This design comes from an exercise in tuning for small area, a short achievable clock period and few clock cycles on the open sky130 flow, not from production work. At most, simulation tests tie the RTL to the original design; equivalence was not proved. Not every run is shown, and edits may drop behaviour that the tests do not exercise. No functional check of the RTL was part of runs 2, 3, 6 and 8 to 12.

<file path="flow/run.sh">
#!/bin/bash
# synth_recipe.tcl (not shown) runs the flow's synth.tcl, then flattens the netlist and writes it again
# the make line also repeats each setting of config.mk as NAME=value (left out here)
make -C /OpenROAD-flow-scripts/flow DESIGN_CONFIG=/design/flow/config.mk WORK_HOME=/design/flow/orfs CLKGATE_MAP_FILE= SYNTH_SCRIPT=/design/flow/synth_recipe.tcl finish
</file>
<file path="flow/config.mk">
export PLATFORM = sky130hd
export DESIGN_NAME = conv
export DESIGN_NICKNAME = conv
export VERILOG_FILES = /design/flow/design.v
export SDC_FILE = /design/flow/constraint.sdc
export NUM_CORES = 8
export LEC_CHECK = 0
export CAP_MARGIN = 20
export CORE_MARGIN = 2
export CORE_UTILIZATION = 45
export PLACE_DENSITY = 0.6
export SLEW_MARGIN = 20
</file>
<file path="flow/constraint.sdc">
create_clock -name core_clock -period 16.0 [get_ports {clk}]
set_input_delay 3.2000 -clock core_clock [delete_from_list [all_inputs] [get_ports {clk}]]
set_output_delay 3.2000 -clock core_clock [all_outputs]
set_load 0.01 [all_outputs]
</file>
<file path="flow/design.v">
module SizedFIFO(CLK, RST, D_IN, ENQ, FULL_N, D_OUT, DEQ, EMPTY_N, CLR);
   parameter               p1width = 1;  
   parameter               p2depth = 3;
   parameter               p3cntr_width = 1;  
   parameter               guarded = 1;
   localparam              p2depth2 = (p2depth >= 2) ? (p2depth -2) : 0 ;
   input                   CLK;
   input                   RST;
   input                   CLR;
   input [p1width - 1 : 0] D_IN;
   input                   ENQ;
   input                   DEQ;
   output                  FULL_N;
   output                  EMPTY_N;
   output [p1width - 1 : 0] D_OUT;
   reg                      not_ring_full;
   reg                      ring_empty;
   reg [p3cntr_width-1 : 0] head;
   wire [p3cntr_width-1 : 0] next_head;
   reg [p3cntr_width-1 : 0]  tail;
   wire [p3cntr_width-1 : 0] next_tail;
   reg [p1width - 1 : 0]     arr[0: p2depth2];
   reg [p1width - 1 : 0]     D_OUT;
   reg                       hasodata;
   wire [p3cntr_width-1:0]   depthLess2 = p2depth2[p3cntr_width-1:0] ;
   wire [p3cntr_width-1 : 0] incr_tail;
   wire [p3cntr_width-1 : 0] incr_head;
   assign                    incr_tail = tail + 1'b1 ;
   assign                    incr_head = head + 1'b1 ;
   assign    next_head = (head == depthLess2 ) ? {p3cntr_width{1'b0}} : incr_head ;
   assign    next_tail = (tail == depthLess2 ) ? {p3cntr_width{1'b0}} : incr_tail ;
   assign    EMPTY_N = hasodata;
   assign    FULL_N  = not_ring_full;
   always @(posedge CLK )
     begin
        if (RST == 1'b0)
          begin
             head <=  {p3cntr_width {1'b0}} ;
             tail <=  {p3cntr_width {1'b0}} ;
             ring_empty <=  1'b1;
             not_ring_full <=  1'b1;
             hasodata <=  1'b0;
          end  
        else
         begin
             casez ({CLR, DEQ, ENQ, hasodata, ring_empty})
               5'b1????: begin
                  head          <=  {p3cntr_width {1'b0}} ;
                  tail          <=  {p3cntr_width {1'b0}} ;
                  ring_empty    <=  1'b1;
                  not_ring_full <=  1'b1;
                  hasodata      <=  1'b0;
               end
               5'b011?0: begin
                  tail          <=  next_tail;
                  head          <=  next_head;
               end
               5'b010?1: begin
                  hasodata <=  1'b0;
               end
               5'b010?0: begin
                  head          <=  next_head;
                  not_ring_full <=  1'b1;
                  ring_empty    <=  next_head == tail ;
               end
               5'b0010?: begin
                  hasodata      <=  1'b1;
                  end
               5'b0011?: begin
                  if ( not_ring_full )  
                   begin
                      tail          <=  next_tail;
                      ring_empty    <=  1'b0;
                      not_ring_full <=  ! (next_tail == head) ;
                   end
               end
             endcase
         end  
     end  
   always @(posedge CLK )
     begin
        begin
             casez ({CLR, DEQ, ENQ, hasodata, ring_empty})
               5'b011?0: begin D_OUT <=  arr[head]; end
               5'b011?1: begin D_OUT <=  D_IN; end
               5'b010?0: begin D_OUT <=  arr[head]; end
               5'b0010?: begin D_OUT <=  D_IN; end
             endcase
          end  
     end  
   always @(posedge CLK )
     begin: array
         begin
            if (!CLR && ENQ && ((DEQ && !ring_empty) || (!DEQ && hasodata && not_ring_full)))
              begin
                 arr[tail] <=  D_IN;
              end
         end  
     end  
endmodule
module fifo
#(
  parameter DATA_WIDTH = 16,
  parameter FIFO_DEPTH = 3,  
  parameter COUNTER_WIDTH = 1 
)(
  input clk,
  input rst_n,
  input [DATA_WIDTH - 1 : 0] din,
  input enq,
  output full_n,
  output [DATA_WIDTH - 1 : 0] dout,
  input deq,
  output empty_n,
  input clr
);
  SizedFIFO #(
    .p1width(DATA_WIDTH),
    .p2depth(FIFO_DEPTH),
    .p3cntr_width(COUNTER_WIDTH)) fifo_inst (
    .CLK(clk), 
    .RST(rst_n),  
    .D_IN(din), 
    .ENQ(enq), 
    .FULL_N(full_n), 
    .D_OUT(dout), 
    .DEQ(deq), 
    .EMPTY_N(empty_n), 
    .CLR(clr)
  );
endmodule
module aggregator
#(
  parameter DATA_WIDTH = 16,
  parameter FETCH_WIDTH = 4
)
(
  input clk,
  input rst_n,
  input [DATA_WIDTH - 1 : 0] sender_data,
  input sender_empty_n,
  output sender_deq,
  output [FETCH_WIDTH*DATA_WIDTH - 1 : 0] receiver_data,
  input receiver_full_n,
  output reg receiver_enq
);
  localparam COUNTER_WIDTH = $clog2(FETCH_WIDTH);
  reg [COUNTER_WIDTH - 1 : 0] count_r;
  reg [DATA_WIDTH - 1 : 0] receiver_data_unpacked [FETCH_WIDTH - 1 : 0]; 
  wire sender_deq_w;
  assign sender_deq_w = rst_n && sender_empty_n && receiver_full_n;
  assign sender_deq = sender_deq_w;
  genvar i;
  generate
    for (i = 0; i < FETCH_WIDTH; i++) begin: unpack
      assign receiver_data[(i + 1)*DATA_WIDTH - 1 : i*DATA_WIDTH] = receiver_data_unpacked[i];
    end
  endgenerate
  always @ (posedge clk) begin
    if (rst_n) begin
      if (sender_deq_w) begin
        receiver_data_unpacked[count_r] <= sender_data;
        count_r <= (count_r == FETCH_WIDTH - 1) ? 0 : count_r + 1;
        receiver_enq <= (count_r == FETCH_WIDTH - 1); 
      end else begin
        receiver_enq <= 0;
      end
    end else begin
      receiver_enq <= 0;
      count_r <= 0;
    end
  end
endmodule
module deaggregator
#(
  parameter DATA_WIDTH = 16,
  parameter FETCH_WIDTH = 4
)
(
  input clk,
  input rst_n,
  input [FETCH_WIDTH*DATA_WIDTH - 1 : 0] sender_data,  
  input sender_empty_n,
  output sender_deq,
  output [DATA_WIDTH - 1 : 0] receiver_data,  
  input receiver_full_n,
  output receiver_enq
);
  localparam COUNTER_WIDTH = $clog2(FETCH_WIDTH);
  reg [COUNTER_WIDTH - 1 : 0] select_r;
  wire [DATA_WIDTH - 1 : 0] fifo_dout [FETCH_WIDTH - 1 : 0]; 
  wire fifo_empty_n [FETCH_WIDTH - 1 : 0];
  wire fifo_deq [FETCH_WIDTH - 1 : 0];
  reg sender_deq_r;
  wire fifo_full_n [FETCH_WIDTH - 1 : 0];
  reg [1 : 0] fifo_elements_r; 
  genvar i;
  generate
    for (i = 0; i < FETCH_WIDTH; i++) begin: instantiate_fifos
      fifo
      #(
        .DATA_WIDTH(DATA_WIDTH),
        .FIFO_DEPTH(3),
        .COUNTER_WIDTH(1)
      ) fifo_inst (
        .clk(clk),
        .rst_n(rst_n),
        .din(sender_data[(i + 1)*DATA_WIDTH - 1 : i*DATA_WIDTH]),
        .enq(sender_deq_r),  
        .full_n(fifo_full_n[i]),
        .dout(fifo_dout[i]),
        .deq(fifo_deq[i]),
        .empty_n(fifo_empty_n[i]),
        .clr(1'b0)
      );
      assign fifo_deq[i] = (select_r == i) ? (rst_n && receiver_full_n && fifo_empty_n[i]) : 0;
    end
  endgenerate
  assign receiver_data = fifo_dout[select_r];
  assign receiver_enq = rst_n && receiver_full_n && fifo_empty_n[select_r];
  always @ (posedge clk) begin
    if (rst_n) begin
      if (receiver_enq) begin
        select_r <= select_r + 1;
      end
    end else begin
      select_r <= 0;
    end
  end
  always @ (posedge clk) begin
    if (rst_n) begin
      if (sender_deq && (!fifo_deq[FETCH_WIDTH - 1])) begin
        fifo_elements_r <= fifo_elements_r + 1;
      end else if (!sender_deq && fifo_deq[FETCH_WIDTH - 1]) begin
        fifo_elements_r <= fifo_elements_r - 1;
      end
    end else begin
      fifo_elements_r <= 0;
    end
  end
  assign sender_deq = sender_empty_n && (fifo_elements_r < 3);
  always @ (posedge clk) begin
    if (rst_n) begin
      sender_deq_r <= sender_deq;
    end else begin
      sender_deq_r <= 0;
    end
  end
endmodule
module ram_sync_1r1w
#(
  parameter DATA_WIDTH = 8,
  parameter ADDR_WIDTH = 7,
  parameter DEPTH = 128
)(
  input clk,
  input wen,
  input [ADDR_WIDTH - 1 : 0] wadr,
  input [DATA_WIDTH - 1 : 0] wdata,
  input ren,
  input [ADDR_WIDTH - 1 : 0] radr,
  output [DATA_WIDTH - 1 : 0] rdata
);
  reg [DATA_WIDTH - 1 : 0] rdata_reg;
  reg [DATA_WIDTH - 1 : 0] mem [DEPTH - 1 : 0];
  always @(posedge clk) begin
    if (wen) begin
      mem[wadr] <= wdata;  
    end
    if (ren) begin
      rdata_reg <= mem[radr];  
    end
  end
  assign rdata = rdata_reg;
endmodule
module double_buffer
#( 
  parameter DATA_WIDTH = 64,
  parameter BANK_ADDR_WIDTH = 7,
  parameter [BANK_ADDR_WIDTH : 0] BANK_DEPTH = 128
)(
  input clk,
  input rst_n,
  input switch_banks,
  input ren,
  input [BANK_ADDR_WIDTH - 1 : 0] radr,
  output [DATA_WIDTH - 1 : 0] rdata,
  input wen,
  input [BANK_ADDR_WIDTH - 1 : 0] wadr,
  input [DATA_WIDTH - 1 : 0] wdata
);
  reg active_write_bank_r;
  always @ (posedge clk) begin
    if (rst_n) begin
      if (switch_banks) begin
        active_write_bank_r <= !active_write_bank_r;
      end
    end else begin
      active_write_bank_r <= 1'b0;
    end
  end
  ram_sync_1r1w
  #(
    .DATA_WIDTH(DATA_WIDTH),
    .ADDR_WIDTH(BANK_ADDR_WIDTH + 1),
    .DEPTH(BANK_DEPTH*2)
  ) ram (
    .clk(clk),
    .wen(wen),
    .wadr(active_write_bank_r ? wadr + BANK_DEPTH : wadr),
    .wdata(wdata),
    .ren(ren),
    .radr(active_write_bank_r ? radr : radr + BANK_DEPTH),
    .rdata(rdata)
  );
endmodule
module accumulation_buffer
#( 
  parameter DATA_WIDTH = 64,
  parameter BANK_ADDR_WIDTH = 7,
  parameter [BANK_ADDR_WIDTH : 0] BANK_DEPTH = 128
)(
  input clk,
  input rst_n,
  input switch_banks,
  input ren,
  input [BANK_ADDR_WIDTH - 1 : 0] radr,
  output [DATA_WIDTH - 1 : 0] rdata,
  input wen,
  input [BANK_ADDR_WIDTH - 1 : 0] wadr,
  input [DATA_WIDTH - 1 : 0] wdata,
  input ren_wb,
  input [BANK_ADDR_WIDTH - 1 : 0] radr_wb,
  output [DATA_WIDTH - 1 : 0] rdata_wb
);
  wire [DATA_WIDTH - 1 : 0] rdata0;
  wire [DATA_WIDTH - 1 : 0] rdata1;
  reg active_write_bank_r;
  always @ (posedge clk) begin
    if (rst_n) begin
      if (switch_banks) begin
        active_write_bank_r <= !active_write_bank_r;
      end
    end else begin
      active_write_bank_r <= 1'b0;
    end
  end
  ram_sync_1r1w
  #(
    .DATA_WIDTH(DATA_WIDTH),
    .ADDR_WIDTH(BANK_ADDR_WIDTH),
    .DEPTH(BANK_DEPTH)
  ) ram0 (
    .clk(clk),
    .wen(active_write_bank_r ? 1'b0 : wen),
    .wadr(wadr),
    .wdata(wdata),
    .ren(active_write_bank_r ? ren_wb : ren),
    .radr(active_write_bank_r ? radr_wb : radr),
    .rdata(rdata0)
  );
  ram_sync_1r1w
  #(
    .DATA_WIDTH(DATA_WIDTH),
    .ADDR_WIDTH(BANK_ADDR_WIDTH),
    .DEPTH(BANK_DEPTH)
  ) ram1 (
    .clk(clk),
    .wen(active_write_bank_r ? wen : 1'b0),
    .wadr(wadr),
    .wdata(wdata),
    .ren(active_write_bank_r ? ren : ren_wb),
    .radr(active_write_bank_r ? radr : radr_wb),
    .rdata(rdata1)
  );
  assign rdata = active_write_bank_r ? rdata1 : rdata0;
  assign rdata_wb = active_write_bank_r ? rdata0 : rdata1;
endmodule
module adr_gen_sequential
#( 
  parameter BANK_ADDR_WIDTH = 32
)(
  input clk,
  input rst_n,
  input adr_en,
  output [BANK_ADDR_WIDTH - 1 : 0] adr,
  input config_en,
  input [BANK_ADDR_WIDTH - 1 : 0] config_data
);
  reg [BANK_ADDR_WIDTH - 1 : 0] config_block_max;
  wire last_adr_w;
  always @ (posedge clk) begin
    if (rst_n) begin
      if (config_en) begin
        config_block_max <= config_data; 
      end
    end else begin
      config_block_max <= 0;
    end
  end
  reg [BANK_ADDR_WIDTH - 1 : 0] adr_r;
  always @ (posedge clk) begin
    if (rst_n) begin
      if (adr_en) begin
        adr_r <= last_adr_w ? 0 : adr_r + 1;
      end
    end else begin
      adr_r <= 0;
    end
  end
  assign adr = adr_r;
  assign last_adr_w = (adr_r == config_block_max);
endmodule
module ifmap_radr_gen
#( 
  parameter BANK_ADDR_WIDTH = 8
)(
  input clk,
  input rst_n,
  input adr_en,
  output [BANK_ADDR_WIDTH - 1 : 0] adr,
  input config_en,
  input [BANK_ADDR_WIDTH*8 - 1 : 0] config_data
);
  reg [BANK_ADDR_WIDTH - 1 : 0] config_OX0, config_OY0, config_FX, config_FY, 
    config_STRIDE, config_IX0, config_IY0, config_IC1;
  always @ (posedge clk) begin
    if (rst_n) begin
      if (config_en) begin
        {config_OX0, config_OY0, config_FX, config_FY, config_STRIDE, 
         config_IX0, config_IY0, config_IC1} <= config_data; 
      end
    end else begin
      {config_OX0, config_OY0, config_FX, config_FY, config_STRIDE, 
       config_IX0, config_IY0, config_IC1} <= 0;
    end
  end
  reg [BANK_ADDR_WIDTH - 1 : 0] ox0, oy0, fx, fy, ic1;
  wire [BANK_ADDR_WIDTH - 1 : 0] ix0, iy0, adrc;
  always @ (posedge clk) begin
    if (rst_n) begin
      if (adr_en) begin
        ox0 <=  (ox0 == config_OX0 - 1) ? 
          0 : ox0 + 1;
        oy0 <=  (ox0 == config_OX0 - 1) ? 
          ((oy0 == config_OY0 - 1) ? 0 : oy0 + 1) : oy0;
        fx  <= ((ox0 == config_OX0 - 1) && (oy0 == config_OY0 - 1)) ? 
          ((fx == config_FX - 1) ? 0 : fx + 1) : fx;
        fy  <= ((ox0 == config_OX0 - 1) && (oy0 == config_OY0 - 1) && (fx == config_FX - 1)) ? 
          ((fy == config_FY - 1) ? 0 : fy + 1) : fy;
        ic1 <= ((ox0 == config_OX0 - 1) && (oy0 == config_OY0 - 1) && (fx == config_FX - 1) && (fy == config_FY - 1)) ? 
          ((ic1 == config_IC1 - 1) ? 0 : ic1 + 1) : ic1;
      end
    end else begin
      ox0 <= 0;
      oy0 <= 0;
      fx <= 0;
      fy <= 0;
      ic1 <= 0;
    end
  end
  assign ix0 = config_STRIDE * ox0 + fx;
  assign iy0 = config_STRIDE * oy0 + fy;
  assign adrc = ic1 * config_IX0 * config_IY0 + iy0 * config_IX0 + ix0;
  assign adr = adrc[BANK_ADDR_WIDTH - 1 : 0];
endmodule
module mac
#(
  parameter IFMAP_WIDTH = 16,
  parameter WEIGHT_WIDTH = 16,
  parameter OFMAP_WIDTH = 32
)(
  input clk,
  input rst_n,
  input en,
  input weight_wen,
  input signed [IFMAP_WIDTH - 1 : 0] ifmap_in,
  input signed [WEIGHT_WIDTH - 1 : 0] weight_in,
  input signed [OFMAP_WIDTH - 1 : 0] ofmap_in,
  output signed [IFMAP_WIDTH - 1 : 0] ifmap_out,
  output signed [OFMAP_WIDTH - 1 : 0] ofmap_out
);
  reg signed [WEIGHT_WIDTH - 1 : 0] weight_r;
  reg signed [IFMAP_WIDTH - 1 : 0] ifmap_r;
  reg signed [OFMAP_WIDTH - 1 : 0] ofmap_r;
  wire signed [OFMAP_WIDTH - 1 : 0] ofmap_w;
  wire signed [OFMAP_WIDTH - 1 : 0] mult_w;
  always @ (posedge clk) begin
    if (rst_n) begin
      if (weight_wen) begin
        weight_r <= weight_in;      
      end
    end else begin
        weight_r <= 0;
    end
  end
  assign mult_w = ifmap_in * weight_r;
  assign ofmap_w = ofmap_in + mult_w;
  assign ofmap_out = ofmap_r;
  assign ifmap_out = ifmap_r;
  always @ (posedge clk) begin
    if (rst_n) begin
      if (en) begin
        ifmap_r <= ifmap_in;
        ofmap_r <= ofmap_w;
      end
    end else begin
      ifmap_r <= 0;
      ofmap_r <= 0;
    end
  end
endmodule
module en_reg #(parameter DATA_WIDTH = 1) (
  input clk,
  input rst_n,
  input en,
  input [DATA_WIDTH - 1 : 0] din,
  output [DATA_WIDTH - 1 : 0] dout
);
  reg [DATA_WIDTH - 1 : 0] r;
  always @ (posedge clk) begin
    if (rst_n) begin
      if (en) begin
        r <= din;
      end
    end else begin
      r <= 0;
    end
  end
  assign dout = r;
endmodule
module skew_registers
#(
  parameter DATA_WIDTH = 16,
  parameter N = 4
)(
  input clk,
  input rst_n,
  input en,
  input [N*DATA_WIDTH - 1 : 0] din,
  output [N*DATA_WIDTH - 1 : 0] dout
);
  genvar y, x;
  generate
    for (y = 0; y < N; y = y + 1) begin: row
      wire [(y + 1)*DATA_WIDTH - 1 : 0] d_w;
      assign d_w[DATA_WIDTH - 1 : 0] = din[(y + 1)*DATA_WIDTH - 1 : y*DATA_WIDTH];
      for (x = 0; x < y; x = x + 1) begin: col
        en_reg #(.DATA_WIDTH(DATA_WIDTH)) skew_r (
          .clk(clk),
          .rst_n(rst_n),
          .en(en),
          .din(d_w[(x + 1)*DATA_WIDTH - 1 : x*DATA_WIDTH]),
          .dout(d_w[(x + 2)*DATA_WIDTH - 1 : (x + 1)*DATA_WIDTH])
        );
      end
      assign dout[(y + 1)*DATA_WIDTH - 1 : y*DATA_WIDTH] = d_w[(y + 1)*DATA_WIDTH - 1 : y*DATA_WIDTH];
    end
  endgenerate
endmodule
module systolic_array
#( 
  parameter IFMAP_WIDTH = 16,
  parameter WEIGHT_WIDTH = 16,
  parameter OFMAP_WIDTH = 32,
  parameter ARRAY_HEIGHT = 4,
  parameter ARRAY_WIDTH = 4
)(
  input clk,
  input rst_n,
  input en,
  input weight_en,
  input [ARRAY_HEIGHT - 1 : 0] weight_wen,
  input [ARRAY_HEIGHT*IFMAP_WIDTH - 1 : 0] ifmap_in,
  input [ARRAY_WIDTH*WEIGHT_WIDTH - 1 : 0] weight_in,
  input [ARRAY_WIDTH*OFMAP_WIDTH - 1 : 0] ofmap_in,
  output [ARRAY_WIDTH*OFMAP_WIDTH - 1 : 0] ofmap_out
);
  wire [ARRAY_WIDTH*WEIGHT_WIDTH - 1 : 0] weight_in_skewed;
  skew_registers
  #(
    .DATA_WIDTH(WEIGHT_WIDTH),
    .N(ARRAY_WIDTH)
  ) weight_in_skew_registers_inst (
    .clk(clk),
    .rst_n(rst_n),
    .en(weight_en),
    .din(weight_in),
    .dout(weight_in_skewed)
  );
  wire [ARRAY_WIDTH*ARRAY_HEIGHT - 1 : 0] weight_wen_w;
  genvar x, y; 
  generate
    for (x = 0; x < ARRAY_WIDTH; x = x + 1) begin: row_reg
      for (y = 0; y < ARRAY_HEIGHT; y = y + 1) begin: col_reg
        if (x == 0) begin
          assign weight_wen_w[x*ARRAY_HEIGHT + y] = weight_wen[y];
        end else begin
          en_reg #(.DATA_WIDTH(1)) skew_r (
            .clk(clk),
            .rst_n(rst_n),
            .en(weight_en),
            .din(weight_wen_w[(x - 1)*ARRAY_HEIGHT + y]),
            .dout(weight_wen_w[x*ARRAY_HEIGHT + y])
          );
        end
      end
    end
  endgenerate
  wire [(ARRAY_WIDTH + 1)*ARRAY_HEIGHT*IFMAP_WIDTH - 1 : 0] ifmap_w;
  wire [ARRAY_WIDTH*(ARRAY_HEIGHT + 1)*OFMAP_WIDTH - 1 : 0] ofmap_w;
  generate
    for (x = 0; x < ARRAY_WIDTH; x = x + 1) begin: row
      for (y = 0; y < ARRAY_HEIGHT; y = y + 1) begin: col
        if (x == 0) begin
          assign ifmap_w[y*IFMAP_WIDTH +: IFMAP_WIDTH] = ifmap_in[y*IFMAP_WIDTH +: IFMAP_WIDTH];
        end
        if (y == 0) begin
          assign ofmap_w[(x*(ARRAY_HEIGHT + 1))*OFMAP_WIDTH +: OFMAP_WIDTH] = ofmap_in[x*OFMAP_WIDTH +: OFMAP_WIDTH];
        end
        if (y == ARRAY_HEIGHT - 1) begin
          assign ofmap_out[x*OFMAP_WIDTH +: OFMAP_WIDTH] = ofmap_w[(x*(ARRAY_HEIGHT + 1) + y + 1)*OFMAP_WIDTH +: OFMAP_WIDTH];
        end
        mac #(
          .IFMAP_WIDTH(IFMAP_WIDTH),
          .WEIGHT_WIDTH(WEIGHT_WIDTH),
          .OFMAP_WIDTH(OFMAP_WIDTH)
        ) mac_inst (
          .clk(clk),
          .rst_n(rst_n),
          .en(en),
          .weight_wen(weight_wen_w[x*ARRAY_HEIGHT + y]),
          .ifmap_in(ifmap_w[(x*ARRAY_HEIGHT + y)*IFMAP_WIDTH +: IFMAP_WIDTH]),
          .weight_in(weight_in_skewed[x*WEIGHT_WIDTH +: WEIGHT_WIDTH]),
          .ofmap_in(ofmap_w[(x*(ARRAY_HEIGHT + 1) + y)*OFMAP_WIDTH +: OFMAP_WIDTH]),
          .ifmap_out(ifmap_w[((x + 1)*ARRAY_HEIGHT + y)*IFMAP_WIDTH +: IFMAP_WIDTH]),
          .ofmap_out(ofmap_w[(x*(ARRAY_HEIGHT + 1) + y + 1)*OFMAP_WIDTH +: OFMAP_WIDTH])
        );
      end
    end
  endgenerate
endmodule
module systolic_array_with_skew
#( 
  parameter IFMAP_WIDTH = 16,
  parameter WEIGHT_WIDTH = 16,
  parameter OFMAP_WIDTH = 32,
  parameter ARRAY_HEIGHT = 4,
  parameter ARRAY_WIDTH = 4
)(
  input clk,
  input rst_n,
  input en,
  input weight_en,
  input [ARRAY_HEIGHT - 1 : 0] weight_wen,
  input [ARRAY_HEIGHT*IFMAP_WIDTH - 1 : 0] ifmap_in,
  input [ARRAY_WIDTH*WEIGHT_WIDTH - 1 : 0] weight_in,
  input [ARRAY_WIDTH*OFMAP_WIDTH - 1 : 0] ofmap_in,
  output [ARRAY_WIDTH*OFMAP_WIDTH - 1 : 0] ofmap_out
);
  wire [ARRAY_HEIGHT*IFMAP_WIDTH - 1 : 0] ifmap;
  wire [ARRAY_WIDTH*OFMAP_WIDTH - 1 : 0] ofmap;
  wire [ARRAY_WIDTH*OFMAP_WIDTH - 1 : 0] ofmap_reversed;
  wire [ARRAY_WIDTH*OFMAP_WIDTH - 1 : 0] ofmap_out_reversed;
  skew_registers
  #(
    .DATA_WIDTH(IFMAP_WIDTH),
    .N(ARRAY_HEIGHT)
  ) ifmap_skew_registers (
    .clk(clk),
    .rst_n(rst_n),
    .en(en),
    .din(ifmap_in),
    .dout(ifmap)
  );
  systolic_array
  #( 
    .IFMAP_WIDTH(IFMAP_WIDTH),
    .WEIGHT_WIDTH(WEIGHT_WIDTH),
    .OFMAP_WIDTH(OFMAP_WIDTH),
    .ARRAY_HEIGHT(ARRAY_HEIGHT),
    .ARRAY_WIDTH(ARRAY_WIDTH)
  ) systolic_array_inst (
    .clk(clk),
    .rst_n(rst_n),
    .en(en),
    .weight_en(weight_en),
    .weight_wen(weight_wen),
    .ifmap_in(ifmap),
    .weight_in(weight_in),
    .ofmap_in(ofmap_in),
    .ofmap_out(ofmap)
  );
  skew_registers
  #(
    .DATA_WIDTH(OFMAP_WIDTH),
    .N(ARRAY_WIDTH)
  ) ofmap_skew_registers (
    .clk(clk),
    .rst_n(rst_n),
    .en(en),
    .din(ofmap_reversed),
    .dout(ofmap_out_reversed)
  );
  genvar x;
  generate
    for (x = 0; x < ARRAY_WIDTH; x = x + 1) begin: reverse 
      assign ofmap_reversed[x*OFMAP_WIDTH +: OFMAP_WIDTH] = ofmap[(ARRAY_WIDTH - 1 - x)*OFMAP_WIDTH +: OFMAP_WIDTH];
      assign ofmap_out[x*OFMAP_WIDTH +: OFMAP_WIDTH] = ofmap_out_reversed[(ARRAY_WIDTH - 1 - x)*OFMAP_WIDTH +: OFMAP_WIDTH];
    end
  endgenerate
endmodule
module conv_controller
#(
  parameter IFMAP_WIDTH = 16,
  parameter WEIGHT_WIDTH = 16,
  parameter OFMAP_WIDTH = 32,
  parameter ARRAY_WIDTH = 4,
  parameter ARRAY_HEIGHT = 4,
  parameter WEIGHT_BANK_ADDR_WIDTH = 8,
  parameter WEIGHT_BANK_DEPTH = 256,
  parameter IFMAP_BANK_ADDR_WIDTH = 8,
  parameter IFMAP_BANK_DEPTH = 256,
  parameter OFMAP_BANK_ADDR_WIDTH = 8,
  parameter OFMAP_BANK_DEPTH = 256,
  parameter CONFIG_ADDR_WIDTH = 8,
  parameter CONFIG_DATA_WIDTH = 8,
  parameter NUM_CONFIGS = 35
)
(
  input clk,
  input rst_n,
  input [CONFIG_ADDR_WIDTH + CONFIG_DATA_WIDTH - 1 : 0] params_fifo_dout,
  output params_fifo_deq,
  input params_fifo_empty_n,
  output reg config_en,
  output [WEIGHT_BANK_ADDR_WIDTH - 1 : 0] weight_max_adr_c,
  output [IFMAP_BANK_ADDR_WIDTH - 1 : 0] ifmap_max_wadr_c,
  output [OFMAP_BANK_ADDR_WIDTH - 1 : 0] ofmap_max_adr_c,
  output [IFMAP_BANK_ADDR_WIDTH - 1 : 0] OX0_c, 
  output [IFMAP_BANK_ADDR_WIDTH - 1 : 0] OY0_c, 
  output [IFMAP_BANK_ADDR_WIDTH - 1 : 0] FX_c, 
  output [IFMAP_BANK_ADDR_WIDTH - 1 : 0] FY_c, 
  output [IFMAP_BANK_ADDR_WIDTH - 1 : 0] STRIDE_c, 
  output [IFMAP_BANK_ADDR_WIDTH - 1 : 0] IX0_c, 
  output [IFMAP_BANK_ADDR_WIDTH - 1 : 0] IY0_c, 
  output [IFMAP_BANK_ADDR_WIDTH - 1 : 0] IC1_c,
  input weight_wen,
  input ifmap_wen, 
  input ofmap_wb_ren,
  output reg weight_ren,
  output reg ifmap_ren,
  output reg ofmap_wen,
  output reg ofmap_ren,
  output wire weight_db_full_n,
  output wire ifmap_db_full_n,
  output reg ofmap_db_empty_n,
  output reg weight_switch_banks,
  output reg ifmap_switch_banks,
  output reg ofmap_switch_banks,
  output reg ofmap_skew_en, 
  output reg ofmap_initialize,
  output reg [ARRAY_HEIGHT - 1 : 0] systolic_array_weight_wen,
  output reg systolic_array_weight_en,
  output reg systolic_array_en
);
  localparam COUNTER_WIDTH = 32;  
  integer i;
  reg [CONFIG_DATA_WIDTH - 1 : 0] config_r [NUM_CONFIGS - 1 : 0];
  wire [COUNTER_WIDTH - 1 : 0] OC1_c;
  wire [COUNTER_WIDTH - 1 : 0] IC1_FY_FX_OY0_OX0_c;
  wire [COUNTER_WIDTH - 1 : 0] OY0_OX0_c;
  reg [2 - 1 : 0] state_r;
  reg [IFMAP_BANK_ADDR_WIDTH + 1 - 1 : 0] ifmap_wadr_r;
  reg [OFMAP_BANK_ADDR_WIDTH + 1 - 1 : 0] ofmap_wbadr_r;
  reg [WEIGHT_BANK_ADDR_WIDTH + 1 - 1 : 0] weight_wadr_r;
  reg [COUNTER_WIDTH - 1 : 0] loop_counter_r;
  reg [COUNTER_WIDTH - 1 : 0] ic1_fy_fx_r; 
  reg [COUNTER_WIDTH - 1 : 0] oc1_r;
  wire [COUNTER_WIDTH - 1 : 0] ic1_fy_fx_OY0_OX0;
  assign ic1_fy_fx_OY0_OX0 = ic1_fy_fx_r * OY0_OX0_c;
  assign weight_db_full_n = (weight_wadr_r <= weight_max_adr_c);
  assign ifmap_db_full_n = (ifmap_wadr_r <= ifmap_max_wadr_c);
  wire [CONFIG_ADDR_WIDTH - 1 : 0] config_adr;
  wire [CONFIG_DATA_WIDTH - 1 : 0] config_data;
  assign config_adr = params_fifo_dout[CONFIG_ADDR_WIDTH + CONFIG_DATA_WIDTH - 1 : CONFIG_DATA_WIDTH];
  assign config_data = params_fifo_dout[CONFIG_DATA_WIDTH - 1 : 0];
  assign params_fifo_deq = params_fifo_empty_n && (state_r == 0);
  always @ (posedge clk) begin
    if (rst_n) begin
      if (state_r == 0) begin
        if (params_fifo_empty_n) begin
          if (config_adr == NUM_CONFIGS - 1) begin 
            config_en <= 1;
            state_r <= 1; 
          end else begin
            config_r[config_adr] <= config_data;
          end
        end
      end 
      else if (state_r == 1) begin
        config_en <= 0;
        ifmap_wadr_r <= ((ifmap_wen) && (ifmap_wadr_r <= ifmap_max_wadr_c)) ? 
			    ifmap_wadr_r + 1 : ifmap_wadr_r;
        weight_wadr_r <= ((weight_wen) && (weight_wadr_r <= weight_max_adr_c)) ? 
			    weight_wadr_r + 1 : weight_wadr_r;
        if ((ifmap_wadr_r  == ifmap_max_wadr_c + 1) && 
            (weight_wadr_r == weight_max_adr_c + 1)) begin
          weight_switch_banks <= 1;
          ifmap_switch_banks <= 1;
          ifmap_wadr_r <= 0;
          weight_wadr_r <= 0;
          state_r <= 2;
        end
      end 
      else if (state_r == 2) begin
        weight_switch_banks <= 0;
        ifmap_switch_banks <= 0;
        ofmap_switch_banks <= 0;
        ifmap_wadr_r <= ((ifmap_wen) && (ifmap_wadr_r <= ifmap_max_wadr_c)) ? 
          ifmap_wadr_r + 1 : ifmap_wadr_r;
        weight_wadr_r <= ((weight_wen) && (weight_wadr_r <= weight_max_adr_c)) ? 
          weight_wadr_r + 1 : weight_wadr_r;
        if ((ofmap_wbadr_r > 0) && !ofmap_switch_banks) 
          ofmap_db_empty_n <= 1; 
        else 
          ofmap_db_empty_n <= 0;
        if (ofmap_wb_ren && (ofmap_wbadr_r > 0)) 
          ofmap_wbadr_r <= ofmap_wbadr_r - 1;
        loop_counter_r <= loop_counter_r + 1;
        ic1_fy_fx_r <= (loop_counter_r == ic1_fy_fx_OY0_OX0 + OY0_OX0_c - 1) ? 
          ic1_fy_fx_r + 1 : ic1_fy_fx_r;
        if ((loop_counter_r >= ic1_fy_fx_OY0_OX0) && 
            (loop_counter_r <= ic1_fy_fx_OY0_OX0 + ARRAY_HEIGHT - 1) &&
            (loop_counter_r <= IC1_FY_FX_OY0_OX0_c - OY0_OX0_c + ARRAY_HEIGHT)) begin
          weight_ren <= 1;
        end else begin
          weight_ren <= 0;
        end
        if ((loop_counter_r >= ic1_fy_fx_OY0_OX0 + 1) && 
            (loop_counter_r <= ic1_fy_fx_OY0_OX0 + ARRAY_HEIGHT - 1 + 1) &&
            (loop_counter_r <= IC1_FY_FX_OY0_OX0_c - OY0_OX0_c + ARRAY_HEIGHT + 1)) begin
          for(i = 0; i < ARRAY_HEIGHT; i++) begin
            if (i == loop_counter_r - ic1_fy_fx_OY0_OX0 - 1) begin
              systolic_array_weight_wen[i] <= 1;
            end else begin
              systolic_array_weight_wen[i] <= 0;
            end
          end
        end else begin
          for(i = 0; i < ARRAY_HEIGHT; i++) systolic_array_weight_wen[i] <= 0;
        end
        if ((loop_counter_r >= ic1_fy_fx_OY0_OX0 + 1) && 
            (loop_counter_r <= ic1_fy_fx_OY0_OX0 + ARRAY_HEIGHT - 1 + 1 + ARRAY_WIDTH - 1) &&
            (loop_counter_r <= IC1_FY_FX_OY0_OX0_c - OY0_OX0_c + ARRAY_HEIGHT + 1 + ARRAY_WIDTH - 1)) begin
          systolic_array_weight_en <= 1;
        end else begin
          systolic_array_weight_en <= 0;
        end
        if ((loop_counter_r >= 1) && (loop_counter_r <= IC1_FY_FX_OY0_OX0_c)) begin 
          ifmap_ren <= 1;
        end else begin
          ifmap_ren <= 0;
        end
        if ((loop_counter_r >= 2) && 
            (loop_counter_r <= IC1_FY_FX_OY0_OX0_c + 1 + 2*ARRAY_HEIGHT - 1)) begin
          systolic_array_en <= 1;
        end else begin
          systolic_array_en <= 0;
        end
        if ((loop_counter_r >= 2*ARRAY_HEIGHT + 1) && 
            (loop_counter_r <= IC1_FY_FX_OY0_OX0_c + 2*ARRAY_HEIGHT)) begin 
          ofmap_wen <= 1;
        end else begin
          ofmap_wen <= 0;
        end
        if ((loop_counter_r >= OY0_OX0_c + 2) && 
            (loop_counter_r <= IC1_FY_FX_OY0_OX0_c + 1)) begin
          ofmap_initialize <= 0;
        end else begin
          ofmap_initialize <= 1;
        end
        if ((loop_counter_r >= OY0_OX0_c + 1) && 
            (loop_counter_r <= IC1_FY_FX_OY0_OX0_c)) begin
          ofmap_ren <= 1;
        end else begin
          ofmap_ren <= 0;
        end
        if ((loop_counter_r >= OY0_OX0_c + 1) && 
            (loop_counter_r <= IC1_FY_FX_OY0_OX0_c + OY0_OX0_c - 1)) begin
          ofmap_skew_en <= 1;
        end else begin
          ofmap_skew_en <= 0;
        end
        if (!ifmap_db_full_n && !weight_db_full_n && !systolic_array_en && 
          !ofmap_db_empty_n && (loop_counter_r >= IC1_FY_FX_OY0_OX0_c)) begin
          state_r <= 3;
        end
      end else if (state_r == 3) begin
        oc1_r <= (oc1_r == OC1_c - 1) ? 0 : oc1_r + 1;
        if (oc1_r == OC1_c - 1) begin 
          ifmap_switch_banks <= 1;
          ifmap_wadr_r <= 0;
        end
        weight_switch_banks <= 1;
        weight_wadr_r <= 0;
        ofmap_switch_banks <= 1;
        ofmap_wbadr_r <= OY0_OX0_c;
        loop_counter_r <= 0;
        ic1_fy_fx_r <= 0;
        state_r <= 2;
      end
    end else begin 
      state_r <= 0;
      ifmap_wadr_r <= 0;
      weight_wadr_r <= 0;
      ofmap_wbadr_r <= 0;
      loop_counter_r <= 0;
      ic1_fy_fx_r <= 0;
      oc1_r <= 0;
      weight_ren <= 0;
      ifmap_ren <= 0;
      ofmap_wen <= 0;
      ofmap_ren <= 0;
      weight_switch_banks <= 0;
      ifmap_switch_banks <= 0;
      ofmap_switch_banks <= 0;      
      ofmap_initialize <= 1;
      ofmap_skew_en <= 0;
      ofmap_db_empty_n <= 0;
      for(i = 0; i < ARRAY_HEIGHT; i++) systolic_array_weight_wen[i] <= 0;
      systolic_array_weight_en <= 0;
      systolic_array_en <= 0;
    end
  end
  assign weight_max_adr_c    = {config_r[ 1], config_r[ 0]};
  assign ifmap_max_wadr_c    = {config_r[ 3], config_r[ 2]};
  assign ofmap_max_adr_c     = {config_r[ 5], config_r[ 4]};
  assign OX0_c               = {config_r[ 7], config_r[ 6]};
  assign OY0_c               = {config_r[ 9], config_r[ 8]};
  assign FX_c                = {config_r[11], config_r[10]};
  assign FY_c                = {config_r[13], config_r[12]};
  assign STRIDE_c            = {config_r[15], config_r[14]};
  assign IX0_c               = {config_r[17], config_r[16]};
  assign IY0_c               = {config_r[19], config_r[18]};
  assign IC1_c               = {config_r[21], config_r[20]};
  assign OC1_c               = {config_r[25], config_r[24], config_r[23], config_r[22]};
  assign IC1_FY_FX_OY0_OX0_c = {config_r[29], config_r[28], config_r[27], config_r[26]};
  assign OY0_OX0_c           = {config_r[33], config_r[32], config_r[31], config_r[30]};
endmodule
module conv 
#(
  parameter IFMAP_WIDTH = 8,
  parameter WEIGHT_WIDTH = 8,
  parameter OFMAP_WIDTH = 32,
  parameter ARRAY_WIDTH = 4,
  parameter ARRAY_HEIGHT = 4,
  parameter WEIGHT_BANK_ADDR_WIDTH = 6,  
  parameter WEIGHT_BANK_DEPTH = 64,
  parameter IFMAP_BANK_ADDR_WIDTH = 5,  
  parameter IFMAP_BANK_DEPTH = 32,
  parameter OFMAP_BANK_ADDR_WIDTH = 4,  
  parameter OFMAP_BANK_DEPTH = 16,
  parameter CONFIG_DATA_WIDTH = 8,
  parameter CONFIG_ADDR_WIDTH = 8,
  parameter WEIGHT_FIFO_WORDS = 1,
  parameter IFMAP_FIFO_WORDS = 1
)
(
    input clk,
    input rst_n,
    input [IFMAP_FIFO_WORDS*IFMAP_WIDTH - 1 : 0] ifmap_data,
    output ifmap_rdy,
    input ifmap_vld,
    input [WEIGHT_FIFO_WORDS*WEIGHT_WIDTH - 1 : 0] weight_data,
    output weight_rdy,
    input weight_vld,
    output [OFMAP_WIDTH - 1 : 0] ofmap_data,
    input ofmap_rdy,
    output ofmap_vld,
    input [CONFIG_ADDR_WIDTH + CONFIG_DATA_WIDTH - 1: 0] config_data,
    output config_rdy,
    input config_vld
);
  localparam CONFIG_WIDTH = CONFIG_ADDR_WIDTH + CONFIG_DATA_WIDTH;
  wire [IFMAP_FIFO_WORDS*IFMAP_WIDTH - 1 : 0] ifmap_fifo_dout;
  wire ifmap_fifo_deq;
  wire ifmap_fifo_empty_n;
  wire [WEIGHT_FIFO_WORDS*WEIGHT_WIDTH - 1 : 0] weight_fifo_dout;
  wire weight_fifo_deq;
  wire weight_fifo_empty_n;
  wire [OFMAP_WIDTH - 1 : 0] ofmap_fifo_din;
  wire ofmap_fifo_enq;
  wire ofmap_fifo_full_n;
  wire ofmap_vld_w;
  wire ifmap_rdy_w;
  wire weight_rdy_w;
  wire params_fifo_full_n;
  wire [CONFIG_WIDTH - 1 : 0] params_fifo_dout;
  wire params_fifo_deq;
  wire params_fifo_empty_n;
  wire config_en;
  wire [WEIGHT_BANK_ADDR_WIDTH - 1 : 0] weight_max_adr_c;
  wire [IFMAP_BANK_ADDR_WIDTH - 1 : 0] ifmap_max_wadr_c;
  wire [OFMAP_BANK_ADDR_WIDTH - 1 : 0] ofmap_max_adr_c;
  wire [IFMAP_BANK_ADDR_WIDTH - 1 : 0] OX0_c, OY0_c, FX_c, FY_c, STRIDE_c, IX0_c, IY0_c, IC1_c;
  wire weight_wen;
  wire ifmap_wen;
  wire ofmap_wb_ren;
  wire weight_ren;
  wire ifmap_ren;
  wire ofmap_wen;
  wire ofmap_ren;
  wire weight_switch_banks; 
  wire ifmap_switch_banks; 
  wire ofmap_switch_banks;
  wire weight_db_full_n;
  wire ifmap_db_full_n;
  wire ofmap_db_empty_n;
  wire ofmap_skew_en; 
  wire ofmap_initialize;
  wire [ARRAY_HEIGHT - 1 : 0] systolic_array_weight_wen;
  wire systolic_array_weight_en;
  wire systolic_array_en;
  wire [WEIGHT_BANK_ADDR_WIDTH - 1 : 0] weight_radr;
  wire [WEIGHT_BANK_ADDR_WIDTH - 1 : 0] weight_wadr;
  wire [IFMAP_BANK_ADDR_WIDTH - 1 : 0] ifmap_radr;
  wire [IFMAP_BANK_ADDR_WIDTH - 1 : 0] ifmap_wadr;
  wire [OFMAP_BANK_ADDR_WIDTH - 1 : 0] ofmap_radr;
  wire [OFMAP_BANK_ADDR_WIDTH - 1 : 0] ofmap_wb_radr;
  wire [OFMAP_BANK_ADDR_WIDTH - 1 : 0] ofmap_wadr;
  wire signed [ARRAY_HEIGHT*IFMAP_WIDTH - 1 : 0] ifmap;        
  wire signed [ARRAY_HEIGHT*IFMAP_WIDTH - 1 : 0] ifmap_flat;             
  wire signed [ARRAY_HEIGHT*IFMAP_WIDTH - 1 : 0] ifmap_aggregator_dout; 
  wire signed [ARRAY_WIDTH*WEIGHT_WIDTH - 1 : 0] weight;
  wire signed [ARRAY_WIDTH*WEIGHT_WIDTH - 1 : 0] weight_flat;           
  wire signed [ARRAY_WIDTH*WEIGHT_WIDTH - 1 : 0] weight_aggregator_dout; 
  wire signed [ARRAY_WIDTH*OFMAP_WIDTH - 1 : 0] ofmap;        
  wire signed [ARRAY_WIDTH*OFMAP_WIDTH - 1 : 0] ofmap_flat;             
  wire signed [ARRAY_WIDTH*OFMAP_WIDTH - 1 : 0] ofmap_from_db; 
  wire signed [ARRAY_WIDTH*OFMAP_WIDTH - 1 : 0] ofmap_from_db_skewed; 
  wire signed [ARRAY_WIDTH*OFMAP_WIDTH - 1 : 0] ofmap_from_db_flat; 
  wire signed [ARRAY_WIDTH*OFMAP_WIDTH - 1 : 0] ofmap_wb_data;
  double_buffer
  #( 
    .DATA_WIDTH(WEIGHT_WIDTH * ARRAY_WIDTH),
    .BANK_ADDR_WIDTH(WEIGHT_BANK_ADDR_WIDTH),
    .BANK_DEPTH(WEIGHT_BANK_DEPTH)
  ) weight_double_buffer_inst (
    .clk(clk),
    .rst_n(rst_n),
    .switch_banks(weight_switch_banks),
    .ren(weight_ren),
    .radr(weight_radr),
    .rdata(weight_flat),
    .wen(weight_wen),
    .wadr(weight_wadr),
    .wdata(weight_aggregator_dout)
  );
  adr_gen_sequential
  #( 
    .BANK_ADDR_WIDTH(WEIGHT_BANK_ADDR_WIDTH)
  ) weight_wadr_gen_inst (
    .clk(clk),
    .rst_n(rst_n),
    .adr_en(weight_wen),
    .adr(weight_wadr),
    .config_en(config_en),
    .config_data(weight_max_adr_c)
  );
  adr_gen_sequential
  #( 
    .BANK_ADDR_WIDTH(WEIGHT_BANK_ADDR_WIDTH)
  ) weight_radr_gen_inst (
    .clk(clk),
    .rst_n(rst_n),
    .adr_en(weight_ren),
    .adr(weight_radr),
    .config_en(config_en),
    .config_data(weight_max_adr_c)
  );
  double_buffer
  #( 
    .DATA_WIDTH(IFMAP_WIDTH * ARRAY_HEIGHT),
    .BANK_ADDR_WIDTH(IFMAP_BANK_ADDR_WIDTH),
    .BANK_DEPTH(IFMAP_BANK_DEPTH)
  ) ifmap_double_buffer_inst (
    .clk(clk),
    .rst_n(rst_n),
    .switch_banks(ifmap_switch_banks),
    .ren(ifmap_ren),
    .radr(ifmap_radr),
    .rdata(ifmap_flat),
    .wen(ifmap_wen),
    .wadr(ifmap_wadr),
    .wdata(ifmap_aggregator_dout)
  );
  adr_gen_sequential
  #( 
    .BANK_ADDR_WIDTH(IFMAP_BANK_ADDR_WIDTH)
  ) ifmap_wadr_gen_inst (
    .clk(clk),
    .rst_n(rst_n),
    .adr_en(ifmap_wen),
    .adr(ifmap_wadr),
    .config_en(config_en),
    .config_data(ifmap_max_wadr_c)
  );
  ifmap_radr_gen
  #( 
    .BANK_ADDR_WIDTH(IFMAP_BANK_ADDR_WIDTH)
  ) ifmap_radr_gen_inst (
    .clk(clk),
    .rst_n(rst_n),
    .adr_en(ifmap_ren),
    .adr(ifmap_radr),
    .config_en(config_en),
    .config_data({OX0_c, OY0_c, FX_c, FY_c, STRIDE_c, IX0_c, IY0_c, IC1_c})
  );
  genvar i;
  generate 
    for (i = 0; i < ARRAY_HEIGHT; i = i + 1) begin: unflatten_ifmap
      assign ifmap[(i + 1)*IFMAP_WIDTH - 1 : i*IFMAP_WIDTH] = ifmap_flat[(i + 1)*IFMAP_WIDTH - 1 : i*IFMAP_WIDTH];
    end
    for (i = 0; i < ARRAY_WIDTH; i = i + 1) begin: unflatten_weight
      assign weight[(i + 1)*WEIGHT_WIDTH - 1 : i*WEIGHT_WIDTH] = weight_flat[(i + 1)*WEIGHT_WIDTH - 1 : i*WEIGHT_WIDTH];
    end
    for (i = 0; i < ARRAY_WIDTH; i = i + 1) begin: unflatten_ofmap
      assign ofmap_from_db[(i + 1)*OFMAP_WIDTH - 1 : i*OFMAP_WIDTH] = ofmap_initialize ? 0 : 
        ofmap_from_db_flat[(i + 1)*OFMAP_WIDTH - 1 : i*OFMAP_WIDTH];
    end
    for (i = 0; i < ARRAY_WIDTH; i = i + 1) begin: flatten_ofmap
      assign ofmap_flat[(i + 1)*OFMAP_WIDTH - 1 : i*OFMAP_WIDTH] = ofmap[(i + 1)*OFMAP_WIDTH - 1 : i*OFMAP_WIDTH];
    end
  endgenerate
  systolic_array_with_skew
  #( 
    .IFMAP_WIDTH(IFMAP_WIDTH),
    .WEIGHT_WIDTH(WEIGHT_WIDTH),
    .OFMAP_WIDTH(OFMAP_WIDTH),
    .ARRAY_HEIGHT(ARRAY_HEIGHT),
    .ARRAY_WIDTH(ARRAY_WIDTH)
  ) systolic_array_with_skew_inst (
    .clk(clk),
    .rst_n(rst_n),
    .en(systolic_array_en),
    .weight_en(systolic_array_weight_en),
    .weight_wen(systolic_array_weight_wen),
    .ifmap_in(ifmap),
    .weight_in(weight),
    .ofmap_in(ofmap_from_db_skewed),
    .ofmap_out(ofmap)
  );
  skew_registers
  #(
    .DATA_WIDTH(OFMAP_WIDTH),
    .N(ARRAY_WIDTH)
  ) ofmap_in_skew_registers (
    .clk(clk),
    .rst_n(rst_n),
    .en(ofmap_skew_en),
    .din(ofmap_from_db),
    .dout(ofmap_from_db_skewed)
  );
  accumulation_buffer
  #( 
    .DATA_WIDTH(ARRAY_WIDTH * OFMAP_WIDTH),
    .BANK_ADDR_WIDTH(OFMAP_BANK_ADDR_WIDTH),
    .BANK_DEPTH(OFMAP_BANK_DEPTH)
  ) ofmap_buffer_inst (
    .clk(clk),
    .rst_n(rst_n),
    .switch_banks(ofmap_switch_banks),
    .ren(ofmap_ren),
    .radr(ofmap_radr),
    .rdata(ofmap_from_db_flat),
    .wen(ofmap_wen),
    .wadr(ofmap_wadr),
    .wdata(ofmap_flat),
    .ren_wb(ofmap_wb_ren),
    .radr_wb(ofmap_wb_radr),
    .rdata_wb(ofmap_wb_data)
  );
  adr_gen_sequential
  #( 
    .BANK_ADDR_WIDTH(OFMAP_BANK_ADDR_WIDTH)
  ) ofmap_radr_gen_inst (
    .clk(clk),
    .rst_n(rst_n),
    .adr_en(ofmap_ren),
    .adr(ofmap_radr),
    .config_en(config_en),
    .config_data(ofmap_max_adr_c)
  );
  adr_gen_sequential
  #( 
    .BANK_ADDR_WIDTH(OFMAP_BANK_ADDR_WIDTH)
  ) ofmap_wadr_gen_inst (
    .clk(clk),
    .rst_n(rst_n),
    .adr_en(ofmap_wen),
    .adr(ofmap_wadr),
    .config_en(config_en),
    .config_data(ofmap_max_adr_c)
  );
  adr_gen_sequential
  #( 
    .BANK_ADDR_WIDTH(OFMAP_BANK_ADDR_WIDTH)
  ) ofmap_wb_radr_gen_inst (
    .clk(clk),
    .rst_n(rst_n),
    .adr_en(ofmap_wb_ren),
    .adr(ofmap_wb_radr),
    .config_en(config_en),
    .config_data(ofmap_max_adr_c)
  );
  fifo
  #(
    .DATA_WIDTH(IFMAP_FIFO_WORDS*IFMAP_WIDTH),
    .FIFO_DEPTH(3),
    .COUNTER_WIDTH(1)
  ) ifmap_fifo_inst (
    .clk(clk),
    .rst_n(rst_n),
    .din(ifmap_data),
    .enq(ifmap_rdy_w && ifmap_vld),
    .full_n(ifmap_rdy_w),
    .dout(ifmap_fifo_dout),
    .deq(ifmap_fifo_deq),
    .empty_n(ifmap_fifo_empty_n),
    .clr(1'b0)
  );
  assign ifmap_rdy = ifmap_rdy_w;
  aggregator
  #(
    .DATA_WIDTH(IFMAP_FIFO_WORDS*IFMAP_WIDTH),
    .FETCH_WIDTH(ARRAY_HEIGHT/IFMAP_FIFO_WORDS)
  ) ifmap_aggregator_inst
  (
    .clk(clk),
    .rst_n(rst_n),
    .sender_data(ifmap_fifo_dout),
    .sender_empty_n(ifmap_fifo_empty_n),
    .sender_deq(ifmap_fifo_deq),
    .receiver_data(ifmap_aggregator_dout),
    .receiver_full_n(ifmap_db_full_n),
    .receiver_enq(ifmap_wen)
  );
  fifo
  #(
    .DATA_WIDTH(WEIGHT_FIFO_WORDS*WEIGHT_WIDTH),
    .FIFO_DEPTH(3),
    .COUNTER_WIDTH(1)
  ) weight_fifo_inst (
    .clk(clk),
    .rst_n(rst_n),
    .din(weight_data),
    .enq(weight_rdy_w && weight_vld),
    .full_n(weight_rdy_w),
    .dout(weight_fifo_dout),
    .deq(weight_fifo_deq),
    .empty_n(weight_fifo_empty_n),
    .clr(1'b0)
  );
  assign weight_rdy = weight_rdy_w;
  aggregator
  #(
    .DATA_WIDTH(WEIGHT_FIFO_WORDS*WEIGHT_WIDTH),
    .FETCH_WIDTH(ARRAY_WIDTH/WEIGHT_FIFO_WORDS)
  ) weight_aggregator_inst
  (
    .clk(clk),
    .rst_n(rst_n),
    .sender_data(weight_fifo_dout),
    .sender_empty_n(weight_fifo_empty_n),
    .sender_deq(weight_fifo_deq),
    .receiver_data(weight_aggregator_dout),
    .receiver_full_n(weight_db_full_n),
    .receiver_enq(weight_wen)
  );
  fifo
  #(
    .DATA_WIDTH(OFMAP_WIDTH),
    .FIFO_DEPTH(3),
    .COUNTER_WIDTH(1)
  ) ofmap_fifo_inst (
    .clk(clk),
    .rst_n(rst_n),
    .din(ofmap_fifo_din),
    .enq(ofmap_fifo_enq),
    .full_n(ofmap_fifo_full_n),
    .dout(ofmap_data),
    .deq(ofmap_rdy && ofmap_vld_w),
    .empty_n(ofmap_vld_w),
    .clr(1'b0)
  );
  assign ofmap_vld = ofmap_vld_w;
  deaggregator
  #(
    .DATA_WIDTH(OFMAP_WIDTH),
    .FETCH_WIDTH(ARRAY_WIDTH)
  ) ofmap_deaggregator_inst
  (
    .clk(clk),
    .rst_n(rst_n),
    .sender_data(ofmap_wb_data),
    .sender_empty_n(ofmap_db_empty_n),
    .sender_deq(ofmap_wb_ren),
    .receiver_data(ofmap_fifo_din),
    .receiver_full_n(ofmap_fifo_full_n),
    .receiver_enq(ofmap_fifo_enq)
  );
  fifo
  #(
    .DATA_WIDTH(CONFIG_WIDTH),
    .FIFO_DEPTH(3),
    .COUNTER_WIDTH(1)
  ) params_fifo_inst (
    .clk(clk),
    .rst_n(rst_n),
    .din(config_data),
    .enq(params_fifo_full_n && config_vld),
    .full_n(params_fifo_full_n),
    .dout(params_fifo_dout),
    .deq(params_fifo_deq),
    .empty_n(params_fifo_empty_n),
    .clr(1'b0)
  );
  assign config_rdy = params_fifo_full_n;
  conv_controller
  #(
    .IFMAP_WIDTH(IFMAP_WIDTH),
    .WEIGHT_WIDTH(WEIGHT_WIDTH),
    .OFMAP_WIDTH(OFMAP_WIDTH),
    .ARRAY_WIDTH(ARRAY_WIDTH),
    .ARRAY_HEIGHT(ARRAY_HEIGHT),
    .WEIGHT_BANK_ADDR_WIDTH(WEIGHT_BANK_ADDR_WIDTH),
    .WEIGHT_BANK_DEPTH(WEIGHT_BANK_DEPTH),
    .IFMAP_BANK_ADDR_WIDTH(IFMAP_BANK_ADDR_WIDTH),
    .IFMAP_BANK_DEPTH(IFMAP_BANK_DEPTH),
    .OFMAP_BANK_ADDR_WIDTH(OFMAP_BANK_ADDR_WIDTH),
    .OFMAP_BANK_DEPTH(OFMAP_BANK_DEPTH),
    .CONFIG_ADDR_WIDTH(CONFIG_ADDR_WIDTH),
    .CONFIG_DATA_WIDTH(CONFIG_DATA_WIDTH)
  ) conv_controller_inst
  (
    .clk(clk),
    .rst_n(rst_n),
    .params_fifo_dout(params_fifo_dout),
    .params_fifo_deq(params_fifo_deq),
    .params_fifo_empty_n(params_fifo_empty_n),
    .config_en(config_en),
    .weight_max_adr_c(weight_max_adr_c),
    .ifmap_max_wadr_c(ifmap_max_wadr_c),
    .ofmap_max_adr_c(ofmap_max_adr_c),
    .OX0_c(OX0_c),
    .OY0_c(OY0_c),
    .FX_c(FX_c),
    .FY_c(FY_c),
    .STRIDE_c(STRIDE_c),
    .IX0_c(IX0_c),
    .IY0_c(IY0_c),
    .IC1_c(IC1_c),
    .weight_ren(weight_ren),
    .ifmap_ren(ifmap_ren), 
    .ofmap_wen(ofmap_wen),
    .ofmap_ren(ofmap_ren),
    .weight_db_full_n(weight_db_full_n),
    .ifmap_db_full_n(ifmap_db_full_n),
    .ofmap_db_empty_n(ofmap_db_empty_n),
    .weight_switch_banks(weight_switch_banks),
    .ifmap_switch_banks(ifmap_switch_banks),   
    .ofmap_switch_banks(ofmap_switch_banks),
    .weight_wen(weight_wen),
    .ifmap_wen(ifmap_wen),
    .ofmap_wb_ren(ofmap_wb_ren),   
    .ofmap_skew_en(ofmap_skew_en),
    .ofmap_initialize(ofmap_initialize),
    .systolic_array_weight_wen(systolic_array_weight_wen),
    .systolic_array_weight_en(systolic_array_weight_en),
    .systolic_array_en(systolic_array_en)
  );
endmodule
</file>
### Clock wires, drivers and flops, run 1

(0.5 px per um)
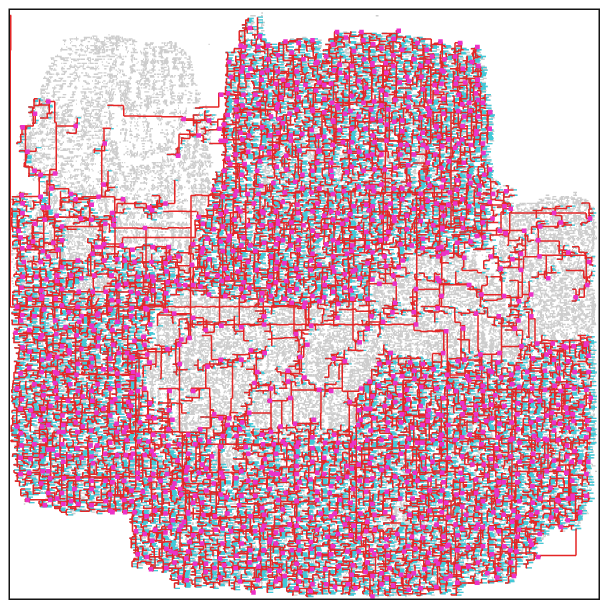
[magenta] clock drivers | count: 1429
[red] clock wires | length: 156 mm
[cyan] flip-flops | count: 12883
flops lie: spread over the die
routed clock nets: 1430

### Full-chip view from the flow's report step, run 1

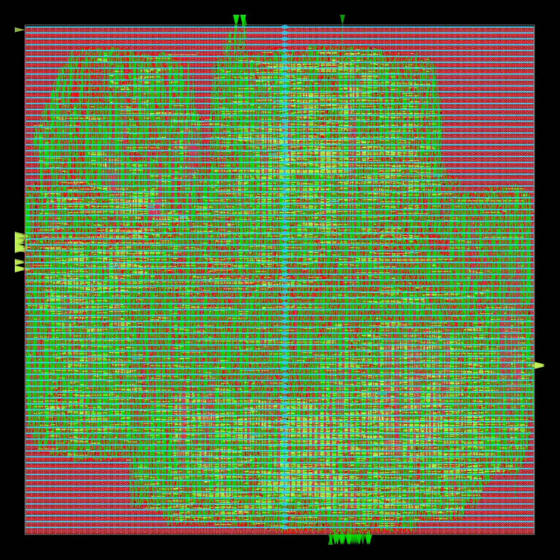
number of cell rows: 430
I/O pin count: 74
Die Height: 1.18 mm
non-filler cells, final: 61.1k

### Signal metal coverage by tile, run 1

The die is cut into 29 by 29 equal tiles; dark purple is low, yellow is high, scaled to the fullest tile. Values are wire area over tile area, all layers added.
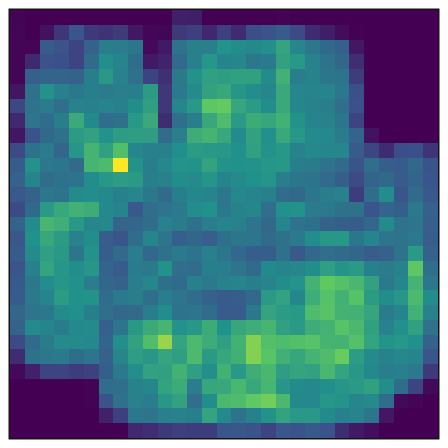
fullest tile: 0.56
emptiest ninth of the die: upper right
nearly empty tiles: 13%

==> impl_metrics.env, run 1 <==
export IMPL_timing_final_hold_violations=0
export IMPL_fmaxAchievable_mhz=77.2
export IMPL_place_detailed_instances=58572
export IMPL_number_of_enable_type_register_cells_in_the_synthesized_netlist=11352
export IMPL_synthTopCellsByArea="edfxtp_1, mux4_2, fa_1, dfxtp_1, ha_1"
export IMPL_slowest_stage="edfxtp_1"
export IMPL_die_x_mm=1.18
export IMPL_post_synth_and_or_nand_nor_area_fraction_pct=7.45
export IMPL_final_nets=46508
export IMPL_post_cts_resized=0
export IMPL_yosys_mux_area_fraction_pct=11.6
export IMPL_holdCritPathClass="flop to flop"
export IMPL_synth_seq_area_share_pct=60.0
export IMPL_post_synthesis_to_final_layout_area_growth_pct=11.3
export IMPL_fin_crit_ns=12.95
export IMPL_synth_compound_area_share_pct=3.25
export IMPL_timing_final_setup_violations=0
export IMPL_start_kind="flop"
export IMPL_multiInputGateArea_um2=229000
export IMPL_maxSlewHeadroom_pct=17.6
export IMPL_fillers=113671
export IMPL_worst_r2r_path_depth=41
export IMPL_asyncSetResetFlopFracSynth_pct=0
export IMPL_detail_route_first_pass_iterations=9
export IMPL_mappedNetlistArea_um2=619000
export IMPL_routed_wirelength_mm=1780
export IMPL_seqCellArea_um2=372000
export IMPL_timing_critical_path_slowest_cell_delay_ns=0.90
export IMPL_fp_dieArea_um2=1390000
export IMPL_post_cts_setup_buffer_count=0
export IMPL_synth_distinct_cells=104
export IMPL_grt_busiest_layer="met2"
export IMPL_syn_mean_instance_area_um2=15.0
export IMPL_grt_util_met1_pct=36.0
export IMPL_synthAdderAreaFrac_pct=12.5
export IMPL_first_pass_grt_wire_length_mm=2570
export IMPL_main_combinational_cell_family_by_area_after_synthesis="adder cells"
export IMPL_grt_util_met3_pct=3.71
export IMPL_port_buffers=73
export IMPL_post_synth_top_area_fraction_pct=55.1
export IMPL_cts_tree="done"
export IMPL_outcome="no timing/DRC/antenna violations"
export IMPL_synthTopCellsByCount="edfxtp_1, nand2_1, inv_1"
export IMPL_initial_core_util_pct=45.1
export IMPL_share_of_the_cycle_needed_by_the_critical_path_after_routing_pct=80.9
export IMPL_globalRouteOverflowTotal=0
export IMPL_fin_setup_tns_ns=0
export IMPL_detailedPlacementHpwl_mm=1110
export IMPL_cts_hold_fix_buffers=0
export IMPL_maxCapViolations=0
export IMPL_insertion_delay_ns=1.35
export IMPL_synth_xor_area_share_pct=1.84
export IMPL_finalMaxSlewViolations=0
export IMPL_rsz_0062_raised_after_global_routing="no"
export IMPL_drt_drc_violations_left=0
export IMPL_tightest_slew_ns=1.23
export IMPL_clock_sinks=12883
export IMPL_grt_util_all_layers_pct=25.3
export IMPL_cpMostUsedCell="fa_1"
export IMPL_ys_flop_type="edfxtp_1"
export IMPL_fraction_of_final_layout_cells_sized_beyond_drive_strength_1_pct=14.0
export IMPL_finalWeightedCongestion=0.864
export IMPL_max_clock_path_buffers=6
export IMPL_worst_hold_path_num_cells=2
export IMPL_yosysWarnings=20
Testbench counts for the RTL of run 1, summed over its fixed seeds: cycles 22,716.
run 1: stage by stage:
stage          hold slack (ns)  setup WS, ns  util (%)  cell area, um^2
6_report                 0.452          3.05      50.3           689000
5_1_grt                  0.479          2.01      50.2           689000
4_1_cts                  0.457          2.96      50.2           689000
3_5_place_dp             0.445          2.95      47.0           645000
3_3_place_gp             0.443          2.98      47.0           645000
2_1_floorplan            0.425          4.63         -           619000
run 1: cell type report:
type,count,share of cell area (%)
antenna,45,0.0163
clock buffer,1834,5.56
clock inverter,672,0.842
inverter,3640,1.98
multi-input combinational,22945,33.2
sequential,12883,53.9
tap,18144,3.29
timing repair buffer,965,1.17
run 1: routing by layer:
layer  part of all wire [%]  wire (um)
met3                    7.8     139000
met1                     42     740000
met2                     47     836000
met4                    3.6      64500
met5                  0.012        211
run 1: path summary, 6_finish.rpt:
check / startpoint / to / slack, ns
worst min register to register: flop / flop / 0.45
worst max-delay path: conv_controller_inst.config_r[30][2] / flop / 3.05
worst min-delay path: flop / flop / 0.45
worst max register to register: conv_controller_inst.config_r[30][2] / flop / 3.05
run 1: cell usage in the layout (no fill, tap or decap), types with 677 or more instances in the layout:
cell type	n
a21oi_1	827
nor2_1	1650
edfxtp_1	11352
and2_1	883
xnor2_1	907
mux4_2	2506
fa_1	2608
nand2_1	3833
nand3_1	1265
ha_1	1993
mux2i_1	1333
buf_4	841
clkbuf_16	1443
nor2b_1	677
inv_1	3605
dfxtp_1	1429
run 1: kinds of logic after synthesis:
logic type / after synthesis
compound gates: 3120
xor+xnor: 1294
fa+ha+maj: 4606
buf+inv: 5571
flops: 12883
mux: 4023
simple gates: 9902
run 1: worst max-delay path, delay by kind of cell (launching register included):
kind / cells / cell delay [ns]
adder cells (fa/ha/maj): 10 / 4.35
buffers and inverters: 4 / 0.61
AND/OR/NAND/NOR: 18 / 4.37
XOR/XNOR: 2 / 0.36
AO/OA/AOI/OAI: 7 / 2.29
flip-flops: 1 / 0.90
--- run 2 (changed files replaced; the others as in run 1) ---
==> flow/design.v <==
module skid2 #(parameter W = 8) (
  input              clk,
  input              rst_n,
  input              in_vld,
  input  [W-1:0]     in_data,
  output             in_rdy,
  output             out_vld,
  output [W-1:0]     out_data,
  input              out_take
);
  reg [W-1:0] d0, d1;
  reg         wp, rp, rdy_r;
  reg [1:0]   cnt;
  wire        enq = in_vld & rdy_r;
  wire [1:0]  cnt_n = cnt + {1'b0, enq} - {1'b0, out_take};
  assign in_rdy   = rdy_r;
  assign out_vld  = (cnt != 2'd0);
  assign out_data = rp ? d1 : d0;
  always @(posedge clk) begin
    if (enq & ~wp) d0 <= in_data;
    if (enq &  wp) d1 <= in_data;
    if (!rst_n) begin
      wp    <= 1'b0;
      rp    <= 1'b0;
      cnt   <= 2'd0;
      rdy_r <= 1'b1;
    end else begin
      if (enq)      wp <= ~wp;
      if (out_take) rp <= ~rp;
      cnt   <= cnt_n;
      rdy_r <= ~cnt_n[1];
    end
  end
endmodule
module conv (
  input         clk,
  input         rst_n,
  input  [7:0]  ifmap_data,
  output        ifmap_rdy,
  input         ifmap_vld,
  input  [7:0]  weight_data,
  output        weight_rdy,
  input         weight_vld,
  output [31:0] ofmap_data,
  input         ofmap_rdy,
  output        ofmap_vld,
  input  [15:0] config_data,
  output        config_rdy,
  input         config_vld
);
  integer i;
  genvar g;
  reg        cfg_rdy_r;
  reg        cfg_v;
  reg [5:0]  cfg_a;
  reg [7:0]  cfg_d;
  reg [4:0]  c_zm1;      
  reg [3:0]  c_pm1;      
  reg [3:0]  c_oxm1;     
  reg [1:0]  c_fxm1;     
  reg [1:0]  c_fym1;     
  reg [1:0]  c_s;        
  reg [4:0]  c_ix;       
  reg [4:0]  c_iy;       
  reg [3:0]  c_ic1m1;    
  reg [7:0]  c_oc1m1;    
  assign config_rdy = cfg_rdy_r;
  always @(posedge clk) begin
    if (!rst_n) begin
      cfg_rdy_r <= 1'b1;
      cfg_v     <= 1'b0;
    end else begin
      cfg_v <= config_vld & cfg_rdy_r;
      if (cfg_v && cfg_a == 6'd34) cfg_rdy_r <= 1'b0;
    end
    cfg_a <= config_data[13:8];
    cfg_d <= config_data[7:0];
    if (cfg_v) begin
      case (cfg_a)
        6'd2:  c_zm1   <= cfg_d[4:0];
        6'd4:  c_pm1   <= cfg_d[3:0];
        6'd6:  c_oxm1  <= cfg_d[3:0] - 4'd1;
        6'd10: c_fxm1  <= cfg_d[1:0] - 2'd1;
        6'd12: c_fym1  <= cfg_d[1:0] - 2'd1;
        6'd14: c_s     <= cfg_d[1:0];
        6'd16: c_ix    <= cfg_d[4:0];
        6'd18: c_iy    <= cfg_d[4:0];
        6'd20: c_ic1m1 <= cfg_d[3:0] - 4'd1;
        6'd22: c_oc1m1 <= cfg_d - 8'd1;
        default: ;
      endcase
    end
  end
  reg [4:0] d_rowstep;   
  reg [4:0] d_stepfy;    
  reg [4:0] d_stepic;    
  reg [5:0] d_z;         
  wire [4:0] dx = c_ix - {1'b0, c_oxm1};
  wire [4:0] dyf = c_iy - {3'b0, c_fym1};
  wire [4:0] ixdy = c_ix * dyf;
  always @(posedge clk) begin
    d_rowstep <= (c_s == 2'd2) ? {dx[3:0], 1'b0} :
                 (c_s == 2'd3) ? dx + {dx[3:0], 1'b0} : dx;
    d_stepfy  <= c_ix - {3'b0, c_fxm1};
    d_stepic  <= ixdy - {3'b0, c_fxm1};
    d_z       <= {1'b0, c_zm1} + 6'd1;
  end
  wire       w_v, i_v;
  wire [7:0] w_d, i_d;
  wire       w_take, i_take;
  skid2 #(.W(8)) wsk (
    .clk(clk), .rst_n(rst_n),
    .in_vld(weight_vld), .in_data(weight_data), .in_rdy(weight_rdy),
    .out_vld(w_v), .out_data(w_d), .out_take(w_take)
  );
  skid2 #(.W(8)) isk (
    .clk(clk), .rst_n(rst_n),
    .in_vld(ifmap_vld), .in_data(ifmap_data), .in_rdy(ifmap_rdy),
    .out_vld(i_v), .out_data(i_d), .out_take(i_take)
  );
  reg [3:0] s;           
  reg [3:0] ox;          
  reg [1:0] fx, fy;
  reg [3:0] ic1;
  reg [7:0] oc1;
  reg [4:0] rel;         
  reg [4:0] rd;          
  reg [4:0] bo;          
  reg [4:0] bb;          
  reg [4:0] rtb;         
  reg       rpar;        
  reg [1:0] ig;          
  wire last_blk  = (fx == c_fxm1) && (fy == c_fym1) && (ic1 == c_ic1m1);
  wire first_blk = (fx == 2'd0) && (fy == 2'd0) && (ic1 == 4'd0);
  wire last_oc1  = (oc1 == c_oc1m1);
  wire fin_pass  = last_blk && last_oc1;
  reg [7:0] ib [0:127];
  reg [6:0] wa;          
  reg [5:0] wwd;         
  reg       wpar;        
  wire      ahead     = wpar ^ rpar;
  wire      tile_full = (wwd == d_z);
  wire [6:0] zw = {1'b0, d_z} + {1'b0, wwd};
  wire [6:0] fr = fin_pass ? {2'b01, rel} : 7'd32;
  wire       wr_ok = ~tile_full & (~ahead | (zw < fr));
  assign i_take = i_v & wr_ok;
  always @(posedge clk) begin
    if (i_take) ib[wa] <= i_d;
    if (!rst_n) begin
      wa   <= 7'd0;
      wwd  <= 6'd0;
      wpar <= 1'b0;
    end else begin
      if (i_take) begin
        wa <= wa + 7'd1;
        if (wa[1:0] == 2'd3) begin
          if ((wwd + 6'd1 == d_z) && !ahead) begin
            wwd  <= 6'd0;
            wpar <= ~wpar;
          end else begin
            wwd <= wwd + 6'd1;
          end
        end
      end else if (tile_full && !ahead) begin
        wwd  <= 6'd0;
        wpar <= ~wpar;
      end
    end
  end
  reg [7:0] ws [0:15];
  reg [7:0] wst [0:15];
  reg [4:0] wcnt;
  wire      ws_full = wcnt[4];
  wire      take;
  assign w_take = w_v & (~ws_full | take);
  always @(posedge clk) begin
    if (w_take) begin
      ws[15] <= w_d;
      for (i = 0; i < 15; i = i + 1) ws[i] <= ws[i+1];
    end
    if (take)
      for (i = 0; i < 16; i = i + 1) wst[i] <= ws[i];
    if (!rst_n) wcnt <= 5'd0;
    else        wcnt <= take ? {4'd0, w_take} : wcnt + {4'd0, w_take};
  end
  reg [1:0] dgen;        
  reg [3:0] dr;          
  reg [1:0] dq;          
  reg [1:0] ag;          
  reg [4:0] aw;          
  wire avail = ahead | ({1'b0, rel} < wwd);
  wire dok   = (dgen == ig) || ((dgen == ig - 2'd1) && (dr > s));
  wire issue = (s != 4'd0 || ws_full) && avail && (!last_blk || dok);
  assign take = issue && (s == 4'd0);
  wire pend  = (s == c_pm1);
  wire [4:0] bstep = (fx != c_fxm1) ? 5'd1 : (fy != c_fym1) ? d_stepfy : d_stepic;
  wire [4:0] pstep = (ox == c_oxm1) ? d_rowstep : {3'd0, c_s};
  wire [4:0] rtb_n = rtb + d_z[4:0];
  always @(posedge clk) begin
    if (!rst_n) begin
      s <= 4'd0; ox <= 4'd0; fx <= 2'd0; fy <= 2'd0; ic1 <= 4'd0; oc1 <= 8'd0;
      rel <= 5'd0; rd <= 5'd0; bo <= 5'd0; bb <= 5'd0; rtb <= 5'd0;
      rpar <= 1'b0; ig <= 2'd0;
    end else if (issue) begin
      if (pend) begin
        s  <= 4'd0;
        ox <= 4'd0;
        if (last_blk) begin
          fx <= 2'd0; fy <= 2'd0; ic1 <= 4'd0; bo <= 5'd0; rel <= 5'd0;
          ig <= ig + 2'd1;
          if (last_oc1) begin
            oc1 <= 8'd0; rtb <= rtb_n; rpar <= ~rpar; rd <= rtb_n; bb <= rtb_n;
          end else begin
            oc1 <= oc1 + 8'd1; rd <= rtb; bb <= rtb;
          end
        end else begin
          if (fx != c_fxm1) fx <= fx + 2'd1;
          else begin
            fx <= 2'd0;
            if (fy != c_fym1) fy <= fy + 2'd1;
            else begin fy <= 2'd0; ic1 <= ic1 + 4'd1; end
          end
          bo  <= bo + bstep;
          rel <= bo + bstep;
          bb  <= bb + bstep;
          rd  <= bb + bstep;
        end
      end else begin
        s   <= s + 4'd1;
        ox  <= (ox == c_oxm1) ? 4'd0 : ox + 4'd1;
        rel <= rel + pstep;
        rd  <= rd + pstep;
      end
    end
  end
  reg        t1_v, t1_first, t1_final;
  reg [3:0]  t1_s;
  reg [31:0] x_r;
  reg        t2_v, t2_first, t2_final;
  reg [3:0]  t2_s;
  reg [17:0] sum_r [0:3];
  always @(posedge clk) begin
    x_r <= {ib[{rd, 2'd3}], ib[{rd, 2'd2}], ib[{rd, 2'd1}], ib[{rd, 2'd0}]};
    t1_first <= first_blk;
    t1_final <= last_blk;
    t1_s     <= s;
    t2_first <= t1_first;
    t2_final <= t1_final;
    t2_s     <= t1_s;
    if (!rst_n) begin
      t1_v <= 1'b0;
      t2_v <= 1'b0;
    end else begin
      t1_v <= issue;
      t2_v <= t1_v;
    end
  end
  generate
    for (g = 0; g < 4; g = g + 1) begin : mul
      wire signed [7:0] x0 = x_r[7:0];
      wire signed [7:0] x1 = x_r[15:8];
      wire signed [7:0] x2 = x_r[23:16];
      wire signed [7:0] x3 = x_r[31:24];
      wire signed [7:0] w0 = wst[0*4+g];
      wire signed [7:0] w1 = wst[1*4+g];
      wire signed [7:0] w2 = wst[2*4+g];
      wire signed [7:0] w3 = wst[3*4+g];
      wire signed [17:0] sm = x0 * w0 + x1 * w1 + x2 * w2 + x3 * w3;
      always @(posedge clk) sum_r[g] <= sm;
    end
  endgenerate
  reg  [87:0] ch [0:15];
  wire [2:0]  hsel = 3'd7 - c_pm1[2:0];    
  wire [87:0] head = ch[{1'b0, hsel}];
  wire [87:0] acc_n;
  generate
    for (g = 0; g < 4; g = g + 1) begin : acc
      wire [21:0] h = t2_first ? 22'd0 : head[g*22 +: 22];
      assign acc_n[g*22 +: 22] = h + {{4{sum_r[g][17]}}, sum_r[g]};
    end
  endgenerate
  always @(posedge clk) begin
    if (t2_v) begin
      ch[15] <= acc_n;
      for (i = 0; i < 15; i = i + 1) ch[i] <= ch[i+1];
    end
  end
  reg [87:0] db [0:15];
  reg [21:0] o_r;
  reg        ov;
  always @(posedge clk) begin
    if (t2_v && t2_final) db[t2_s] <= acc_n;
    if (!rst_n) begin
      ag <= 2'd3;
      aw <= 5'd0;
    end else if (t2_v && t2_final) begin
      if (t2_s == 4'd0) begin
        ag <= ag + 2'd1;
        aw <= 5'd1;
      end else begin
        aw <= aw + 5'd1;
      end
    end
  end
  wire [87:0] dpix = db[dr];
  wire [21:0] dval = dpix[dq*22 +: 22];
  wire rdbl  = ((ag == dgen) && (aw > {1'b0, dr})) || (ag == dgen + 2'd1);
  wire otake = rdbl & (~ov | ofmap_rdy);
  always @(posedge clk) begin
    if (otake) o_r <= dval;
    if (!rst_n) begin
      ov   <= 1'b0;
      dr   <= 4'd0;
      dq   <= 2'd0;
      dgen <= 2'd0;
    end else begin
      if (otake) begin
        ov <= 1'b1;
        dq <= dq + 2'd1;
        if (dq == 2'd3) begin
          if (dr == c_pm1) begin
            dr   <= 4'd0;
            dgen <= dgen + 2'd1;
          end else begin
            dr <= dr + 4'd1;
          end
        end
      end else if (ofmap_rdy) begin
        ov <= 1'b0;
      end
    end
  end
  assign ofmap_vld  = ov;
  assign ofmap_data = {{10{o_r[21]}}, o_r};
endmodule
### Signal metal coverage by tile, run 2

(0.5 px per um) The die is cut into 34 by 34 equal tiles; dark purple is low, yellow is high, scaled to the fullest tile. Values are wire area over tile area, all layers added.
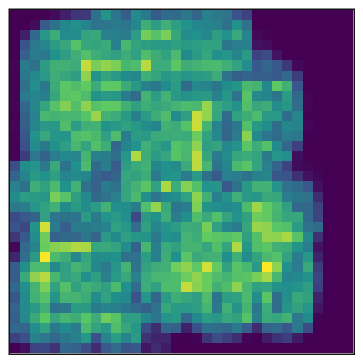
emptiest ninth of the die: upper right
nearly empty tiles: 17%
tiles over half the peak: 47%
mean over tiles: 0.17
fullest tile: 0.39

### Clock wires, drivers and flops, run 2

(1 px per um)
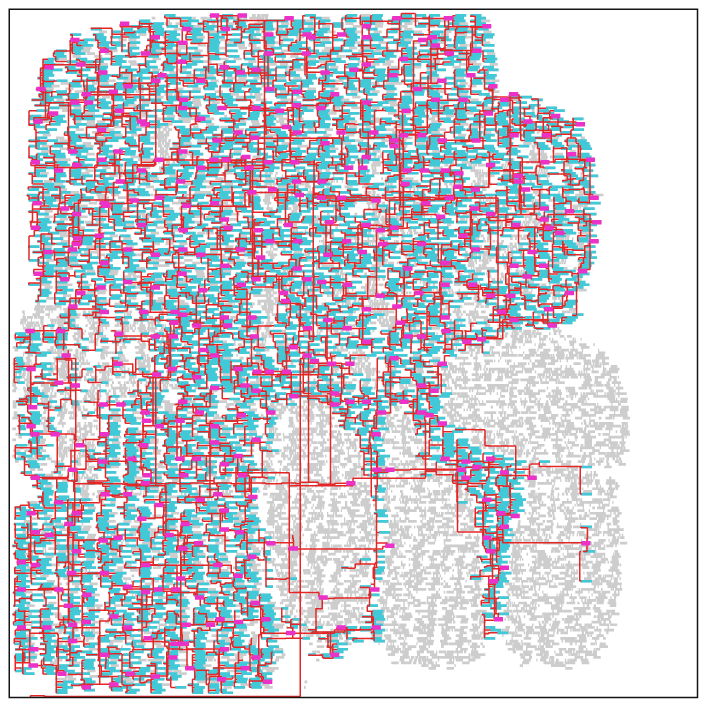
[magenta] clock drivers | count: 428
[cyan] flip-flops | count: 4447
[red] clock wires | length: 50.6 mm
routed clock nets: 429
flops lie: spread over the die

### Full-chip view from the flow's report step, run 2

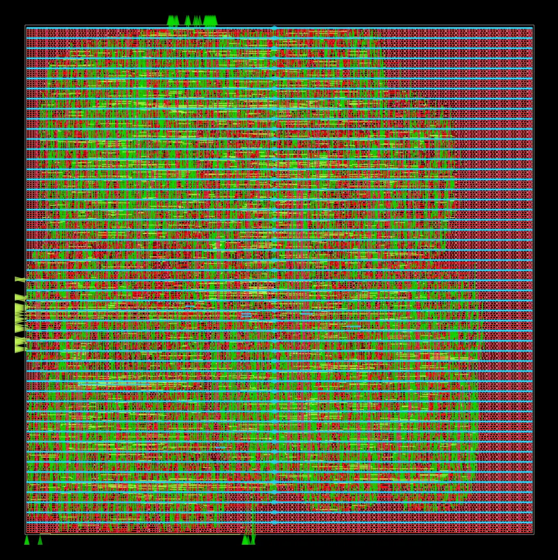
DRT Wirelength: 490 mm
Final Core Density: 50.3%

==> run 2 against run 1 <==
  * Synthesized cell count down 70%
  * Non-clock buffer count down 651
==> impl_metrics.env, run 2 <==
export IMPL_timing_final_setup_violations=0
export IMPL_timing_reg2reg_setup_slack_ns=8.22
export IMPL_final_common_cell="edfxtp_1"
export IMPL_worst_hold_path_num_cells=0
export IMPL_cts_root_buffer="clkbuf_16"
export IMPL_synthTopCellsByCount="edfxtp_1, inv_1, fa_1"
export IMPL_number_of_enable_type_register_cells_in_the_synthesized_netlist=4191
export IMPL_die_x_um=687
export IMPL_floorplan_core_area_um2=464000
export IMPL_synthTopCellsByArea="edfxtp_1, fa_1, mux4_2, ha_1, inv_1"
export IMPL_initial_core_util_pct=45.2
export IMPL_share_of_the_cycle_needed_by_the_critical_path_after_routing_pct=48.6
export IMPL_fraction_of_final_layout_cells_sized_beyond_drive_strength_1_pct=14.6
export IMPL_start_kind="flop"
export IMPL_ys_flop_type="edfxtp_1"
export IMPL_grt_max_degree=196
export IMPL_maxSlewHeadroom_pct=21.0
export IMPL_finalWeightedCongestion=0.837
export IMPL_post_synth_top_count_cell="edfxtp_1"
export IMPL_ys_seq_elements=4447
export IMPL_port_buffers=71
export IMPL_detail_route_first_pass_iterations=5
export IMPL_globalRouteOverflowTotal=0
export IMPL_ioPinCount=74
export IMPL_outcome="no timing/DRC/antenna violations"
export IMPL_route_detailed_wl_per_inst_um=25.4
export IMPL_antenna_found_initial=41
export IMPL_multiInputGateArea_um2=71600
export IMPL_post_synth_top_area_fraction_pct=60.0
export IMPL_clkSlewWorstSetupHoldPaths_ns=0.07
export IMPL_std_cell_rows=250
export IMPL_crit_required_ns=16.80
export IMPL_regToRegStartpoint="x_r[15]"
export IMPL_cp_max_fo=32
export IMPL_viasPerCell=5.48
export IMPL_detailedPlacementHpwl_mm=321
export IMPL_maxCapViolations=0
export IMPL_post_cts_resized=0
export IMPL_fin_crit_ns=7.78
export IMPL_skew_ns=0.0841
export IMPL_grt_util_all_layers_pct=20.9
export IMPL_rr_endpoint="sum_r[3][15]"
export IMPL_syn_mean_instance_area_um2=16.8
export IMPL_highest_count_cells_in_the_layout_ignoring_fill_and_taps="edfxtp_1, inv_1, fa_1, mux4_2, and2_1"
export IMPL_timing_final_hold_violations=0
export IMPL_grt_pass1_vias=112977
export IMPL_finalMaxSlewViolations=0
export IMPL_tightest_slew_ns=1.19
export IMPL_overall_via_count_from_detail_route=105671
export IMPL_yosysTopAreaCell="edfxtp_1"
export IMPL_final_nets=14624
export IMPL_max_clock_path_buffers=4
export IMPL_post_synth_inst_count=12453
export IMPL_syn_num_nets=14334
export IMPL_fin_setup_tns_ns=0
export IMPL_clock_sinks=4447
export IMPL_cp_data_arrival_time_ns=8.58
export IMPL_worstHoldStart="t1_s[1]"
export IMPL_synth_distinct_cells=77
export IMPL_seqCellArea_um2=131000
export IMPL_asyncSetResetFlopFracSynth_pct=0
export IMPL_fp_dieH_um=687
export IMPL_final_antenna_net_count=0
export IMPL_layout_cells_non_filler=19292
export IMPL_rsz_0062_raised_after_global_routing="no"
export IMPL_post_cts_setup_buffer_count=0
export IMPL_regs_by_ff_count="ch x1408, db x1408, ib x1024"
export IMPL_path_class="flop to flop"
export IMPL_drtIter0Drc=9452
export IMPL_timing_hold_ws_ns=0.326
export IMPL_yosysWarnings=6
export IMPL_synth_seq_area_share_pct=62.4
export IMPL_cts_hold_fix_buffers=0
export IMPL_post_synthesis_to_final_layout_area_growth_pct=11.2
export IMPL_cts_h_tree_depth=5
export IMPL_setup_crit_end_kind="flop"
export IMPL_fmaxAchievable_mhz=128
export IMPL_fillers=37634
export IMPL_place_detailed_instances=18482
export IMPL_cts_tree="done"
export IMPL_holdCritPathClass="flop to flop"
export IMPL_insertion_delay_ns=1.01
export IMPL_mappedNetlistArea_um2=210000
export IMPL_drt_drc_violations_left=0
export IMPL_fp_dieArea_um2=472000
export IMPL_worst_hold_endpoint="t2_s[1]"
export IMPL_cts_buffers_inserted=428
export IMPL_worst_r2r_path_depth=21
export IMPL_first_pass_grt_wire_length_mm=733
[run 2: cell families after synthesis]
logic type,synth area share [%]
XOR/XNOR,1.29
adder cells (fa/ha/maj),15.6
AND/OR/NAND/NOR,4.98
AO/OA/AOI/OAI,2.17
flip-flops,62.4
buffers and inverters,3.70
multiplexers,9.83
[run 2: stage by stage]
stage                     utilization (%)  area [um^2]  setup WS, ns
after floorplan                         -       210000         0.944
after global placement               47.2       219000          8.21
after detailed placement             47.2       219000          8.26
after CTS                            50.2       233000          8.21
after global routing                 50.3       233000          8.01
final                                50.3       233000          8.22
[run 2: final cells by class]
| cell class | instances | share of cell area (%) |
|---|---|---|
| diodes | 13 | 0.0139 |
| inverters | 1578 | 2.54 |
| repair buffers | 314 | 1.16 |
| clock inverters | 258 | 1.23 |
| well taps | 6174 | 3.31 |
| flip-flops and latches | 4447 | 56.2 |
| clock buffers | 534 | 4.89 |
| multi-input cells | 5974 | 30.7 |
[run 2: worst max-delay path, stage by stage (launching register included)]
cell and delay [ns]:
dfxtp_1 0.31, buf_4 0.42, and2_1 0.57, inv_1 0.12, fa_1 0.48, fa_1 0.51
inv_1 0.05, fa_1 0.57, fa_1 0.45, fa_1 0.52, fa_1 0.45, fa_1 0.51
inv_1 0.06, fa_1 0.49, inv_1 0.05, ha_1 0.32, inv_1 0.08, o21ai_0 0.28
nand2_1 0.13, o2111ai_1 0.22, o211ai_1 0.22, xnor2_1 0.75
[run 2: worst max path at each step]
stage	startpoint	cells after the start	slack, ns	endpoint
finish	x_r[15]	21	8.22	sum_r[3][15]
global route	x_r[15]	21	8.01	sum_r[3][15]
CTS	x_r[15]	21	8.21	sum_r[3][15]
detailed placement	x_r[15]	21	8.26	sum_r[3][15]
global placement	x_r[15]	21	8.21	sum_r[3][15]
floorplan	t2_v	4	0.94	db[10][0]
[run 2: layer usage]
layer	global-route usage, %	share of wire, %
met5	0.143	0.034
met4	5.58	2.8
met3	2.78	5.9
met2	34.8	49
met1	29.0	42
--- run 3 (changed files replaced; the others as in run 2) ---
removed: flow/run.sh
==> flow/design.v <==
module skid2 #(parameter W = 8) (
  input              clk,
  input              rst_n,
  input              in_vld,
  input  [W-1:0]     in_data,
  output             in_rdy,
  output             out_vld,
  output [W-1:0]     out_data,
  input              out_take
);
  reg [W-1:0] d0, d1;
  reg         wp, rp, rdy_r;
  reg [1:0]   cnt;
  wire        enq = in_vld & rdy_r;
  wire [1:0]  cnt_n = cnt + {1'b0, enq} - {1'b0, out_take};
  assign in_rdy   = rdy_r;
  assign out_vld  = (cnt != 2'd0);
  assign out_data = rp ? d1 : d0;
  always @(posedge clk) begin
    if (enq & ~wp) d0 <= in_data;
    if (enq &  wp) d1 <= in_data;
    if (!rst_n) begin
      wp    <= 1'b0;
      rp    <= 1'b0;
      cnt   <= 2'd0;
      rdy_r <= 1'b1;
    end else begin
      if (enq)      wp <= ~wp;
      if (out_take) rp <= ~rp;
      cnt   <= cnt_n;
      rdy_r <= ~cnt_n[1];
    end
  end
endmodule
module benc8 (
  input  [7:0]  w,
  output [11:0] e
);
  wire [8:0] wx = {w, 1'b0};
  genvar k;
  generate
    for (k = 0; k < 4; k = k + 1) begin : dg
      wire b0 = wx[2*k];
      wire b1 = wx[2*k+1];
      wire b2 = wx[2*k+2];
      assign e[3*k]   = b0 ^ b1;
      assign e[3*k+1] = (b2 & ~b1 & ~b0) | (~b2 & b1 & b0);
      assign e[3*k+2] = b2 & ~(b1 & b0);
    end
  endgenerate
endmodule
module bmul8 (
  input  [7:0]  x,
  input  [11:0] e,
  output [15:0] p
);
  wire [9:0]  x1 = {{2{x[7]}}, x};
  wire [9:0]  x2 = {x[7], x, 1'b0};
  wire [15:0] row [0:3];
  wire [15:0] negv;
  genvar k;
  generate
    for (k = 0; k < 4; k = k + 1) begin : pp
      wire one = e[3*k];
      wire two = e[3*k+1];
      wire neg = e[3*k+2];
      wire [9:0]  m  = ({10{one}} & x1) | ({10{two}} & x2);
      wire [9:0]  r  = m ^ {10{neg}};
      wire [15:0] rs = {{6{r[9]}}, r};
      assign row[k] = rs << (2*k);
      assign negv[2*k]   = neg;
      assign negv[2*k+1] = 1'b0;
    end
  endgenerate
  assign negv[15:8] = 8'd0;
  assign p = row[0] + row[1] + row[2] + row[3] + negv;
endmodule
module conv #(parameter AW = 5) (
  input         clk,
  input         rst_n,
  input  [7:0]  ifmap_data,
  output        ifmap_rdy,
  input         ifmap_vld,
  input  [7:0]  weight_data,
  output        weight_rdy,
  input         weight_vld,
  output [31:0] ofmap_data,
  input         ofmap_rdy,
  output        ofmap_vld,
  input  [15:0] config_data,
  output        config_rdy,
  input         config_vld
);
  integer i;
  genvar g, h;
  reg        cfg_rdy_r;
  reg        cfg_v;
  reg [5:0]  cfg_a;
  reg [7:0]  cfg_d;
  reg        st_r;       
  reg [4:0]  c_zm1;      
  reg [3:0]  c_pm1;      
  reg [3:0]  c_oxm1;     
  reg [1:0]  c_fxm1;     
  reg [1:0]  c_fym1;     
  reg [1:0]  c_s;        
  reg [4:0]  c_ix;       
  reg [4:0]  c_iy;       
  reg [3:0]  c_ic1m1;    
  reg [7:0]  c_oc1m1;    
  assign config_rdy = cfg_rdy_r;
  always @(posedge clk) begin
    if (!rst_n) begin
      cfg_rdy_r <= 1'b1;
      cfg_v     <= 1'b0;
      st_r      <= 1'b0;
    end else begin
      cfg_v <= config_vld & cfg_rdy_r;
      st_r  <= cfg_v && (cfg_a == 6'd34);
      if (cfg_v && cfg_a == 6'd34) cfg_rdy_r <= 1'b0;
    end
    cfg_a <= config_data[13:8];
    cfg_d <= config_data[7:0];
    if (cfg_v) begin
      case (cfg_a)
        6'd2:  c_zm1   <= cfg_d[4:0];
        6'd4:  c_pm1   <= cfg_d[3:0];
        6'd6:  c_oxm1  <= cfg_d[3:0] - 4'd1;
        6'd10: c_fxm1  <= cfg_d[1:0] - 2'd1;
        6'd12: c_fym1  <= cfg_d[1:0] - 2'd1;
        6'd14: c_s     <= cfg_d[1:0];
        6'd16: c_ix    <= cfg_d[4:0];
        6'd18: c_iy    <= cfg_d[4:0];
        6'd20: c_ic1m1 <= cfg_d[3:0] - 4'd1;
        6'd22: c_oc1m1 <= cfg_d - 8'd1;
        default: ;
      endcase
    end
  end
  reg [4:0] d_rowstep;   
  reg [4:0] d_stepfy;    
  reg [4:0] d_stepic;    
  reg [5:0] d_z;         
  reg [3:0] d_pm2, d_oxm2;
  reg [7:0] d_oc1m2;
  reg       d_ox1, d_fx1, d_fy1, d_ic11, d_oc11;
  reg [7:0] d_ins;       
  wire [4:0] dx   = c_ix - {1'b0, c_oxm1};
  wire [4:0] dyf  = c_iy - {3'b0, c_fym1};
  wire [4:0] ixdy = c_ix * dyf;
  always @(posedge clk) begin
    d_rowstep <= (c_s == 2'd2) ? {dx[3:0], 1'b0} :
                 (c_s == 2'd3) ? dx + {dx[3:0], 1'b0} : dx;
    d_stepfy  <= c_ix - {3'b0, c_fxm1};
    d_stepic  <= ixdy - {3'b0, c_fxm1};
    d_z       <= {1'b0, c_zm1} + 6'd1;
    d_pm2     <= c_pm1 - 4'd1;
    d_oxm2    <= c_oxm1 - 4'd1;
    d_oc1m2   <= c_oc1m1 - 8'd1;
    d_ox1     <= (c_oxm1 == 4'd0);
    d_fx1     <= (c_fxm1 == 2'd0);
    d_fy1     <= (c_fym1 == 2'd0);
    d_ic11    <= (c_ic1m1 == 4'd0);
    d_oc11    <= (c_oc1m1 == 8'd0);
    for (i = 0; i < 8; i = i + 1) d_ins[i] <= (c_pm1[2:0] == i);
  end
  wire       w_v, i_v;
  wire [7:0] w_d, i_d;
  wire       w_take, i_take;
  skid2 #(.W(8)) wsk (
    .clk(clk), .rst_n(rst_n),
    .in_vld(weight_vld), .in_data(weight_data), .in_rdy(weight_rdy),
    .out_vld(w_v), .out_data(w_d), .out_take(w_take)
  );
  skid2 #(.W(8)) isk (
    .clk(clk), .rst_n(rst_n),
    .in_vld(ifmap_vld), .in_data(ifmap_data), .in_rdy(ifmap_rdy),
    .out_vld(i_v), .out_data(i_d), .out_take(i_take)
  );
  reg [3:0] s;           
  reg       s0;          
  reg       pend;        
  reg       rl;          
  reg [3:0] ox;          
  reg       oxl;         
  reg [1:0] fx, fy;
  reg [3:0] ic1;
  reg [7:0] oc1;
  reg       fxl, fyl, icl, ocl;   
  reg       fb;          
  reg [4:0] rel;         
  reg [AW-1:0] rd;       
  reg [4:0] bo;          
  reg [AW-1:0] bb;       
  reg [AW-1:0] rtb;      
  reg       rpar;        
  reg [1:0] ig;          
  wire       lb    = fxl & fyl & icl;    
  wire [4:0] bstep = !fxl ? 5'd1 : !fyl ? d_stepfy : d_stepic;
  wire [4:0] bo_nx = bo + bstep;
  reg [7:0] ib [0:(4<<AW)-1];
  reg [AW+1:0] wa;       
  reg [5:0] wwd;         
  reg       wpar;        
  reg       tfull;       
  reg       wlast;       
  reg [6:0] ovl;         
  reg [6:0] fr;          
  reg [5:0] cw;          
  reg       cpar;        
  reg              wv;   
  reg [AW+1:0]     wadr;
  reg [7:0]        wdat;
  wire      ahead = wpar ^ rpar;
  wire      wr_ok = ~tfull & (~ahead | (ovl < fr));
  wire [4:0] fpt  = lb ? (rl ? rel : 5'd31) : ((rl && rel < bo_nx) ? rel : bo_nx);
  assign i_take = i_v & wr_ok;
  always @(posedge clk) begin
    fr   <= (ocl ? {2'b00, fpt} : 7'd0) + (7'd1 << AW);
    wadr <= wa;
    wdat <= i_d;
    if (wv) ib[wadr] <= wdat;
    if (!rst_n) begin
      wa    <= 0;
      wwd   <= 6'd0;
      wpar  <= 1'b0;
      tfull <= 1'b0;
      wlast <= 1'b0;
      ovl   <= 7'd0;
      cw    <= 6'd0;
      cpar  <= 1'b0;
      wv    <= 1'b0;
    end else begin
      cw   <= wwd;
      cpar <= wpar;
      wv   <= i_take;
      if (st_r) begin
        wlast <= (d_z == 6'd1);
        ovl   <= {1'b0, d_z};
      end
      if (i_take) begin
        wa <= wa + 1'b1;
        if (wa[1:0] == 2'd3) begin
          if (wlast && !ahead) begin
            wwd   <= 6'd0;
            wpar  <= ~wpar;
            wlast <= (d_z == 6'd1);
            ovl   <= {1'b0, d_z};
          end else begin
            wwd   <= wwd + 6'd1;
            tfull <= wlast;
            wlast <= (wwd + 6'd2 == d_z);
            ovl   <= ovl + 7'd1;
          end
        end
      end else if (tfull && !ahead) begin
        wwd   <= 6'd0;
        wpar  <= ~wpar;
        tfull <= 1'b0;
        wlast <= (d_z == 6'd1);
        ovl   <= {1'b0, d_z};
      end
    end
  end
  reg [7:0] ws [0:15];
  reg [11:0] wst [0:15];    
  reg [4:0] wcnt;
  wire [11:0] ws_e [0:15];
  generate
    for (g = 0; g < 16; g = g + 1) begin : we
      benc8 enc (.w(ws[g]), .e(ws_e[g]));
    end
  endgenerate
  wire      ws_full = wcnt[4];
  wire      take;
  assign w_take = w_v & (~ws_full | take);
  always @(posedge clk) begin
    if (w_take) begin
      ws[15] <= w_d;
      for (i = 0; i < 15; i = i + 1) ws[i] <= ws[i+1];
    end
    if (take)
      for (i = 0; i < 16; i = i + 1) wst[i] <= ws_e[i];
    if (!rst_n) wcnt <= 5'd0;
    else        wcnt <= take ? {4'd0, w_take} : wcnt + {4'd0, w_take};
  end
  reg [1:0] dgen;        
  reg [3:0] dr;          
  reg [1:0] dq;          
  reg [1:0] ag;          
  reg [4:0] aw;          
  wire avail = (cpar ^ rpar) | ({1'b0, rel} < cw);
  wire dok   = (dgen == ig) || ((dgen == ig - 2'd1) && (dr > s));
  wire issue = (~s0 | ws_full) & (~rl | (avail & (~lb | dok)));
  assign take = issue & s0;
  wire [4:0]    pstep = oxl ? d_rowstep : {3'd0, c_s};
  wire [AW-1:0] rtb_n = rtb + d_z;
  always @(posedge clk) begin
    if (!rst_n) begin
      s <= 4'd0; s0 <= 1'b1; pend <= 1'b0; rl <= 1'b1; ox <= 4'd0; oxl <= 1'b0;
      fx <= 2'd0; fy <= 2'd0; ic1 <= 4'd0; oc1 <= 8'd0;
      fxl <= 1'b0; fyl <= 1'b0; icl <= 1'b0; ocl <= 1'b0; fb <= 1'b1;
      rel <= 5'd0; rd <= 0; bo <= 5'd0; bb <= 0; rtb <= 0;
      rpar <= 1'b0; ig <= 2'd0;
    end else if (st_r) begin
      oxl <= d_ox1;
      fxl <= d_fx1;
      fyl <= d_fy1;
      icl <= d_ic11;
      ocl <= d_oc11;
    end else if (issue) begin
      if (pend) begin
        s    <= 4'd0;
        s0   <= 1'b1;
        pend <= 1'b0;
        rl   <= 1'b1;
        ox   <= 4'd0;
        oxl  <= d_ox1;
        if (lb) begin
          fx <= 2'd0; fy <= 2'd0; ic1 <= 4'd0;
          fxl <= d_fx1; fyl <= d_fy1; icl <= d_ic11;
          fb <= 1'b1;
          bo <= 5'd0; rel <= 5'd0;
          ig <= ig + 2'd1;
          if (ocl) begin
            oc1 <= 8'd0; ocl <= d_oc11;
            rtb <= rtb_n; rpar <= ~rpar; rd <= rtb_n; bb <= rtb_n;
          end else begin
            oc1 <= oc1 + 8'd1; ocl <= (oc1 == d_oc1m2);
            rd <= rtb; bb <= rtb;
          end
        end else begin
          fb <= 1'b0;
          if (!fxl) begin
            fx <= fx + 2'd1; fxl <= (fx + 2'd1 == c_fxm1);
          end else begin
            fx <= 2'd0; fxl <= d_fx1;
            if (!fyl) begin
              fy <= fy + 2'd1; fyl <= (fy + 2'd1 == c_fym1);
            end else begin
              fy <= 2'd0; fyl <= d_fy1;
              ic1 <= ic1 + 4'd1; icl <= (ic1 + 4'd1 == c_ic1m1);
            end
          end
          bo  <= bo_nx;
          rel <= bo_nx;
          bb  <= bb + bstep;
          rd  <= bb + bstep;
        end
      end else begin
        s    <= s + 4'd1;
        s0   <= 1'b0;
        pend <= (s == 4'd14);
        rl   <= rl & (s != c_pm1);
        if (rl) begin
          ox   <= oxl ? 4'd0 : ox + 4'd1;
          oxl  <= oxl ? d_ox1 : (ox == d_oxm2);
          rel  <= rel + pstep;
          rd   <= rd + pstep;
        end
      end
    end
  end
  reg        t1_v, t1_first, t1_final, t1_real;
  reg [3:0]  t1_s;
  reg [31:0] x_r;
  reg        t2_v, t2_first, t2_final, t2_real;
  reg [3:0]  t2_s;
  reg [15:0] p_r [0:15];     
  reg        t3_v, t3_first, t3_final, t3_real;
  reg [3:0]  t3_s;
  reg [17:0] sum_r [0:3];
  reg [7:0]  ins;
  always @(posedge clk) begin
    x_r <= {ib[{rd, 2'd3}], ib[{rd, 2'd2}], ib[{rd, 2'd1}], ib[{rd, 2'd0}]};
    t1_first <= fb;
    t1_final <= lb;
    t1_real  <= rl;
    t1_s     <= s;
    t2_first <= t1_first;
    t2_final <= t1_final;
    t2_real  <= t1_real;
    t2_s     <= t1_s;
    t3_first <= t2_first;
    t3_final <= t2_final;
    t3_real  <= t2_real;
    t3_s     <= t2_s;
    ins      <= d_ins;
    if (!rst_n) begin
      t1_v <= 1'b0;
      t2_v <= 1'b0;
      t3_v <= 1'b0;
    end else begin
      t1_v <= issue;
      t2_v <= t1_v;
      t3_v <= t2_v;
    end
  end
  generate
    for (g = 0; g < 4; g = g + 1) begin : mi
      for (h = 0; h < 4; h = h + 1) begin : mo
        wire [15:0] pv;
        bmul8 mul (.x(x_r[g*8 +: 8]), .e(wst[g*4+h]), .p(pv));
        always @(posedge clk) p_r[g*4+h] <= pv;
      end
    end
    for (g = 0; g < 4; g = g + 1) begin : sm
      wire signed [15:0] q0 = p_r[0*4+g];
      wire signed [15:0] q1 = p_r[1*4+g];
      wire signed [15:0] q2 = p_r[2*4+g];
      wire signed [15:0] q3 = p_r[3*4+g];
      wire signed [17:0] sv = q0 + q1 + q2 + q3;
      always @(posedge clk) sum_r[g] <= sv;
    end
  endgenerate
  reg  [87:0] ch [0:15];
  wire [87:0] head = ch[0];
  wire [87:0] acc_n;
  generate
    for (g = 0; g < 4; g = g + 1) begin : acc
      wire [21:0] hv = t3_first ? 22'd0 : head[g*22 +: 22];
      assign acc_n[g*22 +: 22] = hv + {{4{sum_r[g][17]}}, sum_r[g]};
    end
  endgenerate
  always @(posedge clk) begin
    if (t3_v) begin
      for (i = 0; i < 15; i = i + 1) ch[i] <= ch[i+1];
      ch[15] <= acc_n;
    end
  end
  reg [87:0] db [0:15];
  reg [21:0] o_r;
  reg        ov;
  always @(posedge clk) begin
    if (t3_v && t3_final && t3_real) db[t3_s] <= acc_n;
    if (!rst_n) begin
      ag <= 2'd3;
      aw <= 5'd0;
    end else if (t3_v && t3_final && t3_real) begin
      if (t3_s == 4'd0) begin
        ag <= ag + 2'd1;
        aw <= 5'd1;
      end else begin
        aw <= aw + 5'd1;
      end
    end
  end
  wire [87:0] dpix = db[dr];
  wire [21:0] dval = dpix[dq*22 +: 22];
  wire rdbl  = ((ag == dgen) && (aw > {1'b0, dr})) || (ag == dgen + 2'd1);
  wire otake = rdbl & (~ov | ofmap_rdy);
  always @(posedge clk) begin
    if (otake) o_r <= dval;
    if (!rst_n) begin
      ov   <= 1'b0;
      dr   <= 4'd0;
      dq   <= 2'd0;
      dgen <= 2'd0;
    end else begin
      if (otake) begin
        ov <= 1'b1;
        dq <= dq + 2'd1;
        if (dq == 2'd3) begin
          if (dr == c_pm1) begin
            dr   <= 4'd0;
            dgen <= dgen + 2'd1;
          end else begin
            dr <= dr + 4'd1;
          end
        end
      end else if (ofmap_rdy) begin
        ov <= 1'b0;
      end
    end
  end
  assign ofmap_vld  = ov;
  assign ofmap_data = {{10{o_r[21]}}, o_r};
endmodule
==> flow/flow/run.sh <==
#!/bin/bash
# Layout flow: the standard synthesis and ORFS layout, with the post-placement
# timing repair (repair_timing) asked to leave a larger setup margin, so that it
# keeps optimising paths well below the 16 ns clock. The SDC and the clock period
# are the design's own; only the optimisation target of the repair changes.
set -euo pipefail
MARGIN=${MARGIN:-11.5}
# 1. Standard synthesis, unchanged.
bash standard.sh synth > synth.log 2>&1
# 2. Floorplan to final layout with the same ORFS make command, plus the margin.
MAKECMD=$(grep '^make ' standard.sh | sed 's/"\${@:-finish}"//')
eval "$MAKECMD SETUP_SLACK_MARGIN=$MARGIN finish" > layout.log 2>&1
# 3. Write out/final.def (targets are up to date, so make does nothing here).
bash standard.sh finish > def.log 2>&1
==> flow/standard.sh <==
#!/bin/bash
# synth_recipe.tcl (not shown) runs the flow's synth.tcl, then flattens the netlist and writes it again
# the make line also repeats each setting of config.mk as NAME=value (left out here)
make -C /OpenROAD-flow-scripts/flow DESIGN_CONFIG=/design/flow/config.mk WORK_HOME=/design/flow/orfs CLKGATE_MAP_FILE= SYNTH_SCRIPT=/design/flow/synth_recipe.tcl "${@:-finish}"
==> flow/config.mk <==
export PLATFORM = sky130hd
export DESIGN_NAME = conv
export DESIGN_NICKNAME = conv
export VERILOG_FILES = /design/flow/design.v
export SDC_FILE = /design/flow/constraint.sdc
export NUM_CORES = 8
export LEC_CHECK = 0
export CAP_MARGIN = 20
export CORE_MARGIN = 2
export CORE_UTILIZATION = 65
export PLACE_DENSITY = 0.8
export SLEW_MARGIN = 20
### Signal metal coverage by tile, run 3

(0.5 px per um) The die is cut into 28 by 28 equal tiles; dark purple is low, yellow is high, scaled to the fullest tile. Values are wire area over tile area, all layers added.
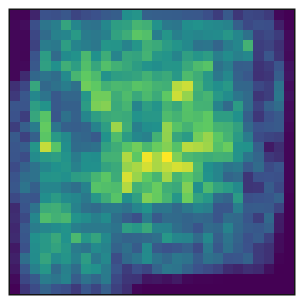
wire length per cell after detailed routing: 35.3 um
All-Layer GR Usage: 35.7%
DRT Wirelength: 610 mm
overall via count from detail_route: 121k

### Clock wires, drivers and flops, run 3

(1 px per um)
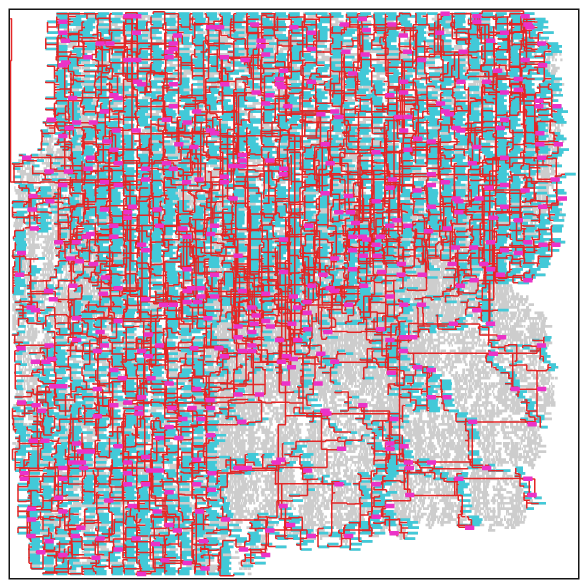
source-to-sink clock delay at the later pin of the worst-skew pair: 1.08 ns
Max Clock Skew: 0.155 ns

### Full-chip view from the flow's report step, run 3

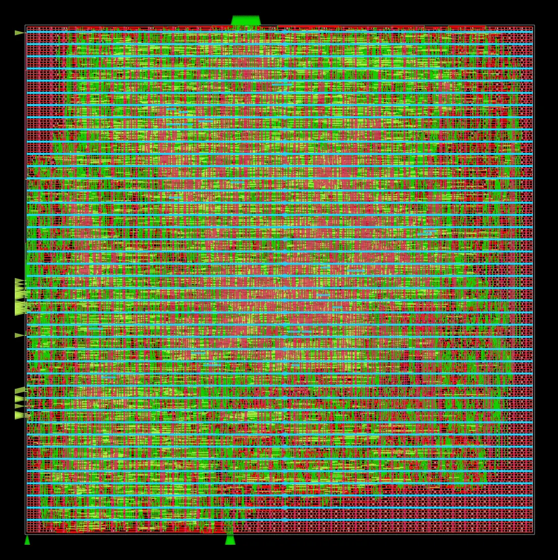
die area: 323000 um^2
Die Height: 568 um
number of cell rows: 207

==> run 3 against run 2 <==
  * Now fails the layout checks on max-capacitance violations, max-slew violations
  * Count of clock-buffer cells in the layout grew 24
  * Area after synthesis is 1.4% lower
  * Synthesized cell count is 2.7% lower
  * Flip-flop and latch count increased by 394
  * Worst hold slack lost 0.047 ns
  * Routed wire length rose by 25%
  * Via count increased by 15%
  * Fmax increased by 36%
  * Critical path depth up 5
  * Global-route usage grew 15 points
  * Highest routed layer unchanged
==> impl_metrics.env, run 3 <==
export IMPL_initial_core_util_pct=65.2
export IMPL_grt_max_degree=217
export IMPL_ys_seq_elements=4841
export IMPL_yosysWarnings=13
export IMPL_syn_mean_instance_area_um2=17.1
export IMPL_first_pass_grt_wire_length_mm=831
export IMPL_timing_final_hold_violations=0
export IMPL_fmaxAchievable_mhz=175
export IMPL_detail_route_first_pass_iterations=21
export IMPL_synth_seq_area_share_pct=67.5
export IMPL_post_synth_inst_count=12116
export IMPL_rsz_0062_raised_after_global_routing="yes"
export IMPL_path_class="flop to flop"
export IMPL_mappedNetlistArea_um2=207000
export IMPL_clkSlewWorstSetupHoldPaths_ns=0.08
export IMPL_timing_final_setup_violations=0
export IMPL_final_antenna_net_count=0
export IMPL_ys_flop_type="edfxtp_1"
export IMPL_globalRouteOverflowTotal=0
export IMPL_port_buffers=71
export IMPL_antenna_found_initial=71
export IMPL_maxSlewHeadroom_pct=-25.4
export IMPL_max_clock_path_buffers=4
export IMPL_die_x_um=568
export IMPL_tightest_slew_ns=1.87
export IMPL_share_of_the_cycle_needed_by_the_critical_path_after_routing_pct=35.7
export IMPL_finalWeightedCongestion=0.874
export IMPL_fin_crit_ns=5.71
export IMPL_setup_crit_end_kind="flop"
export IMPL_holdCritPathClass="flop to flop"
export IMPL_synthTopCellsByCount="edfxtp_1, ha_1, mux4_2"
export IMPL_cts_buffers_inserted=454
export IMPL_asyncSetResetFlopFracSynth_pct=0
export IMPL_maxCapViolations=1
export IMPL_finalMaxSlewViolations=6
export IMPL_outcome="failed layout checks"
export IMPL_fillers=16345
export IMPL_start_kind="flop"
export IMPL_multiInputGateArea_um2=68000
export IMPL_fin_setup_tns_ns=0
export IMPL_place_detailed_instances=16003
export IMPL_highest_count_cells_in_the_layout_ignoring_fill_and_taps="edfxtp_1, mux4_2, ha_1, xnor2_1, dfxtp_1"
export IMPL_post_synth_top_area_fraction_pct=61.8
export IMPL_post_synthesis_to_final_layout_area_growth_pct=14.5
export IMPL_crit_required_ns=16.92
export IMPL_cp_data_arrival_time_ns=6.64
export IMPL_regs_by_ff_count="ch x1408, db x1408, ib x1024"
export IMPL_placed_area_um2=212000
export IMPL_yosysTopAreaCell="edfxtp_1"
export IMPL_layout_failed_checks="max-capacitance violations, max-slew violations"
export IMPL_synthTopCellsByArea="edfxtp_1, mux4_2, dfxtp_1, ha_1, xnor2_1"
export IMPL_post_route_design_area_um2=237000
export IMPL_drt_drc_violations_left=0
export IMPL_drtIter0Drc=19737
export IMPL_cts_root_buffer="clkbuf_16"
export IMPL_detailedPlacementHpwl_mm=284
export IMPL_final_nets=13874
export IMPL_viasPerCell=6.99
export IMPL_ioPinCount=74
export IMPL_placement_setup_worst_slack_ns=10.14
export IMPL_number_of_enable_type_register_cells_in_the_synthesized_netlist=4255
export IMPL_synth_distinct_cells=84
export IMPL_cts_h_tree_depth=5
export IMPL_cts_tree="done"
export IMPL_cp_max_fo=5
export IMPL_syn_num_nets=13305
==> run 3: cell types whose count changed in the layout (fill, tap and decap cells not counted), sizes merged, moves of 130 or more <==
cell   before  now
xnor2     229  738
fa       1292  301
ha        551  850
nand2     511  271
inv      1596  522
xor2       80  416
a22oi      14  450
and2      599   24
nor2b      75  232
buf       244  608
dfxtp     256  586
o21ai     127  257
==> run 3: cells by family (layout without fill, tap and decap cells) <==
| logic type | Yosys count | count (layout) | synth area share [%] |
|---|---|---|---|
| flip-flops | 4841 | 4841 | 67.5 |
| AO/OA/AOI/OAI | 1530 | 1531 | 4.96 |
| AND/OR/NAND/NOR | 1498 | 1498 | 3.59 |
| XOR/XNOR | 1154 | 1154 | 4.89 |
| adder cells (fa/ha/maj) | 1151 | 1151 | 8.06 |
| buffers and inverters | 1056 | 2022 | 1.98 |
| multiplexers | 886 | 886 | 9.07 |
| other | 0 | 45 | 0 |
==> run 3: final timing paths <==
path,depth (start not counted),to,from,slack [ns]
setup / recovery,26,p_r[5][15],x_r[11],10.29
hold / removal,0,t2_first,t1_first,0.28
setup reg to reg,26,p_r[5][15],x_r[11],10.29
hold reg to reg,0,t2_first,t1_first,0.28
==> run 3: repair_timing <==
action,CTS,global route
gates resized for setup,617,513
gates cloned,14,6
endpoints found under the setup margin,1145,1374
pin swaps,233,377
buffers inserted,209,174
==> run 3: cell type report <==
class	instances	area share (%)
Clock buffer	558	5.11
Inverter	506	0.805
Antenna cell	45	0.0475
Sequential cell	4841	59.0
Tap cell	4180	2.21
Clock inverter	296	1.46
Multi-Input combinational cell	6220	28.7
Timing Repair Buffer	662	2.68
==> run 3: per-stage QoR <==
| stage | util [%] | hold slack (ns) |
|---|---|---|
| 6_report | 74.6 | 0.279 |
| 5_1_grt | 74.6 | 0.284 |
| 4_1_cts | 73.2 | 0.281 |
| 3_5_place_dp | 66.9 | 0.314 |
| 3_3_place_gp | 66.9 | 0.311 |
| 2_1_floorplan | - | 0.310 |
==> run 3: worst max-delay path, cell delays in order, from the launching register on <==
cell and delay, ns:
dfxtp_4 0.36, buf_12 0.15, buf_8 0.13, a22oi_2 0.53
xnor2_2 0.21, buf_4 0.15, fa_2 0.20, a21oi_2 0.07
nor2_2 0.13, nor2_2 0.06, buf_4 0.15, o21bai_4 0.37
a21oi_4 0.17, o21bai_4 0.16, a21oi_2 0.08, buf_6 0.16
buf_12 0.12, a21oi_4 0.27, fa_1 0.48, inv_1 0.11
ha_4 0.21, ha_4 0.19, nor3_4 0.42, nor2_2 0.16
a31o_4 0.29, a21oi_4 0.18, xnor2_2 0.17
==> run 3: layer usage <==
layer | up-vias | GRT usage (%) | wire length [um]
met5 | - | 0 | 259
met4 | 42 | 21.5 | 53300
met3 | 3022 | 8.19 | 77800
met2 | 10796 | 56.9 | 285000
met1 | 59672 | 44.9 | 194000
li1 | 47504 | - | -
==> run 4: changes to the inputs <==
--- a/flow/design.v
+++ b/flow/design.v
@@ -34,6 +34,3 @@
 endmodule
-module benc8 (
-  input  [7:0]  w,
-  output [11:0] e
-);
+module benc8 (input [7:0] w, output [11:0] e);
   wire [8:0] wx = {w, 1'b0};
@@ -51,9 +48,5 @@
 endmodule
-module bmul8 (
-  input  [7:0]  x,
-  input  [11:0] e,
-  output [15:0] p
-);
-  wire [9:0]  x1 = {{2{x[7]}}, x};
-  wire [9:0]  x2 = {x[7], x, 1'b0};
+module bmul8 (input [11:0] e, input [7:0] w, output [15:0] p);
+  wire [9:0]  w1 = {{2{w[7]}}, w};
+  wire [9:0]  w2 = {w[7], w, 1'b0};
   wire [15:0] row [0:3];
@@ -66,5 +59,5 @@
       wire neg = e[3*k+2];
-      wire [9:0]  m  = ({10{one}} & x1) | ({10{two}} & x2);
+      wire [9:0]  m  = ({10{one}} & w1) | ({10{two}} & w2);
       wire [9:0]  r  = m ^ {10{neg}};
-      wire [15:0] rs = {{6{r[9]}}, r};
+      wire [15:0] rs = {5'd0, ~r[9], r[8:0]};
       assign row[k] = rs << (2*k);
@@ -75,5 +68,5 @@
   assign negv[15:8] = 8'd0;
-  assign p = row[0] + row[1] + row[2] + row[3] + negv;
+  assign p = row[0] + row[1] + row[2] + row[3] + negv + 16'h5600;
 endmodule
-module conv #(parameter AW = 5) (
+module conv #(parameter AW = 5, parameter DB = 10) (
   input         clk,
@@ -196,3 +189,2 @@
   reg       rpar;        
-  reg [1:0] ig;          
   wire       lb    = fxl & fyl & icl;    
@@ -265,10 +257,4 @@
   reg [7:0] ws [0:15];
-  reg [11:0] wst [0:15];    
+  reg [7:0] wst [0:15];
   reg [4:0] wcnt;
-  wire [11:0] ws_e [0:15];
-  generate
-    for (g = 0; g < 16; g = g + 1) begin : we
-      benc8 enc (.w(ws[g]), .e(ws_e[g]));
-    end
-  endgenerate
   wire      ws_full = wcnt[4];
@@ -282,3 +268,3 @@
     if (take)
-      for (i = 0; i < 16; i = i + 1) wst[i] <= ws_e[i];
+      for (i = 0; i < 16; i = i + 1) wst[i] <= ws[i];
     if (!rst_n) wcnt <= 5'd0;
@@ -286,9 +272,10 @@
   end
-  reg [1:0] dgen;        
-  reg [3:0] dr;          
+  reg [3:0] wp;          
+  reg [3:0] rp;          
   reg [1:0] dq;          
-  reg [1:0] ag;          
-  reg [4:0] aw;          
+  reg [4:0] nal;         
+  reg [4:0] nav;         
+  wire      pdone;       
   wire avail = (cpar ^ rpar) | ({1'b0, rel} < cw);
-  wire dok   = (dgen == ig) || ((dgen == ig - 2'd1) && (dr > s));
+  wire dok   = (nal != DB);
   wire issue = (~s0 | ws_full) & (~rl | (avail & (~lb | dok)));
@@ -303,3 +290,3 @@
       rel <= 5'd0; rd <= 0; bo <= 5'd0; bb <= 0; rtb <= 0;
-      rpar <= 1'b0; ig <= 2'd0;
+      rpar <= 1'b0;
     end else if (st_r) begin
@@ -323,3 +310,2 @@
           bo <= 5'd0; rel <= 5'd0;
-          ig <= ig + 2'd1;
           if (ocl) begin
@@ -365,3 +351,3 @@
   reg [3:0]  t1_s;
-  reg [31:0] x_r;
+  reg [47:0] x_r;           
   reg        t2_v, t2_first, t2_final, t2_real;
@@ -373,4 +359,11 @@
   reg [7:0]  ins;
+  wire [31:0] x_w = {ib[{rd, 2'd3}], ib[{rd, 2'd2}], ib[{rd, 2'd1}], ib[{rd, 2'd0}]};
+  wire [47:0] x_e;
+  generate
+    for (g = 0; g < 4; g = g + 1) begin : xe
+      benc8 enc (.w(x_w[g*8 +: 8]), .e(x_e[g*12 +: 12]));
+    end
+  endgenerate
   always @(posedge clk) begin
-    x_r <= {ib[{rd, 2'd3}], ib[{rd, 2'd2}], ib[{rd, 2'd1}], ib[{rd, 2'd0}]};
+    x_r <= x_e;
     t1_first <= fb;
@@ -402,3 +395,3 @@
         wire [15:0] pv;
-        bmul8 mul (.x(x_r[g*8 +: 8]), .e(wst[g*4+h]), .p(pv));
+        bmul8 mul (.e(x_r[g*12 +: 12]), .w(wst[g*4+h]), .p(pv));
         always @(posedge clk) p_r[g*4+h] <= pv;
@@ -430,31 +423,26 @@
   end
-  reg [87:0] db [0:15];
+  reg [87:0] db [0:DB-1];
   reg [21:0] o_r;
   reg        ov;
-  always @(posedge clk) begin
-    if (t3_v && t3_final && t3_real) db[t3_s] <= acc_n;
-    if (!rst_n) begin
-      ag <= 2'd3;
-      aw <= 5'd0;
-    end else if (t3_v && t3_final && t3_real) begin
-      if (t3_s == 4'd0) begin
-        ag <= ag + 2'd1;
-        aw <= 5'd1;
-      end else begin
-        aw <= aw + 5'd1;
-      end
-    end
-  end
-  wire [87:0] dpix = db[dr];
+  wire       dwr   = t3_v & t3_final & t3_real;
+  wire       alloc = issue & lb & rl;
+  wire [87:0] dpix = db[rp];
   wire [21:0] dval = dpix[dq*22 +: 22];
-  wire rdbl  = ((ag == dgen) && (aw > {1'b0, dr})) || (ag == dgen + 2'd1);
-  wire otake = rdbl & (~ov | ofmap_rdy);
+  wire       otake = (nav != 5'd0) & (~ov | ofmap_rdy);
+  assign pdone = otake & (dq == 2'd3);
   always @(posedge clk) begin
+    if (dwr) db[wp] <= acc_n;
     if (otake) o_r <= dval;
     if (!rst_n) begin
-      ov   <= 1'b0;
-      dr   <= 4'd0;
-      dq   <= 2'd0;
-      dgen <= 2'd0;
+      wp  <= 4'd0;
+      rp  <= 4'd0;
+      dq  <= 2'd0;
+      nal <= 5'd0;
+      nav <= 5'd0;
+      ov  <= 1'b0;
     end else begin
+      if (dwr) wp <= (wp == DB - 1) ? 4'd0 : wp + 4'd1;
+      if (pdone) rp <= (rp == DB - 1) ? 4'd0 : rp + 4'd1;
+      nal <= nal + {4'd0, alloc} - {4'd0, pdone};
+      nav <= nav + {4'd0, dwr} - {4'd0, pdone};
       if (otake) begin
@@ -462,10 +450,2 @@
         dq <= dq + 2'd1;
-        if (dq == 2'd3) begin
-          if (dr == c_pm1) begin
-            dr   <= 4'd0;
-            dgen <= dgen + 2'd1;
-          end else begin
-            dr <= dr + 4'd1;
-          end
-        end
       end else if (ofmap_rdy) begin
==> flow/run.sh (new file) <==
#!/bin/bash
# synth_recipe.tcl (not shown) runs the flow's synth.tcl, then flattens the netlist and writes it again
# the make line also repeats each setting of config.mk as NAME=value (left out here)
make -C /OpenROAD-flow-scripts/flow DESIGN_CONFIG=/design/flow/config.mk WORK_HOME=/design/flow/orfs CLKGATE_MAP_FILE= SYNTH_SCRIPT=/design/flow/synth_recipe.tcl finish
removed: flow/flow/run.sh
removed: flow/standard.sh
### Clock wires, drivers and flops, run 4

(1 px per um)
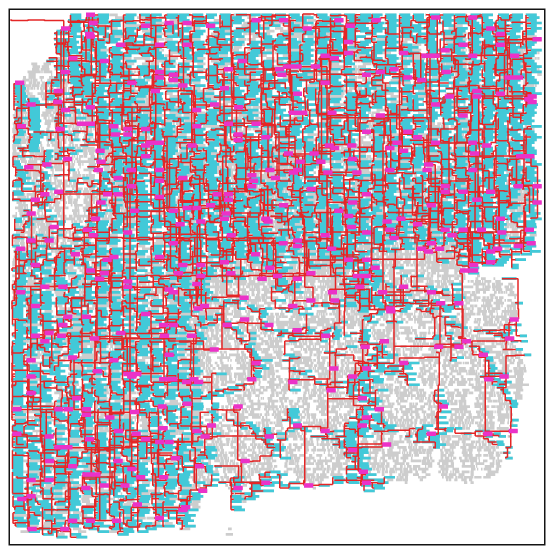
[red] clock wires | length: 51.5 mm
[magenta] clock drivers | count: 401
[cyan] flip-flops | count: 4261
flops lie: spread over the die

### Signal metal coverage by tile, run 4

The die is cut into 27 by 27 equal tiles; dark purple is low, yellow is high, scaled to the fullest tile. Values are wire area over tile area, all layers added.
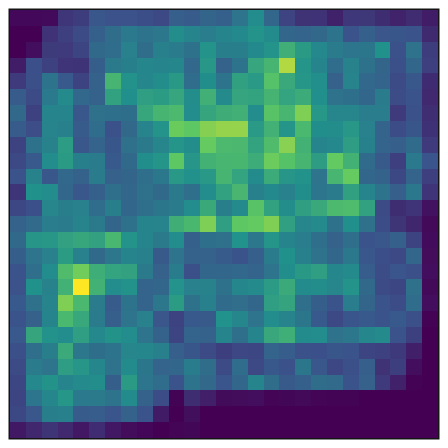
fullest tile: 0.77
nearly empty tiles: 7.5%
mean over tiles: 0.27
emptiest ninth of the die: lower right
tiles over half the peak: 20%

==> run 4 against run 3 <==
  * Now clean on timing, DRC and antenna
  * Fmax fell by 2.7%
  * Via count shrank 17%
  * Flip-flop and latch count decreased by 580
  * Die area shrank 12%
  * Highest routed layer unchanged
==> impl_metrics.env, run 4 <==
export IMPL_largest_register="ch"
export IMPL_largest_reg_flops=1408
export IMPL_post_cts_setup_buffer_count=0
export IMPL_cts_buffers_inserted=401
export IMPL_post_cts_resized=0
export IMPL_path_class="flop to flop"
export IMPL_post_synth_top_count_cell="edfxtp_1"
export IMPL_cp_buffers_inverters=1
export IMPL_ys_flop_type="edfxtp_1"
export IMPL_die_x_um=534
export IMPL_max_clock_path_buffers=4
export IMPL_final_common_cell="edfxtp_1"
export IMPL_drtIter0Drc=13923
export IMPL_timing_critical_path_slowest_cell_delay_ns=0.81
export IMPL_ioPinCount=74
export IMPL_rsz_0062_raised_after_global_routing="no"
export IMPL_holdCritPathClass="flop to flop"
export IMPL_placement_setup_worst_slack_ns=9.16
export IMPL_yosysWarnings=13
export IMPL_setup_crit_end_kind="flop"
export IMPL_antenna_found_initial=29
export IMPL_routed_wirelength_mm=456
export IMPL_post_synthesis_to_final_layout_area_growth_pct=10.1
export IMPL_initial_core_util_pct=65.3
export IMPL_timing_final_setup_violations=0
export IMPL_grt_max_degree=219
export IMPL_final_antenna_net_count=0
export IMPL_tightest_slew_ns=1.19
export IMPL_overall_via_count_from_detail_route=100388
export IMPL_cts_h_tree_depth=5
export IMPL_share_of_the_cycle_needed_by_the_critical_path_after_routing_pct=36.7
export IMPL_timing_hold_ws_ns=0.325
export IMPL_port_buffers=71
export IMPL_outcome="no timing/DRC/antenna violations"
export IMPL_placed_area_um2=187000
export IMPL_globalRouteOverflowTotal=0
export IMPL_insertion_delay_ns=1.00
export IMPL_post_synth_top_area_fraction_pct=60.3
export IMPL_cp_data_arrival_time_ns=6.51
export IMPL_post_synth_inst_count=11009
export IMPL_cts_root_buffer="clkbuf_16"
export IMPL_fmaxAchievable_mhz=170
export IMPL_viasPerCell=6.59
export IMPL_final_nets=12241
export IMPL_clkSlewWorstSetupHoldPaths_ns=0.07
export IMPL_fp_dieArea_um2=285000
export IMPL_maxSlewHeadroom_pct=20.0
export IMPL_finalMaxSlewViolations=0
export IMPL_detail_route_first_pass_iterations=8
export IMPL_synthTopCellsByArea="edfxtp_1, mux4_2, dfxtp_1, ha_1, xnor2_1"
export IMPL_floorplan_core_area_um2=279000
export IMPL_finalWeightedCongestion=0.885
export IMPL_route_detailed_wl_per_inst_um=29.9
export IMPL_fraction_of_final_layout_cells_sized_beyond_drive_strength_1_pct=13.8
export IMPL_syn_mean_instance_area_um2=16.6
export IMPL_synth_distinct_cells=83
export IMPL_detailedPlacementHpwl_mm=258
export IMPL_syn_num_nets=12118
export IMPL_cp_top_family="compound AO/OA/AOI/OAI gates"
export IMPL_grt_pass1_vias=102249
export IMPL_drt_drc_violations_left=0
export IMPL_setup_ws_ns=10.13
export IMPL_synth_seq_area_share_pct=66.8
export IMPL_fin_crit_ns=5.87
export IMPL_timing_final_hold_violations=0
export IMPL_cpMostUsedCell="a21oi_1"
export IMPL_grt_util_all_layers_pct=31.7
export IMPL_cp_max_fo=53
export IMPL_clock_sinks=4261
export IMPL_slowest_stage="a2111oi_1"
export IMPL_crit_path_cell_trace="buf_4 -> nor2b_1 -> ha_1 -> a21o_1 -> a21oi_1 -> nand2b_1 -> nor4b_1 -> nor4_1 -> a2111oi_1 -> a21oi_1 -> xnor2_1"
export IMPL_number_of_enable_type_register_cells_in_the_synthesized_netlist=3663
export IMPL_regs_by_ff_count="ch x1408, ib x1024, db x880"
export IMPL_mappedNetlistArea_um2=183000
export IMPL_start_kind="flop"
export IMPL_maxCapViolations=0
export IMPL_synthTopCellsByCount="edfxtp_1, ha_1, xnor2_1"
export IMPL_highest_count_cells_in_the_layout_ignoring_fill_and_taps="edfxtp_1, ha_1, xnor2_1, mux4_2, dfxtp_1"
export IMPL_skew_ns=0.101
export IMPL_first_pass_grt_wire_length_mm=667
export IMPL_yosysTopAreaCell="edfxtp_1"
export IMPL_cts_tree="done"
export IMPL_cts_hold_fix_buffers=0
export IMPL_ys_seq_elements=4261
export IMPL_crit_required_ns=16.64
export IMPL_asyncSetResetFlopFracSynth_pct=0
Testbench counts for the RTL of run 4, summed over its fixed seeds: cycles 19,358.
### Full-chip view from the flow's report step, run 4

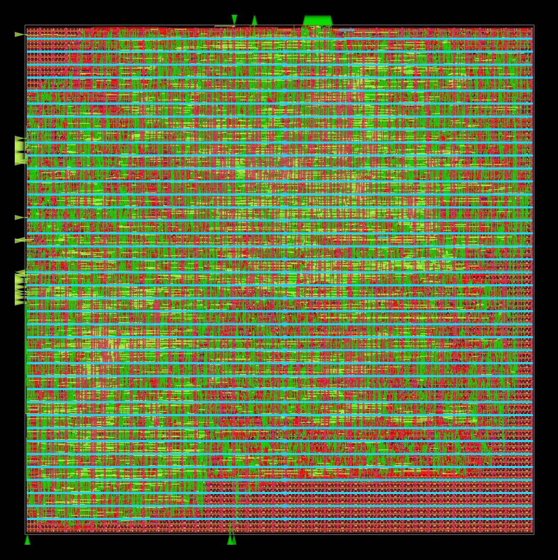
Final Core Density: 71.9%
number of cell rows: 194
Die Height: 534 um
post-route design area: 201000 um^2

-- run 4: cell type report --
type,count,area (um^2)
well taps,3724,4660
flip-flops and latches,4261,122000
repair buffers,235,2160
multi-input cells,5715,56900
inverters,518,1950
fillers,15739,78400
diodes,31,77.6
clock inverters,239,2470
clock buffers,509,10800
-- run 4: path summary, 6_finish.rpt --
check / to / depth (start not counted) / slack (ns) / from
setup / recovery: ch[15][65] / 11 / 10.13 / t3_first
hold / removal: t3_real / 0 / 0.32 / t2_real
setup reg to reg: ch[15][65] / 11 / 10.13 / t3_first
hold reg to reg: t3_real / 0 / 0.32 / t2_real
-- run 4: stage by stage --
step | setup TNS, ns | utilization [%] | cells
5_1_grt | 0 | 71.9 | 15221
6_report | 0 | 71.9 | 15232
4_1_cts | 0 | 71.8 | 15194
3_5_place_dp | 0 | 67.0 | 14446
2_1_floorplan | -292.80 | - | 11009
3_3_place_gp | 0 | 67.0 | 14444
-- run 4: cell families after synthesis --
group | after synthesis | synth area share, %
mux | 710 | 8.10
flops | 4261 | 66.8
fa+ha+maj | 1071 | 8.50
compound gates | 1494 | 5.56
buf+inv | 1033 | 2.24
xor+xnor | 1111 | 5.33
simple gates | 1329 | 3.45
-- run 4: per-layer routing --
metal | GRT usage, % | routed length, um | up-vias
li1 | - | - | 42063
met1 | 41.2 | 159000 | 50548
met2 | 52.2 | 224000 | 6394
met3 | 4.68 | 43900 | 1379
met4 | 16.9 | 29700 | 4
met5 | 0 | 22 | -
## Run 5: files that changed since run 4, shown whole
removed: flow/run.sh
==> flow/design.v <==
module skid2 #(parameter W = 8) (
  input              clk,
  input              rst_n,
  input              in_vld,
  input  [W-1:0]     in_data,
  output             in_rdy,
  output             out_vld,
  output [W-1:0]     out_data,
  input              out_take
);
  reg [W-1:0] d0, d1;
  reg         wp, rp, rdy_r;
  reg [1:0]   cnt;
  wire        enq = in_vld & rdy_r;
  wire [1:0]  cnt_n = cnt + {1'b0, enq} - {1'b0, out_take};
  assign in_rdy   = rdy_r;
  assign out_vld  = (cnt != 2'd0);
  assign out_data = rp ? d1 : d0;
  always @(posedge clk) begin
    if (enq & ~wp) d0 <= in_data;
    if (enq &  wp) d1 <= in_data;
    if (!rst_n) begin
      wp    <= 1'b0;
      rp    <= 1'b0;
      cnt   <= 2'd0;
      rdy_r <= 1'b1;
    end else begin
      if (enq)      wp <= ~wp;
      if (out_take) rp <= ~rp;
      cnt   <= cnt_n;
      rdy_r <= ~cnt_n[1];
    end
  end
endmodule
module benc8 (input [7:0] w, output [11:0] e);
  wire [8:0] wx = {w, 1'b0};
  genvar k;
  generate
    for (k = 0; k < 4; k = k + 1) begin : dg
      wire b0 = wx[2*k];
      wire b1 = wx[2*k+1];
      wire b2 = wx[2*k+2];
      assign e[3*k]   = b0 ^ b1;
      assign e[3*k+1] = (b2 & ~b1 & ~b0) | (~b2 & b1 & b0);
      assign e[3*k+2] = b2 & ~(b1 & b0);
    end
  endgenerate
endmodule
module dot4 (
  input  [11:0] e0, e1, e2, e3,    
  input  [7:0]  w0, w1, w2, w3,
  output [21:0] s,
  output [21:0] c
);
  wire [9:0] w1_0 = {{2{w0[7]}}, w0};
  wire [9:0] w2_0 = {w0[7], w0, 1'b0};
  wire [9:0] r0_0 = (({10{e0[0]}} & w1_0) | ({10{e0[1]}} & w2_0)) ^ {10{e0[2]}};
  wire [9:0] r0_1 = (({10{e0[3]}} & w1_0) | ({10{e0[4]}} & w2_0)) ^ {10{e0[5]}};
  wire [9:0] r0_2 = (({10{e0[6]}} & w1_0) | ({10{e0[7]}} & w2_0)) ^ {10{e0[8]}};
  wire [9:0] r0_3 = (({10{e0[9]}} & w1_0) | ({10{e0[10]}} & w2_0)) ^ {10{e0[11]}};
  wire [9:0] w1_1 = {{2{w1[7]}}, w1};
  wire [9:0] w2_1 = {w1[7], w1, 1'b0};
  wire [9:0] r1_0 = (({10{e1[0]}} & w1_1) | ({10{e1[1]}} & w2_1)) ^ {10{e1[2]}};
  wire [9:0] r1_1 = (({10{e1[3]}} & w1_1) | ({10{e1[4]}} & w2_1)) ^ {10{e1[5]}};
  wire [9:0] r1_2 = (({10{e1[6]}} & w1_1) | ({10{e1[7]}} & w2_1)) ^ {10{e1[8]}};
  wire [9:0] r1_3 = (({10{e1[9]}} & w1_1) | ({10{e1[10]}} & w2_1)) ^ {10{e1[11]}};
  wire [9:0] w1_2 = {{2{w2[7]}}, w2};
  wire [9:0] w2_2 = {w2[7], w2, 1'b0};
  wire [9:0] r2_0 = (({10{e2[0]}} & w1_2) | ({10{e2[1]}} & w2_2)) ^ {10{e2[2]}};
  wire [9:0] r2_1 = (({10{e2[3]}} & w1_2) | ({10{e2[4]}} & w2_2)) ^ {10{e2[5]}};
  wire [9:0] r2_2 = (({10{e2[6]}} & w1_2) | ({10{e2[7]}} & w2_2)) ^ {10{e2[8]}};
  wire [9:0] r2_3 = (({10{e2[9]}} & w1_2) | ({10{e2[10]}} & w2_2)) ^ {10{e2[11]}};
  wire [9:0] w1_3 = {{2{w3[7]}}, w3};
  wire [9:0] w2_3 = {w3[7], w3, 1'b0};
  wire [9:0] r3_0 = (({10{e3[0]}} & w1_3) | ({10{e3[1]}} & w2_3)) ^ {10{e3[2]}};
  wire [9:0] r3_1 = (({10{e3[3]}} & w1_3) | ({10{e3[4]}} & w2_3)) ^ {10{e3[5]}};
  wire [9:0] r3_2 = (({10{e3[6]}} & w1_3) | ({10{e3[7]}} & w2_3)) ^ {10{e3[8]}};
  wire [9:0] r3_3 = (({10{e3[9]}} & w1_3) | ({10{e3[10]}} & w2_3)) ^ {10{e3[11]}};
  wire t1 = r0_0[6] ^ r0_1[4];
  wire t2 = r0_0[6] & r0_1[4];
  wire t3 = r0_0[4] ^ r0_1[2] ^ r0_2[0];
  wire t4 = (r0_0[4] & r0_1[2]) | (r0_0[4] & r0_2[0]) | (r0_1[2] & r0_2[0]);
  wire t5 = e0[8] ^ r1_0[4];
  wire t6 = e0[8] & r1_0[4];
  wire t7 = r0_0[5] ^ r0_1[3];
  wire t8 = r0_0[5] & r0_1[3];
  wire t9 = t1 ^ r0_2[2] ^ r0_3[0];
  wire t10 = (t1 & r0_2[2]) | (t1 & r0_3[0]) | (r0_2[2] & r0_3[0]);
  wire t11 = e0[11] ^ r1_0[6] ^ r1_1[4];
  wire t12 = (e0[11] & r1_0[6]) | (e0[11] & r1_1[4]) | (r1_0[6] & r1_1[4]);
  wire t13 = r1_2[2] ^ r1_3[0] ^ e1[11];
  wire t14 = (r1_2[2] & r1_3[0]) | (r1_2[2] & e1[11]) | (r1_3[0] & e1[11]);
  wire t15 = r2_0[6] ^ r2_1[4];
  wire t16 = r2_0[6] & r2_1[4];
  wire t17 = t2 ^ r0_0[7] ^ r0_1[5];
  wire t18 = (t2 & r0_0[7]) | (t2 & r0_1[5]) | (r0_0[7] & r0_1[5]);
  wire t19 = r0_2[3] ^ r0_3[1] ^ r1_0[7];
  wire t20 = (r0_2[3] & r0_3[1]) | (r0_2[3] & r1_0[7]) | (r0_3[1] & r1_0[7]);
  wire t21 = r1_1[5] ^ r1_2[3] ^ r1_3[1];
  wire t22 = (r1_1[5] & r1_2[3]) | (r1_1[5] & r1_3[1]) | (r1_2[3] & r1_3[1]);
  wire t23 = r2_0[7] ^ r2_1[5] ^ r2_2[3];
  wire t24 = (r2_0[7] & r2_1[5]) | (r2_0[7] & r2_2[3]) | (r2_1[5] & r2_2[3]);
  wire t25 = r0_0[8] ^ r0_1[6] ^ r0_2[4];
  wire t26 = (r0_0[8] & r0_1[6]) | (r0_0[8] & r0_2[4]) | (r0_1[6] & r0_2[4]);
  wire t27 = r0_3[2] ^ r1_0[8] ^ r1_1[6];
  wire t28 = (r0_3[2] & r1_0[8]) | (r0_3[2] & r1_1[6]) | (r1_0[8] & r1_1[6]);
  wire t29 = r1_2[4] ^ r1_3[2] ^ r2_0[8];
  wire t30 = (r1_2[4] & r1_3[2]) | (r1_2[4] & r2_0[8]) | (r1_3[2] & r2_0[8]);
  wire t31 = r2_1[6] ^ r2_2[4];
  wire t32 = r2_1[6] & r2_2[4];
  wire t33 = ~r0_0[9] ^ r0_1[7] ^ r0_2[5];
  wire t34 = (~r0_0[9] & r0_1[7]) | (~r0_0[9] & r0_2[5]) | (r0_1[7] & r0_2[5]);
  wire t35 = r0_3[3] ^ ~r1_0[9] ^ r1_1[7];
  wire t36 = (r0_3[3] & ~r1_0[9]) | (r0_3[3] & r1_1[7]) | (~r1_0[9] & r1_1[7]);
  wire t37 = r1_2[5] ^ r1_3[3] ^ ~r2_0[9];
  wire t38 = (r1_2[5] & r1_3[3]) | (r1_2[5] & ~r2_0[9]) | (r1_3[3] & ~r2_0[9]);
  wire t39 = r2_1[7] ^ r2_2[5];
  wire t40 = r2_1[7] & r2_2[5];
  wire t41 = r0_1[8] ^ r0_2[6] ^ r0_3[4];
  wire t42 = (r0_1[8] & r0_2[6]) | (r0_1[8] & r0_3[4]) | (r0_2[6] & r0_3[4]);
  wire t43 = r1_1[8] ^ r1_2[6];
  wire t44 = r1_1[8] & r1_2[6];
  wire t45 = ~r0_1[9] ^ r0_2[7] ^ r0_3[5];
  wire t46 = (~r0_1[9] & r0_2[7]) | (~r0_1[9] & r0_3[5]) | (r0_2[7] & r0_3[5]);
  wire t47 = r0_0[2] ^ r0_1[0] ^ e0[5];
  wire t48 = (r0_0[2] & r0_1[0]) | (r0_0[2] & e0[5]) | (r0_1[0] & e0[5]);
  wire t49 = r1_0[2] ^ r1_1[0];
  wire t50 = r1_0[2] & r1_1[0];
  wire t51 = r0_0[3] ^ r0_1[1];
  wire t52 = r0_0[3] & r0_1[1];
  wire t53 = t3 ^ t5 ^ r1_1[2];
  wire t54 = (t3 & t5) | (t3 & r1_1[2]) | (t5 & r1_1[2]);
  wire t55 = r1_2[0] ^ e1[8] ^ r2_0[4];
  wire t56 = (r1_2[0] & e1[8]) | (r1_2[0] & r2_0[4]) | (e1[8] & r2_0[4]);
  wire t57 = r2_1[2] ^ r2_2[0];
  wire t58 = r2_1[2] & r2_2[0];
  wire t59 = t4 ^ t6 ^ t7;
  wire t60 = (t4 & t6) | (t4 & t7) | (t6 & t7);
  wire t61 = r0_2[1] ^ r1_0[5] ^ r1_1[3];
  wire t62 = (r0_2[1] & r1_0[5]) | (r0_2[1] & r1_1[3]) | (r1_0[5] & r1_1[3]);
  wire t63 = r1_2[1] ^ r2_0[5] ^ r2_1[3];
  wire t64 = (r1_2[1] & r2_0[5]) | (r1_2[1] & r2_1[3]) | (r2_0[5] & r2_1[3]);
  wire t65 = r2_2[1] ^ r3_0[5];
  wire t66 = r2_2[1] & r3_0[5];
  wire t67 = t8 ^ t9 ^ t11;
  wire t68 = (t8 & t9) | (t8 & t11) | (t9 & t11);
  wire t69 = t13 ^ t15 ^ r2_2[2];
  wire t70 = (t13 & t15) | (t13 & r2_2[2]) | (t15 & r2_2[2]);
  wire t71 = r2_3[0] ^ e2[11] ^ r3_0[6];
  wire t72 = (r2_3[0] & e2[11]) | (r2_3[0] & r3_0[6]) | (e2[11] & r3_0[6]);
  wire t73 = r3_1[4] ^ r3_2[2] ^ r3_3[0];
  wire t74 = (r3_1[4] & r3_2[2]) | (r3_1[4] & r3_3[0]) | (r3_2[2] & r3_3[0]);
  wire t75 = t10 ^ t12 ^ t14;
  wire t76 = (t10 & t12) | (t10 & t14) | (t12 & t14);
  wire t77 = t16 ^ t17 ^ t19;
  wire t78 = (t16 & t17) | (t16 & t19) | (t17 & t19);
  wire t79 = t21 ^ t23 ^ r2_3[1];
  wire t80 = (t21 & t23) | (t21 & r2_3[1]) | (t23 & r2_3[1]);
  wire t81 = r3_0[7] ^ r3_1[5] ^ r3_2[3];
  wire t82 = (r3_0[7] & r3_1[5]) | (r3_0[7] & r3_2[3]) | (r3_1[5] & r3_2[3]);
  wire t83 = t18 ^ t20 ^ t22;
  wire t84 = (t18 & t20) | (t18 & t22) | (t20 & t22);
  wire t85 = t24 ^ t25 ^ t27;
  wire t86 = (t24 & t25) | (t24 & t27) | (t25 & t27);
  wire t87 = t29 ^ t31 ^ r2_3[2];
  wire t88 = (t29 & t31) | (t29 & r2_3[2]) | (t31 & r2_3[2]);
  wire t89 = r3_0[8] ^ r3_1[6] ^ r3_2[4];
  wire t90 = (r3_0[8] & r3_1[6]) | (r3_0[8] & r3_2[4]) | (r3_1[6] & r3_2[4]);
  wire t91 = t26 ^ t28 ^ t30;
  wire t92 = (t26 & t28) | (t26 & t30) | (t28 & t30);
  wire t93 = t32 ^ t33 ^ t35;
  wire t94 = (t32 & t33) | (t32 & t35) | (t33 & t35);
  wire t95 = t37 ^ t39 ^ r2_3[3];
  wire t96 = (t37 & t39) | (t37 & r2_3[3]) | (t39 & r2_3[3]);
  wire t97 = ~r3_0[9] ^ r3_1[7] ^ r3_2[5];
  wire t98 = (~r3_0[9] & r3_1[7]) | (~r3_0[9] & r3_2[5]) | (r3_1[7] & r3_2[5]);
  wire t99 = t34 ^ t36 ^ t38;
  wire t100 = (t34 & t36) | (t34 & t38) | (t36 & t38);
  wire t101 = t40 ^ t41 ^ t43;
  wire t102 = (t40 & t41) | (t40 & t43) | (t41 & t43);
  wire t103 = r1_3[4] ^ r2_1[8] ^ r2_2[6];
  wire t104 = (r1_3[4] & r2_1[8]) | (r1_3[4] & r2_2[6]) | (r2_1[8] & r2_2[6]);
  wire t105 = r2_3[4] ^ r3_1[8] ^ r3_2[6];
  wire t106 = (r2_3[4] & r3_1[8]) | (r2_3[4] & r3_2[6]) | (r3_1[8] & r3_2[6]);
  wire t107 = t42 ^ t44 ^ t45;
  wire t108 = (t42 & t44) | (t42 & t45) | (t44 & t45);
  wire t109 = ~r1_1[9] ^ r1_2[7] ^ r1_3[5];
  wire t110 = (~r1_1[9] & r1_2[7]) | (~r1_1[9] & r1_3[5]) | (r1_2[7] & r1_3[5]);
  wire t111 = ~r2_1[9] ^ r2_2[7] ^ r2_3[5];
  wire t112 = (~r2_1[9] & r2_2[7]) | (~r2_1[9] & r2_3[5]) | (r2_2[7] & r2_3[5]);
  wire t113 = ~r3_1[9] ^ r3_2[7] ^ r3_3[5];
  wire t114 = (~r3_1[9] & r3_2[7]) | (~r3_1[9] & r3_3[5]) | (r3_2[7] & r3_3[5]);
  wire t115 = t46 ^ r0_2[8] ^ r0_3[6];
  wire t116 = (t46 & r0_2[8]) | (t46 & r0_3[6]) | (r0_2[8] & r0_3[6]);
  wire t117 = r1_2[8] ^ r1_3[6] ^ r2_2[8];
  wire t118 = (r1_2[8] & r1_3[6]) | (r1_2[8] & r2_2[8]) | (r1_3[6] & r2_2[8]);
  wire t119 = r2_3[6] ^ r3_2[8];
  wire t120 = r2_3[6] & r3_2[8];
  wire t121 = ~r0_2[9] ^ r0_3[7] ^ ~r1_2[9];
  wire t122 = (~r0_2[9] & r0_3[7]) | (~r0_2[9] & ~r1_2[9]) | (r0_3[7] & ~r1_2[9]);
  wire t123 = r0_0[0] ^ e0[2] ^ r1_0[0];
  wire t124 = (r0_0[0] & e0[2]) | (r0_0[0] & r1_0[0]) | (e0[2] & r1_0[0]);
  wire t125 = t47 ^ t49 ^ e1[5];
  wire t126 = (t47 & t49) | (t47 & e1[5]) | (t49 & e1[5]);
  wire t127 = r2_0[2] ^ r2_1[0];
  wire t128 = r2_0[2] & r2_1[0];
  wire t129 = t48 ^ t50 ^ t51;
  wire t130 = (t48 & t50) | (t48 & t51) | (t50 & t51);
  wire t131 = r1_0[3] ^ r1_1[1] ^ r2_0[3];
  wire t132 = (r1_0[3] & r1_1[1]) | (r1_0[3] & r2_0[3]) | (r1_1[1] & r2_0[3]);
  wire t133 = r2_1[1] ^ r3_0[3];
  wire t134 = r2_1[1] & r3_0[3];
  wire t135 = t52 ^ t53 ^ t55;
  wire t136 = (t52 & t53) | (t52 & t55) | (t53 & t55);
  wire t137 = t57 ^ e2[8] ^ r3_0[4];
  wire t138 = (t57 & e2[8]) | (t57 & r3_0[4]) | (e2[8] & r3_0[4]);
  wire t139 = r3_1[2] ^ r3_2[0] ^ e3[8];
  wire t140 = (r3_1[2] & r3_2[0]) | (r3_1[2] & e3[8]) | (r3_2[0] & e3[8]);
  wire t141 = t54 ^ t56 ^ t58;
  wire t142 = (t54 & t56) | (t54 & t58) | (t56 & t58);
  wire t143 = t59 ^ t61 ^ t63;
  wire t144 = (t59 & t61) | (t59 & t63) | (t61 & t63);
  wire t145 = t65 ^ r3_1[3] ^ r3_2[1];
  wire t146 = (t65 & r3_1[3]) | (t65 & r3_2[1]) | (r3_1[3] & r3_2[1]);
  wire t147 = t60 ^ t62 ^ t64;
  wire t148 = (t60 & t62) | (t60 & t64) | (t62 & t64);
  wire t149 = t66 ^ t67 ^ t69;
  wire t150 = (t66 & t67) | (t66 & t69) | (t67 & t69);
  wire t151 = t71 ^ t73 ^ e3[11];
  wire t152 = (t71 & t73) | (t71 & e3[11]) | (t73 & e3[11]);
  wire t153 = t68 ^ t70 ^ t72;
  wire t154 = (t68 & t70) | (t68 & t72) | (t70 & t72);
  wire t155 = t74 ^ t75 ^ t77;
  wire t156 = (t74 & t75) | (t74 & t77) | (t75 & t77);
  wire t157 = t79 ^ t81 ^ r3_3[1];
  wire t158 = (t79 & t81) | (t79 & r3_3[1]) | (t81 & r3_3[1]);
  wire t159 = t76 ^ t78 ^ t80;
  wire t160 = (t76 & t78) | (t76 & t80) | (t78 & t80);
  wire t161 = t82 ^ t83 ^ t85;
  wire t162 = (t82 & t83) | (t82 & t85) | (t83 & t85);
  wire t163 = t87 ^ t89 ^ r3_3[2];
  wire t164 = (t87 & t89) | (t87 & r3_3[2]) | (t89 & r3_3[2]);
  wire t165 = t84 ^ t86 ^ t88;
  wire t166 = (t84 & t86) | (t84 & t88) | (t86 & t88);
  wire t167 = t90 ^ t91 ^ t93;
  wire t168 = (t90 & t91) | (t90 & t93) | (t91 & t93);
  wire t169 = t95 ^ t97 ^ r3_3[3];
  wire t170 = (t95 & t97) | (t95 & r3_3[3]) | (t97 & r3_3[3]);
  wire t171 = t92 ^ t94 ^ t96;
  wire t172 = (t92 & t94) | (t92 & t96) | (t94 & t96);
  wire t173 = t98 ^ t99 ^ t101;
  wire t174 = (t98 & t99) | (t98 & t101) | (t99 & t101);
  wire t175 = t103 ^ t105 ^ r3_3[4];
  wire t176 = (t103 & t105) | (t103 & r3_3[4]) | (t105 & r3_3[4]);
  wire t177 = t100 ^ t102 ^ t104;
  wire t178 = (t100 & t102) | (t100 & t104) | (t102 & t104);
  wire t179 = t106 ^ t107 ^ t109;
  wire t180 = (t106 & t107) | (t106 & t109) | (t107 & t109);
  wire t181 = t111 ^ t113 ^ 1'b1;
  wire t182 = (t111 & t113) | (t111 & 1'b1) | (t113 & 1'b1);
  wire t183 = t108 ^ t110 ^ t112;
  wire t184 = (t108 & t110) | (t108 & t112) | (t110 & t112);
  wire t185 = t114 ^ t115 ^ t117;
  wire t186 = (t114 & t115) | (t114 & t117) | (t115 & t117);
  wire t187 = t119 ^ r3_3[6] ^ 1'b1;
  wire t188 = (t119 & r3_3[6]) | (t119 & 1'b1) | (r3_3[6] & 1'b1);
  wire t189 = t116 ^ t118 ^ t120;
  wire t190 = (t116 & t118) | (t116 & t120) | (t118 & t120);
  wire t191 = t121 ^ r1_3[7] ^ ~r2_2[9];
  wire t192 = (t121 & r1_3[7]) | (t121 & ~r2_2[9]) | (r1_3[7] & ~r2_2[9]);
  wire t193 = r2_3[7] ^ ~r3_2[9] ^ r3_3[7];
  wire t194 = (r2_3[7] & ~r3_2[9]) | (r2_3[7] & r3_3[7]) | (~r3_2[9] & r3_3[7]);
  wire t195 = t122 ^ r0_3[8] ^ r1_3[8];
  wire t196 = (t122 & r0_3[8]) | (t122 & r1_3[8]) | (r0_3[8] & r1_3[8]);
  wire t197 = r2_3[8] ^ r3_3[8];
  wire t198 = r2_3[8] & r3_3[8];
  wire t199 = t123 ^ e1[2] ^ r2_0[0];
  wire t200 = (t123 & e1[2]) | (t123 & r2_0[0]) | (e1[2] & r2_0[0]);
  wire t201 = t124 ^ r0_0[1] ^ r1_0[1];
  wire t202 = (t124 & r0_0[1]) | (t124 & r1_0[1]) | (r0_0[1] & r1_0[1]);
  wire t203 = t125 ^ t127 ^ e2[5];
  wire t204 = (t125 & t127) | (t125 & e2[5]) | (t127 & e2[5]);
  wire t205 = r3_0[2] ^ r3_1[0];
  wire t206 = r3_0[2] & r3_1[0];
  wire t207 = t126 ^ t128 ^ t129;
  wire t208 = (t126 & t128) | (t126 & t129) | (t128 & t129);
  wire t209 = t131 ^ t133 ^ r3_1[1];
  wire t210 = (t131 & t133) | (t131 & r3_1[1]) | (t133 & r3_1[1]);
  wire t211 = t130 ^ t132 ^ t134;
  wire t212 = (t130 & t132) | (t130 & t134) | (t132 & t134);
  wire t213 = t135 ^ t137 ^ t139;
  wire t214 = (t135 & t137) | (t135 & t139) | (t137 & t139);
  wire t215 = t136 ^ t138 ^ t140;
  wire t216 = (t136 & t138) | (t136 & t140) | (t138 & t140);
  wire t217 = t141 ^ t143 ^ t145;
  wire t218 = (t141 & t143) | (t141 & t145) | (t143 & t145);
  wire t219 = t142 ^ t144 ^ t146;
  wire t220 = (t142 & t144) | (t142 & t146) | (t144 & t146);
  wire t221 = t147 ^ t149 ^ t151;
  wire t222 = (t147 & t149) | (t147 & t151) | (t149 & t151);
  wire t223 = t148 ^ t150 ^ t152;
  wire t224 = (t148 & t150) | (t148 & t152) | (t150 & t152);
  wire t225 = t153 ^ t155 ^ t157;
  wire t226 = (t153 & t155) | (t153 & t157) | (t155 & t157);
  wire t227 = t154 ^ t156 ^ t158;
  wire t228 = (t154 & t156) | (t154 & t158) | (t156 & t158);
  wire t229 = t159 ^ t161 ^ t163;
  wire t230 = (t159 & t161) | (t159 & t163) | (t161 & t163);
  wire t231 = t160 ^ t162 ^ t164;
  wire t232 = (t160 & t162) | (t160 & t164) | (t162 & t164);
  wire t233 = t165 ^ t167 ^ t169;
  wire t234 = (t165 & t167) | (t165 & t169) | (t167 & t169);
  wire t235 = t166 ^ t168 ^ t170;
  wire t236 = (t166 & t168) | (t166 & t170) | (t168 & t170);
  wire t237 = t171 ^ t173 ^ t175;
  wire t238 = (t171 & t173) | (t171 & t175) | (t173 & t175);
  wire t239 = t172 ^ t174 ^ t176;
  wire t240 = (t172 & t174) | (t172 & t176) | (t174 & t176);
  wire t241 = t177 ^ t179 ^ t181;
  wire t242 = (t177 & t179) | (t177 & t181) | (t179 & t181);
  wire t243 = t178 ^ t180 ^ t182;
  wire t244 = (t178 & t180) | (t178 & t182) | (t180 & t182);
  wire t245 = t183 ^ t185 ^ t187;
  wire t246 = (t183 & t185) | (t183 & t187) | (t185 & t187);
  wire t247 = t184 ^ t186 ^ t188;
  wire t248 = (t184 & t186) | (t184 & t188) | (t186 & t188);
  wire t249 = t189 ^ t191 ^ t193;
  wire t250 = (t189 & t191) | (t189 & t193) | (t191 & t193);
  wire t251 = t190 ^ t192 ^ t194;
  wire t252 = (t190 & t192) | (t190 & t194) | (t192 & t194);
  wire t253 = t195 ^ t197 ^ 1'b1;
  wire t254 = (t195 & t197) | (t195 & 1'b1) | (t197 & 1'b1);
  wire t255 = t196 ^ t198 ^ ~r0_3[9];
  wire t256 = (t196 & t198) | (t196 & ~r0_3[9]) | (t198 & ~r0_3[9]);
  wire t257 = ~r1_3[9] ^ ~r2_3[9] ^ ~r3_3[9];
  wire t258 = (~r1_3[9] & ~r2_3[9]) | (~r1_3[9] & ~r3_3[9]) | (~r2_3[9] & ~r3_3[9]);
  wire t259 = t199 ^ e2[2];
  wire t260 = t199 & e2[2];
  wire t261 = t200 ^ t201 ^ r2_0[1];
  wire t262 = (t200 & t201) | (t200 & r2_0[1]) | (t201 & r2_0[1]);
  wire t263 = t202 ^ t203 ^ t205;
  wire t264 = (t202 & t203) | (t202 & t205) | (t203 & t205);
  wire t265 = t204 ^ t206 ^ t207;
  wire t266 = (t204 & t206) | (t204 & t207) | (t206 & t207);
  wire t267 = t208 ^ t210 ^ t211;
  wire t268 = (t208 & t210) | (t208 & t211) | (t210 & t211);
  wire t269 = t212 ^ t214 ^ t215;
  wire t270 = (t212 & t214) | (t212 & t215) | (t214 & t215);
  wire t271 = t216 ^ t218 ^ t219;
  wire t272 = (t216 & t218) | (t216 & t219) | (t218 & t219);
  wire t273 = t220 ^ t222 ^ t223;
  wire t274 = (t220 & t222) | (t220 & t223) | (t222 & t223);
  wire t275 = t224 ^ t226 ^ t227;
  wire t276 = (t224 & t226) | (t224 & t227) | (t226 & t227);
  wire t277 = t228 ^ t230 ^ t231;
  wire t278 = (t228 & t230) | (t228 & t231) | (t230 & t231);
  wire t279 = t232 ^ t234 ^ t235;
  wire t280 = (t232 & t234) | (t232 & t235) | (t234 & t235);
  wire t281 = t236 ^ t238 ^ t239;
  wire t282 = (t236 & t238) | (t236 & t239) | (t238 & t239);
  wire t283 = t240 ^ t242 ^ t243;
  wire t284 = (t240 & t242) | (t240 & t243) | (t242 & t243);
  wire t285 = t244 ^ t246 ^ t247;
  wire t286 = (t244 & t246) | (t244 & t247) | (t246 & t247);
  wire t287 = t248 ^ t250 ^ t251;
  wire t288 = (t248 & t250) | (t248 & t251) | (t250 & t251);
  wire t289 = t252 ^ t254 ^ t255;
  wire t290 = (t252 & t254) | (t252 & t255) | (t254 & t255);
  wire t291 = t256 ^ t258;
  wire t292 = t256 & t258;
  wire t293 = t259 ^ r3_0[0];
  wire t294 = t259 & r3_0[0];
  wire t295 = t260 ^ t261 ^ r3_0[1];
  wire t296 = (t260 & t261) | (t260 & r3_0[1]) | (t261 & r3_0[1]);
  wire t297 = t262 ^ t263 ^ e3[5];
  wire t298 = (t262 & t263) | (t262 & e3[5]) | (t263 & e3[5]);
  wire t299 = t264 ^ t265 ^ t209;
  wire t300 = (t264 & t265) | (t264 & t209) | (t265 & t209);
  wire t301 = t266 ^ t267 ^ t213;
  wire t302 = (t266 & t267) | (t266 & t213) | (t267 & t213);
  wire t303 = t268 ^ t269 ^ t217;
  wire t304 = (t268 & t269) | (t268 & t217) | (t269 & t217);
  wire t305 = t270 ^ t271 ^ t221;
  wire t306 = (t270 & t271) | (t270 & t221) | (t271 & t221);
  wire t307 = t272 ^ t273 ^ t225;
  wire t308 = (t272 & t273) | (t272 & t225) | (t273 & t225);
  wire t309 = t274 ^ t275 ^ t229;
  wire t310 = (t274 & t275) | (t274 & t229) | (t275 & t229);
  wire t311 = t276 ^ t277 ^ t233;
  wire t312 = (t276 & t277) | (t276 & t233) | (t277 & t233);
  wire t313 = t278 ^ t279 ^ t237;
  wire t314 = (t278 & t279) | (t278 & t237) | (t279 & t237);
  wire t315 = t280 ^ t281 ^ t241;
  wire t316 = (t280 & t281) | (t280 & t241) | (t281 & t241);
  wire t317 = t282 ^ t283 ^ t245;
  wire t318 = (t282 & t283) | (t282 & t245) | (t283 & t245);
  wire t319 = t284 ^ t285 ^ t249;
  wire t320 = (t284 & t285) | (t284 & t249) | (t285 & t249);
  wire t321 = t286 ^ t287 ^ t253;
  wire t322 = (t286 & t287) | (t286 & t253) | (t287 & t253);
  wire t323 = t288 ^ t289 ^ t257;
  wire t324 = (t288 & t289) | (t288 & t257) | (t289 & t257);
  wire t325 = t290 ^ t291 ^ 1'b1;
  wire t326 = (t290 & t291) | (t290 & 1'b1) | (t291 & 1'b1);
  assign s = {1'b1, 1'b1, 1'b1, 1'b1, t326, t324, t322, t320, t318, t316, t314, t312, t310, t308, t306, t304, t302, t300, t298, t296, t294, t293};
  assign c = {1'b0, 1'b0, 1'b0, 1'b0, t292, t325, t323, t321, t319, t317, t315, t313, t311, t309, t307, t305, t303, t301, t299, t297, t295, e3[2]};
endmodule
module conv #(parameter AW = 5, parameter DB = 10) (
  input         clk,
  input         rst_n,
  input  [7:0]  ifmap_data,
  output        ifmap_rdy,
  input         ifmap_vld,
  input  [7:0]  weight_data,
  output        weight_rdy,
  input         weight_vld,
  output [31:0] ofmap_data,
  input         ofmap_rdy,
  output        ofmap_vld,
  input  [15:0] config_data,
  output        config_rdy,
  input         config_vld
);
  integer i;
  genvar g, h;
  reg        cfg_rdy_r;
  reg        cfg_v;
  reg [5:0]  cfg_a;
  reg [7:0]  cfg_d;
  reg        st_r;       
  reg [4:0]  c_zm1;      
  reg [3:0]  c_pm1;      
  reg [3:0]  c_oxm1;     
  reg [1:0]  c_fxm1;     
  reg [1:0]  c_fym1;     
  reg [1:0]  c_s;        
  reg [4:0]  c_ix;       
  reg [4:0]  c_iy;       
  reg [3:0]  c_ic1m1;    
  reg [7:0]  c_oc1m1;    
  assign config_rdy = cfg_rdy_r;
  always @(posedge clk) begin
    if (!rst_n) begin
      cfg_rdy_r <= 1'b1;
      cfg_v     <= 1'b0;
      st_r      <= 1'b0;
    end else begin
      cfg_v <= config_vld & cfg_rdy_r;
      st_r  <= cfg_v && (cfg_a == 6'd34);
      if (cfg_v && cfg_a == 6'd34) cfg_rdy_r <= 1'b0;
    end
    cfg_a <= config_data[13:8];
    cfg_d <= config_data[7:0];
    if (cfg_v) begin
      case (cfg_a)
        6'd2:  c_zm1   <= cfg_d[4:0];
        6'd4:  c_pm1   <= cfg_d[3:0];
        6'd6:  c_oxm1  <= cfg_d[3:0] - 4'd1;
        6'd10: c_fxm1  <= cfg_d[1:0] - 2'd1;
        6'd12: c_fym1  <= cfg_d[1:0] - 2'd1;
        6'd14: c_s     <= cfg_d[1:0];
        6'd16: c_ix    <= cfg_d[4:0];
        6'd18: c_iy    <= cfg_d[4:0];
        6'd20: c_ic1m1 <= cfg_d[3:0] - 4'd1;
        6'd22: c_oc1m1 <= cfg_d - 8'd1;
        default: ;
      endcase
    end
  end
  reg [4:0] d_rowstep;   
  reg [4:0] d_stepfy;    
  reg [4:0] d_stepic;    
  reg [5:0] d_z;         
  reg [3:0] d_pm2, d_oxm2;
  reg [7:0] d_oc1m2;
  reg       d_ox1, d_fx1, d_fy1, d_ic11, d_oc11;
  reg [7:0] d_ins;       
  wire [4:0] dx   = c_ix - {1'b0, c_oxm1};
  wire [4:0] dyf  = c_iy - {3'b0, c_fym1};
  wire [4:0] ixdy = c_ix * dyf;
  always @(posedge clk) begin
    d_rowstep <= (c_s == 2'd2) ? {dx[3:0], 1'b0} :
                 (c_s == 2'd3) ? dx + {dx[3:0], 1'b0} : dx;
    d_stepfy  <= c_ix - {3'b0, c_fxm1};
    d_stepic  <= ixdy - {3'b0, c_fxm1};
    d_z       <= {1'b0, c_zm1} + 6'd1;
    d_pm2     <= c_pm1 - 4'd1;
    d_oxm2    <= c_oxm1 - 4'd1;
    d_oc1m2   <= c_oc1m1 - 8'd1;
    d_ox1     <= (c_oxm1 == 4'd0);
    d_fx1     <= (c_fxm1 == 2'd0);
    d_fy1     <= (c_fym1 == 2'd0);
    d_ic11    <= (c_ic1m1 == 4'd0);
    d_oc11    <= (c_oc1m1 == 8'd0);
    for (i = 0; i < 8; i = i + 1) d_ins[i] <= (c_pm1[2:0] == i);
  end
  wire       w_v, i_v;
  wire [7:0] w_d, i_d;
  wire       w_take, i_take;
  skid2 #(.W(8)) wsk (
    .clk(clk), .rst_n(rst_n),
    .in_vld(weight_vld), .in_data(weight_data), .in_rdy(weight_rdy),
    .out_vld(w_v), .out_data(w_d), .out_take(w_take)
  );
  skid2 #(.W(8)) isk (
    .clk(clk), .rst_n(rst_n),
    .in_vld(ifmap_vld), .in_data(ifmap_data), .in_rdy(ifmap_rdy),
    .out_vld(i_v), .out_data(i_d), .out_take(i_take)
  );
  reg [3:0] s;           
  reg       s0;          
  reg       pend;        
  reg       rl;          
  reg [3:0] ox;          
  reg       oxl;         
  reg [1:0] fx, fy;
  reg [3:0] ic1;
  reg [7:0] oc1;
  reg       fxl, fyl, icl, ocl;   
  reg       fb;          
  reg [4:0] rel;         
  reg [AW-1:0] rd;       
  reg [4:0] bo;          
  reg [AW-1:0] bb;       
  reg [AW-1:0] rtb;      
  reg       rpar;        
  wire       lb    = fxl & fyl & icl;    
  wire [4:0] bstep = !fxl ? 5'd1 : !fyl ? d_stepfy : d_stepic;
  wire [4:0] bo_nx = bo + bstep;
  reg [7:0] ib [0:(4<<AW)-1];
  reg [AW+1:0] wa;       
  reg [5:0] wwd;         
  reg       wpar;        
  reg       tfull;       
  reg       wlast;       
  reg [6:0] ovl;         
  reg [6:0] fr;          
  reg [5:0] cw;          
  reg       cpar;        
  reg              wv;   
  reg [AW+1:0]     wadr;
  reg [7:0]        wdat;
  wire      ahead = wpar ^ rpar;
  wire      wr_ok = ~tfull & (~ahead | (ovl < fr));
  wire [4:0] fpt  = lb ? (rl ? rel : 5'd31) : ((rl && rel < bo_nx) ? rel : bo_nx);
  assign i_take = i_v & wr_ok;
  always @(posedge clk) begin
    fr   <= (ocl ? {2'b00, fpt} : 7'd0) + (7'd1 << AW);
    wadr <= wa;
    wdat <= i_d;
    if (wv) ib[wadr] <= wdat;
    if (!rst_n) begin
      wa    <= 0;
      wwd   <= 6'd0;
      wpar  <= 1'b0;
      tfull <= 1'b0;
      wlast <= 1'b0;
      ovl   <= 7'd0;
      cw    <= 6'd0;
      cpar  <= 1'b0;
      wv    <= 1'b0;
    end else begin
      cw   <= wwd;
      cpar <= wpar;
      wv   <= i_take;
      if (st_r) begin
        wlast <= (d_z == 6'd1);
        ovl   <= {1'b0, d_z};
      end
      if (i_take) begin
        wa <= wa + 1'b1;
        if (wa[1:0] == 2'd3) begin
          if (wlast && !ahead) begin
            wwd   <= 6'd0;
            wpar  <= ~wpar;
            wlast <= (d_z == 6'd1);
            ovl   <= {1'b0, d_z};
          end else begin
            wwd   <= wwd + 6'd1;
            tfull <= wlast;
            wlast <= (wwd + 6'd2 == d_z);
            ovl   <= ovl + 7'd1;
          end
        end
      end else if (tfull && !ahead) begin
        wwd   <= 6'd0;
        wpar  <= ~wpar;
        tfull <= 1'b0;
        wlast <= (d_z == 6'd1);
        ovl   <= {1'b0, d_z};
      end
    end
  end
  reg [7:0] ws [0:15];
  reg [7:0] wst [0:15];
  reg [4:0] wcnt;
  wire      ws_full = wcnt[4];
  wire      take;
  assign w_take = w_v & (~ws_full | take);
  always @(posedge clk) begin
    if (w_take) begin
      ws[15] <= w_d;
      for (i = 0; i < 15; i = i + 1) ws[i] <= ws[i+1];
    end
    if (take)
      for (i = 0; i < 16; i = i + 1) wst[i] <= ws[i];
    if (!rst_n) wcnt <= 5'd0;
    else        wcnt <= take ? {4'd0, w_take} : wcnt + {4'd0, w_take};
  end
  reg [3:0] wp;          
  reg [3:0] rp;          
  reg [1:0] dq;          
  reg [4:0] nal;         
  reg [4:0] nav;         
  wire      pdone;       
  wire avail = (cpar ^ rpar) | ({1'b0, rel} < cw);
  wire dok   = (nal != DB);
  wire issue = (~s0 | ws_full) & (~rl | (avail & (~lb | dok)));
  assign take = issue & s0;
  wire [4:0]    pstep = oxl ? d_rowstep : {3'd0, c_s};
  wire [AW-1:0] rtb_n = rtb + d_z;
  always @(posedge clk) begin
    if (!rst_n) begin
      s <= 4'd0; s0 <= 1'b1; pend <= 1'b0; rl <= 1'b1; ox <= 4'd0; oxl <= 1'b0;
      fx <= 2'd0; fy <= 2'd0; ic1 <= 4'd0; oc1 <= 8'd0;
      fxl <= 1'b0; fyl <= 1'b0; icl <= 1'b0; ocl <= 1'b0; fb <= 1'b1;
      rel <= 5'd0; rd <= 0; bo <= 5'd0; bb <= 0; rtb <= 0;
      rpar <= 1'b0;
    end else if (st_r) begin
      oxl <= d_ox1;
      fxl <= d_fx1;
      fyl <= d_fy1;
      icl <= d_ic11;
      ocl <= d_oc11;
    end else if (issue) begin
      if (pend) begin
        s    <= 4'd0;
        s0   <= 1'b1;
        pend <= 1'b0;
        rl   <= 1'b1;
        ox   <= 4'd0;
        oxl  <= d_ox1;
        if (lb) begin
          fx <= 2'd0; fy <= 2'd0; ic1 <= 4'd0;
          fxl <= d_fx1; fyl <= d_fy1; icl <= d_ic11;
          fb <= 1'b1;
          bo <= 5'd0; rel <= 5'd0;
          if (ocl) begin
            oc1 <= 8'd0; ocl <= d_oc11;
            rtb <= rtb_n; rpar <= ~rpar; rd <= rtb_n; bb <= rtb_n;
          end else begin
            oc1 <= oc1 + 8'd1; ocl <= (oc1 == d_oc1m2);
            rd <= rtb; bb <= rtb;
          end
        end else begin
          fb <= 1'b0;
          if (!fxl) begin
            fx <= fx + 2'd1; fxl <= (fx + 2'd1 == c_fxm1);
          end else begin
            fx <= 2'd0; fxl <= d_fx1;
            if (!fyl) begin
              fy <= fy + 2'd1; fyl <= (fy + 2'd1 == c_fym1);
            end else begin
              fy <= 2'd0; fyl <= d_fy1;
              ic1 <= ic1 + 4'd1; icl <= (ic1 + 4'd1 == c_ic1m1);
            end
          end
          bo  <= bo_nx;
          rel <= bo_nx;
          bb  <= bb + bstep;
          rd  <= bb + bstep;
        end
      end else begin
        s    <= s + 4'd1;
        s0   <= 1'b0;
        pend <= (s == 4'd14);
        rl   <= rl & (s != c_pm1);
        if (rl) begin
          ox   <= oxl ? 4'd0 : ox + 4'd1;
          oxl  <= oxl ? d_ox1 : (ox == d_oxm2);
          rel  <= rel + pstep;
          rd   <= rd + pstep;
        end
      end
    end
  end
  reg        t1_v, t1_first, t1_final, t1_real;
  reg [47:0] x_r;           
  reg        t2_v, t2_first, t2_final, t2_real;
  reg [21:0] cs_s [0:3];    
  reg [21:0] cs_c [0:3];
  wire [31:0] x_w = {ib[{rd, 2'd3}], ib[{rd, 2'd2}], ib[{rd, 2'd1}], ib[{rd, 2'd0}]};
  wire [47:0] x_e;
  generate
    for (g = 0; g < 4; g = g + 1) begin : xe
      benc8 enc (.w(x_w[g*8 +: 8]), .e(x_e[g*12 +: 12]));
    end
  endgenerate
  always @(posedge clk) begin
    x_r <= x_e;
    t1_first <= fb;
    t1_final <= lb;
    t1_real  <= rl;
    t2_first <= t1_first;
    t2_final <= t1_final;
    t2_real  <= t1_real;
    if (!rst_n) begin
      t1_v <= 1'b0;
      t2_v <= 1'b0;
    end else begin
      t1_v <= issue;
      t2_v <= t1_v;
    end
  end
  generate
    for (h = 0; h < 4; h = h + 1) begin : mo
      wire [21:0] sv, cv;
      dot4 dp (
        .e0(x_r[0*12 +: 12]), .e1(x_r[1*12 +: 12]), .e2(x_r[2*12 +: 12]), .e3(x_r[3*12 +: 12]),
        .w0(wst[0*4+h]), .w1(wst[1*4+h]), .w2(wst[2*4+h]), .w3(wst[3*4+h]),
        .s(sv), .c(cv)
      );
      always @(posedge clk) begin
        cs_s[h] <= sv;
        cs_c[h] <= cv;
      end
    end
  endgenerate
  reg  [87:0] ch [0:15];
  wire [87:0] head = ch[0];
  wire [87:0] acc_n;
  generate
    for (g = 0; g < 4; g = g + 1) begin : acc
      wire [21:0] hv = t2_first ? 22'd0 : head[g*22 +: 22];
      assign acc_n[g*22 +: 22] = hv + cs_s[g] + cs_c[g];
    end
  endgenerate
  always @(posedge clk) begin
    if (t2_v) begin
      for (i = 0; i < 15; i = i + 1) ch[i] <= ch[i+1];
      ch[15] <= acc_n;
    end
  end
  reg [87:0] db [0:DB-1];
  reg [21:0] o_r;
  reg        ov;
  reg        dwr;        
  wire       alloc = issue & lb & rl;
  wire [87:0] dpix = db[rp];
  wire [21:0] dval = dpix[dq*22 +: 22];
  wire       otake = (nav != 5'd0) & (~ov | ofmap_rdy);
  assign pdone = otake & (dq == 2'd3);
  always @(posedge clk) begin
    if (dwr) db[wp] <= ch[15];
    if (otake) o_r <= dval;
    if (!rst_n) begin
      dwr <= 1'b0;
      wp  <= 4'd0;
      rp  <= 4'd0;
      dq  <= 2'd0;
      nal <= 5'd0;
      nav <= 5'd0;
      ov  <= 1'b0;
    end else begin
      dwr <= t2_v & t2_final & t2_real;
      if (dwr) wp <= (wp == DB - 1) ? 4'd0 : wp + 4'd1;
      if (pdone) rp <= (rp == DB - 1) ? 4'd0 : rp + 4'd1;
      nal <= nal + {4'd0, alloc} - {4'd0, pdone};
      nav <= nav + {4'd0, dwr} - {4'd0, pdone};
      if (otake) begin
        ov <= 1'b1;
        dq <= dq + 2'd1;
      end else if (ofmap_rdy) begin
        ov <= 1'b0;
      end
    end
  end
  assign ofmap_vld  = ov;
  assign ofmap_data = {{10{o_r[21]}}, o_r};
endmodule
==> flow/flow/run.sh <==
#!/bin/bash
# Layout flow: the standard synthesis and ORFS layout, with the post-placement
# timing repair (repair_timing) asked to leave a larger setup margin, so that it
# keeps optimising paths well below the 16 ns clock. The SDC and the clock period
# are the design's own; only the optimisation target of the repair changes.
set -euo pipefail
MARGIN=${MARGIN:-11.0}
# 1. Standard synthesis, unchanged.
bash standard.sh synth > synth.log 2>&1
# 2. Floorplan to final layout with the same ORFS make command, plus the margin.
MAKECMD=$(grep '^make ' standard.sh | sed 's/"\${@:-finish}"//')
eval "$MAKECMD SETUP_SLACK_MARGIN=$MARGIN SKIP_GATE_CLONING=1 finish" > layout.log 2>&1
# 3. Write out/final.def (targets are up to date, so make does nothing here).
bash standard.sh finish > def.log 2>&1
==> flow/standard.sh <==
#!/bin/bash
# synth_recipe.tcl (not shown) runs the flow's synth.tcl, then flattens the netlist and writes it again
# the make line also repeats each setting of config.mk as NAME=value (left out here)
make -C /OpenROAD-flow-scripts/flow DESIGN_CONFIG=/design/flow/config.mk WORK_HOME=/design/flow/orfs CLKGATE_MAP_FILE= SYNTH_SCRIPT=/design/flow/synth_recipe.tcl "${@:-finish}"
==> flow/config.mk <==
export PLATFORM = sky130hd
export DESIGN_NAME = conv
export DESIGN_NICKNAME = conv
export VERILOG_FILES = /design/flow/design.v
export SDC_FILE = /design/flow/constraint.sdc
export NUM_CORES = 8
export LEC_CHECK = 0
export CAP_MARGIN = 20
export CORE_MARGIN = 2
export CORE_UTILIZATION = 65
export CTS_CLUSTER_DIAMETER = 80
export CTS_CLUSTER_SIZE = 20
export PLACE_DENSITY = 0.8
export SLEW_MARGIN = 20
### Full-chip view from the flow's report step, run 5

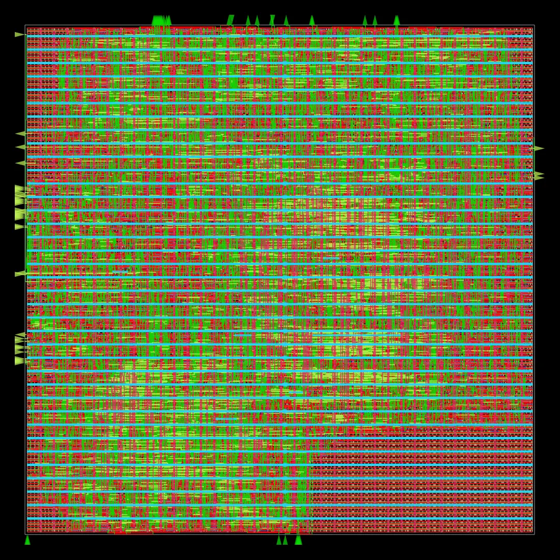
Die Height: 517 um
DRT Wirelength: 400 mm
die width: 517 um
post-route design area: 183000 um^2
non-filler cells, final: 13.2k

### Signal metal coverage by tile, run 5

The die is cut into 26 by 26 equal tiles; dark purple is low, yellow is high, scaled to the fullest tile. Values are wire area over tile area, all layers added.
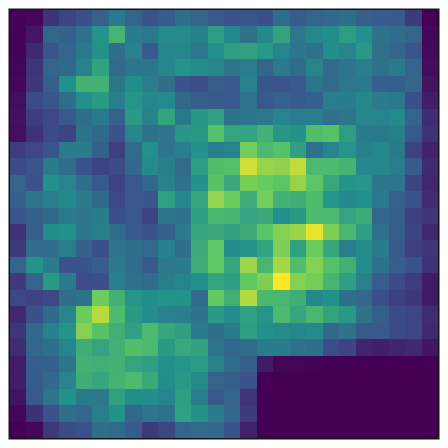
nearly empty tiles: 9.2%
tiles over half the peak: 26%
mean over tiles: 0.25

### Clock wires, drivers and flops, run 5

(1 px per um)
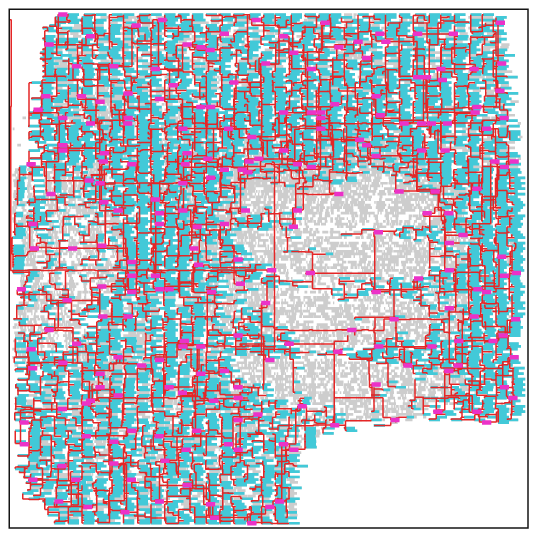
[red] clock wires | length: 40.1 mm
[cyan] flip-flops | count: 4071
[magenta] clock drivers | count: 228
flops lie: spread over the die
routed clock nets: 229

==> run 5 against run 4 <==
  * Still clean
  * First-iteration DRC count fell by 19%
  * Critical path depth fell by 9
  * Flip-flop and latch count fell by 190
  * Fmax rose by 17%
  * Count of clock-buffer cells in the layout fell by 145
  * Area after synthesis fell by 6.2%
  * Synthesized cell count fell by 13%
  * Cell count fell by 13%
  * Critical path type is now flop to output pin
  * Largest cell class unchanged
  * Highest routed layer unchanged
==> impl_metrics.env, run 5 <==
export IMPL_fraction_of_final_layout_cells_sized_beyond_drive_strength_1_pct=11.9
export IMPL_cts_root_buffer="clkbuf_16"
export IMPL_initial_core_util_pct=65.3
export IMPL_cts_buffers_inserted=228
export IMPL_crit_required_ns=12.80
export IMPL_timing_reg2reg_setup_slack_ns=11.14
export IMPL_asyncSetResetFlopFracSynth_pct=0
export IMPL_synthTopCellsByCount="edfxtp_1, inv_1, fa_1"
export IMPL_cp_max_fo=11
export IMPL_mappedNetlistArea_um2=171000
export IMPL_timing_hold_ws_ns=0.328
export IMPL_skew_ns=0.0771
export IMPL_timing_final_hold_violations=0
export IMPL_ioPinCount=74
export IMPL_grt_max_degree=198
export IMPL_viasPerCell=6.52
export IMPL_cts_tree="done"
export IMPL_floorplan_core_area_um2=262000
export IMPL_rr_endpoint="cs_c[3][10]"
export IMPL_fin_crit_ns=5.02
export IMPL_holdCritPathClass="flop to flop"
export IMPL_first_pass_grt_wire_length_mm=590
export IMPL_worstHoldStart="t1_first"
export IMPL_regs_by_ff_count="ch x1408, ib x1024, db x880"
export IMPL_yosysTopAreaCell="edfxtp_1"
export IMPL_fin_setup_tns_ns=0
export IMPL_maxCapViolations=0
export IMPL_fillers=15454
export IMPL_cp_data_arrival_time_ns=1.82
export IMPL_max_clock_path_buffers=3
export IMPL_syn_num_nets=10530
export IMPL_post_synth_inst_count=9605
export IMPL_fmaxAchievable_mhz=199
export IMPL_finalMaxSlewViolations=0
export IMPL_detail_route_first_pass_iterations=7
export IMPL_setup_crit_end_kind="output pin"
export IMPL_final_antenna_net_count=0
export IMPL_number_of_enable_type_register_cells_in_the_synthesized_netlist=3663
export IMPL_post_synth_top_count_cell="edfxtp_1"
export IMPL_route_detailed_wl_per_inst_um=30.3
export IMPL_ys_seq_elements=4071
export IMPL_post_synth_top_area_fraction_pct=64.2
export IMPL_rsz_0062_raised_after_global_routing="yes"
export IMPL_worst_hold_path_num_cells=0
export IMPL_syn_mean_instance_area_um2=17.8
export IMPL_globalRouteOverflowTotal=0
export IMPL_overall_via_count_from_detail_route=86176
export IMPL_path_class="flop to output pin"
export IMPL_cts_h_tree_depth=4
export IMPL_final_nets=10458
export IMPL_std_cell_rows=188
export IMPL_drt_drc_violations_left=0
export IMPL_insertion_delay_ns=0.94
export IMPL_drtIter0Drc=11259
export IMPL_antenna_found_initial=19
export IMPL_port_buffers=71
export IMPL_yosysWarnings=12
export IMPL_largest_register="ch"
export IMPL_highest_count_cells_in_the_layout_ignoring_fill_and_taps="edfxtp_1, inv_1, fa_1, mux4_2, xnor2_1"
export IMPL_outcome="no timing/DRC/antenna violations"
export IMPL_cts_hold_fix_buffers=0
export IMPL_largest_reg_flops=1408
export IMPL_grt_util_all_layers_pct=30.3
export IMPL_ys_flop_type="edfxtp_1"
export IMPL_finalWeightedCongestion=0.927
export IMPL_clkSlewWorstSetupHoldPaths_ns=0.09
export IMPL_timing_final_setup_violations=0
export IMPL_synthTopCellsByArea="edfxtp_1, mux4_2, fa_1, dfxtp_1, xnor2_1"
export IMPL_detailedPlacementHpwl_mm=236
export IMPL_synth_distinct_cells=75
export IMPL_final_common_cell="edfxtp_1"
export IMPL_post_synthesis_to_final_layout_area_growth_pct=6.61
export IMPL_worst_hold_endpoint="t2_first"
export IMPL_maxSlewHeadroom_pct=23.6
export IMPL_regToRegStartpoint="x_r[25]"
export IMPL_fp_dieArea_um2=268000
export IMPL_tightest_slew_ns=1.13
export IMPL_share_of_the_cycle_needed_by_the_critical_path_after_routing_pct=31.4
export IMPL_grt_pass1_vias=89364
Testbench counts for the RTL of run 5, summed over its fixed seeds: cycles 19,358.
[run 5: cell count changes in the layout (fill, tap and decap cells not counted), sizes merged, moves of 142 or more]
cell,change
inv,+236
clkbuf,-142
dfxtp,-190
fa,+328
a21oi,-207
ha,-512
xnor2,-248
[run 5: cell families after synthesis]
logic type | count (synthesis) | synth area share, %
AOI/OAI and AO/OA | 925 | 3.72
xor gates and xnor gates | 793 | 4.06
adders and majority gates | 895 | 9.20
buffers and inverters | 1286 | 2.91
DFF | 4071 | 69.0
muxes | 690 | 8.50
and+or+nand+nor | 945 | 2.63
[run 5: critical path, stage by stage (launching register included)]
cell and delay [ns]:
edfxtp_1 0.43, buf_12 0.17, dlygate4sd2_1 0.28
[run 5: repair_timing]
| item | in CTS | in global routing |
|---|---|---|
| resized for setup | 77 | 32 |
| pin swaps | 1 | 2 |
| buffers inserted | 6 | 2 |
| setup endpoints to repair | 253 | 241 |
[run 5: area by class of cell]
cell class	count	area, um^2	area share [%]
Clock buffer	364	6320	3.46
Antenna cell	6	15.0	0.00822
Sequential cell	4071	118000	64.8
Tap cell	3515	4400	2.41
Timing Repair Buffer	213	1910	1.05
Clock inverter	29	462	0.253
Inverter	771	2900	1.59
Multi-Input combinational cell	4248	48300	26.5
[run 5: metrics by stage]
| stage | std cells | area [um^2] | worst slack, ns | util (%) |
|---|---|---|---|---|
| 3_5_place_dp | 12810 | 176000 | 9.28 | 66.9 |
| 5_1_grt | 13213 | 183000 | 10.94 | 69.6 |
| 4_1_cts | 13209 | 182000 | 10.97 | 69.6 |
| 6_report | 13217 | 183000 | 10.98 | 69.6 |
| 2_1_floorplan | 9605 | 171000 | 5.31 | - |
| 3_3_place_gp | 12808 | 175000 | 9.36 | 66.9 |
[run 5: per-layer routing]
metal  vias to the layer above  routed length, um  global-route usage (%)
met4                        13              19800                    12.8
li1                      35415                  -                       -
met2                      5113             194000                    48.5
met5                         -                161                   0.144
met1                     44618             147000                    41.1
met3                      1017              39600                    6.31
[run 5: worst max-delay path by stage]
stage               slack, ns              to       from
global route            10.94  ofmap_data[21]    o_r[21]
detailed placement       9.28          nav[4]  ofmap_rdy
finish                  10.98  ofmap_data[21]    o_r[21]
global placement         9.36          nav[4]  ofmap_rdy
CTS                     10.97  ofmap_data[21]    o_r[21]
floorplan                5.31             dwr       t2_v
==> run 6: changes to the inputs <==
--- a/flow/design.v
+++ b/flow/design.v
@@ -745,2 +745,3 @@
   reg [21:0] o_r;
+  reg        o_s;        
   reg        ov;
@@ -755,2 +756,3 @@
     if (otake) o_r <= dval;
+    o_s <= otake ? dval[21] : o_r[21];
     if (!rst_n) begin
@@ -778,3 +780,3 @@
   assign ofmap_vld  = ov;
-  assign ofmap_data = {{10{o_r[21]}}, o_r};
+  assign ofmap_data = {{10{o_s}}, o_r};
 endmodule
--- a/flow/flow/run.sh
+++ b/flow/flow/run.sh
@@ -6,3 +6,3 @@
 set -euo pipefail
-MARGIN=${MARGIN:-11.0}
+MARGIN=${MARGIN:-11.5}
 # 1. Standard synthesis, unchanged.
### Signal metal coverage by tile, run 6

The die is cut into 26 by 26 equal tiles; dark purple is low, yellow is high, scaled to the fullest tile. Values are wire area over tile area, all layers added.
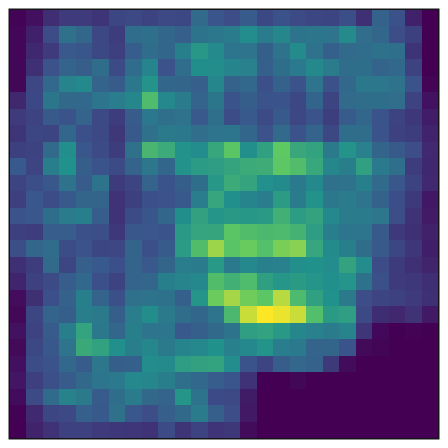
emptiest ninth of the die: lower right
tiles over half the peak: 14%
mean over tiles: 0.28
densest ninth of the die: centre

### Clock wires, drivers and flops, run 6

(1 px per um)
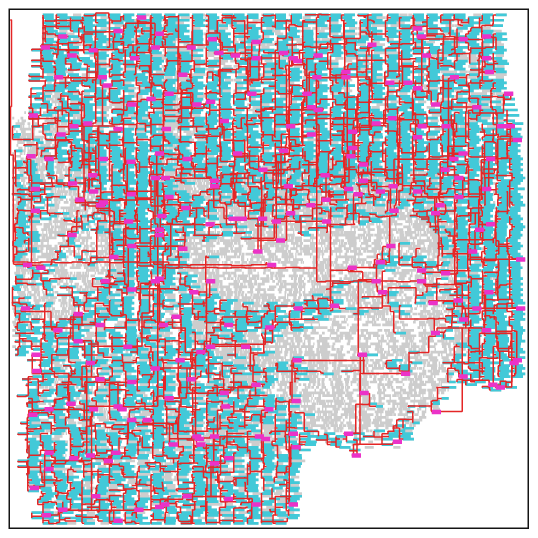
Max Clock Skew: 0.132 ns
source-to-sink clock delay at the later pin of the worst-skew pair: 1.00 ns

==> run 6 against run 5 <==
  * Via count rose by 3.3%
  * Synthesized cell count barely moved
  * Highest routed layer unchanged
  * Final area up 1.6%
  * Fmax rose by 4.4%
  * Die area barely moved
==> impl_metrics.env, run 6 <==
export IMPL_worstHoldStart="ch[2][15]"
export IMPL_start_kind="flop"
export IMPL_max_clock_path_buffers=4
export IMPL_ys_flop_type="edfxtp_1"
export IMPL_timing_critical_path_slowest_cell_delay_ns=0.50
export IMPL_synthAdderAreaFrac_pct=9.19
export IMPL_yosysTopAreaCell="edfxtp_1"
export IMPL_cp_buffers_inverters=1
export IMPL_rr_endpoint="x_r[8]"
export IMPL_drt_drc_violations_left=0
export IMPL_syn_num_nets=10528
export IMPL_post_synth_top_count_cell="edfxtp_1"
export IMPL_outcome="no timing/DRC/antenna violations"
export IMPL_path_class="flop to output pin"
export IMPL_synth_compound_area_share_pct=3.72
export IMPL_number_of_enable_type_register_cells_in_the_synthesized_netlist=3663
export IMPL_port_buffers=71
export IMPL_fin_crit_ns=4.81
export IMPL_cts_tree="done"
export IMPL_crit_path_cell_trace="buf_2"
export IMPL_finalWeightedCongestion=0.905
export IMPL_timing_reg2reg_setup_slack_ns=11.47
export IMPL_detail_route_first_pass_iterations=9
export IMPL_final_antenna_net_count=0
export IMPL_drtIter0Drc=12882
export IMPL_grt_util_all_layers_pct=31.7
export IMPL_fmaxAchievable_mhz=208
export IMPL_grt_pass1_vias=91047
export IMPL_syn_mean_instance_area_um2=17.8
export IMPL_worst_hold_path_num_cells=0
export IMPL_largest_register="ch"
export IMPL_slowest_stage="edfxtp_1"
export IMPL_clock_sinks=4072
export IMPL_highest_count_cells_in_the_layout_ignoring_fill_and_taps="edfxtp_1, inv_1, mux4_2, fa_1, xnor2_1"
export IMPL_final_util_pct=70.7
export IMPL_worst_r2r_path_depth=8
export IMPL_yosysWarnings=12
export IMPL_cts_root_buffer="clkbuf_16"
export IMPL_synth_distinct_cells=83
export IMPL_fin_setup_tns_ns=0
export IMPL_ys_seq_elements=4072
export IMPL_overall_via_count_from_detail_route=88983
export IMPL_layout_cells_non_filler=13408
export IMPL_cts_buffers_inserted=240
export IMPL_antenna_found_initial=20
export IMPL_floorplan_core_area_um2=262000
export IMPL_synth_xor_area_share_pct=4.04
export IMPL_yosys_mux_area_fraction_pct=8.56
export IMPL_clkSlewWorstSetupHoldPaths_ns=0.09
export IMPL_synthTopCellsByArea="edfxtp_1, mux4_2, fa_1, dfxtp_1, xnor2_1"
export IMPL_synth_seq_area_share_pct=68.9
export IMPL_maxCapViolations=0
export IMPL_post_synth_top_area_fraction_pct=64.2
export IMPL_post_synth_inst_count=9603
export IMPL_post_synthesis_to_final_layout_area_growth_pct=8.19
export IMPL_maxSlewHeadroom_pct=24.0
export IMPL_final_nets=10634
export IMPL_regs_by_ff_count="ch x1408, ib x1024, db x880"
export IMPL_main_combinational_cell_family_by_area_after_synthesis="adder cells"
export IMPL_timing_final_setup_violations=0
export IMPL_cts_h_tree_depth=4
export IMPL_final_common_cell="edfxtp_1"
export IMPL_finalMaxSlewViolations=0
export IMPL_holdCritPathClass="flop to flop"
export IMPL_cp_max_fo=1
export IMPL_cp_data_arrival_time_ns=1.61
export IMPL_route_detailed_wl_per_inst_um=32.0
export IMPL_initial_core_util_pct=65.4
export IMPL_ioPinCount=74
export IMPL_rsz_0062_raised_after_global_routing="yes"
export IMPL_first_pass_grt_wire_length_mm=618
export IMPL_post_synth_and_or_nand_nor_area_fraction_pct=2.63
export IMPL_synthTopCellsByCount="edfxtp_1, inv_1, fa_1"
export IMPL_asyncSetResetFlopFracSynth_pct=0
export IMPL_viasPerCell=6.64
export IMPL_fillers=15156
export IMPL_largest_reg_flops=1408
export IMPL_tightest_slew_ns=1.14
export IMPL_worst_hold_endpoint="ch[1][15]"
export IMPL_share_of_the_cycle_needed_by_the_critical_path_after_routing_pct=30.0
export IMPL_detailedPlacementHpwl_mm=241
export IMPL_grt_max_degree=180
export IMPL_setup_crit_end_kind="output pin"
export IMPL_mappedNetlistArea_um2=171000
export IMPL_globalRouteOverflowTotal=0
export IMPL_place_detailed_instances=12807
export IMPL_fraction_of_final_layout_cells_sized_beyond_drive_strength_1_pct=14.8
export IMPL_timing_final_hold_violations=0
export IMPL_cp_top_family="flip-flops"
export IMPL_crit_required_ns=12.80
### Full-chip view from the flow's report step, run 6

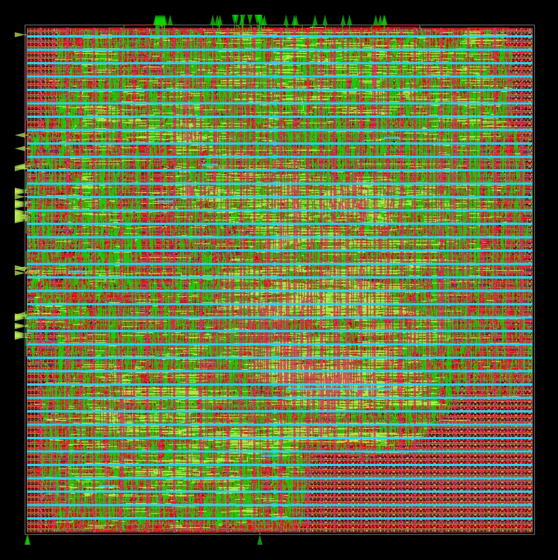
DRT Wirelength: 429 mm
die area: 268000 um^2
number of cell rows: 188
die width: 518 um
Die Height: 518 um

-- run 6: logic make-up (layout without fill, tap and decap cells) --
kind of cell	Yosys count	in the layout
adder cells (fa/ha/maj)	895	895
XOR/XNOR	790	790
AO/OA/AOI/OAI	917	917
other	0	11
multiplexers	702	702
flip-flops	4072	4072
AND/OR/NAND/NOR	944	944
buffers and inverters	1283	1562
-- run 6: cell type report --
class | instances | area (um^2) | share of cell area [%]
antenna | 11 | 27.5 | 0.0148
clock buffer | 388 | 6580 | 3.55
clock inverter | 27 | 355 | 0.192
inverter | 778 | 2930 | 1.58
multi-input combinational | 4248 | 48900 | 26.3
sequential | 4072 | 118000 | 63.8
tap | 3515 | 4400 | 2.37
timing repair buffer | 369 | 3990 | 2.15
-- run 6: worst max-delay path by stage --
stage / from / to / slack (ns) / depth (start not counted)
finish: o_r[2] / ofmap_data[2] / 11.19 / 1
global route: o_r[2] / ofmap_data[2] / 11.13 / 1
CTS: o_r[2] / ofmap_data[2] / 11.13 / 1
detailed placement: ofmap_rdy / nal[4] / 9.56 / 15
global placement: ofmap_rdy / nal[4] / 9.55 / 15
floorplan: t2_v / dwr / 5.31 / 1
-- run 6: layer usage --
layer  share of wire (%)  GRT usage [%]  up-vias
li1                    -              -    35813
met1                  35           42.7    45383
met2                  48           50.3     6533
met3                  11           6.85     1240
met4                 5.8           14.9       14
met5               0.044          0.267        -
-- run 6: per-stage QoR --
step	hold WS (ns)	area, um^2	worst slack (ns)
floorplan	0.310	171000	5.31
global placement	0.313	176000	9.55
detailed placement	0.312	176000	9.56
CTS	0.331	184000	11.13
global route	0.340	185000	11.13
finish	0.332	185000	11.19
-- run 6: repair_timing --
item                                    4_1_cts  5_1_grt
hold buffers                                  0        0
pin swaps                                    11       85
buffers inserted                             77       94
endpoints found under the setup margin      408      261
gates resized for setup                     284      127
==> run 7: changes to the inputs <==
--- a/flow/design.v
+++ b/flow/design.v
@@ -745,3 +745,2 @@
   reg [21:0] o_r;
-  reg        o_s;        
   reg        ov;
@@ -756,3 +755,2 @@
     if (otake) o_r <= dval;
-    o_s <= otake ? dval[21] : o_r[21];
     if (!rst_n) begin
@@ -780,3 +778,3 @@
   assign ofmap_vld  = ov;
-  assign ofmap_data = {{10{o_s}}, o_r};
+  assign ofmap_data = {{10{o_r[21]}}, o_r};
 endmodule
--- a/flow/config.mk
+++ b/flow/config.mk
@@ -10,4 +10,4 @@
 export CORE_UTILIZATION = 65
-export CTS_CLUSTER_DIAMETER = 80
-export CTS_CLUSTER_SIZE = 20
+export CTS_CLUSTER_DIAMETER = 100
+export CTS_CLUSTER_SIZE = 30
 export PLACE_DENSITY = 0.8
### Clock wires, drivers and flops, run 7

(1 px per um)
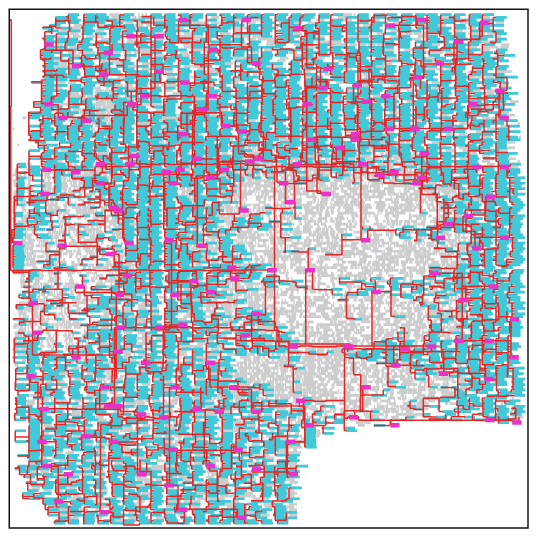
source-to-sink clock delay at the later pin of the worst-skew pair: 0.93 ns

### Signal metal coverage by tile, run 7

The die is cut into 26 by 26 equal tiles; dark purple is low, yellow is high, scaled to the fullest tile. Values are wire area over tile area, all layers added.
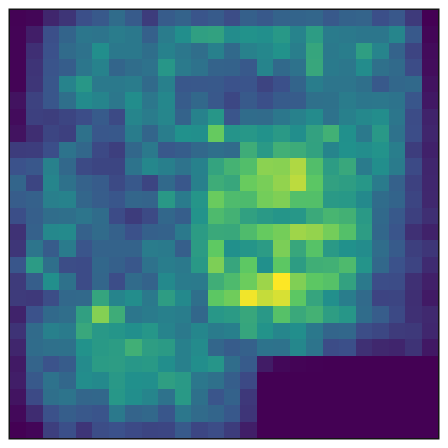
mean over tiles: 0.25
nearly empty tiles: 9.3%
emptiest ninth of the die: lower right
tiles over half the peak: 22%

==> run 7 against run 6 <==
  * Critical path depth up 2
  * Worst hold slack better by 0.0041 ns
  * Utilization down 1.0 points
  * Die area about the same
  * Global-route usage down 2.2 points
  * Critical endpoint is now ofmap_data[26]
  * Largest cell class unchanged
==> impl_metrics.env, run 7 <==
export IMPL_timing_final_setup_violations=0
export IMPL_fin_crit_ns=4.95
export IMPL_final_nets=10519
export IMPL_cp_max_fo=7
export IMPL_tightest_slew_ns=1.17
export IMPL_timing_reg2reg_setup_slack_ns=11.51
export IMPL_share_of_the_cycle_needed_by_the_critical_path_after_routing_pct=30.9
export IMPL_fillers=15619
export IMPL_post_synth_top_area_fraction_pct=64.2
export IMPL_std_cell_rows=188
export IMPL_cts_h_tree_depth=4
export IMPL_synthTopCellsByArea="edfxtp_1, mux4_2, fa_1, dfxtp_1, xnor2_1"
export IMPL_mappedNetlistArea_um2=171000
export IMPL_clock_sinks=4071
export IMPL_start_kind="flop"
export IMPL_detail_route_first_pass_iterations=6
export IMPL_cts_buffers_inserted=160
export IMPL_post_synth_inst_count=9605
export IMPL_yosysWarnings=12
export IMPL_grt_pass1_vias=87216
export IMPL_finalMaxSlewViolations=0
export IMPL_first_pass_grt_wire_length_mm=573
export IMPL_max_clock_path_buffers=3
export IMPL_placement_setup_worst_slack_ns=9.28
export IMPL_crit_required_ns=12.80
export IMPL_cts_root_buffer="clkbuf_16"
export IMPL_synthTopCellsByCount="edfxtp_1, inv_1, fa_1"
export IMPL_route_detailed_wl_per_inst_um=29.7
export IMPL_rsz_0062_raised_after_global_routing="yes"
export IMPL_maxSlewHeadroom_pct=22.3
export IMPL_yosysTopAreaCell="edfxtp_1"
export IMPL_fmaxAchievable_mhz=202
export IMPL_die_x_um=517
export IMPL_regs_by_ff_count="ch x1408, ib x1024, db x880"
export IMPL_holdCritPathClass="flop to flop"
export IMPL_cts_tree="done"
export IMPL_outcome="no timing/DRC/antenna violations"
export IMPL_drtIter0Drc=11603
export IMPL_ys_flop_type="edfxtp_1"
export IMPL_largest_reg_flops=1408
export IMPL_clkSlewWorstSetupHoldPaths_ns=0.11
export IMPL_setup_ws_ns=11.05
export IMPL_ioPinCount=74
export IMPL_post_synth_top_count_cell="edfxtp_1"
export IMPL_final_antenna_net_count=0
export IMPL_viasPerCell=6.49
export IMPL_drt_drc_violations_left=0
export IMPL_grt_max_degree=198
export IMPL_syn_num_nets=10530
export IMPL_fp_dieArea_um2=268000
export IMPL_initial_core_util_pct=65.3
export IMPL_synth_seq_area_share_pct=69.0
export IMPL_fin_setup_tns_ns=0
export IMPL_detailedPlacementHpwl_mm=236
export IMPL_antenna_found_initial=19
export IMPL_finalWeightedCongestion=0.927
export IMPL_cp_data_arrival_time_ns=1.75
export IMPL_setup_crit_end_kind="output pin"
export IMPL_fp_dieH_um=517
export IMPL_highest_count_cells_in_the_layout_ignoring_fill_and_taps="edfxtp_1, inv_1, mux4_2, fa_1, xnor2_1"
export IMPL_synth_distinct_cells=75
export IMPL_asyncSetResetFlopFracSynth_pct=0
export IMPL_floorplan_core_area_um2=262000
export IMPL_overall_via_count_from_detail_route=85904
export IMPL_post_synthesis_to_final_layout_area_growth_pct=6.73
export IMPL_final_common_cell="edfxtp_1"
export IMPL_number_of_enable_type_register_cells_in_the_synthesized_netlist=3663
export IMPL_place_detailed_instances=12810
export IMPL_path_class="flop to output pin"
export IMPL_globalRouteOverflowTotal=0
export IMPL_skew_ns=0.112
export IMPL_timing_final_hold_violations=0
export IMPL_maxCapViolations=0
export IMPL_grt_util_all_layers_pct=29.5
export IMPL_syn_mean_instance_area_um2=17.8
export IMPL_ys_seq_elements=4071
export IMPL_port_buffers=71
export IMPL_largest_register="ch"
Testbench counts for the RTL of run 7, summed over its fixed seeds: cycles 19,358.
### Full-chip view from the flow's report step, run 7

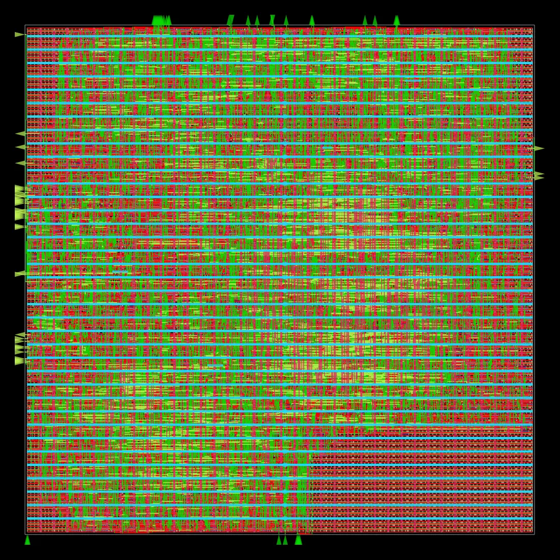
non-filler cells, final: 13.2k
DRT Wirelength: 393 mm
Final Core Density: 69.7%

run 7: cell count changes after synthesis, moves of 6 or more:
| cell | previous run | this run |
|---|---|---|
| or4_1 | 11 | 5 |
| clkbuf_1 | 287 | 302 |
| nand2_1 | 213 | 228 |
| a21oi_1 | 119 | 130 |
| mux2i_1 | 43 | 32 |
| a211oi_1 | 20 | 28 |
| nor2_1 | 328 | 314 |
| o221ai_1 | 2 | 8 |
| inv_1 | 774 | 768 |
| o211ai_1 | 21 | 13 |
run 7: cell type report:
| class | instances | area [um^2] | area share (%) |
|---|---|---|---|
| antenna | 11 | 27.5 | 0.0151 |
| clock buffer | 242 | 4330 | 2.37 |
| clock inverter | 30 | 581 | 0.318 |
| inverter | 771 | 2910 | 1.59 |
| multi-input combinational | 4248 | 48800 | 26.7 |
| sequential | 4071 | 118000 | 64.7 |
| tap | 3515 | 4400 | 2.41 |
| timing repair buffer | 342 | 3500 | 1.92 |
run 7: cells by family after synthesis:
kind of cell	after synthesis	synth area share, %
AO/OA/AOI/OAI	925	3.72
XOR/XNOR	793	4.06
adder cells (fa/ha/maj)	895	9.20
buffers and inverters	1286	2.91
flip-flops	4071	69.0
multiplexers	690	8.50
AND/OR/NAND/NOR	945	2.63
run 7: worst paths after layout:
kind,to,startpoint,cells past startpoint
worst min register to register,t2_first,t1_first,0
worst min-delay path,t2_first,t1_first,0
worst max register to register,cs_s[3][6],wst[3][4],13
worst max-delay path,ofmap_data[26],o_r[21],3
run 7: worst max-delay path, cell delays in order (launching register included):
cell	delay [ns]
edfxtp_1	0.43
buf_12	0.16
buf_8	0.12
buf_6	0.11
run 7: timing repair:
item                                    CTS  global route
hold buffers                              0             0
gates resized for setup                 281           150
setup buffers                            58            79
endpoints found under the hold margin     0             0
pin swaps                                11            54
endpoints found under the setup margin  402           188
run 7: routing by layer:
metal	share of wire (%)	wire length [um]	global-route usage, %
met2	49	190000	47.2
met3	9.8	38300	5.60
met4	4.5	17800	11.8
met1	37	146000	40.8
met5	0.012	48	0.144
run 7: metrics by stage:
stage / util [%] / cell area (um^2) / hold slack [ns]
global placement: 66.9 / 175000 / 0.312
global route: 69.7 / 183000 / 0.344
CTS: 69.2 / 181000 / 0.341
detailed placement: 66.9 / 176000 / 0.314
finish: 69.7 / 183000 / 0.336
floorplan: - / 171000 / 0.310
==> run 8: changes to the inputs <==
--- a/flow/design.v
+++ b/flow/design.v
@@ -626,3 +626,3 @@
       fxl <= 1'b0; fyl <= 1'b0; icl <= 1'b0; ocl <= 1'b0; fb <= 1'b1;
-      rel <= 5'd0; rd <= 0; bo <= 5'd0; bb <= 0; rtb <= 0;
+      rel <= 5'd0; bo <= 5'd0; bb <= 0; rtb <= 0;
       rpar <= 1'b0;
@@ -649,6 +649,6 @@
             oc1 <= 8'd0; ocl <= d_oc11;
-            rtb <= rtb_n; rpar <= ~rpar; rd <= rtb_n; bb <= rtb_n;
+            rtb <= rtb_n; rpar <= ~rpar; bb <= rtb_n;
           end else begin
             oc1 <= oc1 + 8'd1; ocl <= (oc1 == d_oc1m2);
-            rd <= rtb; bb <= rtb;
+            bb <= rtb;
           end
@@ -670,3 +670,2 @@
           bb  <= bb + bstep;
-          rd  <= bb + bstep;
         end
@@ -681,3 +680,2 @@
           rel  <= rel + pstep;
-          rd   <= rd + pstep;
         end
@@ -686,8 +684,29 @@
   end
-  reg        t1_v, t1_first, t1_final, t1_real;
+  reg  [31:0]   rd_oh;       
+  wire [AW-1:0] rd_nx = !issue ? rd :
+                        !pend  ? (rl ? rd + pstep : rd) :
+                        lb     ? (ocl ? rtb_n : rtb) : bb + bstep;
+  always @(posedge clk) begin
+    if (!rst_n) begin
+      rd    <= 0;
+      rd_oh <= 32'd1;
+    end else if (!st_r) begin
+      rd    <= rd_nx;
+      for (i = 0; i < 32; i = i + 1) rd_oh[i] <= (rd_nx == i);
+    end
+  end
+  reg        t1_v, t1_first, t1_final, t1_real, t1_end;
   reg [47:0] x_r;           
-  reg        t2_v, t2_first, t2_final, t2_real;
+  reg        t2_v, t2_final, t2_real;
+  reg        t2_zero;       
   reg [21:0] cs_s [0:3];    
   reg [21:0] cs_c [0:3];
-  wire [31:0] x_w = {ib[{rd, 2'd3}], ib[{rd, 2'd2}], ib[{rd, 2'd1}], ib[{rd, 2'd0}]};
+  wire [31:0] x_t [0:32];
+  assign x_t[0] = 32'd0;
+  generate
+    for (g = 0; g < 32; g = g + 1) begin : rdw
+      assign x_t[g+1] = x_t[g] | ({32{rd_oh[g]}} & {ib[4*g+3], ib[4*g+2], ib[4*g+1], ib[4*g]});
+    end
+  endgenerate
+  wire [31:0] x_w = x_t[32];
   wire [47:0] x_e;
@@ -699,3 +718,2 @@
   always @(posedge clk) begin
-    x_r <= x_e;
     t1_first <= fb;
@@ -703,5 +721,7 @@
     t1_real  <= rl;
-    t2_first <= t1_first;
+    t1_end   <= pend;
+    x_r      <= x_e;
     t2_final <= t1_final;
     t2_real  <= t1_real;
+    t2_zero  <= t1_end ? t1_final : t1_first;
     if (!rst_n) begin
@@ -729,3 +749,2 @@
   reg  [87:0] ch [0:15];
-  wire [87:0] head = ch[0];
   wire [87:0] acc_n;
@@ -733,4 +752,3 @@
     for (g = 0; g < 4; g = g + 1) begin : acc
-      wire [21:0] hv = t2_first ? 22'd0 : head[g*22 +: 22];
-      assign acc_n[g*22 +: 22] = hv + cs_s[g] + cs_c[g];
+      assign acc_n[g*22 +: 22] = ch[0][g*22 +: 22] + cs_s[g] + cs_c[g];
     end
@@ -739,9 +757,13 @@
     if (t2_v) begin
-      for (i = 0; i < 15; i = i + 1) ch[i] <= ch[i+1];
+      for (i = 1; i < 15; i = i + 1) ch[i] <= ch[i+1];
       ch[15] <= acc_n;
     end
+    if (!rst_n)    ch[0] <= 88'd0;
+    else if (t2_v) ch[0] <= t2_zero ? 88'd0 : ch[1];
   end
   reg [87:0] db [0:DB-1];
-  reg [21:0] o_r;
+  reg [21:0] o_r;        
+  reg [21:0] o_p;        
   reg        ov;
+  reg        navnz;      
   reg        dwr;        
@@ -750,4 +772,9 @@
   wire [21:0] dval = dpix[dq*22 +: 22];
-  wire       otake = (nav != 5'd0) & (~ov | ofmap_rdy);
+  wire       otake = navnz & (~ov | ofmap_rdy);
   assign pdone = otake & (dq == 2'd3);
+  wire [4:0] nal_a = nal + {4'd0, alloc};
+  wire [4:0] nav_a = nav + {4'd0, dwr};
+  wire [4:0] nal_d = nal_a - 5'd1;
+  wire [4:0] nav_d = nav_a - 5'd1;
+  wire [3:0] rp_i  = (rp == DB - 1) ? 4'd0 : rp + 4'd1;
   always @(posedge clk) begin
@@ -755,10 +782,12 @@
     if (otake) o_r <= dval;
+    o_p <= otake ? dval : o_r;
     if (!rst_n) begin
-      dwr <= 1'b0;
-      wp  <= 4'd0;
-      rp  <= 4'd0;
-      dq  <= 2'd0;
-      nal <= 5'd0;
-      nav <= 5'd0;
-      ov  <= 1'b0;
+      dwr   <= 1'b0;
+      wp    <= 4'd0;
+      rp    <= 4'd0;
+      dq    <= 2'd0;
+      nal   <= 5'd0;
+      nav   <= 5'd0;
+      navnz <= 1'b0;
+      ov    <= 1'b0;
     end else begin
@@ -766,5 +795,6 @@
       if (dwr) wp <= (wp == DB - 1) ? 4'd0 : wp + 4'd1;
-      if (pdone) rp <= (rp == DB - 1) ? 4'd0 : rp + 4'd1;
-      nal <= nal + {4'd0, alloc} - {4'd0, pdone};
-      nav <= nav + {4'd0, dwr} - {4'd0, pdone};
+      if (pdone) rp <= rp_i;
+      nal   <= pdone ? nal_d : nal_a;
+      nav   <= pdone ? nav_d : nav_a;
+      navnz <= pdone ? (nav_d != 5'd0) : (nav_a != 5'd0);
       if (otake) begin
@@ -778,3 +808,3 @@
   assign ofmap_vld  = ov;
-  assign ofmap_data = {{10{o_r[21]}}, o_r};
+  assign ofmap_data = {{10{o_p[21]}}, o_p};
 endmodule
--- a/flow/config.mk
+++ b/flow/config.mk
@@ -10,4 +10,4 @@
 export CORE_UTILIZATION = 65
-export CTS_CLUSTER_DIAMETER = 100
-export CTS_CLUSTER_SIZE = 30
+export CTS_CLUSTER_DIAMETER = 80
+export CTS_CLUSTER_SIZE = 20
 export PLACE_DENSITY = 0.8
### Clock wires, drivers and flops, run 8

(1 px per um)
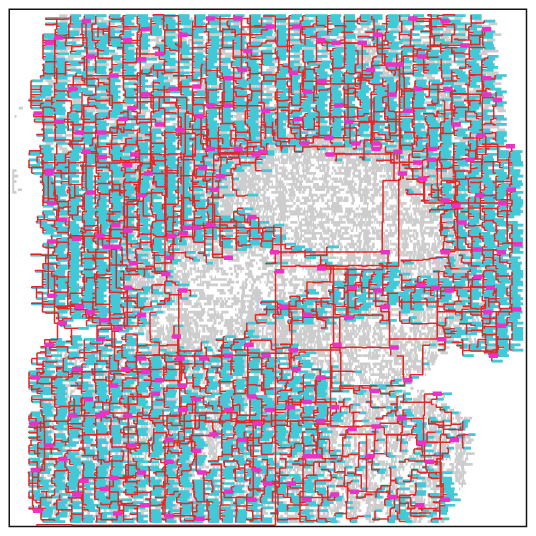
source-to-sink clock delay at the later pin of the worst-skew pair: 0.98 ns

### Full-chip view from the flow's report step, run 8

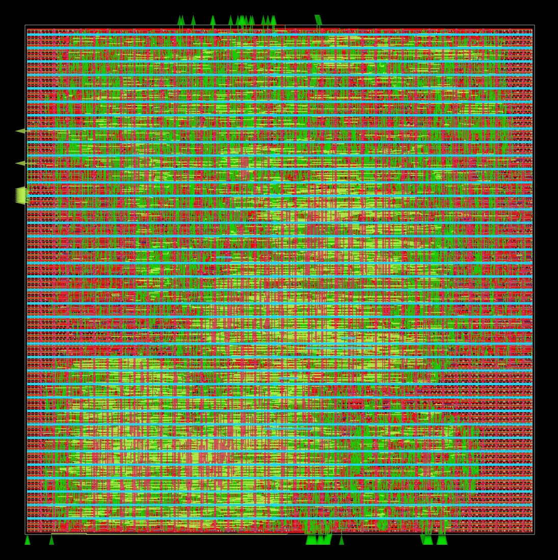
Die Height: 516 um
Final Core Density: 70.5%
die area: 266000 um^2
DRT Wirelength: 436 mm
number of cell rows: 187

### Signal metal coverage by tile, run 8

The die is cut into 26 by 26 equal tiles; dark purple is low, yellow is high, scaled to the fullest tile. Values are wire area over tile area, all layers added.
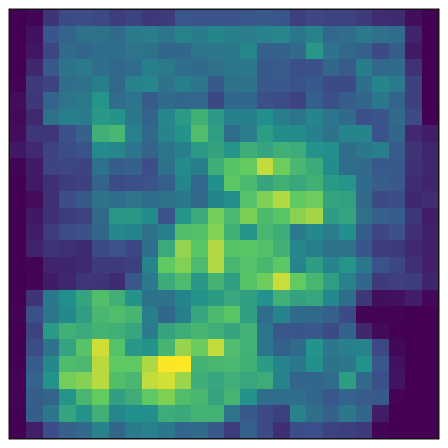
nearly empty tiles: 8.3%
densest ninth of the die: centre
tiles over half the peak: 27%
fullest tile: 0.78
mean over tiles: 0.29

==> run 8 against run 7 <==
  * Global-route usage is 3.3 points higher
  * Area after synthesis is 0.64% lower
  * Final area is 0.21% higher
  * Sequential share of layout area is 0.30 points lower
  * Utilization is 0.77 points higher
  * Non-clock buffer count is 8 higher
  * Count of clock-buffer cells in the layout is 131 higher
  * Die area is 0.64% lower
  * Routed wire length is 11% higher
  * Critical endpoint is now ofmap_data[23]
  * Highest routed layer unchanged
==> impl_metrics.env, run 8 <==
export IMPL_outcome="no timing/DRC/antenna violations"
export IMPL_route_detailed_wl_per_inst_um=31.2
export IMPL_placement_setup_worst_slack_ns=10.03
export IMPL_highest_count_cells_in_the_layout_ignoring_fill_and_taps="edfxtp_1, a22oi_1, inv_1, fa_1, xnor2_1"
export IMPL_timing_final_setup_violations=0
export IMPL_holdCritPathClass="flop to flop"
export IMPL_seqCellArea_um2=118000
export IMPL_setup_ws_ns=10.99
export IMPL_final_nets=11205
export IMPL_post_synth_inst_count=10278
export IMPL_fraction_of_final_layout_cells_sized_beyond_drive_strength_1_pct=10.5
export IMPL_clock_sinks=4100
export IMPL_syn_mean_instance_area_um2=16.6
export IMPL_regs_by_ff_count="ch x1408, ib x1024, db x880"
export IMPL_cts_tree="done"
export IMPL_maxCapViolations=0
export IMPL_grt_util_all_layers_pct=32.9
export IMPL_clkSlewWorstSetupHoldPaths_ns=0.09
export IMPL_multiInputGateArea_um2=47300
export IMPL_mappedNetlistArea_um2=170000
export IMPL_cts_buffers_inserted=229
export IMPL_finalMaxSlewViolations=0
export IMPL_final_antenna_net_count=0
export IMPL_cts_root_buffer="clkbuf_16"
export IMPL_finalWeightedCongestion=0.943
export IMPL_maxSlewHeadroom_pct=11.7
export IMPL_synth_distinct_cells=93
export IMPL_ys_flop_type="edfxtp_1"
export IMPL_globalRouteOverflowTotal=0
export IMPL_number_of_enable_type_register_cells_in_the_synthesized_netlist=3575
export IMPL_rsz_0062_raised_after_global_routing="yes"
export IMPL_setup_crit_end_kind="output pin"
export IMPL_fillers=15539
export IMPL_die_x_um=516
export IMPL_post_synth_top_count_cell="edfxtp_1"
export IMPL_largest_register="ch"
export IMPL_fin_setup_tns_ns=0
export IMPL_cp_max_fo=7
export IMPL_post_synthesis_to_final_layout_area_growth_pct=7.64
export IMPL_asyncSetResetFlopFracSynth_pct=0
export IMPL_tightest_slew_ns=1.32
export IMPL_crit_required_ns=12.80
export IMPL_share_of_the_cycle_needed_by_the_critical_path_after_routing_pct=31.3
export IMPL_cp_data_arrival_time_ns=1.81
export IMPL_cpMostUsedCell="buf_12"
export IMPL_overall_via_count_from_detail_route=93370
export IMPL_post_synth_top_area_fraction_pct=63.1
export IMPL_start_kind="flop"
export IMPL_grt_pass1_vias=93661
export IMPL_final_common_cell="edfxtp_1"
export IMPL_first_pass_grt_wire_length_mm=629
export IMPL_antenna_found_initial=12
export IMPL_grt_max_degree=202
export IMPL_initial_core_util_pct=65.5
export IMPL_path_class="flop to output pin"
export IMPL_skew_ns=0.0872
export IMPL_timing_critical_path_slowest_cell_delay_ns=0.43
export IMPL_cts_h_tree_depth=4
export IMPL_cp_top_family="buffers and inverters"
export IMPL_yosysWarnings=12
export IMPL_synth_seq_area_share_pct=69.3
export IMPL_ioPinCount=74
export IMPL_fmaxAchievable_mhz=199
export IMPL_floorplan_core_area_um2=260000
export IMPL_ys_seq_elements=4100
export IMPL_crit_path_cell_trace="buf_12 -> buf_12 -> buf_6"
export IMPL_syn_num_nets=11193
export IMPL_drtIter0Drc=14499
export IMPL_fin_crit_ns=5.01
export IMPL_detail_route_first_pass_iterations=8
export IMPL_slowest_stage="edfxtp_1"
export IMPL_detailedPlacementHpwl_mm=257
export IMPL_drt_drc_violations_left=0
export IMPL_max_clock_path_buffers=3
export IMPL_largest_reg_flops=1408
export IMPL_viasPerCell=6.68
export IMPL_synthTopCellsByCount="edfxtp_1, a22oi_1, inv_1"
export IMPL_yosysTopAreaCell="edfxtp_1"
export IMPL_port_buffers=71
export IMPL_timing_final_hold_violations=0
export IMPL_cp_buffers_inverters=3
export IMPL_synthTopCellsByArea="edfxtp_1, fa_1, dfxtp_1, mux4_2, a22oi_1"
[run 8: final cells by class]
cell class                 instances  share of cell area (%)
tap                             3496                    2.39
multi-input combinational       4791                    25.8
clock buffer                     373                    3.47
antenna                           12                  0.0164
sequential                      4100                    64.4
timing repair buffer             350                    1.88
clock inverter                    33                   0.309
inverter                         818                    1.69
[run 8: per-stage QoR]
stage | hold slack [ns] | std cells | instance area, um^2
2_1_floorplan | 0.310 | 10278 | 170000
3_3_place_gp | 0.312 | 13441 | 174000
3_5_place_dp | 0.328 | 13444 | 175000
4_1_cts | 0.316 | 13889 | 182000
5_1_grt | 0.327 | 13968 | 183000
6_report | 0.321 | 13973 | 183000
[run 8: per-layer routing]
metal / vias up / wire [um] / track usage, %
met5: - / 157 / 0
li1: 38071 / - / -
met1: 47275 / 156000 / 45.4
met2: 6867 / 199000 / 49.9
met4: 10 / 20900 / 13.0
met3: 1147 / 60100 / 9.51
[run 8: final timing paths]
kind,slack (ns),end,depth (start not counted),from
worst min register to register,0.32,t2_real,0,t1_real
worst min-delay path,0.32,t2_real,0,t1_real
worst max register to register,11.55,cs_c[2][9],13,wst[2][6]
worst max-delay path,10.99,ofmap_data[23],3,o_p[21]
[run 8: what timing repair did]
| item | in CTS | in global routing |
|---|---|---|
| resized for setup | 224 | 99 |
| buffers inserted | 39 | 70 |
| setup endpoints to repair | 556 | 216 |
| hold buffers | 0 | 0 |
| pin swaps | 1 | 33 |
[run 8: cells by family after synthesis]
family	synth area share (%)
AOI/OAI and AO/OA	6.78
adders and majority gates	9.21
and+or+nand+nor	3.42
muxes	4.17
xor gates and xnor gates	3.98
buffers and inverters	3.17
DFF	69.3
==> run 9: changes to the inputs <==
--- a/flow/design.v
+++ b/flow/design.v
@@ -765,3 +765,3 @@
   reg [21:0] o_r;        
-  reg [21:0] o_p;        
+  reg        o_s;        
   reg        ov;
@@ -782,3 +782,3 @@
     if (otake) o_r <= dval;
-    o_p <= otake ? dval : o_r;
+    o_s <= otake ? dval[21] : o_r[21];
     if (!rst_n) begin
@@ -808,3 +808,3 @@
   assign ofmap_vld  = ov;
-  assign ofmap_data = {{10{o_p[21]}}, o_p};
+  assign ofmap_data = {{10{o_s}}, o_r};
 endmodule
### Full-chip view from the flow's report step, run 9

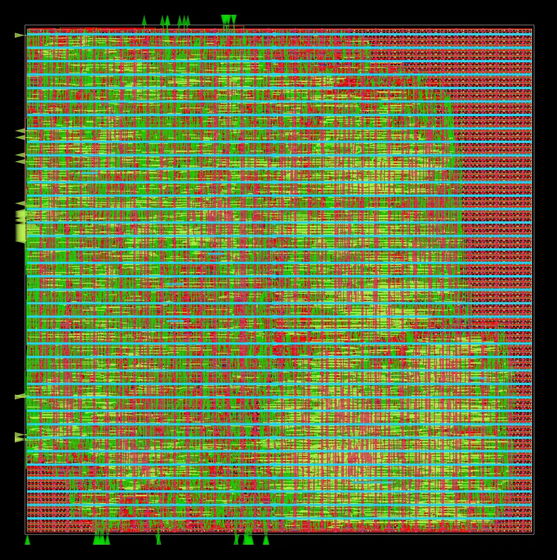
Die Height: 515 um
Final Core Density: 70.6%

### Signal metal coverage by tile, run 9

The die is cut into 26 by 26 equal tiles; dark purple is low, yellow is high, scaled to the fullest tile. Values are wire area over tile area, all layers added.
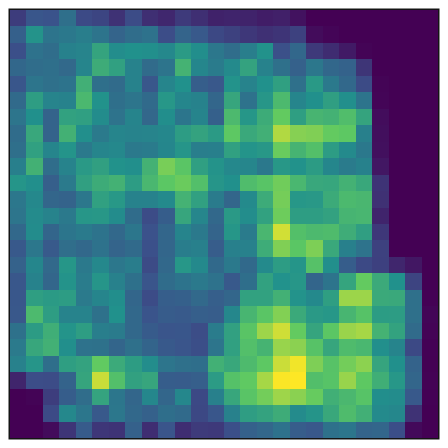
emptiest ninth of the die: upper right
fullest tile: 0.76
nearly empty tiles: 11%
tiles over half the peak: 35%

==> run 9 against run 8 <==
  * First-iteration DRC count up 5.8%
  * Die area down 0.13%
  * Routed wire length up 6.7%
  * Sequential share of layout area down 0.090 points
  * Critical path type unchanged
  * Clock skew down 0.011 ns
  * Highest routed layer unchanged
==> impl_metrics.env, run 9 <==
export IMPL_syn_mean_instance_area_um2=16.5
export IMPL_synthAdderAreaFrac_pct=9.23
export IMPL_cp_buffers_inverters=1
export IMPL_synthTopCellsByCount="edfxtp_1, a22oi_1, inv_1"
export IMPL_post_synth_inst_count=10294
export IMPL_worst_hold_path_num_cells=0
export IMPL_die_x_um=515
export IMPL_timing_critical_path_slowest_cell_delay_ns=0.53
export IMPL_fin_crit_ns=4.86
export IMPL_route_detailed_wl_per_inst_um=33.4
export IMPL_ys_seq_elements=4101
export IMPL_initial_core_util_pct=65.4
export IMPL_cts_h_tree_depth=4
export IMPL_detailedPlacementHpwl_mm=265
export IMPL_setup_ws_ns=11.14
export IMPL_fmaxAchievable_mhz=206
export IMPL_synth_distinct_cells=86
export IMPL_floorplan_core_area_um2=260000
export IMPL_layout_cells_non_filler=13915
export IMPL_setup_crit_end_kind="output pin"
export IMPL_finalWeightedCongestion=0.939
export IMPL_ioPinCount=74
export IMPL_worstHoldStart="t1_final"
export IMPL_final_antenna_net_count=0
export IMPL_routed_wirelength_mm=465
export IMPL_globalRouteOverflowTotal=0
export IMPL_maxSlewHeadroom_pct=14.8
export IMPL_cp_max_fo=1
export IMPL_highest_count_cells_in_the_layout_ignoring_fill_and_taps="edfxtp_1, a22oi_1, inv_1, fa_1, xnor2_1"
export IMPL_post_synth_top_count_cell="edfxtp_1"
export IMPL_synth_xor_area_share_pct=4.00
export IMPL_synthTopCellsByArea="edfxtp_1, fa_1, dfxtp_1, mux4_2, a22oi_1"
export IMPL_start_kind="flop"
export IMPL_cts_buffers_inserted=230
export IMPL_max_clock_path_buffers=3
export IMPL_mappedNetlistArea_um2=170000
export IMPL_finalMaxSlewViolations=0
export IMPL_final_common_cell="edfxtp_1"
export IMPL_fp_dieArea_um2=266000
export IMPL_ys_flop_type="edfxtp_1"
export IMPL_slowest_stage="edfxtp_1"
export IMPL_cp_data_arrival_time_ns=1.66
export IMPL_cts_hold_fix_buffers=0
export IMPL_skew_ns=0.0760
export IMPL_rr_endpoint="cs_c[2][7]"
export IMPL_rsz_0062_raised_after_global_routing="yes"
export IMPL_crit_path_cell_trace="buf_6"
export IMPL_maxCapViolations=0
export IMPL_post_synth_and_or_nand_nor_area_fraction_pct=3.51
export IMPL_timing_reg2reg_setup_slack_ns=11.45
export IMPL_timing_final_setup_violations=0
export IMPL_cts_root_buffer="clkbuf_16"
export IMPL_grt_util_all_layers_pct=35.0
export IMPL_syn_num_nets=11209
export IMPL_largest_reg_flops=1408
export IMPL_outcome="no timing/DRC/antenna violations"
export IMPL_path_class="flop to output pin"
export IMPL_regs_by_ff_count="ch x1408, ib x1024, db x880"
export IMPL_yosys_mux_area_fraction_pct=4.18
export IMPL_main_combinational_cell_family_by_area_after_synthesis="adder cells"
export IMPL_final_nets=11224
export IMPL_synth_seq_area_share_pct=69.4
export IMPL_cp_top_family="flip-flops"
export IMPL_yosysTopAreaCell="edfxtp_1"
export IMPL_crit_required_ns=12.80
export IMPL_share_of_the_cycle_needed_by_the_critical_path_after_routing_pct=30.3
export IMPL_timing_final_hold_violations=0
export IMPL_grt_pass1_vias=96521
export IMPL_cts_tree="done"
export IMPL_antenna_found_initial=24
export IMPL_tightest_slew_ns=1.27
export IMPL_insertion_delay_ns=0.95
export IMPL_drtIter0Drc=15347
export IMPL_number_of_enable_type_register_cells_in_the_synthesized_netlist=3575
export IMPL_holdCritPathClass="flop to flop"
export IMPL_worst_r2r_path_depth=15
export IMPL_first_pass_grt_wire_length_mm=665
export IMPL_placement_setup_worst_slack_ns=10.22
export IMPL_post_synthesis_to_final_layout_area_growth_pct=7.95
export IMPL_worst_hold_endpoint="t2_final"
export IMPL_fin_setup_tns_ns=0
export IMPL_clkSlewWorstSetupHoldPaths_ns=0.09
export IMPL_drt_drc_violations_left=0
export IMPL_port_buffers=71
export IMPL_viasPerCell=6.84
export IMPL_grt_max_degree=184
export IMPL_fraction_of_final_layout_cells_sized_beyond_drive_strength_1_pct=11.4
export IMPL_std_cell_rows=187
export IMPL_largest_register="ch"
export IMPL_asyncSetResetFlopFracSynth_pct=0
export IMPL_overall_via_count_from_detail_route=95144
export IMPL_regToRegStartpoint="x_r[4]"
export IMPL_yosysWarnings=12
export IMPL_detail_route_first_pass_iterations=11
export IMPL_place_detailed_instances=13360
export IMPL_post_synth_top_area_fraction_pct=63.2
export IMPL_clock_sinks=4101
export IMPL_synth_compound_area_share_pct=6.58
### Clock wires, drivers and flops, run 9

(1 px per um)
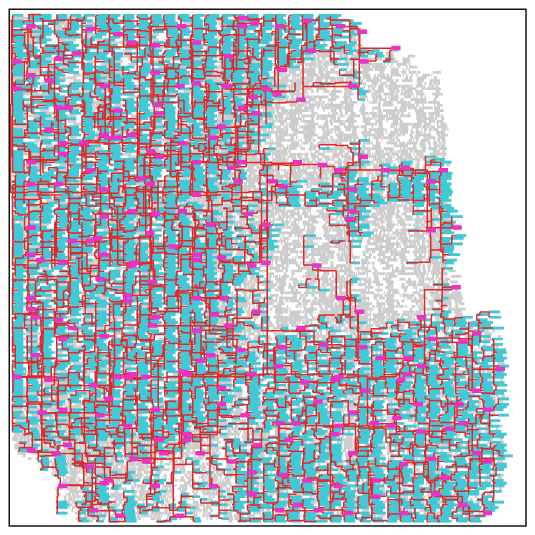
[red] clock wires | length: 41.4 mm
[cyan] flip-flops | count: 4101
[magenta] clock drivers | count: 230
routed clock nets: 231
flops lie: spread over the die

[run 9: per-stage QoR]
stage	cell area (um^2)	hold slack (ns)
5_1_grt	183000	0.348
2_1_floorplan	170000	0.310
3_5_place_dp	174000	0.319
3_3_place_gp	174000	0.318
6_report	183000	0.339
4_1_cts	182000	0.336
[run 9: cell type report]
type | instances | area, um^2
Antenna cell | 14 | 35.0
Clock buffer | 393 | 6380
Clock inverter | 29 | 562
Fill cell | 15126 | 76300
Inverter | 811 | 3080
Multi-Input combinational cell | 4820 | 47500
Sequential cell | 4101 | 118000
Tap cell | 3402 | 4260
Timing Repair Buffer | 345 | 3630
[run 9: timing repair]
action                     CTS  global route
pin swaps                   20           137
buffers inserted            58            57
setup endpoints to repair  647           273
resized for setup          281           221
[run 9: cells by family after synthesis]
family / count (synthesis)
AO/OA/AOI/OAI: 1586
XOR/XNOR: 777
adder cells (fa/ha/maj): 877
buffers and inverters: 1373
flip-flops: 4101
multiplexers: 348
AND/OR/NAND/NOR: 1232
[run 9: metal layers]
layer | GRT usage [%] | share of wire [%] | vias to the layer above
li1 | - | - | 38041
met1 | 46.0 | 34 | 47801
met2 | 55.5 | 47 | 7759
met3 | 8.97 | 13 | 1531
met4 | 15.9 | 5.8 | 12
met5 | 0 | 0.024 | -
[run 9: worst max path at each step]
| stage | slack [ns] | from | end | depth (start not counted) |
|---|---|---|---|---|
| final | 11.14 | o_r[8] | ofmap_data[8] | 1 |
| after floorplan | 5.73 | t2_v | ch[0][55] | 7 |
| after detailed placement | 10.22 | ofmap_rdy | nav[3] | 7 |
| after CTS | 11.08 | o_r[2] | ofmap_data[2] | 1 |
| after global placement | 10.34 | ofmap_rdy | nav[3] | 7 |
| after global routing | 11.13 | o_r[8] | ofmap_data[8] | 1 |
==> run 10: changes to the inputs <==
--- a/flow/config.mk
+++ b/flow/config.mk
@@ -12,2 +12,3 @@
 export CTS_CLUSTER_SIZE = 20
+export GPL_TIMING_DRIVEN = 1
 export PLACE_DENSITY = 0.8
==> run 10 against run 9 <==
  * Non-clock buffer count unchanged
  * Count of clock-buffer cells in the layout unchanged
  * Sequential share of layout area is the same
  * First-iteration DRC count stayed put
  * Flip-flop and latch count is the same
  * Cell count stayed put
  * Register-to-register slack about the same
==> impl_metrics.env, run 10 <==
export IMPL_route_detailed_wl_per_inst_um=33.4
export IMPL_drtIter0Drc=15347
export IMPL_regToRegStartpoint="x_r[4]"
export IMPL_regs_by_ff_count="ch x1408, ib x1024, db x880"
export IMPL_post_synth_top_area_fraction_pct=63.2
export IMPL_tightest_slew_ns=1.27
export IMPL_detailedPlacementHpwl_mm=265
export IMPL_largest_register="ch"
export IMPL_timing_final_hold_violations=0
export IMPL_globalRouteOverflowTotal=0
export IMPL_slowest_stage="edfxtp_1"
export IMPL_number_of_enable_type_register_cells_in_the_synthesized_netlist=3575
export IMPL_holdCritPathClass="flop to flop"
export IMPL_fp_dieH_um=515
export IMPL_syn_num_nets=11209
export IMPL_grt_pass1_vias=96521
export IMPL_fp_dieArea_um2=266000
export IMPL_highest_count_cells_in_the_layout_ignoring_fill_and_taps="edfxtp_1, a22oi_1, inv_1, fa_1, xnor2_1"
export IMPL_yosysWarnings=12
export IMPL_antenna_found_initial=24
export IMPL_rsz_0062_raised_after_global_routing="yes"
export IMPL_synthTopCellsByArea="edfxtp_1, fa_1, dfxtp_1, mux4_2, a22oi_1"
export IMPL_timing_final_setup_violations=0
export IMPL_largest_reg_flops=1408
export IMPL_setup_crit_end_kind="output pin"
export IMPL_worstHoldStart="t1_final"
export IMPL_synth_seq_area_share_pct=69.4
export IMPL_worst_r2r_path_depth=15
export IMPL_cp_max_fo=1
export IMPL_crit_path_cell_trace="buf_6"
export IMPL_asyncSetResetFlopFracSynth_pct=0
export IMPL_initial_core_util_pct=65.4
export IMPL_post_synthesis_to_final_layout_area_growth_pct=7.95
export IMPL_overall_via_count_from_detail_route=95144
export IMPL_finalWeightedCongestion=0.939
export IMPL_path_class="flop to output pin"
export IMPL_cts_h_tree_depth=4
export IMPL_cp_buffers_inverters=1
export IMPL_crit_required_ns=12.80
export IMPL_ioPinCount=74
export IMPL_drt_drc_violations_left=0
export IMPL_mappedNetlistArea_um2=170000
export IMPL_finalMaxSlewViolations=0
export IMPL_die_x_um=515
export IMPL_insertion_delay_ns=0.95
export IMPL_synth_distinct_cells=86
export IMPL_cp_data_arrival_time_ns=1.66
export IMPL_critical_path_cell_count=1
export IMPL_maxSlewHeadroom_pct=14.8
export IMPL_fillers=15126
export IMPL_syn_mean_instance_area_um2=16.5
export IMPL_cts_buffers_inserted=230
export IMPL_final_common_cell="edfxtp_1"
export IMPL_final_nets=11224
export IMPL_floorplan_core_area_um2=260000
export IMPL_start_kind="flop"
export IMPL_outcome="no timing/DRC/antenna violations"
export IMPL_fraction_of_final_layout_cells_sized_beyond_drive_strength_1_pct=11.4
export IMPL_synthTopCellsByCount="edfxtp_1, a22oi_1, inv_1"
export IMPL_worst_hold_endpoint="t2_final"
export IMPL_grt_util_all_layers_pct=35.0
export IMPL_port_buffers=71
export IMPL_share_of_the_cycle_needed_by_the_critical_path_after_routing_pct=30.3
export IMPL_yosysTopAreaCell="edfxtp_1"
export IMPL_skew_ns=0.0760
export IMPL_post_synth_top_count_cell="edfxtp_1"
export IMPL_timing_reg2reg_setup_slack_ns=11.45
export IMPL_std_cell_rows=187
export IMPL_detail_route_first_pass_iterations=11
export IMPL_grt_max_degree=184
export IMPL_clkSlewWorstSetupHoldPaths_ns=0.09
export IMPL_cts_tree="done"
export IMPL_timing_critical_path_slowest_cell_delay_ns=0.53
export IMPL_first_pass_grt_wire_length_mm=665
export IMPL_worst_hold_path_num_cells=0
export IMPL_rr_endpoint="cs_c[2][7]"
export IMPL_cts_root_buffer="clkbuf_16"
export IMPL_viasPerCell=6.84
export IMPL_ys_flop_type="edfxtp_1"
export IMPL_fin_setup_tns_ns=0
export IMPL_setup_ws_ns=11.14
export IMPL_max_clock_path_buffers=3
export IMPL_post_synth_inst_count=10294
export IMPL_cp_top_family="flip-flops"
export IMPL_maxCapViolations=0
export IMPL_final_antenna_net_count=0
export IMPL_clock_sinks=4101
export IMPL_routed_wirelength_mm=465
export IMPL_fmaxAchievable_mhz=206
export IMPL_fin_crit_ns=4.86
export IMPL_placement_setup_worst_slack_ns=10.22
export IMPL_ys_seq_elements=4101
## run 10: stage by stage
| step | hold slack [ns] | cells | instance area [um^2] | util [%] |
|---|---|---|---|---|
| global route | 0.348 | 13902 | 183000 | 70.6 |
| CTS | 0.336 | 13840 | 182000 | 70.1 |
| finish | 0.339 | 13915 | 183000 | 70.6 |
| detailed placement | 0.319 | 13360 | 174000 | 67.0 |
| floorplan | 0.310 | 10294 | 170000 | - |
| global placement | 0.318 | 13357 | 174000 | 67.0 |
## run 10: how the worst max path moves through the flow
stage              start            end  slack, ns
6_report          o_r[8]  ofmap_data[8]      11.14
5_1_grt           o_r[8]  ofmap_data[8]      11.13
4_1_cts           o_r[2]  ofmap_data[2]      11.08
3_5_place_dp   ofmap_rdy         nav[3]      10.22
3_3_place_gp   ofmap_rdy         nav[3]      10.34
2_1_floorplan       t2_v      ch[0][55]       5.73
## run 10: cell families after synthesis
| family | count (synthesis) | synth area share (%) |
|---|---|---|
| buf+inv | 1373 | 3.13 |
| mux | 348 | 4.18 |
| simple gates | 1232 | 3.51 |
| xor+xnor | 777 | 4.00 |
| flops | 4101 | 69.4 |
| fa+ha+maj | 877 | 9.23 |
| compound gates | 1586 | 6.58 |
## run 10: cell type report
class	count	area, um^2	area share (%)
Multi-Input combinational cell	4820	47500	25.9
Antenna cell	14	35.0	0.0191
Timing Repair Buffer	345	3630	1.98
Tap cell	3402	4260	2.32
Sequential cell	4101	118000	64.3
Clock inverter	29	562	0.306
Clock buffer	393	6380	3.48
Inverter	811	3080	1.68
## run 10: worst reg2reg max path: cells and delay by family, from the launching register on
| kind | cells | cell delay (ns) |
|---|---|---|
| xor+xnor | 1 | 0.15 |
| flops | 1 | 0.34 |
| buf+inv | 6 | 0.52 |
| fa+ha+maj | 7 | 3.29 |
| compound gates | 1 | 0.16 |
## run 10: repair_timing
| action | CTS | global route |
|---|---|---|
| hold buffers | 0 | 0 |
| buffers inserted | 58 | 57 |
| endpoints found under the setup margin | 647 | 273 |
| hold endpoints to repair | 0 | 0 |
| gates resized for setup | 281 | 221 |
| pin swaps | 20 | 137 |
## run 10: metal layers
layer	GRT usage [%]	vias to the layer above	part of all wire [%]
met5	0	-	0.024
met4	15.9	12	5.8
met3	8.97	1531	13
met2	55.5	7759	47
met1	46.0	47801	34
li1	-	38041	-
==> run 11: changes to the inputs <==
--- a/flow/config.mk
+++ b/flow/config.mk
@@ -9,7 +9,6 @@
 export CORE_MARGIN = 2
-export CORE_UTILIZATION = 65
+export CORE_UTILIZATION = 72
 export CTS_CLUSTER_DIAMETER = 80
 export CTS_CLUSTER_SIZE = 20
-export GPL_TIMING_DRIVEN = 1
-export PLACE_DENSITY = 0.8
+export PLACE_DENSITY = 0.85
 export SLEW_MARGIN = 20
### Full-chip view from the flow's report step, run 11

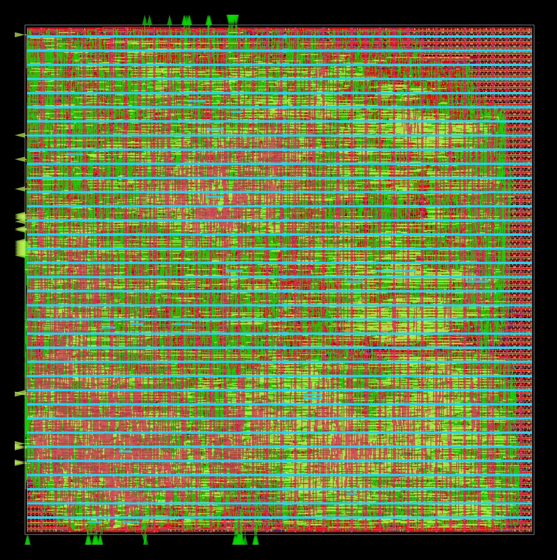
die area: 240000 um^2
Final Core Density: 78.2%
DRT Wirelength: 527 mm
non-filler cells, final: 13.7k

### Clock wires, drivers and flops, run 11

(1 px per um)
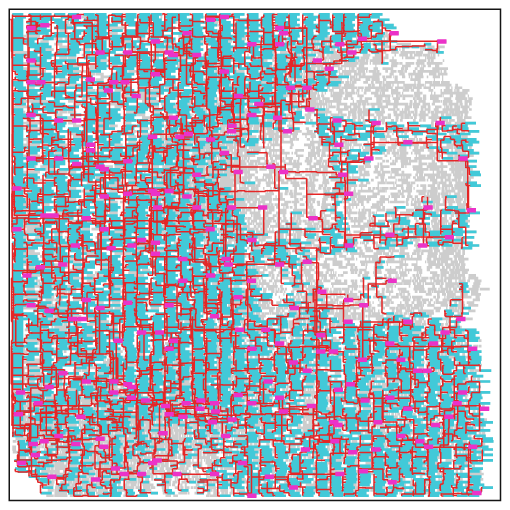
Max Clock Skew: 0.101 ns
source-to-sink clock delay at the later pin of the worst-skew pair: 0.97 ns

==> run 11 against run 10 <==
  * Still clean
  * Utilization up 7.5 points
  * Setup slack worse by 0.017 ns
  * Clock skew up 0.025 ns
  * Count of clock-buffer cells in the layout down 11
  * Sequential share of layout area down 0.088 points
  * Non-clock buffer count up 52
  * Global-route usage up 9.0 points
  * Routed wire length up 13%
  * Critical path type is now flop to flop
  * Highest routed layer unchanged
==> impl_metrics.env, run 11 <==
export IMPL_clkSlewWorstSetupHoldPaths_ns=0.11
export IMPL_cp_buffers_inverters=0
export IMPL_post_synth_inst_count=10294
export IMPL_ys_flop_type="edfxtp_1"
export IMPL_fmaxAchievable_mhz=205
export IMPL_asyncSetResetFlopFracSynth_pct=0
export IMPL_fraction_of_final_layout_cells_sized_beyond_drive_strength_1_pct=11.6
export IMPL_initial_core_util_pct=72.3
export IMPL_timing_final_setup_violations=0
export IMPL_number_of_enable_type_register_cells_in_the_synthesized_netlist=3575
export IMPL_fillers=11460
export IMPL_slowest_stage="o41ai_1"
export IMPL_cts_buffers_inserted=232
export IMPL_path_class="flop to flop"
export IMPL_timing_final_hold_violations=0
export IMPL_tightest_slew_ns=1.27
export IMPL_largest_reg_flops=1408
export IMPL_final_common_cell="edfxtp_1"
export IMPL_crit_path_cell_trace="fa_1 -> ha_1 -> a211oi_1 -> nor2_1 -> o41ai_1 -> a211oi_1 -> o211ai_1 -> o21ai_0 -> xor2_2"
export IMPL_ys_seq_elements=4101
export IMPL_maxSlewHeadroom_pct=14.7
export IMPL_ioPinCount=74
export IMPL_synthTopCellsByArea="edfxtp_1, fa_1, dfxtp_1, mux4_2, a22oi_1"
export IMPL_route_detailed_wl_per_inst_um=38.4
export IMPL_viasPerCell=7.39
export IMPL_floorplan_core_area_um2=235000
export IMPL_fin_crit_ns=4.87
export IMPL_largest_register="ch"
export IMPL_fp_dieH_um=490
export IMPL_final_nets=11278
export IMPL_overall_via_count_from_detail_route=101416
export IMPL_syn_num_nets=11209
export IMPL_cts_h_tree_depth=4
export IMPL_synth_distinct_cells=86
export IMPL_post_route_design_area_um2=184000
export IMPL_detailedPlacementHpwl_mm=296
export IMPL_die_x_um=490
export IMPL_share_of_the_cycle_needed_by_the_critical_path_after_routing_pct=30.5
export IMPL_finalWeightedCongestion=0.937
export IMPL_grt_pass1_vias=100441
export IMPL_drtIter0Drc=19820
export IMPL_placed_area_um2=174000
export IMPL_cpMostUsedCell="a211oi_1"
export IMPL_timing_critical_path_slowest_cell_delay_ns=0.88
export IMPL_start_kind="flop"
export IMPL_outcome="no timing/DRC/antenna violations"
export IMPL_finalMaxSlewViolations=0
export IMPL_mappedNetlistArea_um2=170000
export IMPL_maxCapViolations=0
export IMPL_post_synth_top_area_fraction_pct=63.2
export IMPL_clock_sinks=4101
export IMPL_synthTopCellsByCount="edfxtp_1, a22oi_1, inv_1"
export IMPL_yosysWarnings=12
export IMPL_syn_mean_instance_area_um2=16.5
export IMPL_post_synth_top_count_cell="edfxtp_1"
export IMPL_grt_max_degree=194
export IMPL_drt_drc_violations_left=0
export IMPL_cts_tree="done"
export IMPL_first_pass_grt_wire_length_mm=732
export IMPL_port_buffers=71
export IMPL_grt_util_all_layers_pct=44.0
export IMPL_fin_setup_tns_ns=0
export IMPL_placement_setup_worst_slack_ns=10.22
export IMPL_cp_data_arrival_time_ns=5.51
export IMPL_detail_route_first_pass_iterations=17
export IMPL_highest_count_cells_in_the_layout_ignoring_fill_and_taps="edfxtp_1, a22oi_1, inv_1, fa_1, xnor2_1"
export IMPL_yosysTopAreaCell="edfxtp_1"
export IMPL_post_synthesis_to_final_layout_area_growth_pct=8.09
export IMPL_setup_crit_end_kind="flop"
export IMPL_regs_by_ff_count="ch x1408, ib x1024, db x880"
export IMPL_rsz_0062_raised_after_global_routing="yes"
export IMPL_max_clock_path_buffers=3
export IMPL_final_antenna_net_count=0
export IMPL_cp_max_fo=3
export IMPL_cp_top_family="compound AO/OA/AOI/OAI gates"
export IMPL_cts_root_buffer="clkbuf_16"
export IMPL_synth_seq_area_share_pct=69.4
export IMPL_std_cell_rows=178
export IMPL_crit_required_ns=16.64
export IMPL_setup_ws_ns=11.13
export IMPL_globalRouteOverflowTotal=0
export IMPL_antenna_found_initial=41
export IMPL_holdCritPathClass="flop to flop"
### Signal metal coverage by tile, run 11

The die is cut into 24 by 24 equal tiles; dark purple is low, yellow is high, scaled to the fullest tile. Values are wire area over tile area, all layers added.
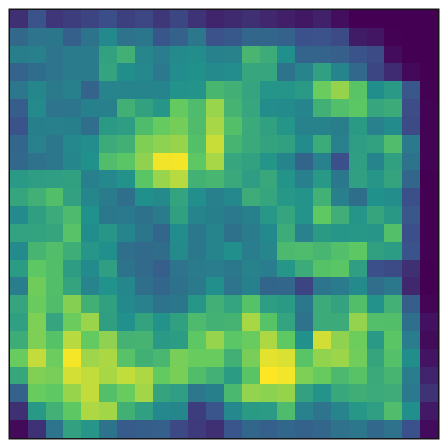
nearly empty tiles: 4.2%
mean over tiles: 0.41
tiles over half the peak: 50%

run 11: per-stage QoR:
step	hold WS, ns	std cells
after global placement	0.317	13114
final	0.340	13721
after global routing	0.363	13696
after CTS	0.336	13591
after detailed placement	0.320	13119
after floorplan	0.310	10294
run 11: repair_timing:
action                                  in CTS  in global routing
resized for setup                          279                223
pin swaps                                   15                105
hold buffers                                 0                  0
hold endpoints to repair                     0                  0
buffers inserted                            59                 94
endpoints found under the setup margin     638                426
run 11: cell families (layout without fill, tap and decap cells):
family,Yosys count,count (layout),share of synthesized area (%)
AOI/OAI and AO/OA,1586,1586,6.58
xor gates and xnor gates,777,777,4.00
adders and majority gates,877,877,9.23
buffers and inverters,1373,1621,3.13
DFF,4101,4101,69.4
muxes,348,348,4.18
other,0,29,0
and+or+nand+nor,1232,1232,3.51
run 11: cell type report:
type,instances,area [um^2],area share [%]
flip-flops and latches,4101,118000,64.2
multi-input cells,4820,47500,25.9
clock buffers,382,6410,3.49
repair buffers,397,4060,2.21
well taps,3150,3940,2.15
inverters,811,3070,1.67
clock inverters,31,626,0.341
diodes,29,72.6,0.0395
run 11: path summary, 6_finish.rpt:
| kind | cells past startpoint | slack (ns) | start | to |
|---|---|---|---|---|
| max reg2reg | 9 | 11.13 | ch[0][68] | ch[15][86] |
| max | 9 | 11.13 | ch[0][68] | ch[15][86] |
| min | 0 | 0.34 | t1_real | t2_real |
| min reg2reg | 0 | 0.34 | t1_real | t2_real |
run 11: layer usage:
layer / part of all wire, % / wire length [um] / track usage [%]
met1: 31 / 161000 / 55.8
met2: 45 / 238000 / 66.1
met3: 16 / 82000 / 14.8
met4: 8.6 / 45400 / 27.8
met5: 0.048 / 255 / 0.181
==> run 12: changes to the inputs <==
--- a/flow/design.v
+++ b/flow/design.v
@@ -764,7 +764,9 @@
   reg [87:0] db [0:DB-1];
-  reg [21:0] o_r;        
-  reg        o_s;        
-  reg        ov;
   reg        navnz;      
   reg        dwr;        
+  reg [21:0] oq [0:1];   
+  reg [1:0]  qn;         
+  reg        qw, qh;     
+  reg [21:0] o_p;        
+  reg        ov;         
   wire       alloc = issue & lb & rl;
@@ -772,4 +774,5 @@
   wire [21:0] dval = dpix[dq*22 +: 22];
-  wire       otake = navnz & (~ov | ofmap_rdy);
-  assign pdone = otake & (dq == 2'd3);
+  wire       push  = navnz & ~qn[1];
+  wire       pop   = ov & ofmap_rdy;
+  assign pdone = push & (dq == 2'd3);
   wire [4:0] nal_a = nal + {4'd0, alloc};
@@ -779,6 +782,9 @@
   wire [3:0] rp_i  = (rp == DB - 1) ? 4'd0 : rp + 4'd1;
+  wire [21:0] hd_pop  = qn[1] ? oq[~qh] : dval;           
+  wire [21:0] hd_stay = (qn != 2'd0) ? oq[qh] : dval;     
+  wire [1:0] qn_a = qn + {1'b0, push};
   always @(posedge clk) begin
     if (dwr) db[wp] <= ch[15];
-    if (otake) o_r <= dval;
-    o_s <= otake ? dval[21] : o_r[21];
+    if (push) oq[qw] <= dval;
+    o_p <= pop ? hd_pop : hd_stay;
     if (!rst_n) begin
@@ -791,2 +797,5 @@
       navnz <= 1'b0;
+      qn    <= 2'd0;
+      qw    <= 1'b0;
+      qh    <= 1'b0;
       ov    <= 1'b0;
@@ -796,2 +805,6 @@
       if (pdone) rp <= rp_i;
+      if (push) begin
+        dq <= dq + 2'd1;
+        qw <= ~qw;
+      end
       nal   <= pdone ? nal_d : nal_a;
@@ -799,8 +812,5 @@
       navnz <= pdone ? (nav_d != 5'd0) : (nav_a != 5'd0);
-      if (otake) begin
-        ov <= 1'b1;
-        dq <= dq + 2'd1;
-      end else if (ofmap_rdy) begin
-        ov <= 1'b0;
-      end
+      if (pop) qh <= ~qh;
+      qn <= pop ? qn_a - 2'd1 : qn_a;
+      ov <= pop ? (qn_a != 2'd1) : (qn_a != 2'd0);
     end
@@ -808,3 +818,3 @@
   assign ofmap_vld  = ov;
-  assign ofmap_data = {{10{o_s}}, o_r};
+  assign ofmap_data = {{10{o_p[21]}}, o_p};
 endmodule
--- a/flow/config.mk
+++ b/flow/config.mk
@@ -9,6 +9,6 @@
 export CORE_MARGIN = 2
-export CORE_UTILIZATION = 72
+export CORE_UTILIZATION = 65
 export CTS_CLUSTER_DIAMETER = 80
 export CTS_CLUSTER_SIZE = 20
-export PLACE_DENSITY = 0.85
+export PLACE_DENSITY = 0.8
 export SLEW_MARGIN = 20
### Full-chip view from the flow's report step, run 12

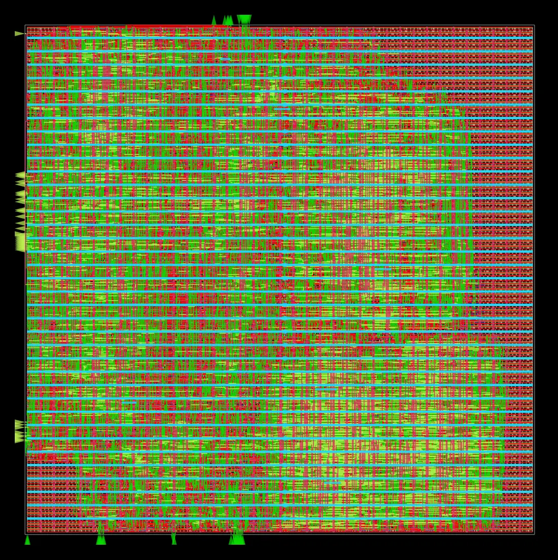
die area: 269000 um^2
post-route design area: 186000 um^2

### Clock wires, drivers and flops, run 12

(1 px per um)
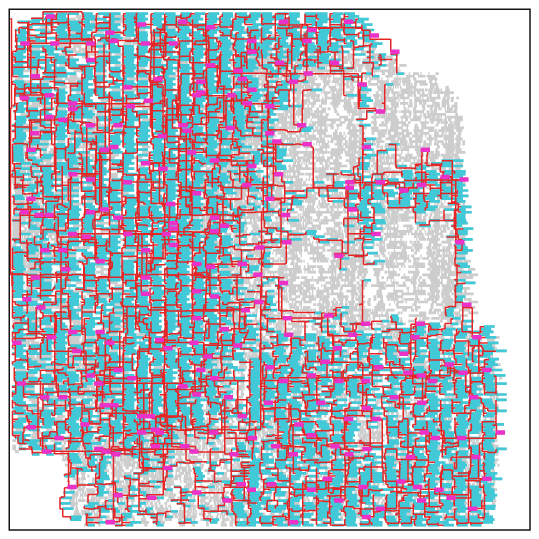
[cyan] flip-flops | count: 4149
[magenta] clock drivers | count: 241
[red] clock wires | length: 41.9 mm
flops lie: spread over the die
routed clock nets: 242

==> run 12 against run 11 <==
  * Now fails the layout checks on antenna violations
  * Final area increased by 1.5%
  * Die area increased by 12%
  * Via count decreased by 5.2%
  * Area after synthesis increased by 1.5%
  * Count of clock-buffer cells in the layout increased by 16
  * Highest routed layer unchanged
==> impl_metrics.env, run 12 <==
export IMPL_outcome="failed layout checks"
export IMPL_layout_failed_checks="antenna violations"
export IMPL_holdCritPathClass="flop to flop"
export IMPL_fin_setup_tns_ns=0
export IMPL_drtIter0Drc=15121
export IMPL_share_of_the_cycle_needed_by_the_critical_path_after_routing_pct=29.9
export IMPL_insertion_delay_ns=0.98
export IMPL_globalRouteOverflowTotal=0
export IMPL_path_class="flop to output pin"
export IMPL_crit_path_cell_trace="buf_12 -> buf_6"
export IMPL_post_synth_inst_count=10492
export IMPL_yosysTopAreaCell="edfxtp_1"
export IMPL_cts_hold_fix_buffers=0
export IMPL_detail_route_first_pass_iterations=8
export IMPL_mappedNetlistArea_um2=172000
export IMPL_synth_distinct_cells=88
export IMPL_grt_util_all_layers_pct=33.6
export IMPL_synthTopCellsByArea="edfxtp_1, fa_1, dfxtp_1, mux4_2, a22oi_1"
export IMPL_timing_critical_path_slowest_cell_delay_ns=0.37
export IMPL_port_buffers=71
export IMPL_finalWeightedCongestion=0.927
export IMPL_cts_h_tree_depth=4
export IMPL_cts_root_buffer="clkbuf_16"
export IMPL_std_cell_rows=189
export IMPL_yosysWarnings=12
export IMPL_ioPinCount=74
export IMPL_fin_crit_ns=4.78
export IMPL_maxCapViolations=0
export IMPL_final_antenna_net_count=1
export IMPL_fraction_of_final_layout_cells_sized_beyond_drive_strength_1_pct=11.6
export IMPL_max_clock_path_buffers=4
export IMPL_fmaxAchievable_mhz=209
export IMPL_largest_reg_flops=1408
export IMPL_final_common_cell="edfxtp_1"
export IMPL_grt_pass1_vias=97114
export IMPL_start_kind="flop"
export IMPL_route_detailed_wl_per_inst_um=32.2
export IMPL_regs_by_ff_count="ch x1408, ib x1024, db x880"
export IMPL_post_synth_top_count_cell="edfxtp_1"
export IMPL_syn_mean_instance_area_um2=16.4
export IMPL_cp_data_arrival_time_ns=1.58
export IMPL_cts_buffers_inserted=241
export IMPL_slowest_stage="dfxtp_4"
export IMPL_overall_via_count_from_detail_route=96151
export IMPL_antenna_found_initial=28
export IMPL_rsz_0062_raised_after_global_routing="yes"
export IMPL_die_x_um=519
export IMPL_synthTopCellsByCount="edfxtp_1, a22oi_1, inv_1"
export IMPL_ys_flop_type="edfxtp_1"
export IMPL_fillers=15574
export IMPL_post_synth_top_area_fraction_pct=62.6
export IMPL_detailedPlacementHpwl_mm=263
export IMPL_routed_wirelength_mm=458
export IMPL_post_synthesis_to_final_layout_area_growth_pct=8.11
export IMPL_syn_num_nets=11410
export IMPL_setup_crit_end_kind="output pin"
export IMPL_cp_buffers_inverters=2
export IMPL_crit_required_ns=12.80
export IMPL_timing_final_setup_violations=0
export IMPL_first_pass_grt_wire_length_mm=658
export IMPL_cp_max_fo=5
export IMPL_finalMaxSlewViolations=0
export IMPL_skew_ns=0.0814
export IMPL_viasPerCell=6.75
export IMPL_timing_final_hold_violations=0
export IMPL_clock_sinks=4149
export IMPL_number_of_enable_type_register_cells_in_the_synthesized_netlist=3597
export IMPL_synth_seq_area_share_pct=69.0
export IMPL_highest_count_cells_in_the_layout_ignoring_fill_and_taps="edfxtp_1, a22oi_1, inv_1, fa_1, xnor2_1"
export IMPL_clkSlewWorstSetupHoldPaths_ns=0.09
export IMPL_drt_drc_violations_left=0
export IMPL_initial_core_util_pct=65.2
export IMPL_ys_seq_elements=4149
export IMPL_largest_register="ch"
export IMPL_grt_max_degree=210
export IMPL_maxSlewHeadroom_pct=14.3
export IMPL_cp_top_family="flip-flops"
export IMPL_cts_tree="done"
export IMPL_final_nets=11450
export IMPL_asyncSetResetFlopFracSynth_pct=0
export IMPL_tightest_slew_ns=1.28
export IMPL_floorplan_core_area_um2=265000
export IMPL_fp_dieH_um=519
### Signal metal coverage by tile, run 12

The die is cut into 26 by 26 equal tiles; dark purple is low, yellow is high, scaled to the fullest tile. Values are wire area over tile area, all layers added.
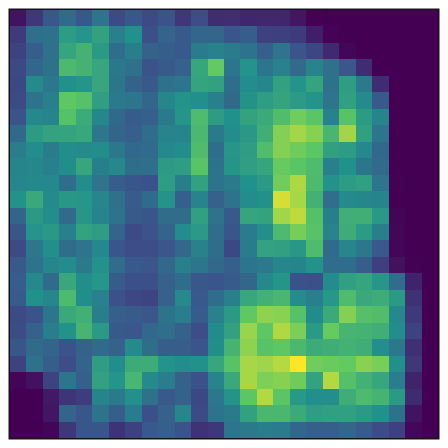
mean over tiles: 0.30
fullest tile: 0.75
tiles over half the peak: 32%
emptiest ninth of the die: upper right
nearly empty tiles: 12%

## run 12: cell types whose count changed in the layout (fill, tap and decap cells not counted), moves of 14 or more
cell,before,now
mux2_2,33,54
dfxtp_2,24,50
o21ai_1,8,22
a221oi_1,59,82
nor2_1,363,410
a32o_1,1,15
o21ai_0,169,126
edfxtp_1,3575,3597
o31ai_1,7,24
a21oi_1,221,189
diode_2,29,14
mux2i_1,29,55
## run 12: per-stage QoR
| step | area, um^2 | cells | setup WS, ns | utilization [%] | hold WS (ns) |
|---|---|---|---|---|---|
| floorplan | 173000 | 10492 | 5.75 | - | 0.310 |
| global placement | 177000 | 13681 | 10.01 | 66.8 | 0.318 |
| detailed placement | 177000 | 13684 | 9.91 | 66.8 | 0.318 |
| CTS | 185000 | 14157 | 11.19 | 69.9 | 0.347 |
| global route | 186000 | 14238 | 11.20 | 70.5 | 0.353 |
| finish | 186000 | 14250 | 11.22 | 70.5 | 0.348 |
## run 12: final timing paths
path	startpoint	to	slack [ns]	depth (start not counted)
max	o_p[21]	ofmap_data[30]	11.22	2
min reg2reg	t1_real	t2_real	0.35	0
min	t1_real	t2_real	0.35	0
max reg2reg	x_r[3]	cs_c[0][10]	11.50	14
## run 12: timing repair
action | CTS | global route
buffers inserted | 59 | 75
setup endpoints to repair | 505 | 437
pin swaps | 5 | 118
resized for setup | 307 | 196
## run 12: per-layer routing
metal,GRT usage (%),share of wire (%),up-vias
met5,0,0.018,-
met4,13.9,5.3,12
met3,8.02,13,1456
met2,52.8,47,7594
met1,45.6,35,48217
li1,-,-,38872
## run 12: worst reg2reg max path, cell delays in order, from the launching register on
cell and delay [ns]:
dfxtp_2 0.34, buf_12 0.15, buf_12 0.15, buf_4 0.17
a22oi_2 0.24, xor2_2 0.11, fa_1 0.55, inv_1 0.06
fa_1 0.49, fa_2 0.41, fa_1 0.52, inv_1 0.06
fa_1 0.53, inv_1 0.05, fa_2 0.60
## run 12: logic make-up (layout without fill, tap and decap cells)
family	Yosys count	after routing	synth area share (%)
DFF	4149	4149	69.0
AOI/OAI and AO/OA	1612	1612	6.74
buffers and inverters	1395	1606	3.17
and+or+nand+nor	1274	1274	3.55
adders and majority gates	880	880	9.11
xor gates and xnor gates	787	787	4.00
muxes	395	395	4.41
other	0	14	0
## run 12: cell type report
class	count	area, um^2	area share (%)
sequential	4149	119000	63.9
multi-input combinational	4948	48700	26.1
clock buffer	398	6740	3.61
tap	3533	4420	2.37
timing repair buffer	380	4050	2.17
inverter	812	3080	1.65
clock inverter	16	211	0.113
antenna	14	35.0	0.0188

port drivers added, routing unchanged:
How much do the figures lean on ideal ports? The routed layouts below were timed once more, with nothing changed but the port constraints. Step 1 assumes that a clkbuf_16 drives the clock port and a buf_2 every other input. Step 2 adds t to the input delays and takes it off the output delays; t is the mean of the earliest and latest rising clock arrival at the registers after step 1. Input paths then give back, and output paths get back, about the clock's delay inside the block. a / b / c = ideal ports / drivers / drivers and shift; a / b = the first two.
run | t, ns | setup WS [ns] | hold slack, ns | clock arrival spread, ns | cell pins on the clock port's net
run 1 | 1.458 | 3.053 / 3.053 / 3.053 | 0.452 / 0.452 / 0.452 | 0.193 / 0.193 | 1
run 2 | 1.074 | 8.218 / 8.218 / 8.218 | 0.326 / 0.326 / 0.326 | 0.088 / 0.088 | 1
run 3 | 1.091 | 10.286 / 10.286 / 10.286 | 0.279 / 0.279 / 0.279 | 0.206 / 0.207 | 1
run 4 | 1.054 | 10.130 / 10.130 / 9.446 | 0.325 / 0.325 / 0.325 | 0.103 / 0.103 | 1
run 5 | 0.986 | 10.983 / 10.900 / 10.134 | 0.328 / 0.328 / 0.328 | 0.089 / 0.088 | 1
run 6 | 1.039 | 11.193 / 11.089 / 10.528 | 0.332 / 0.332 / 0.332 | 0.136 / 0.136 | 1
run 7 | 0.962 | 11.053 / 10.970 / 10.553 | 0.336 / 0.336 / 0.336 | 0.129 / 0.129 | 1
run 8 | 1.033 | 10.985 / 10.886 / 10.588 | 0.321 / 0.321 / 0.321 | 0.088 / 0.088 | 1
run 9 | 1.027 | 11.144 / 11.033 / 10.603 | 0.339 / 0.339 / 0.339 | 0.090 / 0.090 | 1
run 10 | 1.027 | 11.144 / 11.033 / 10.603 | 0.339 / 0.339 / 0.339 | 0.090 / 0.090 | 1
run 11 | 1.042 | 11.128 / 11.023 / 10.426 | 0.340 / 0.340 / 0.340 | 0.115 / 0.116 | 1
run 12 | 1.036 | 11.216 / 11.114 / 10.585 | 0.348 / 0.348 / 0.348 | 0.092 / 0.093 | 1
For run 5, which loses most, drivers alone change the setup slack by -0.083 ns; drivers and shift together by -0.849 ns.
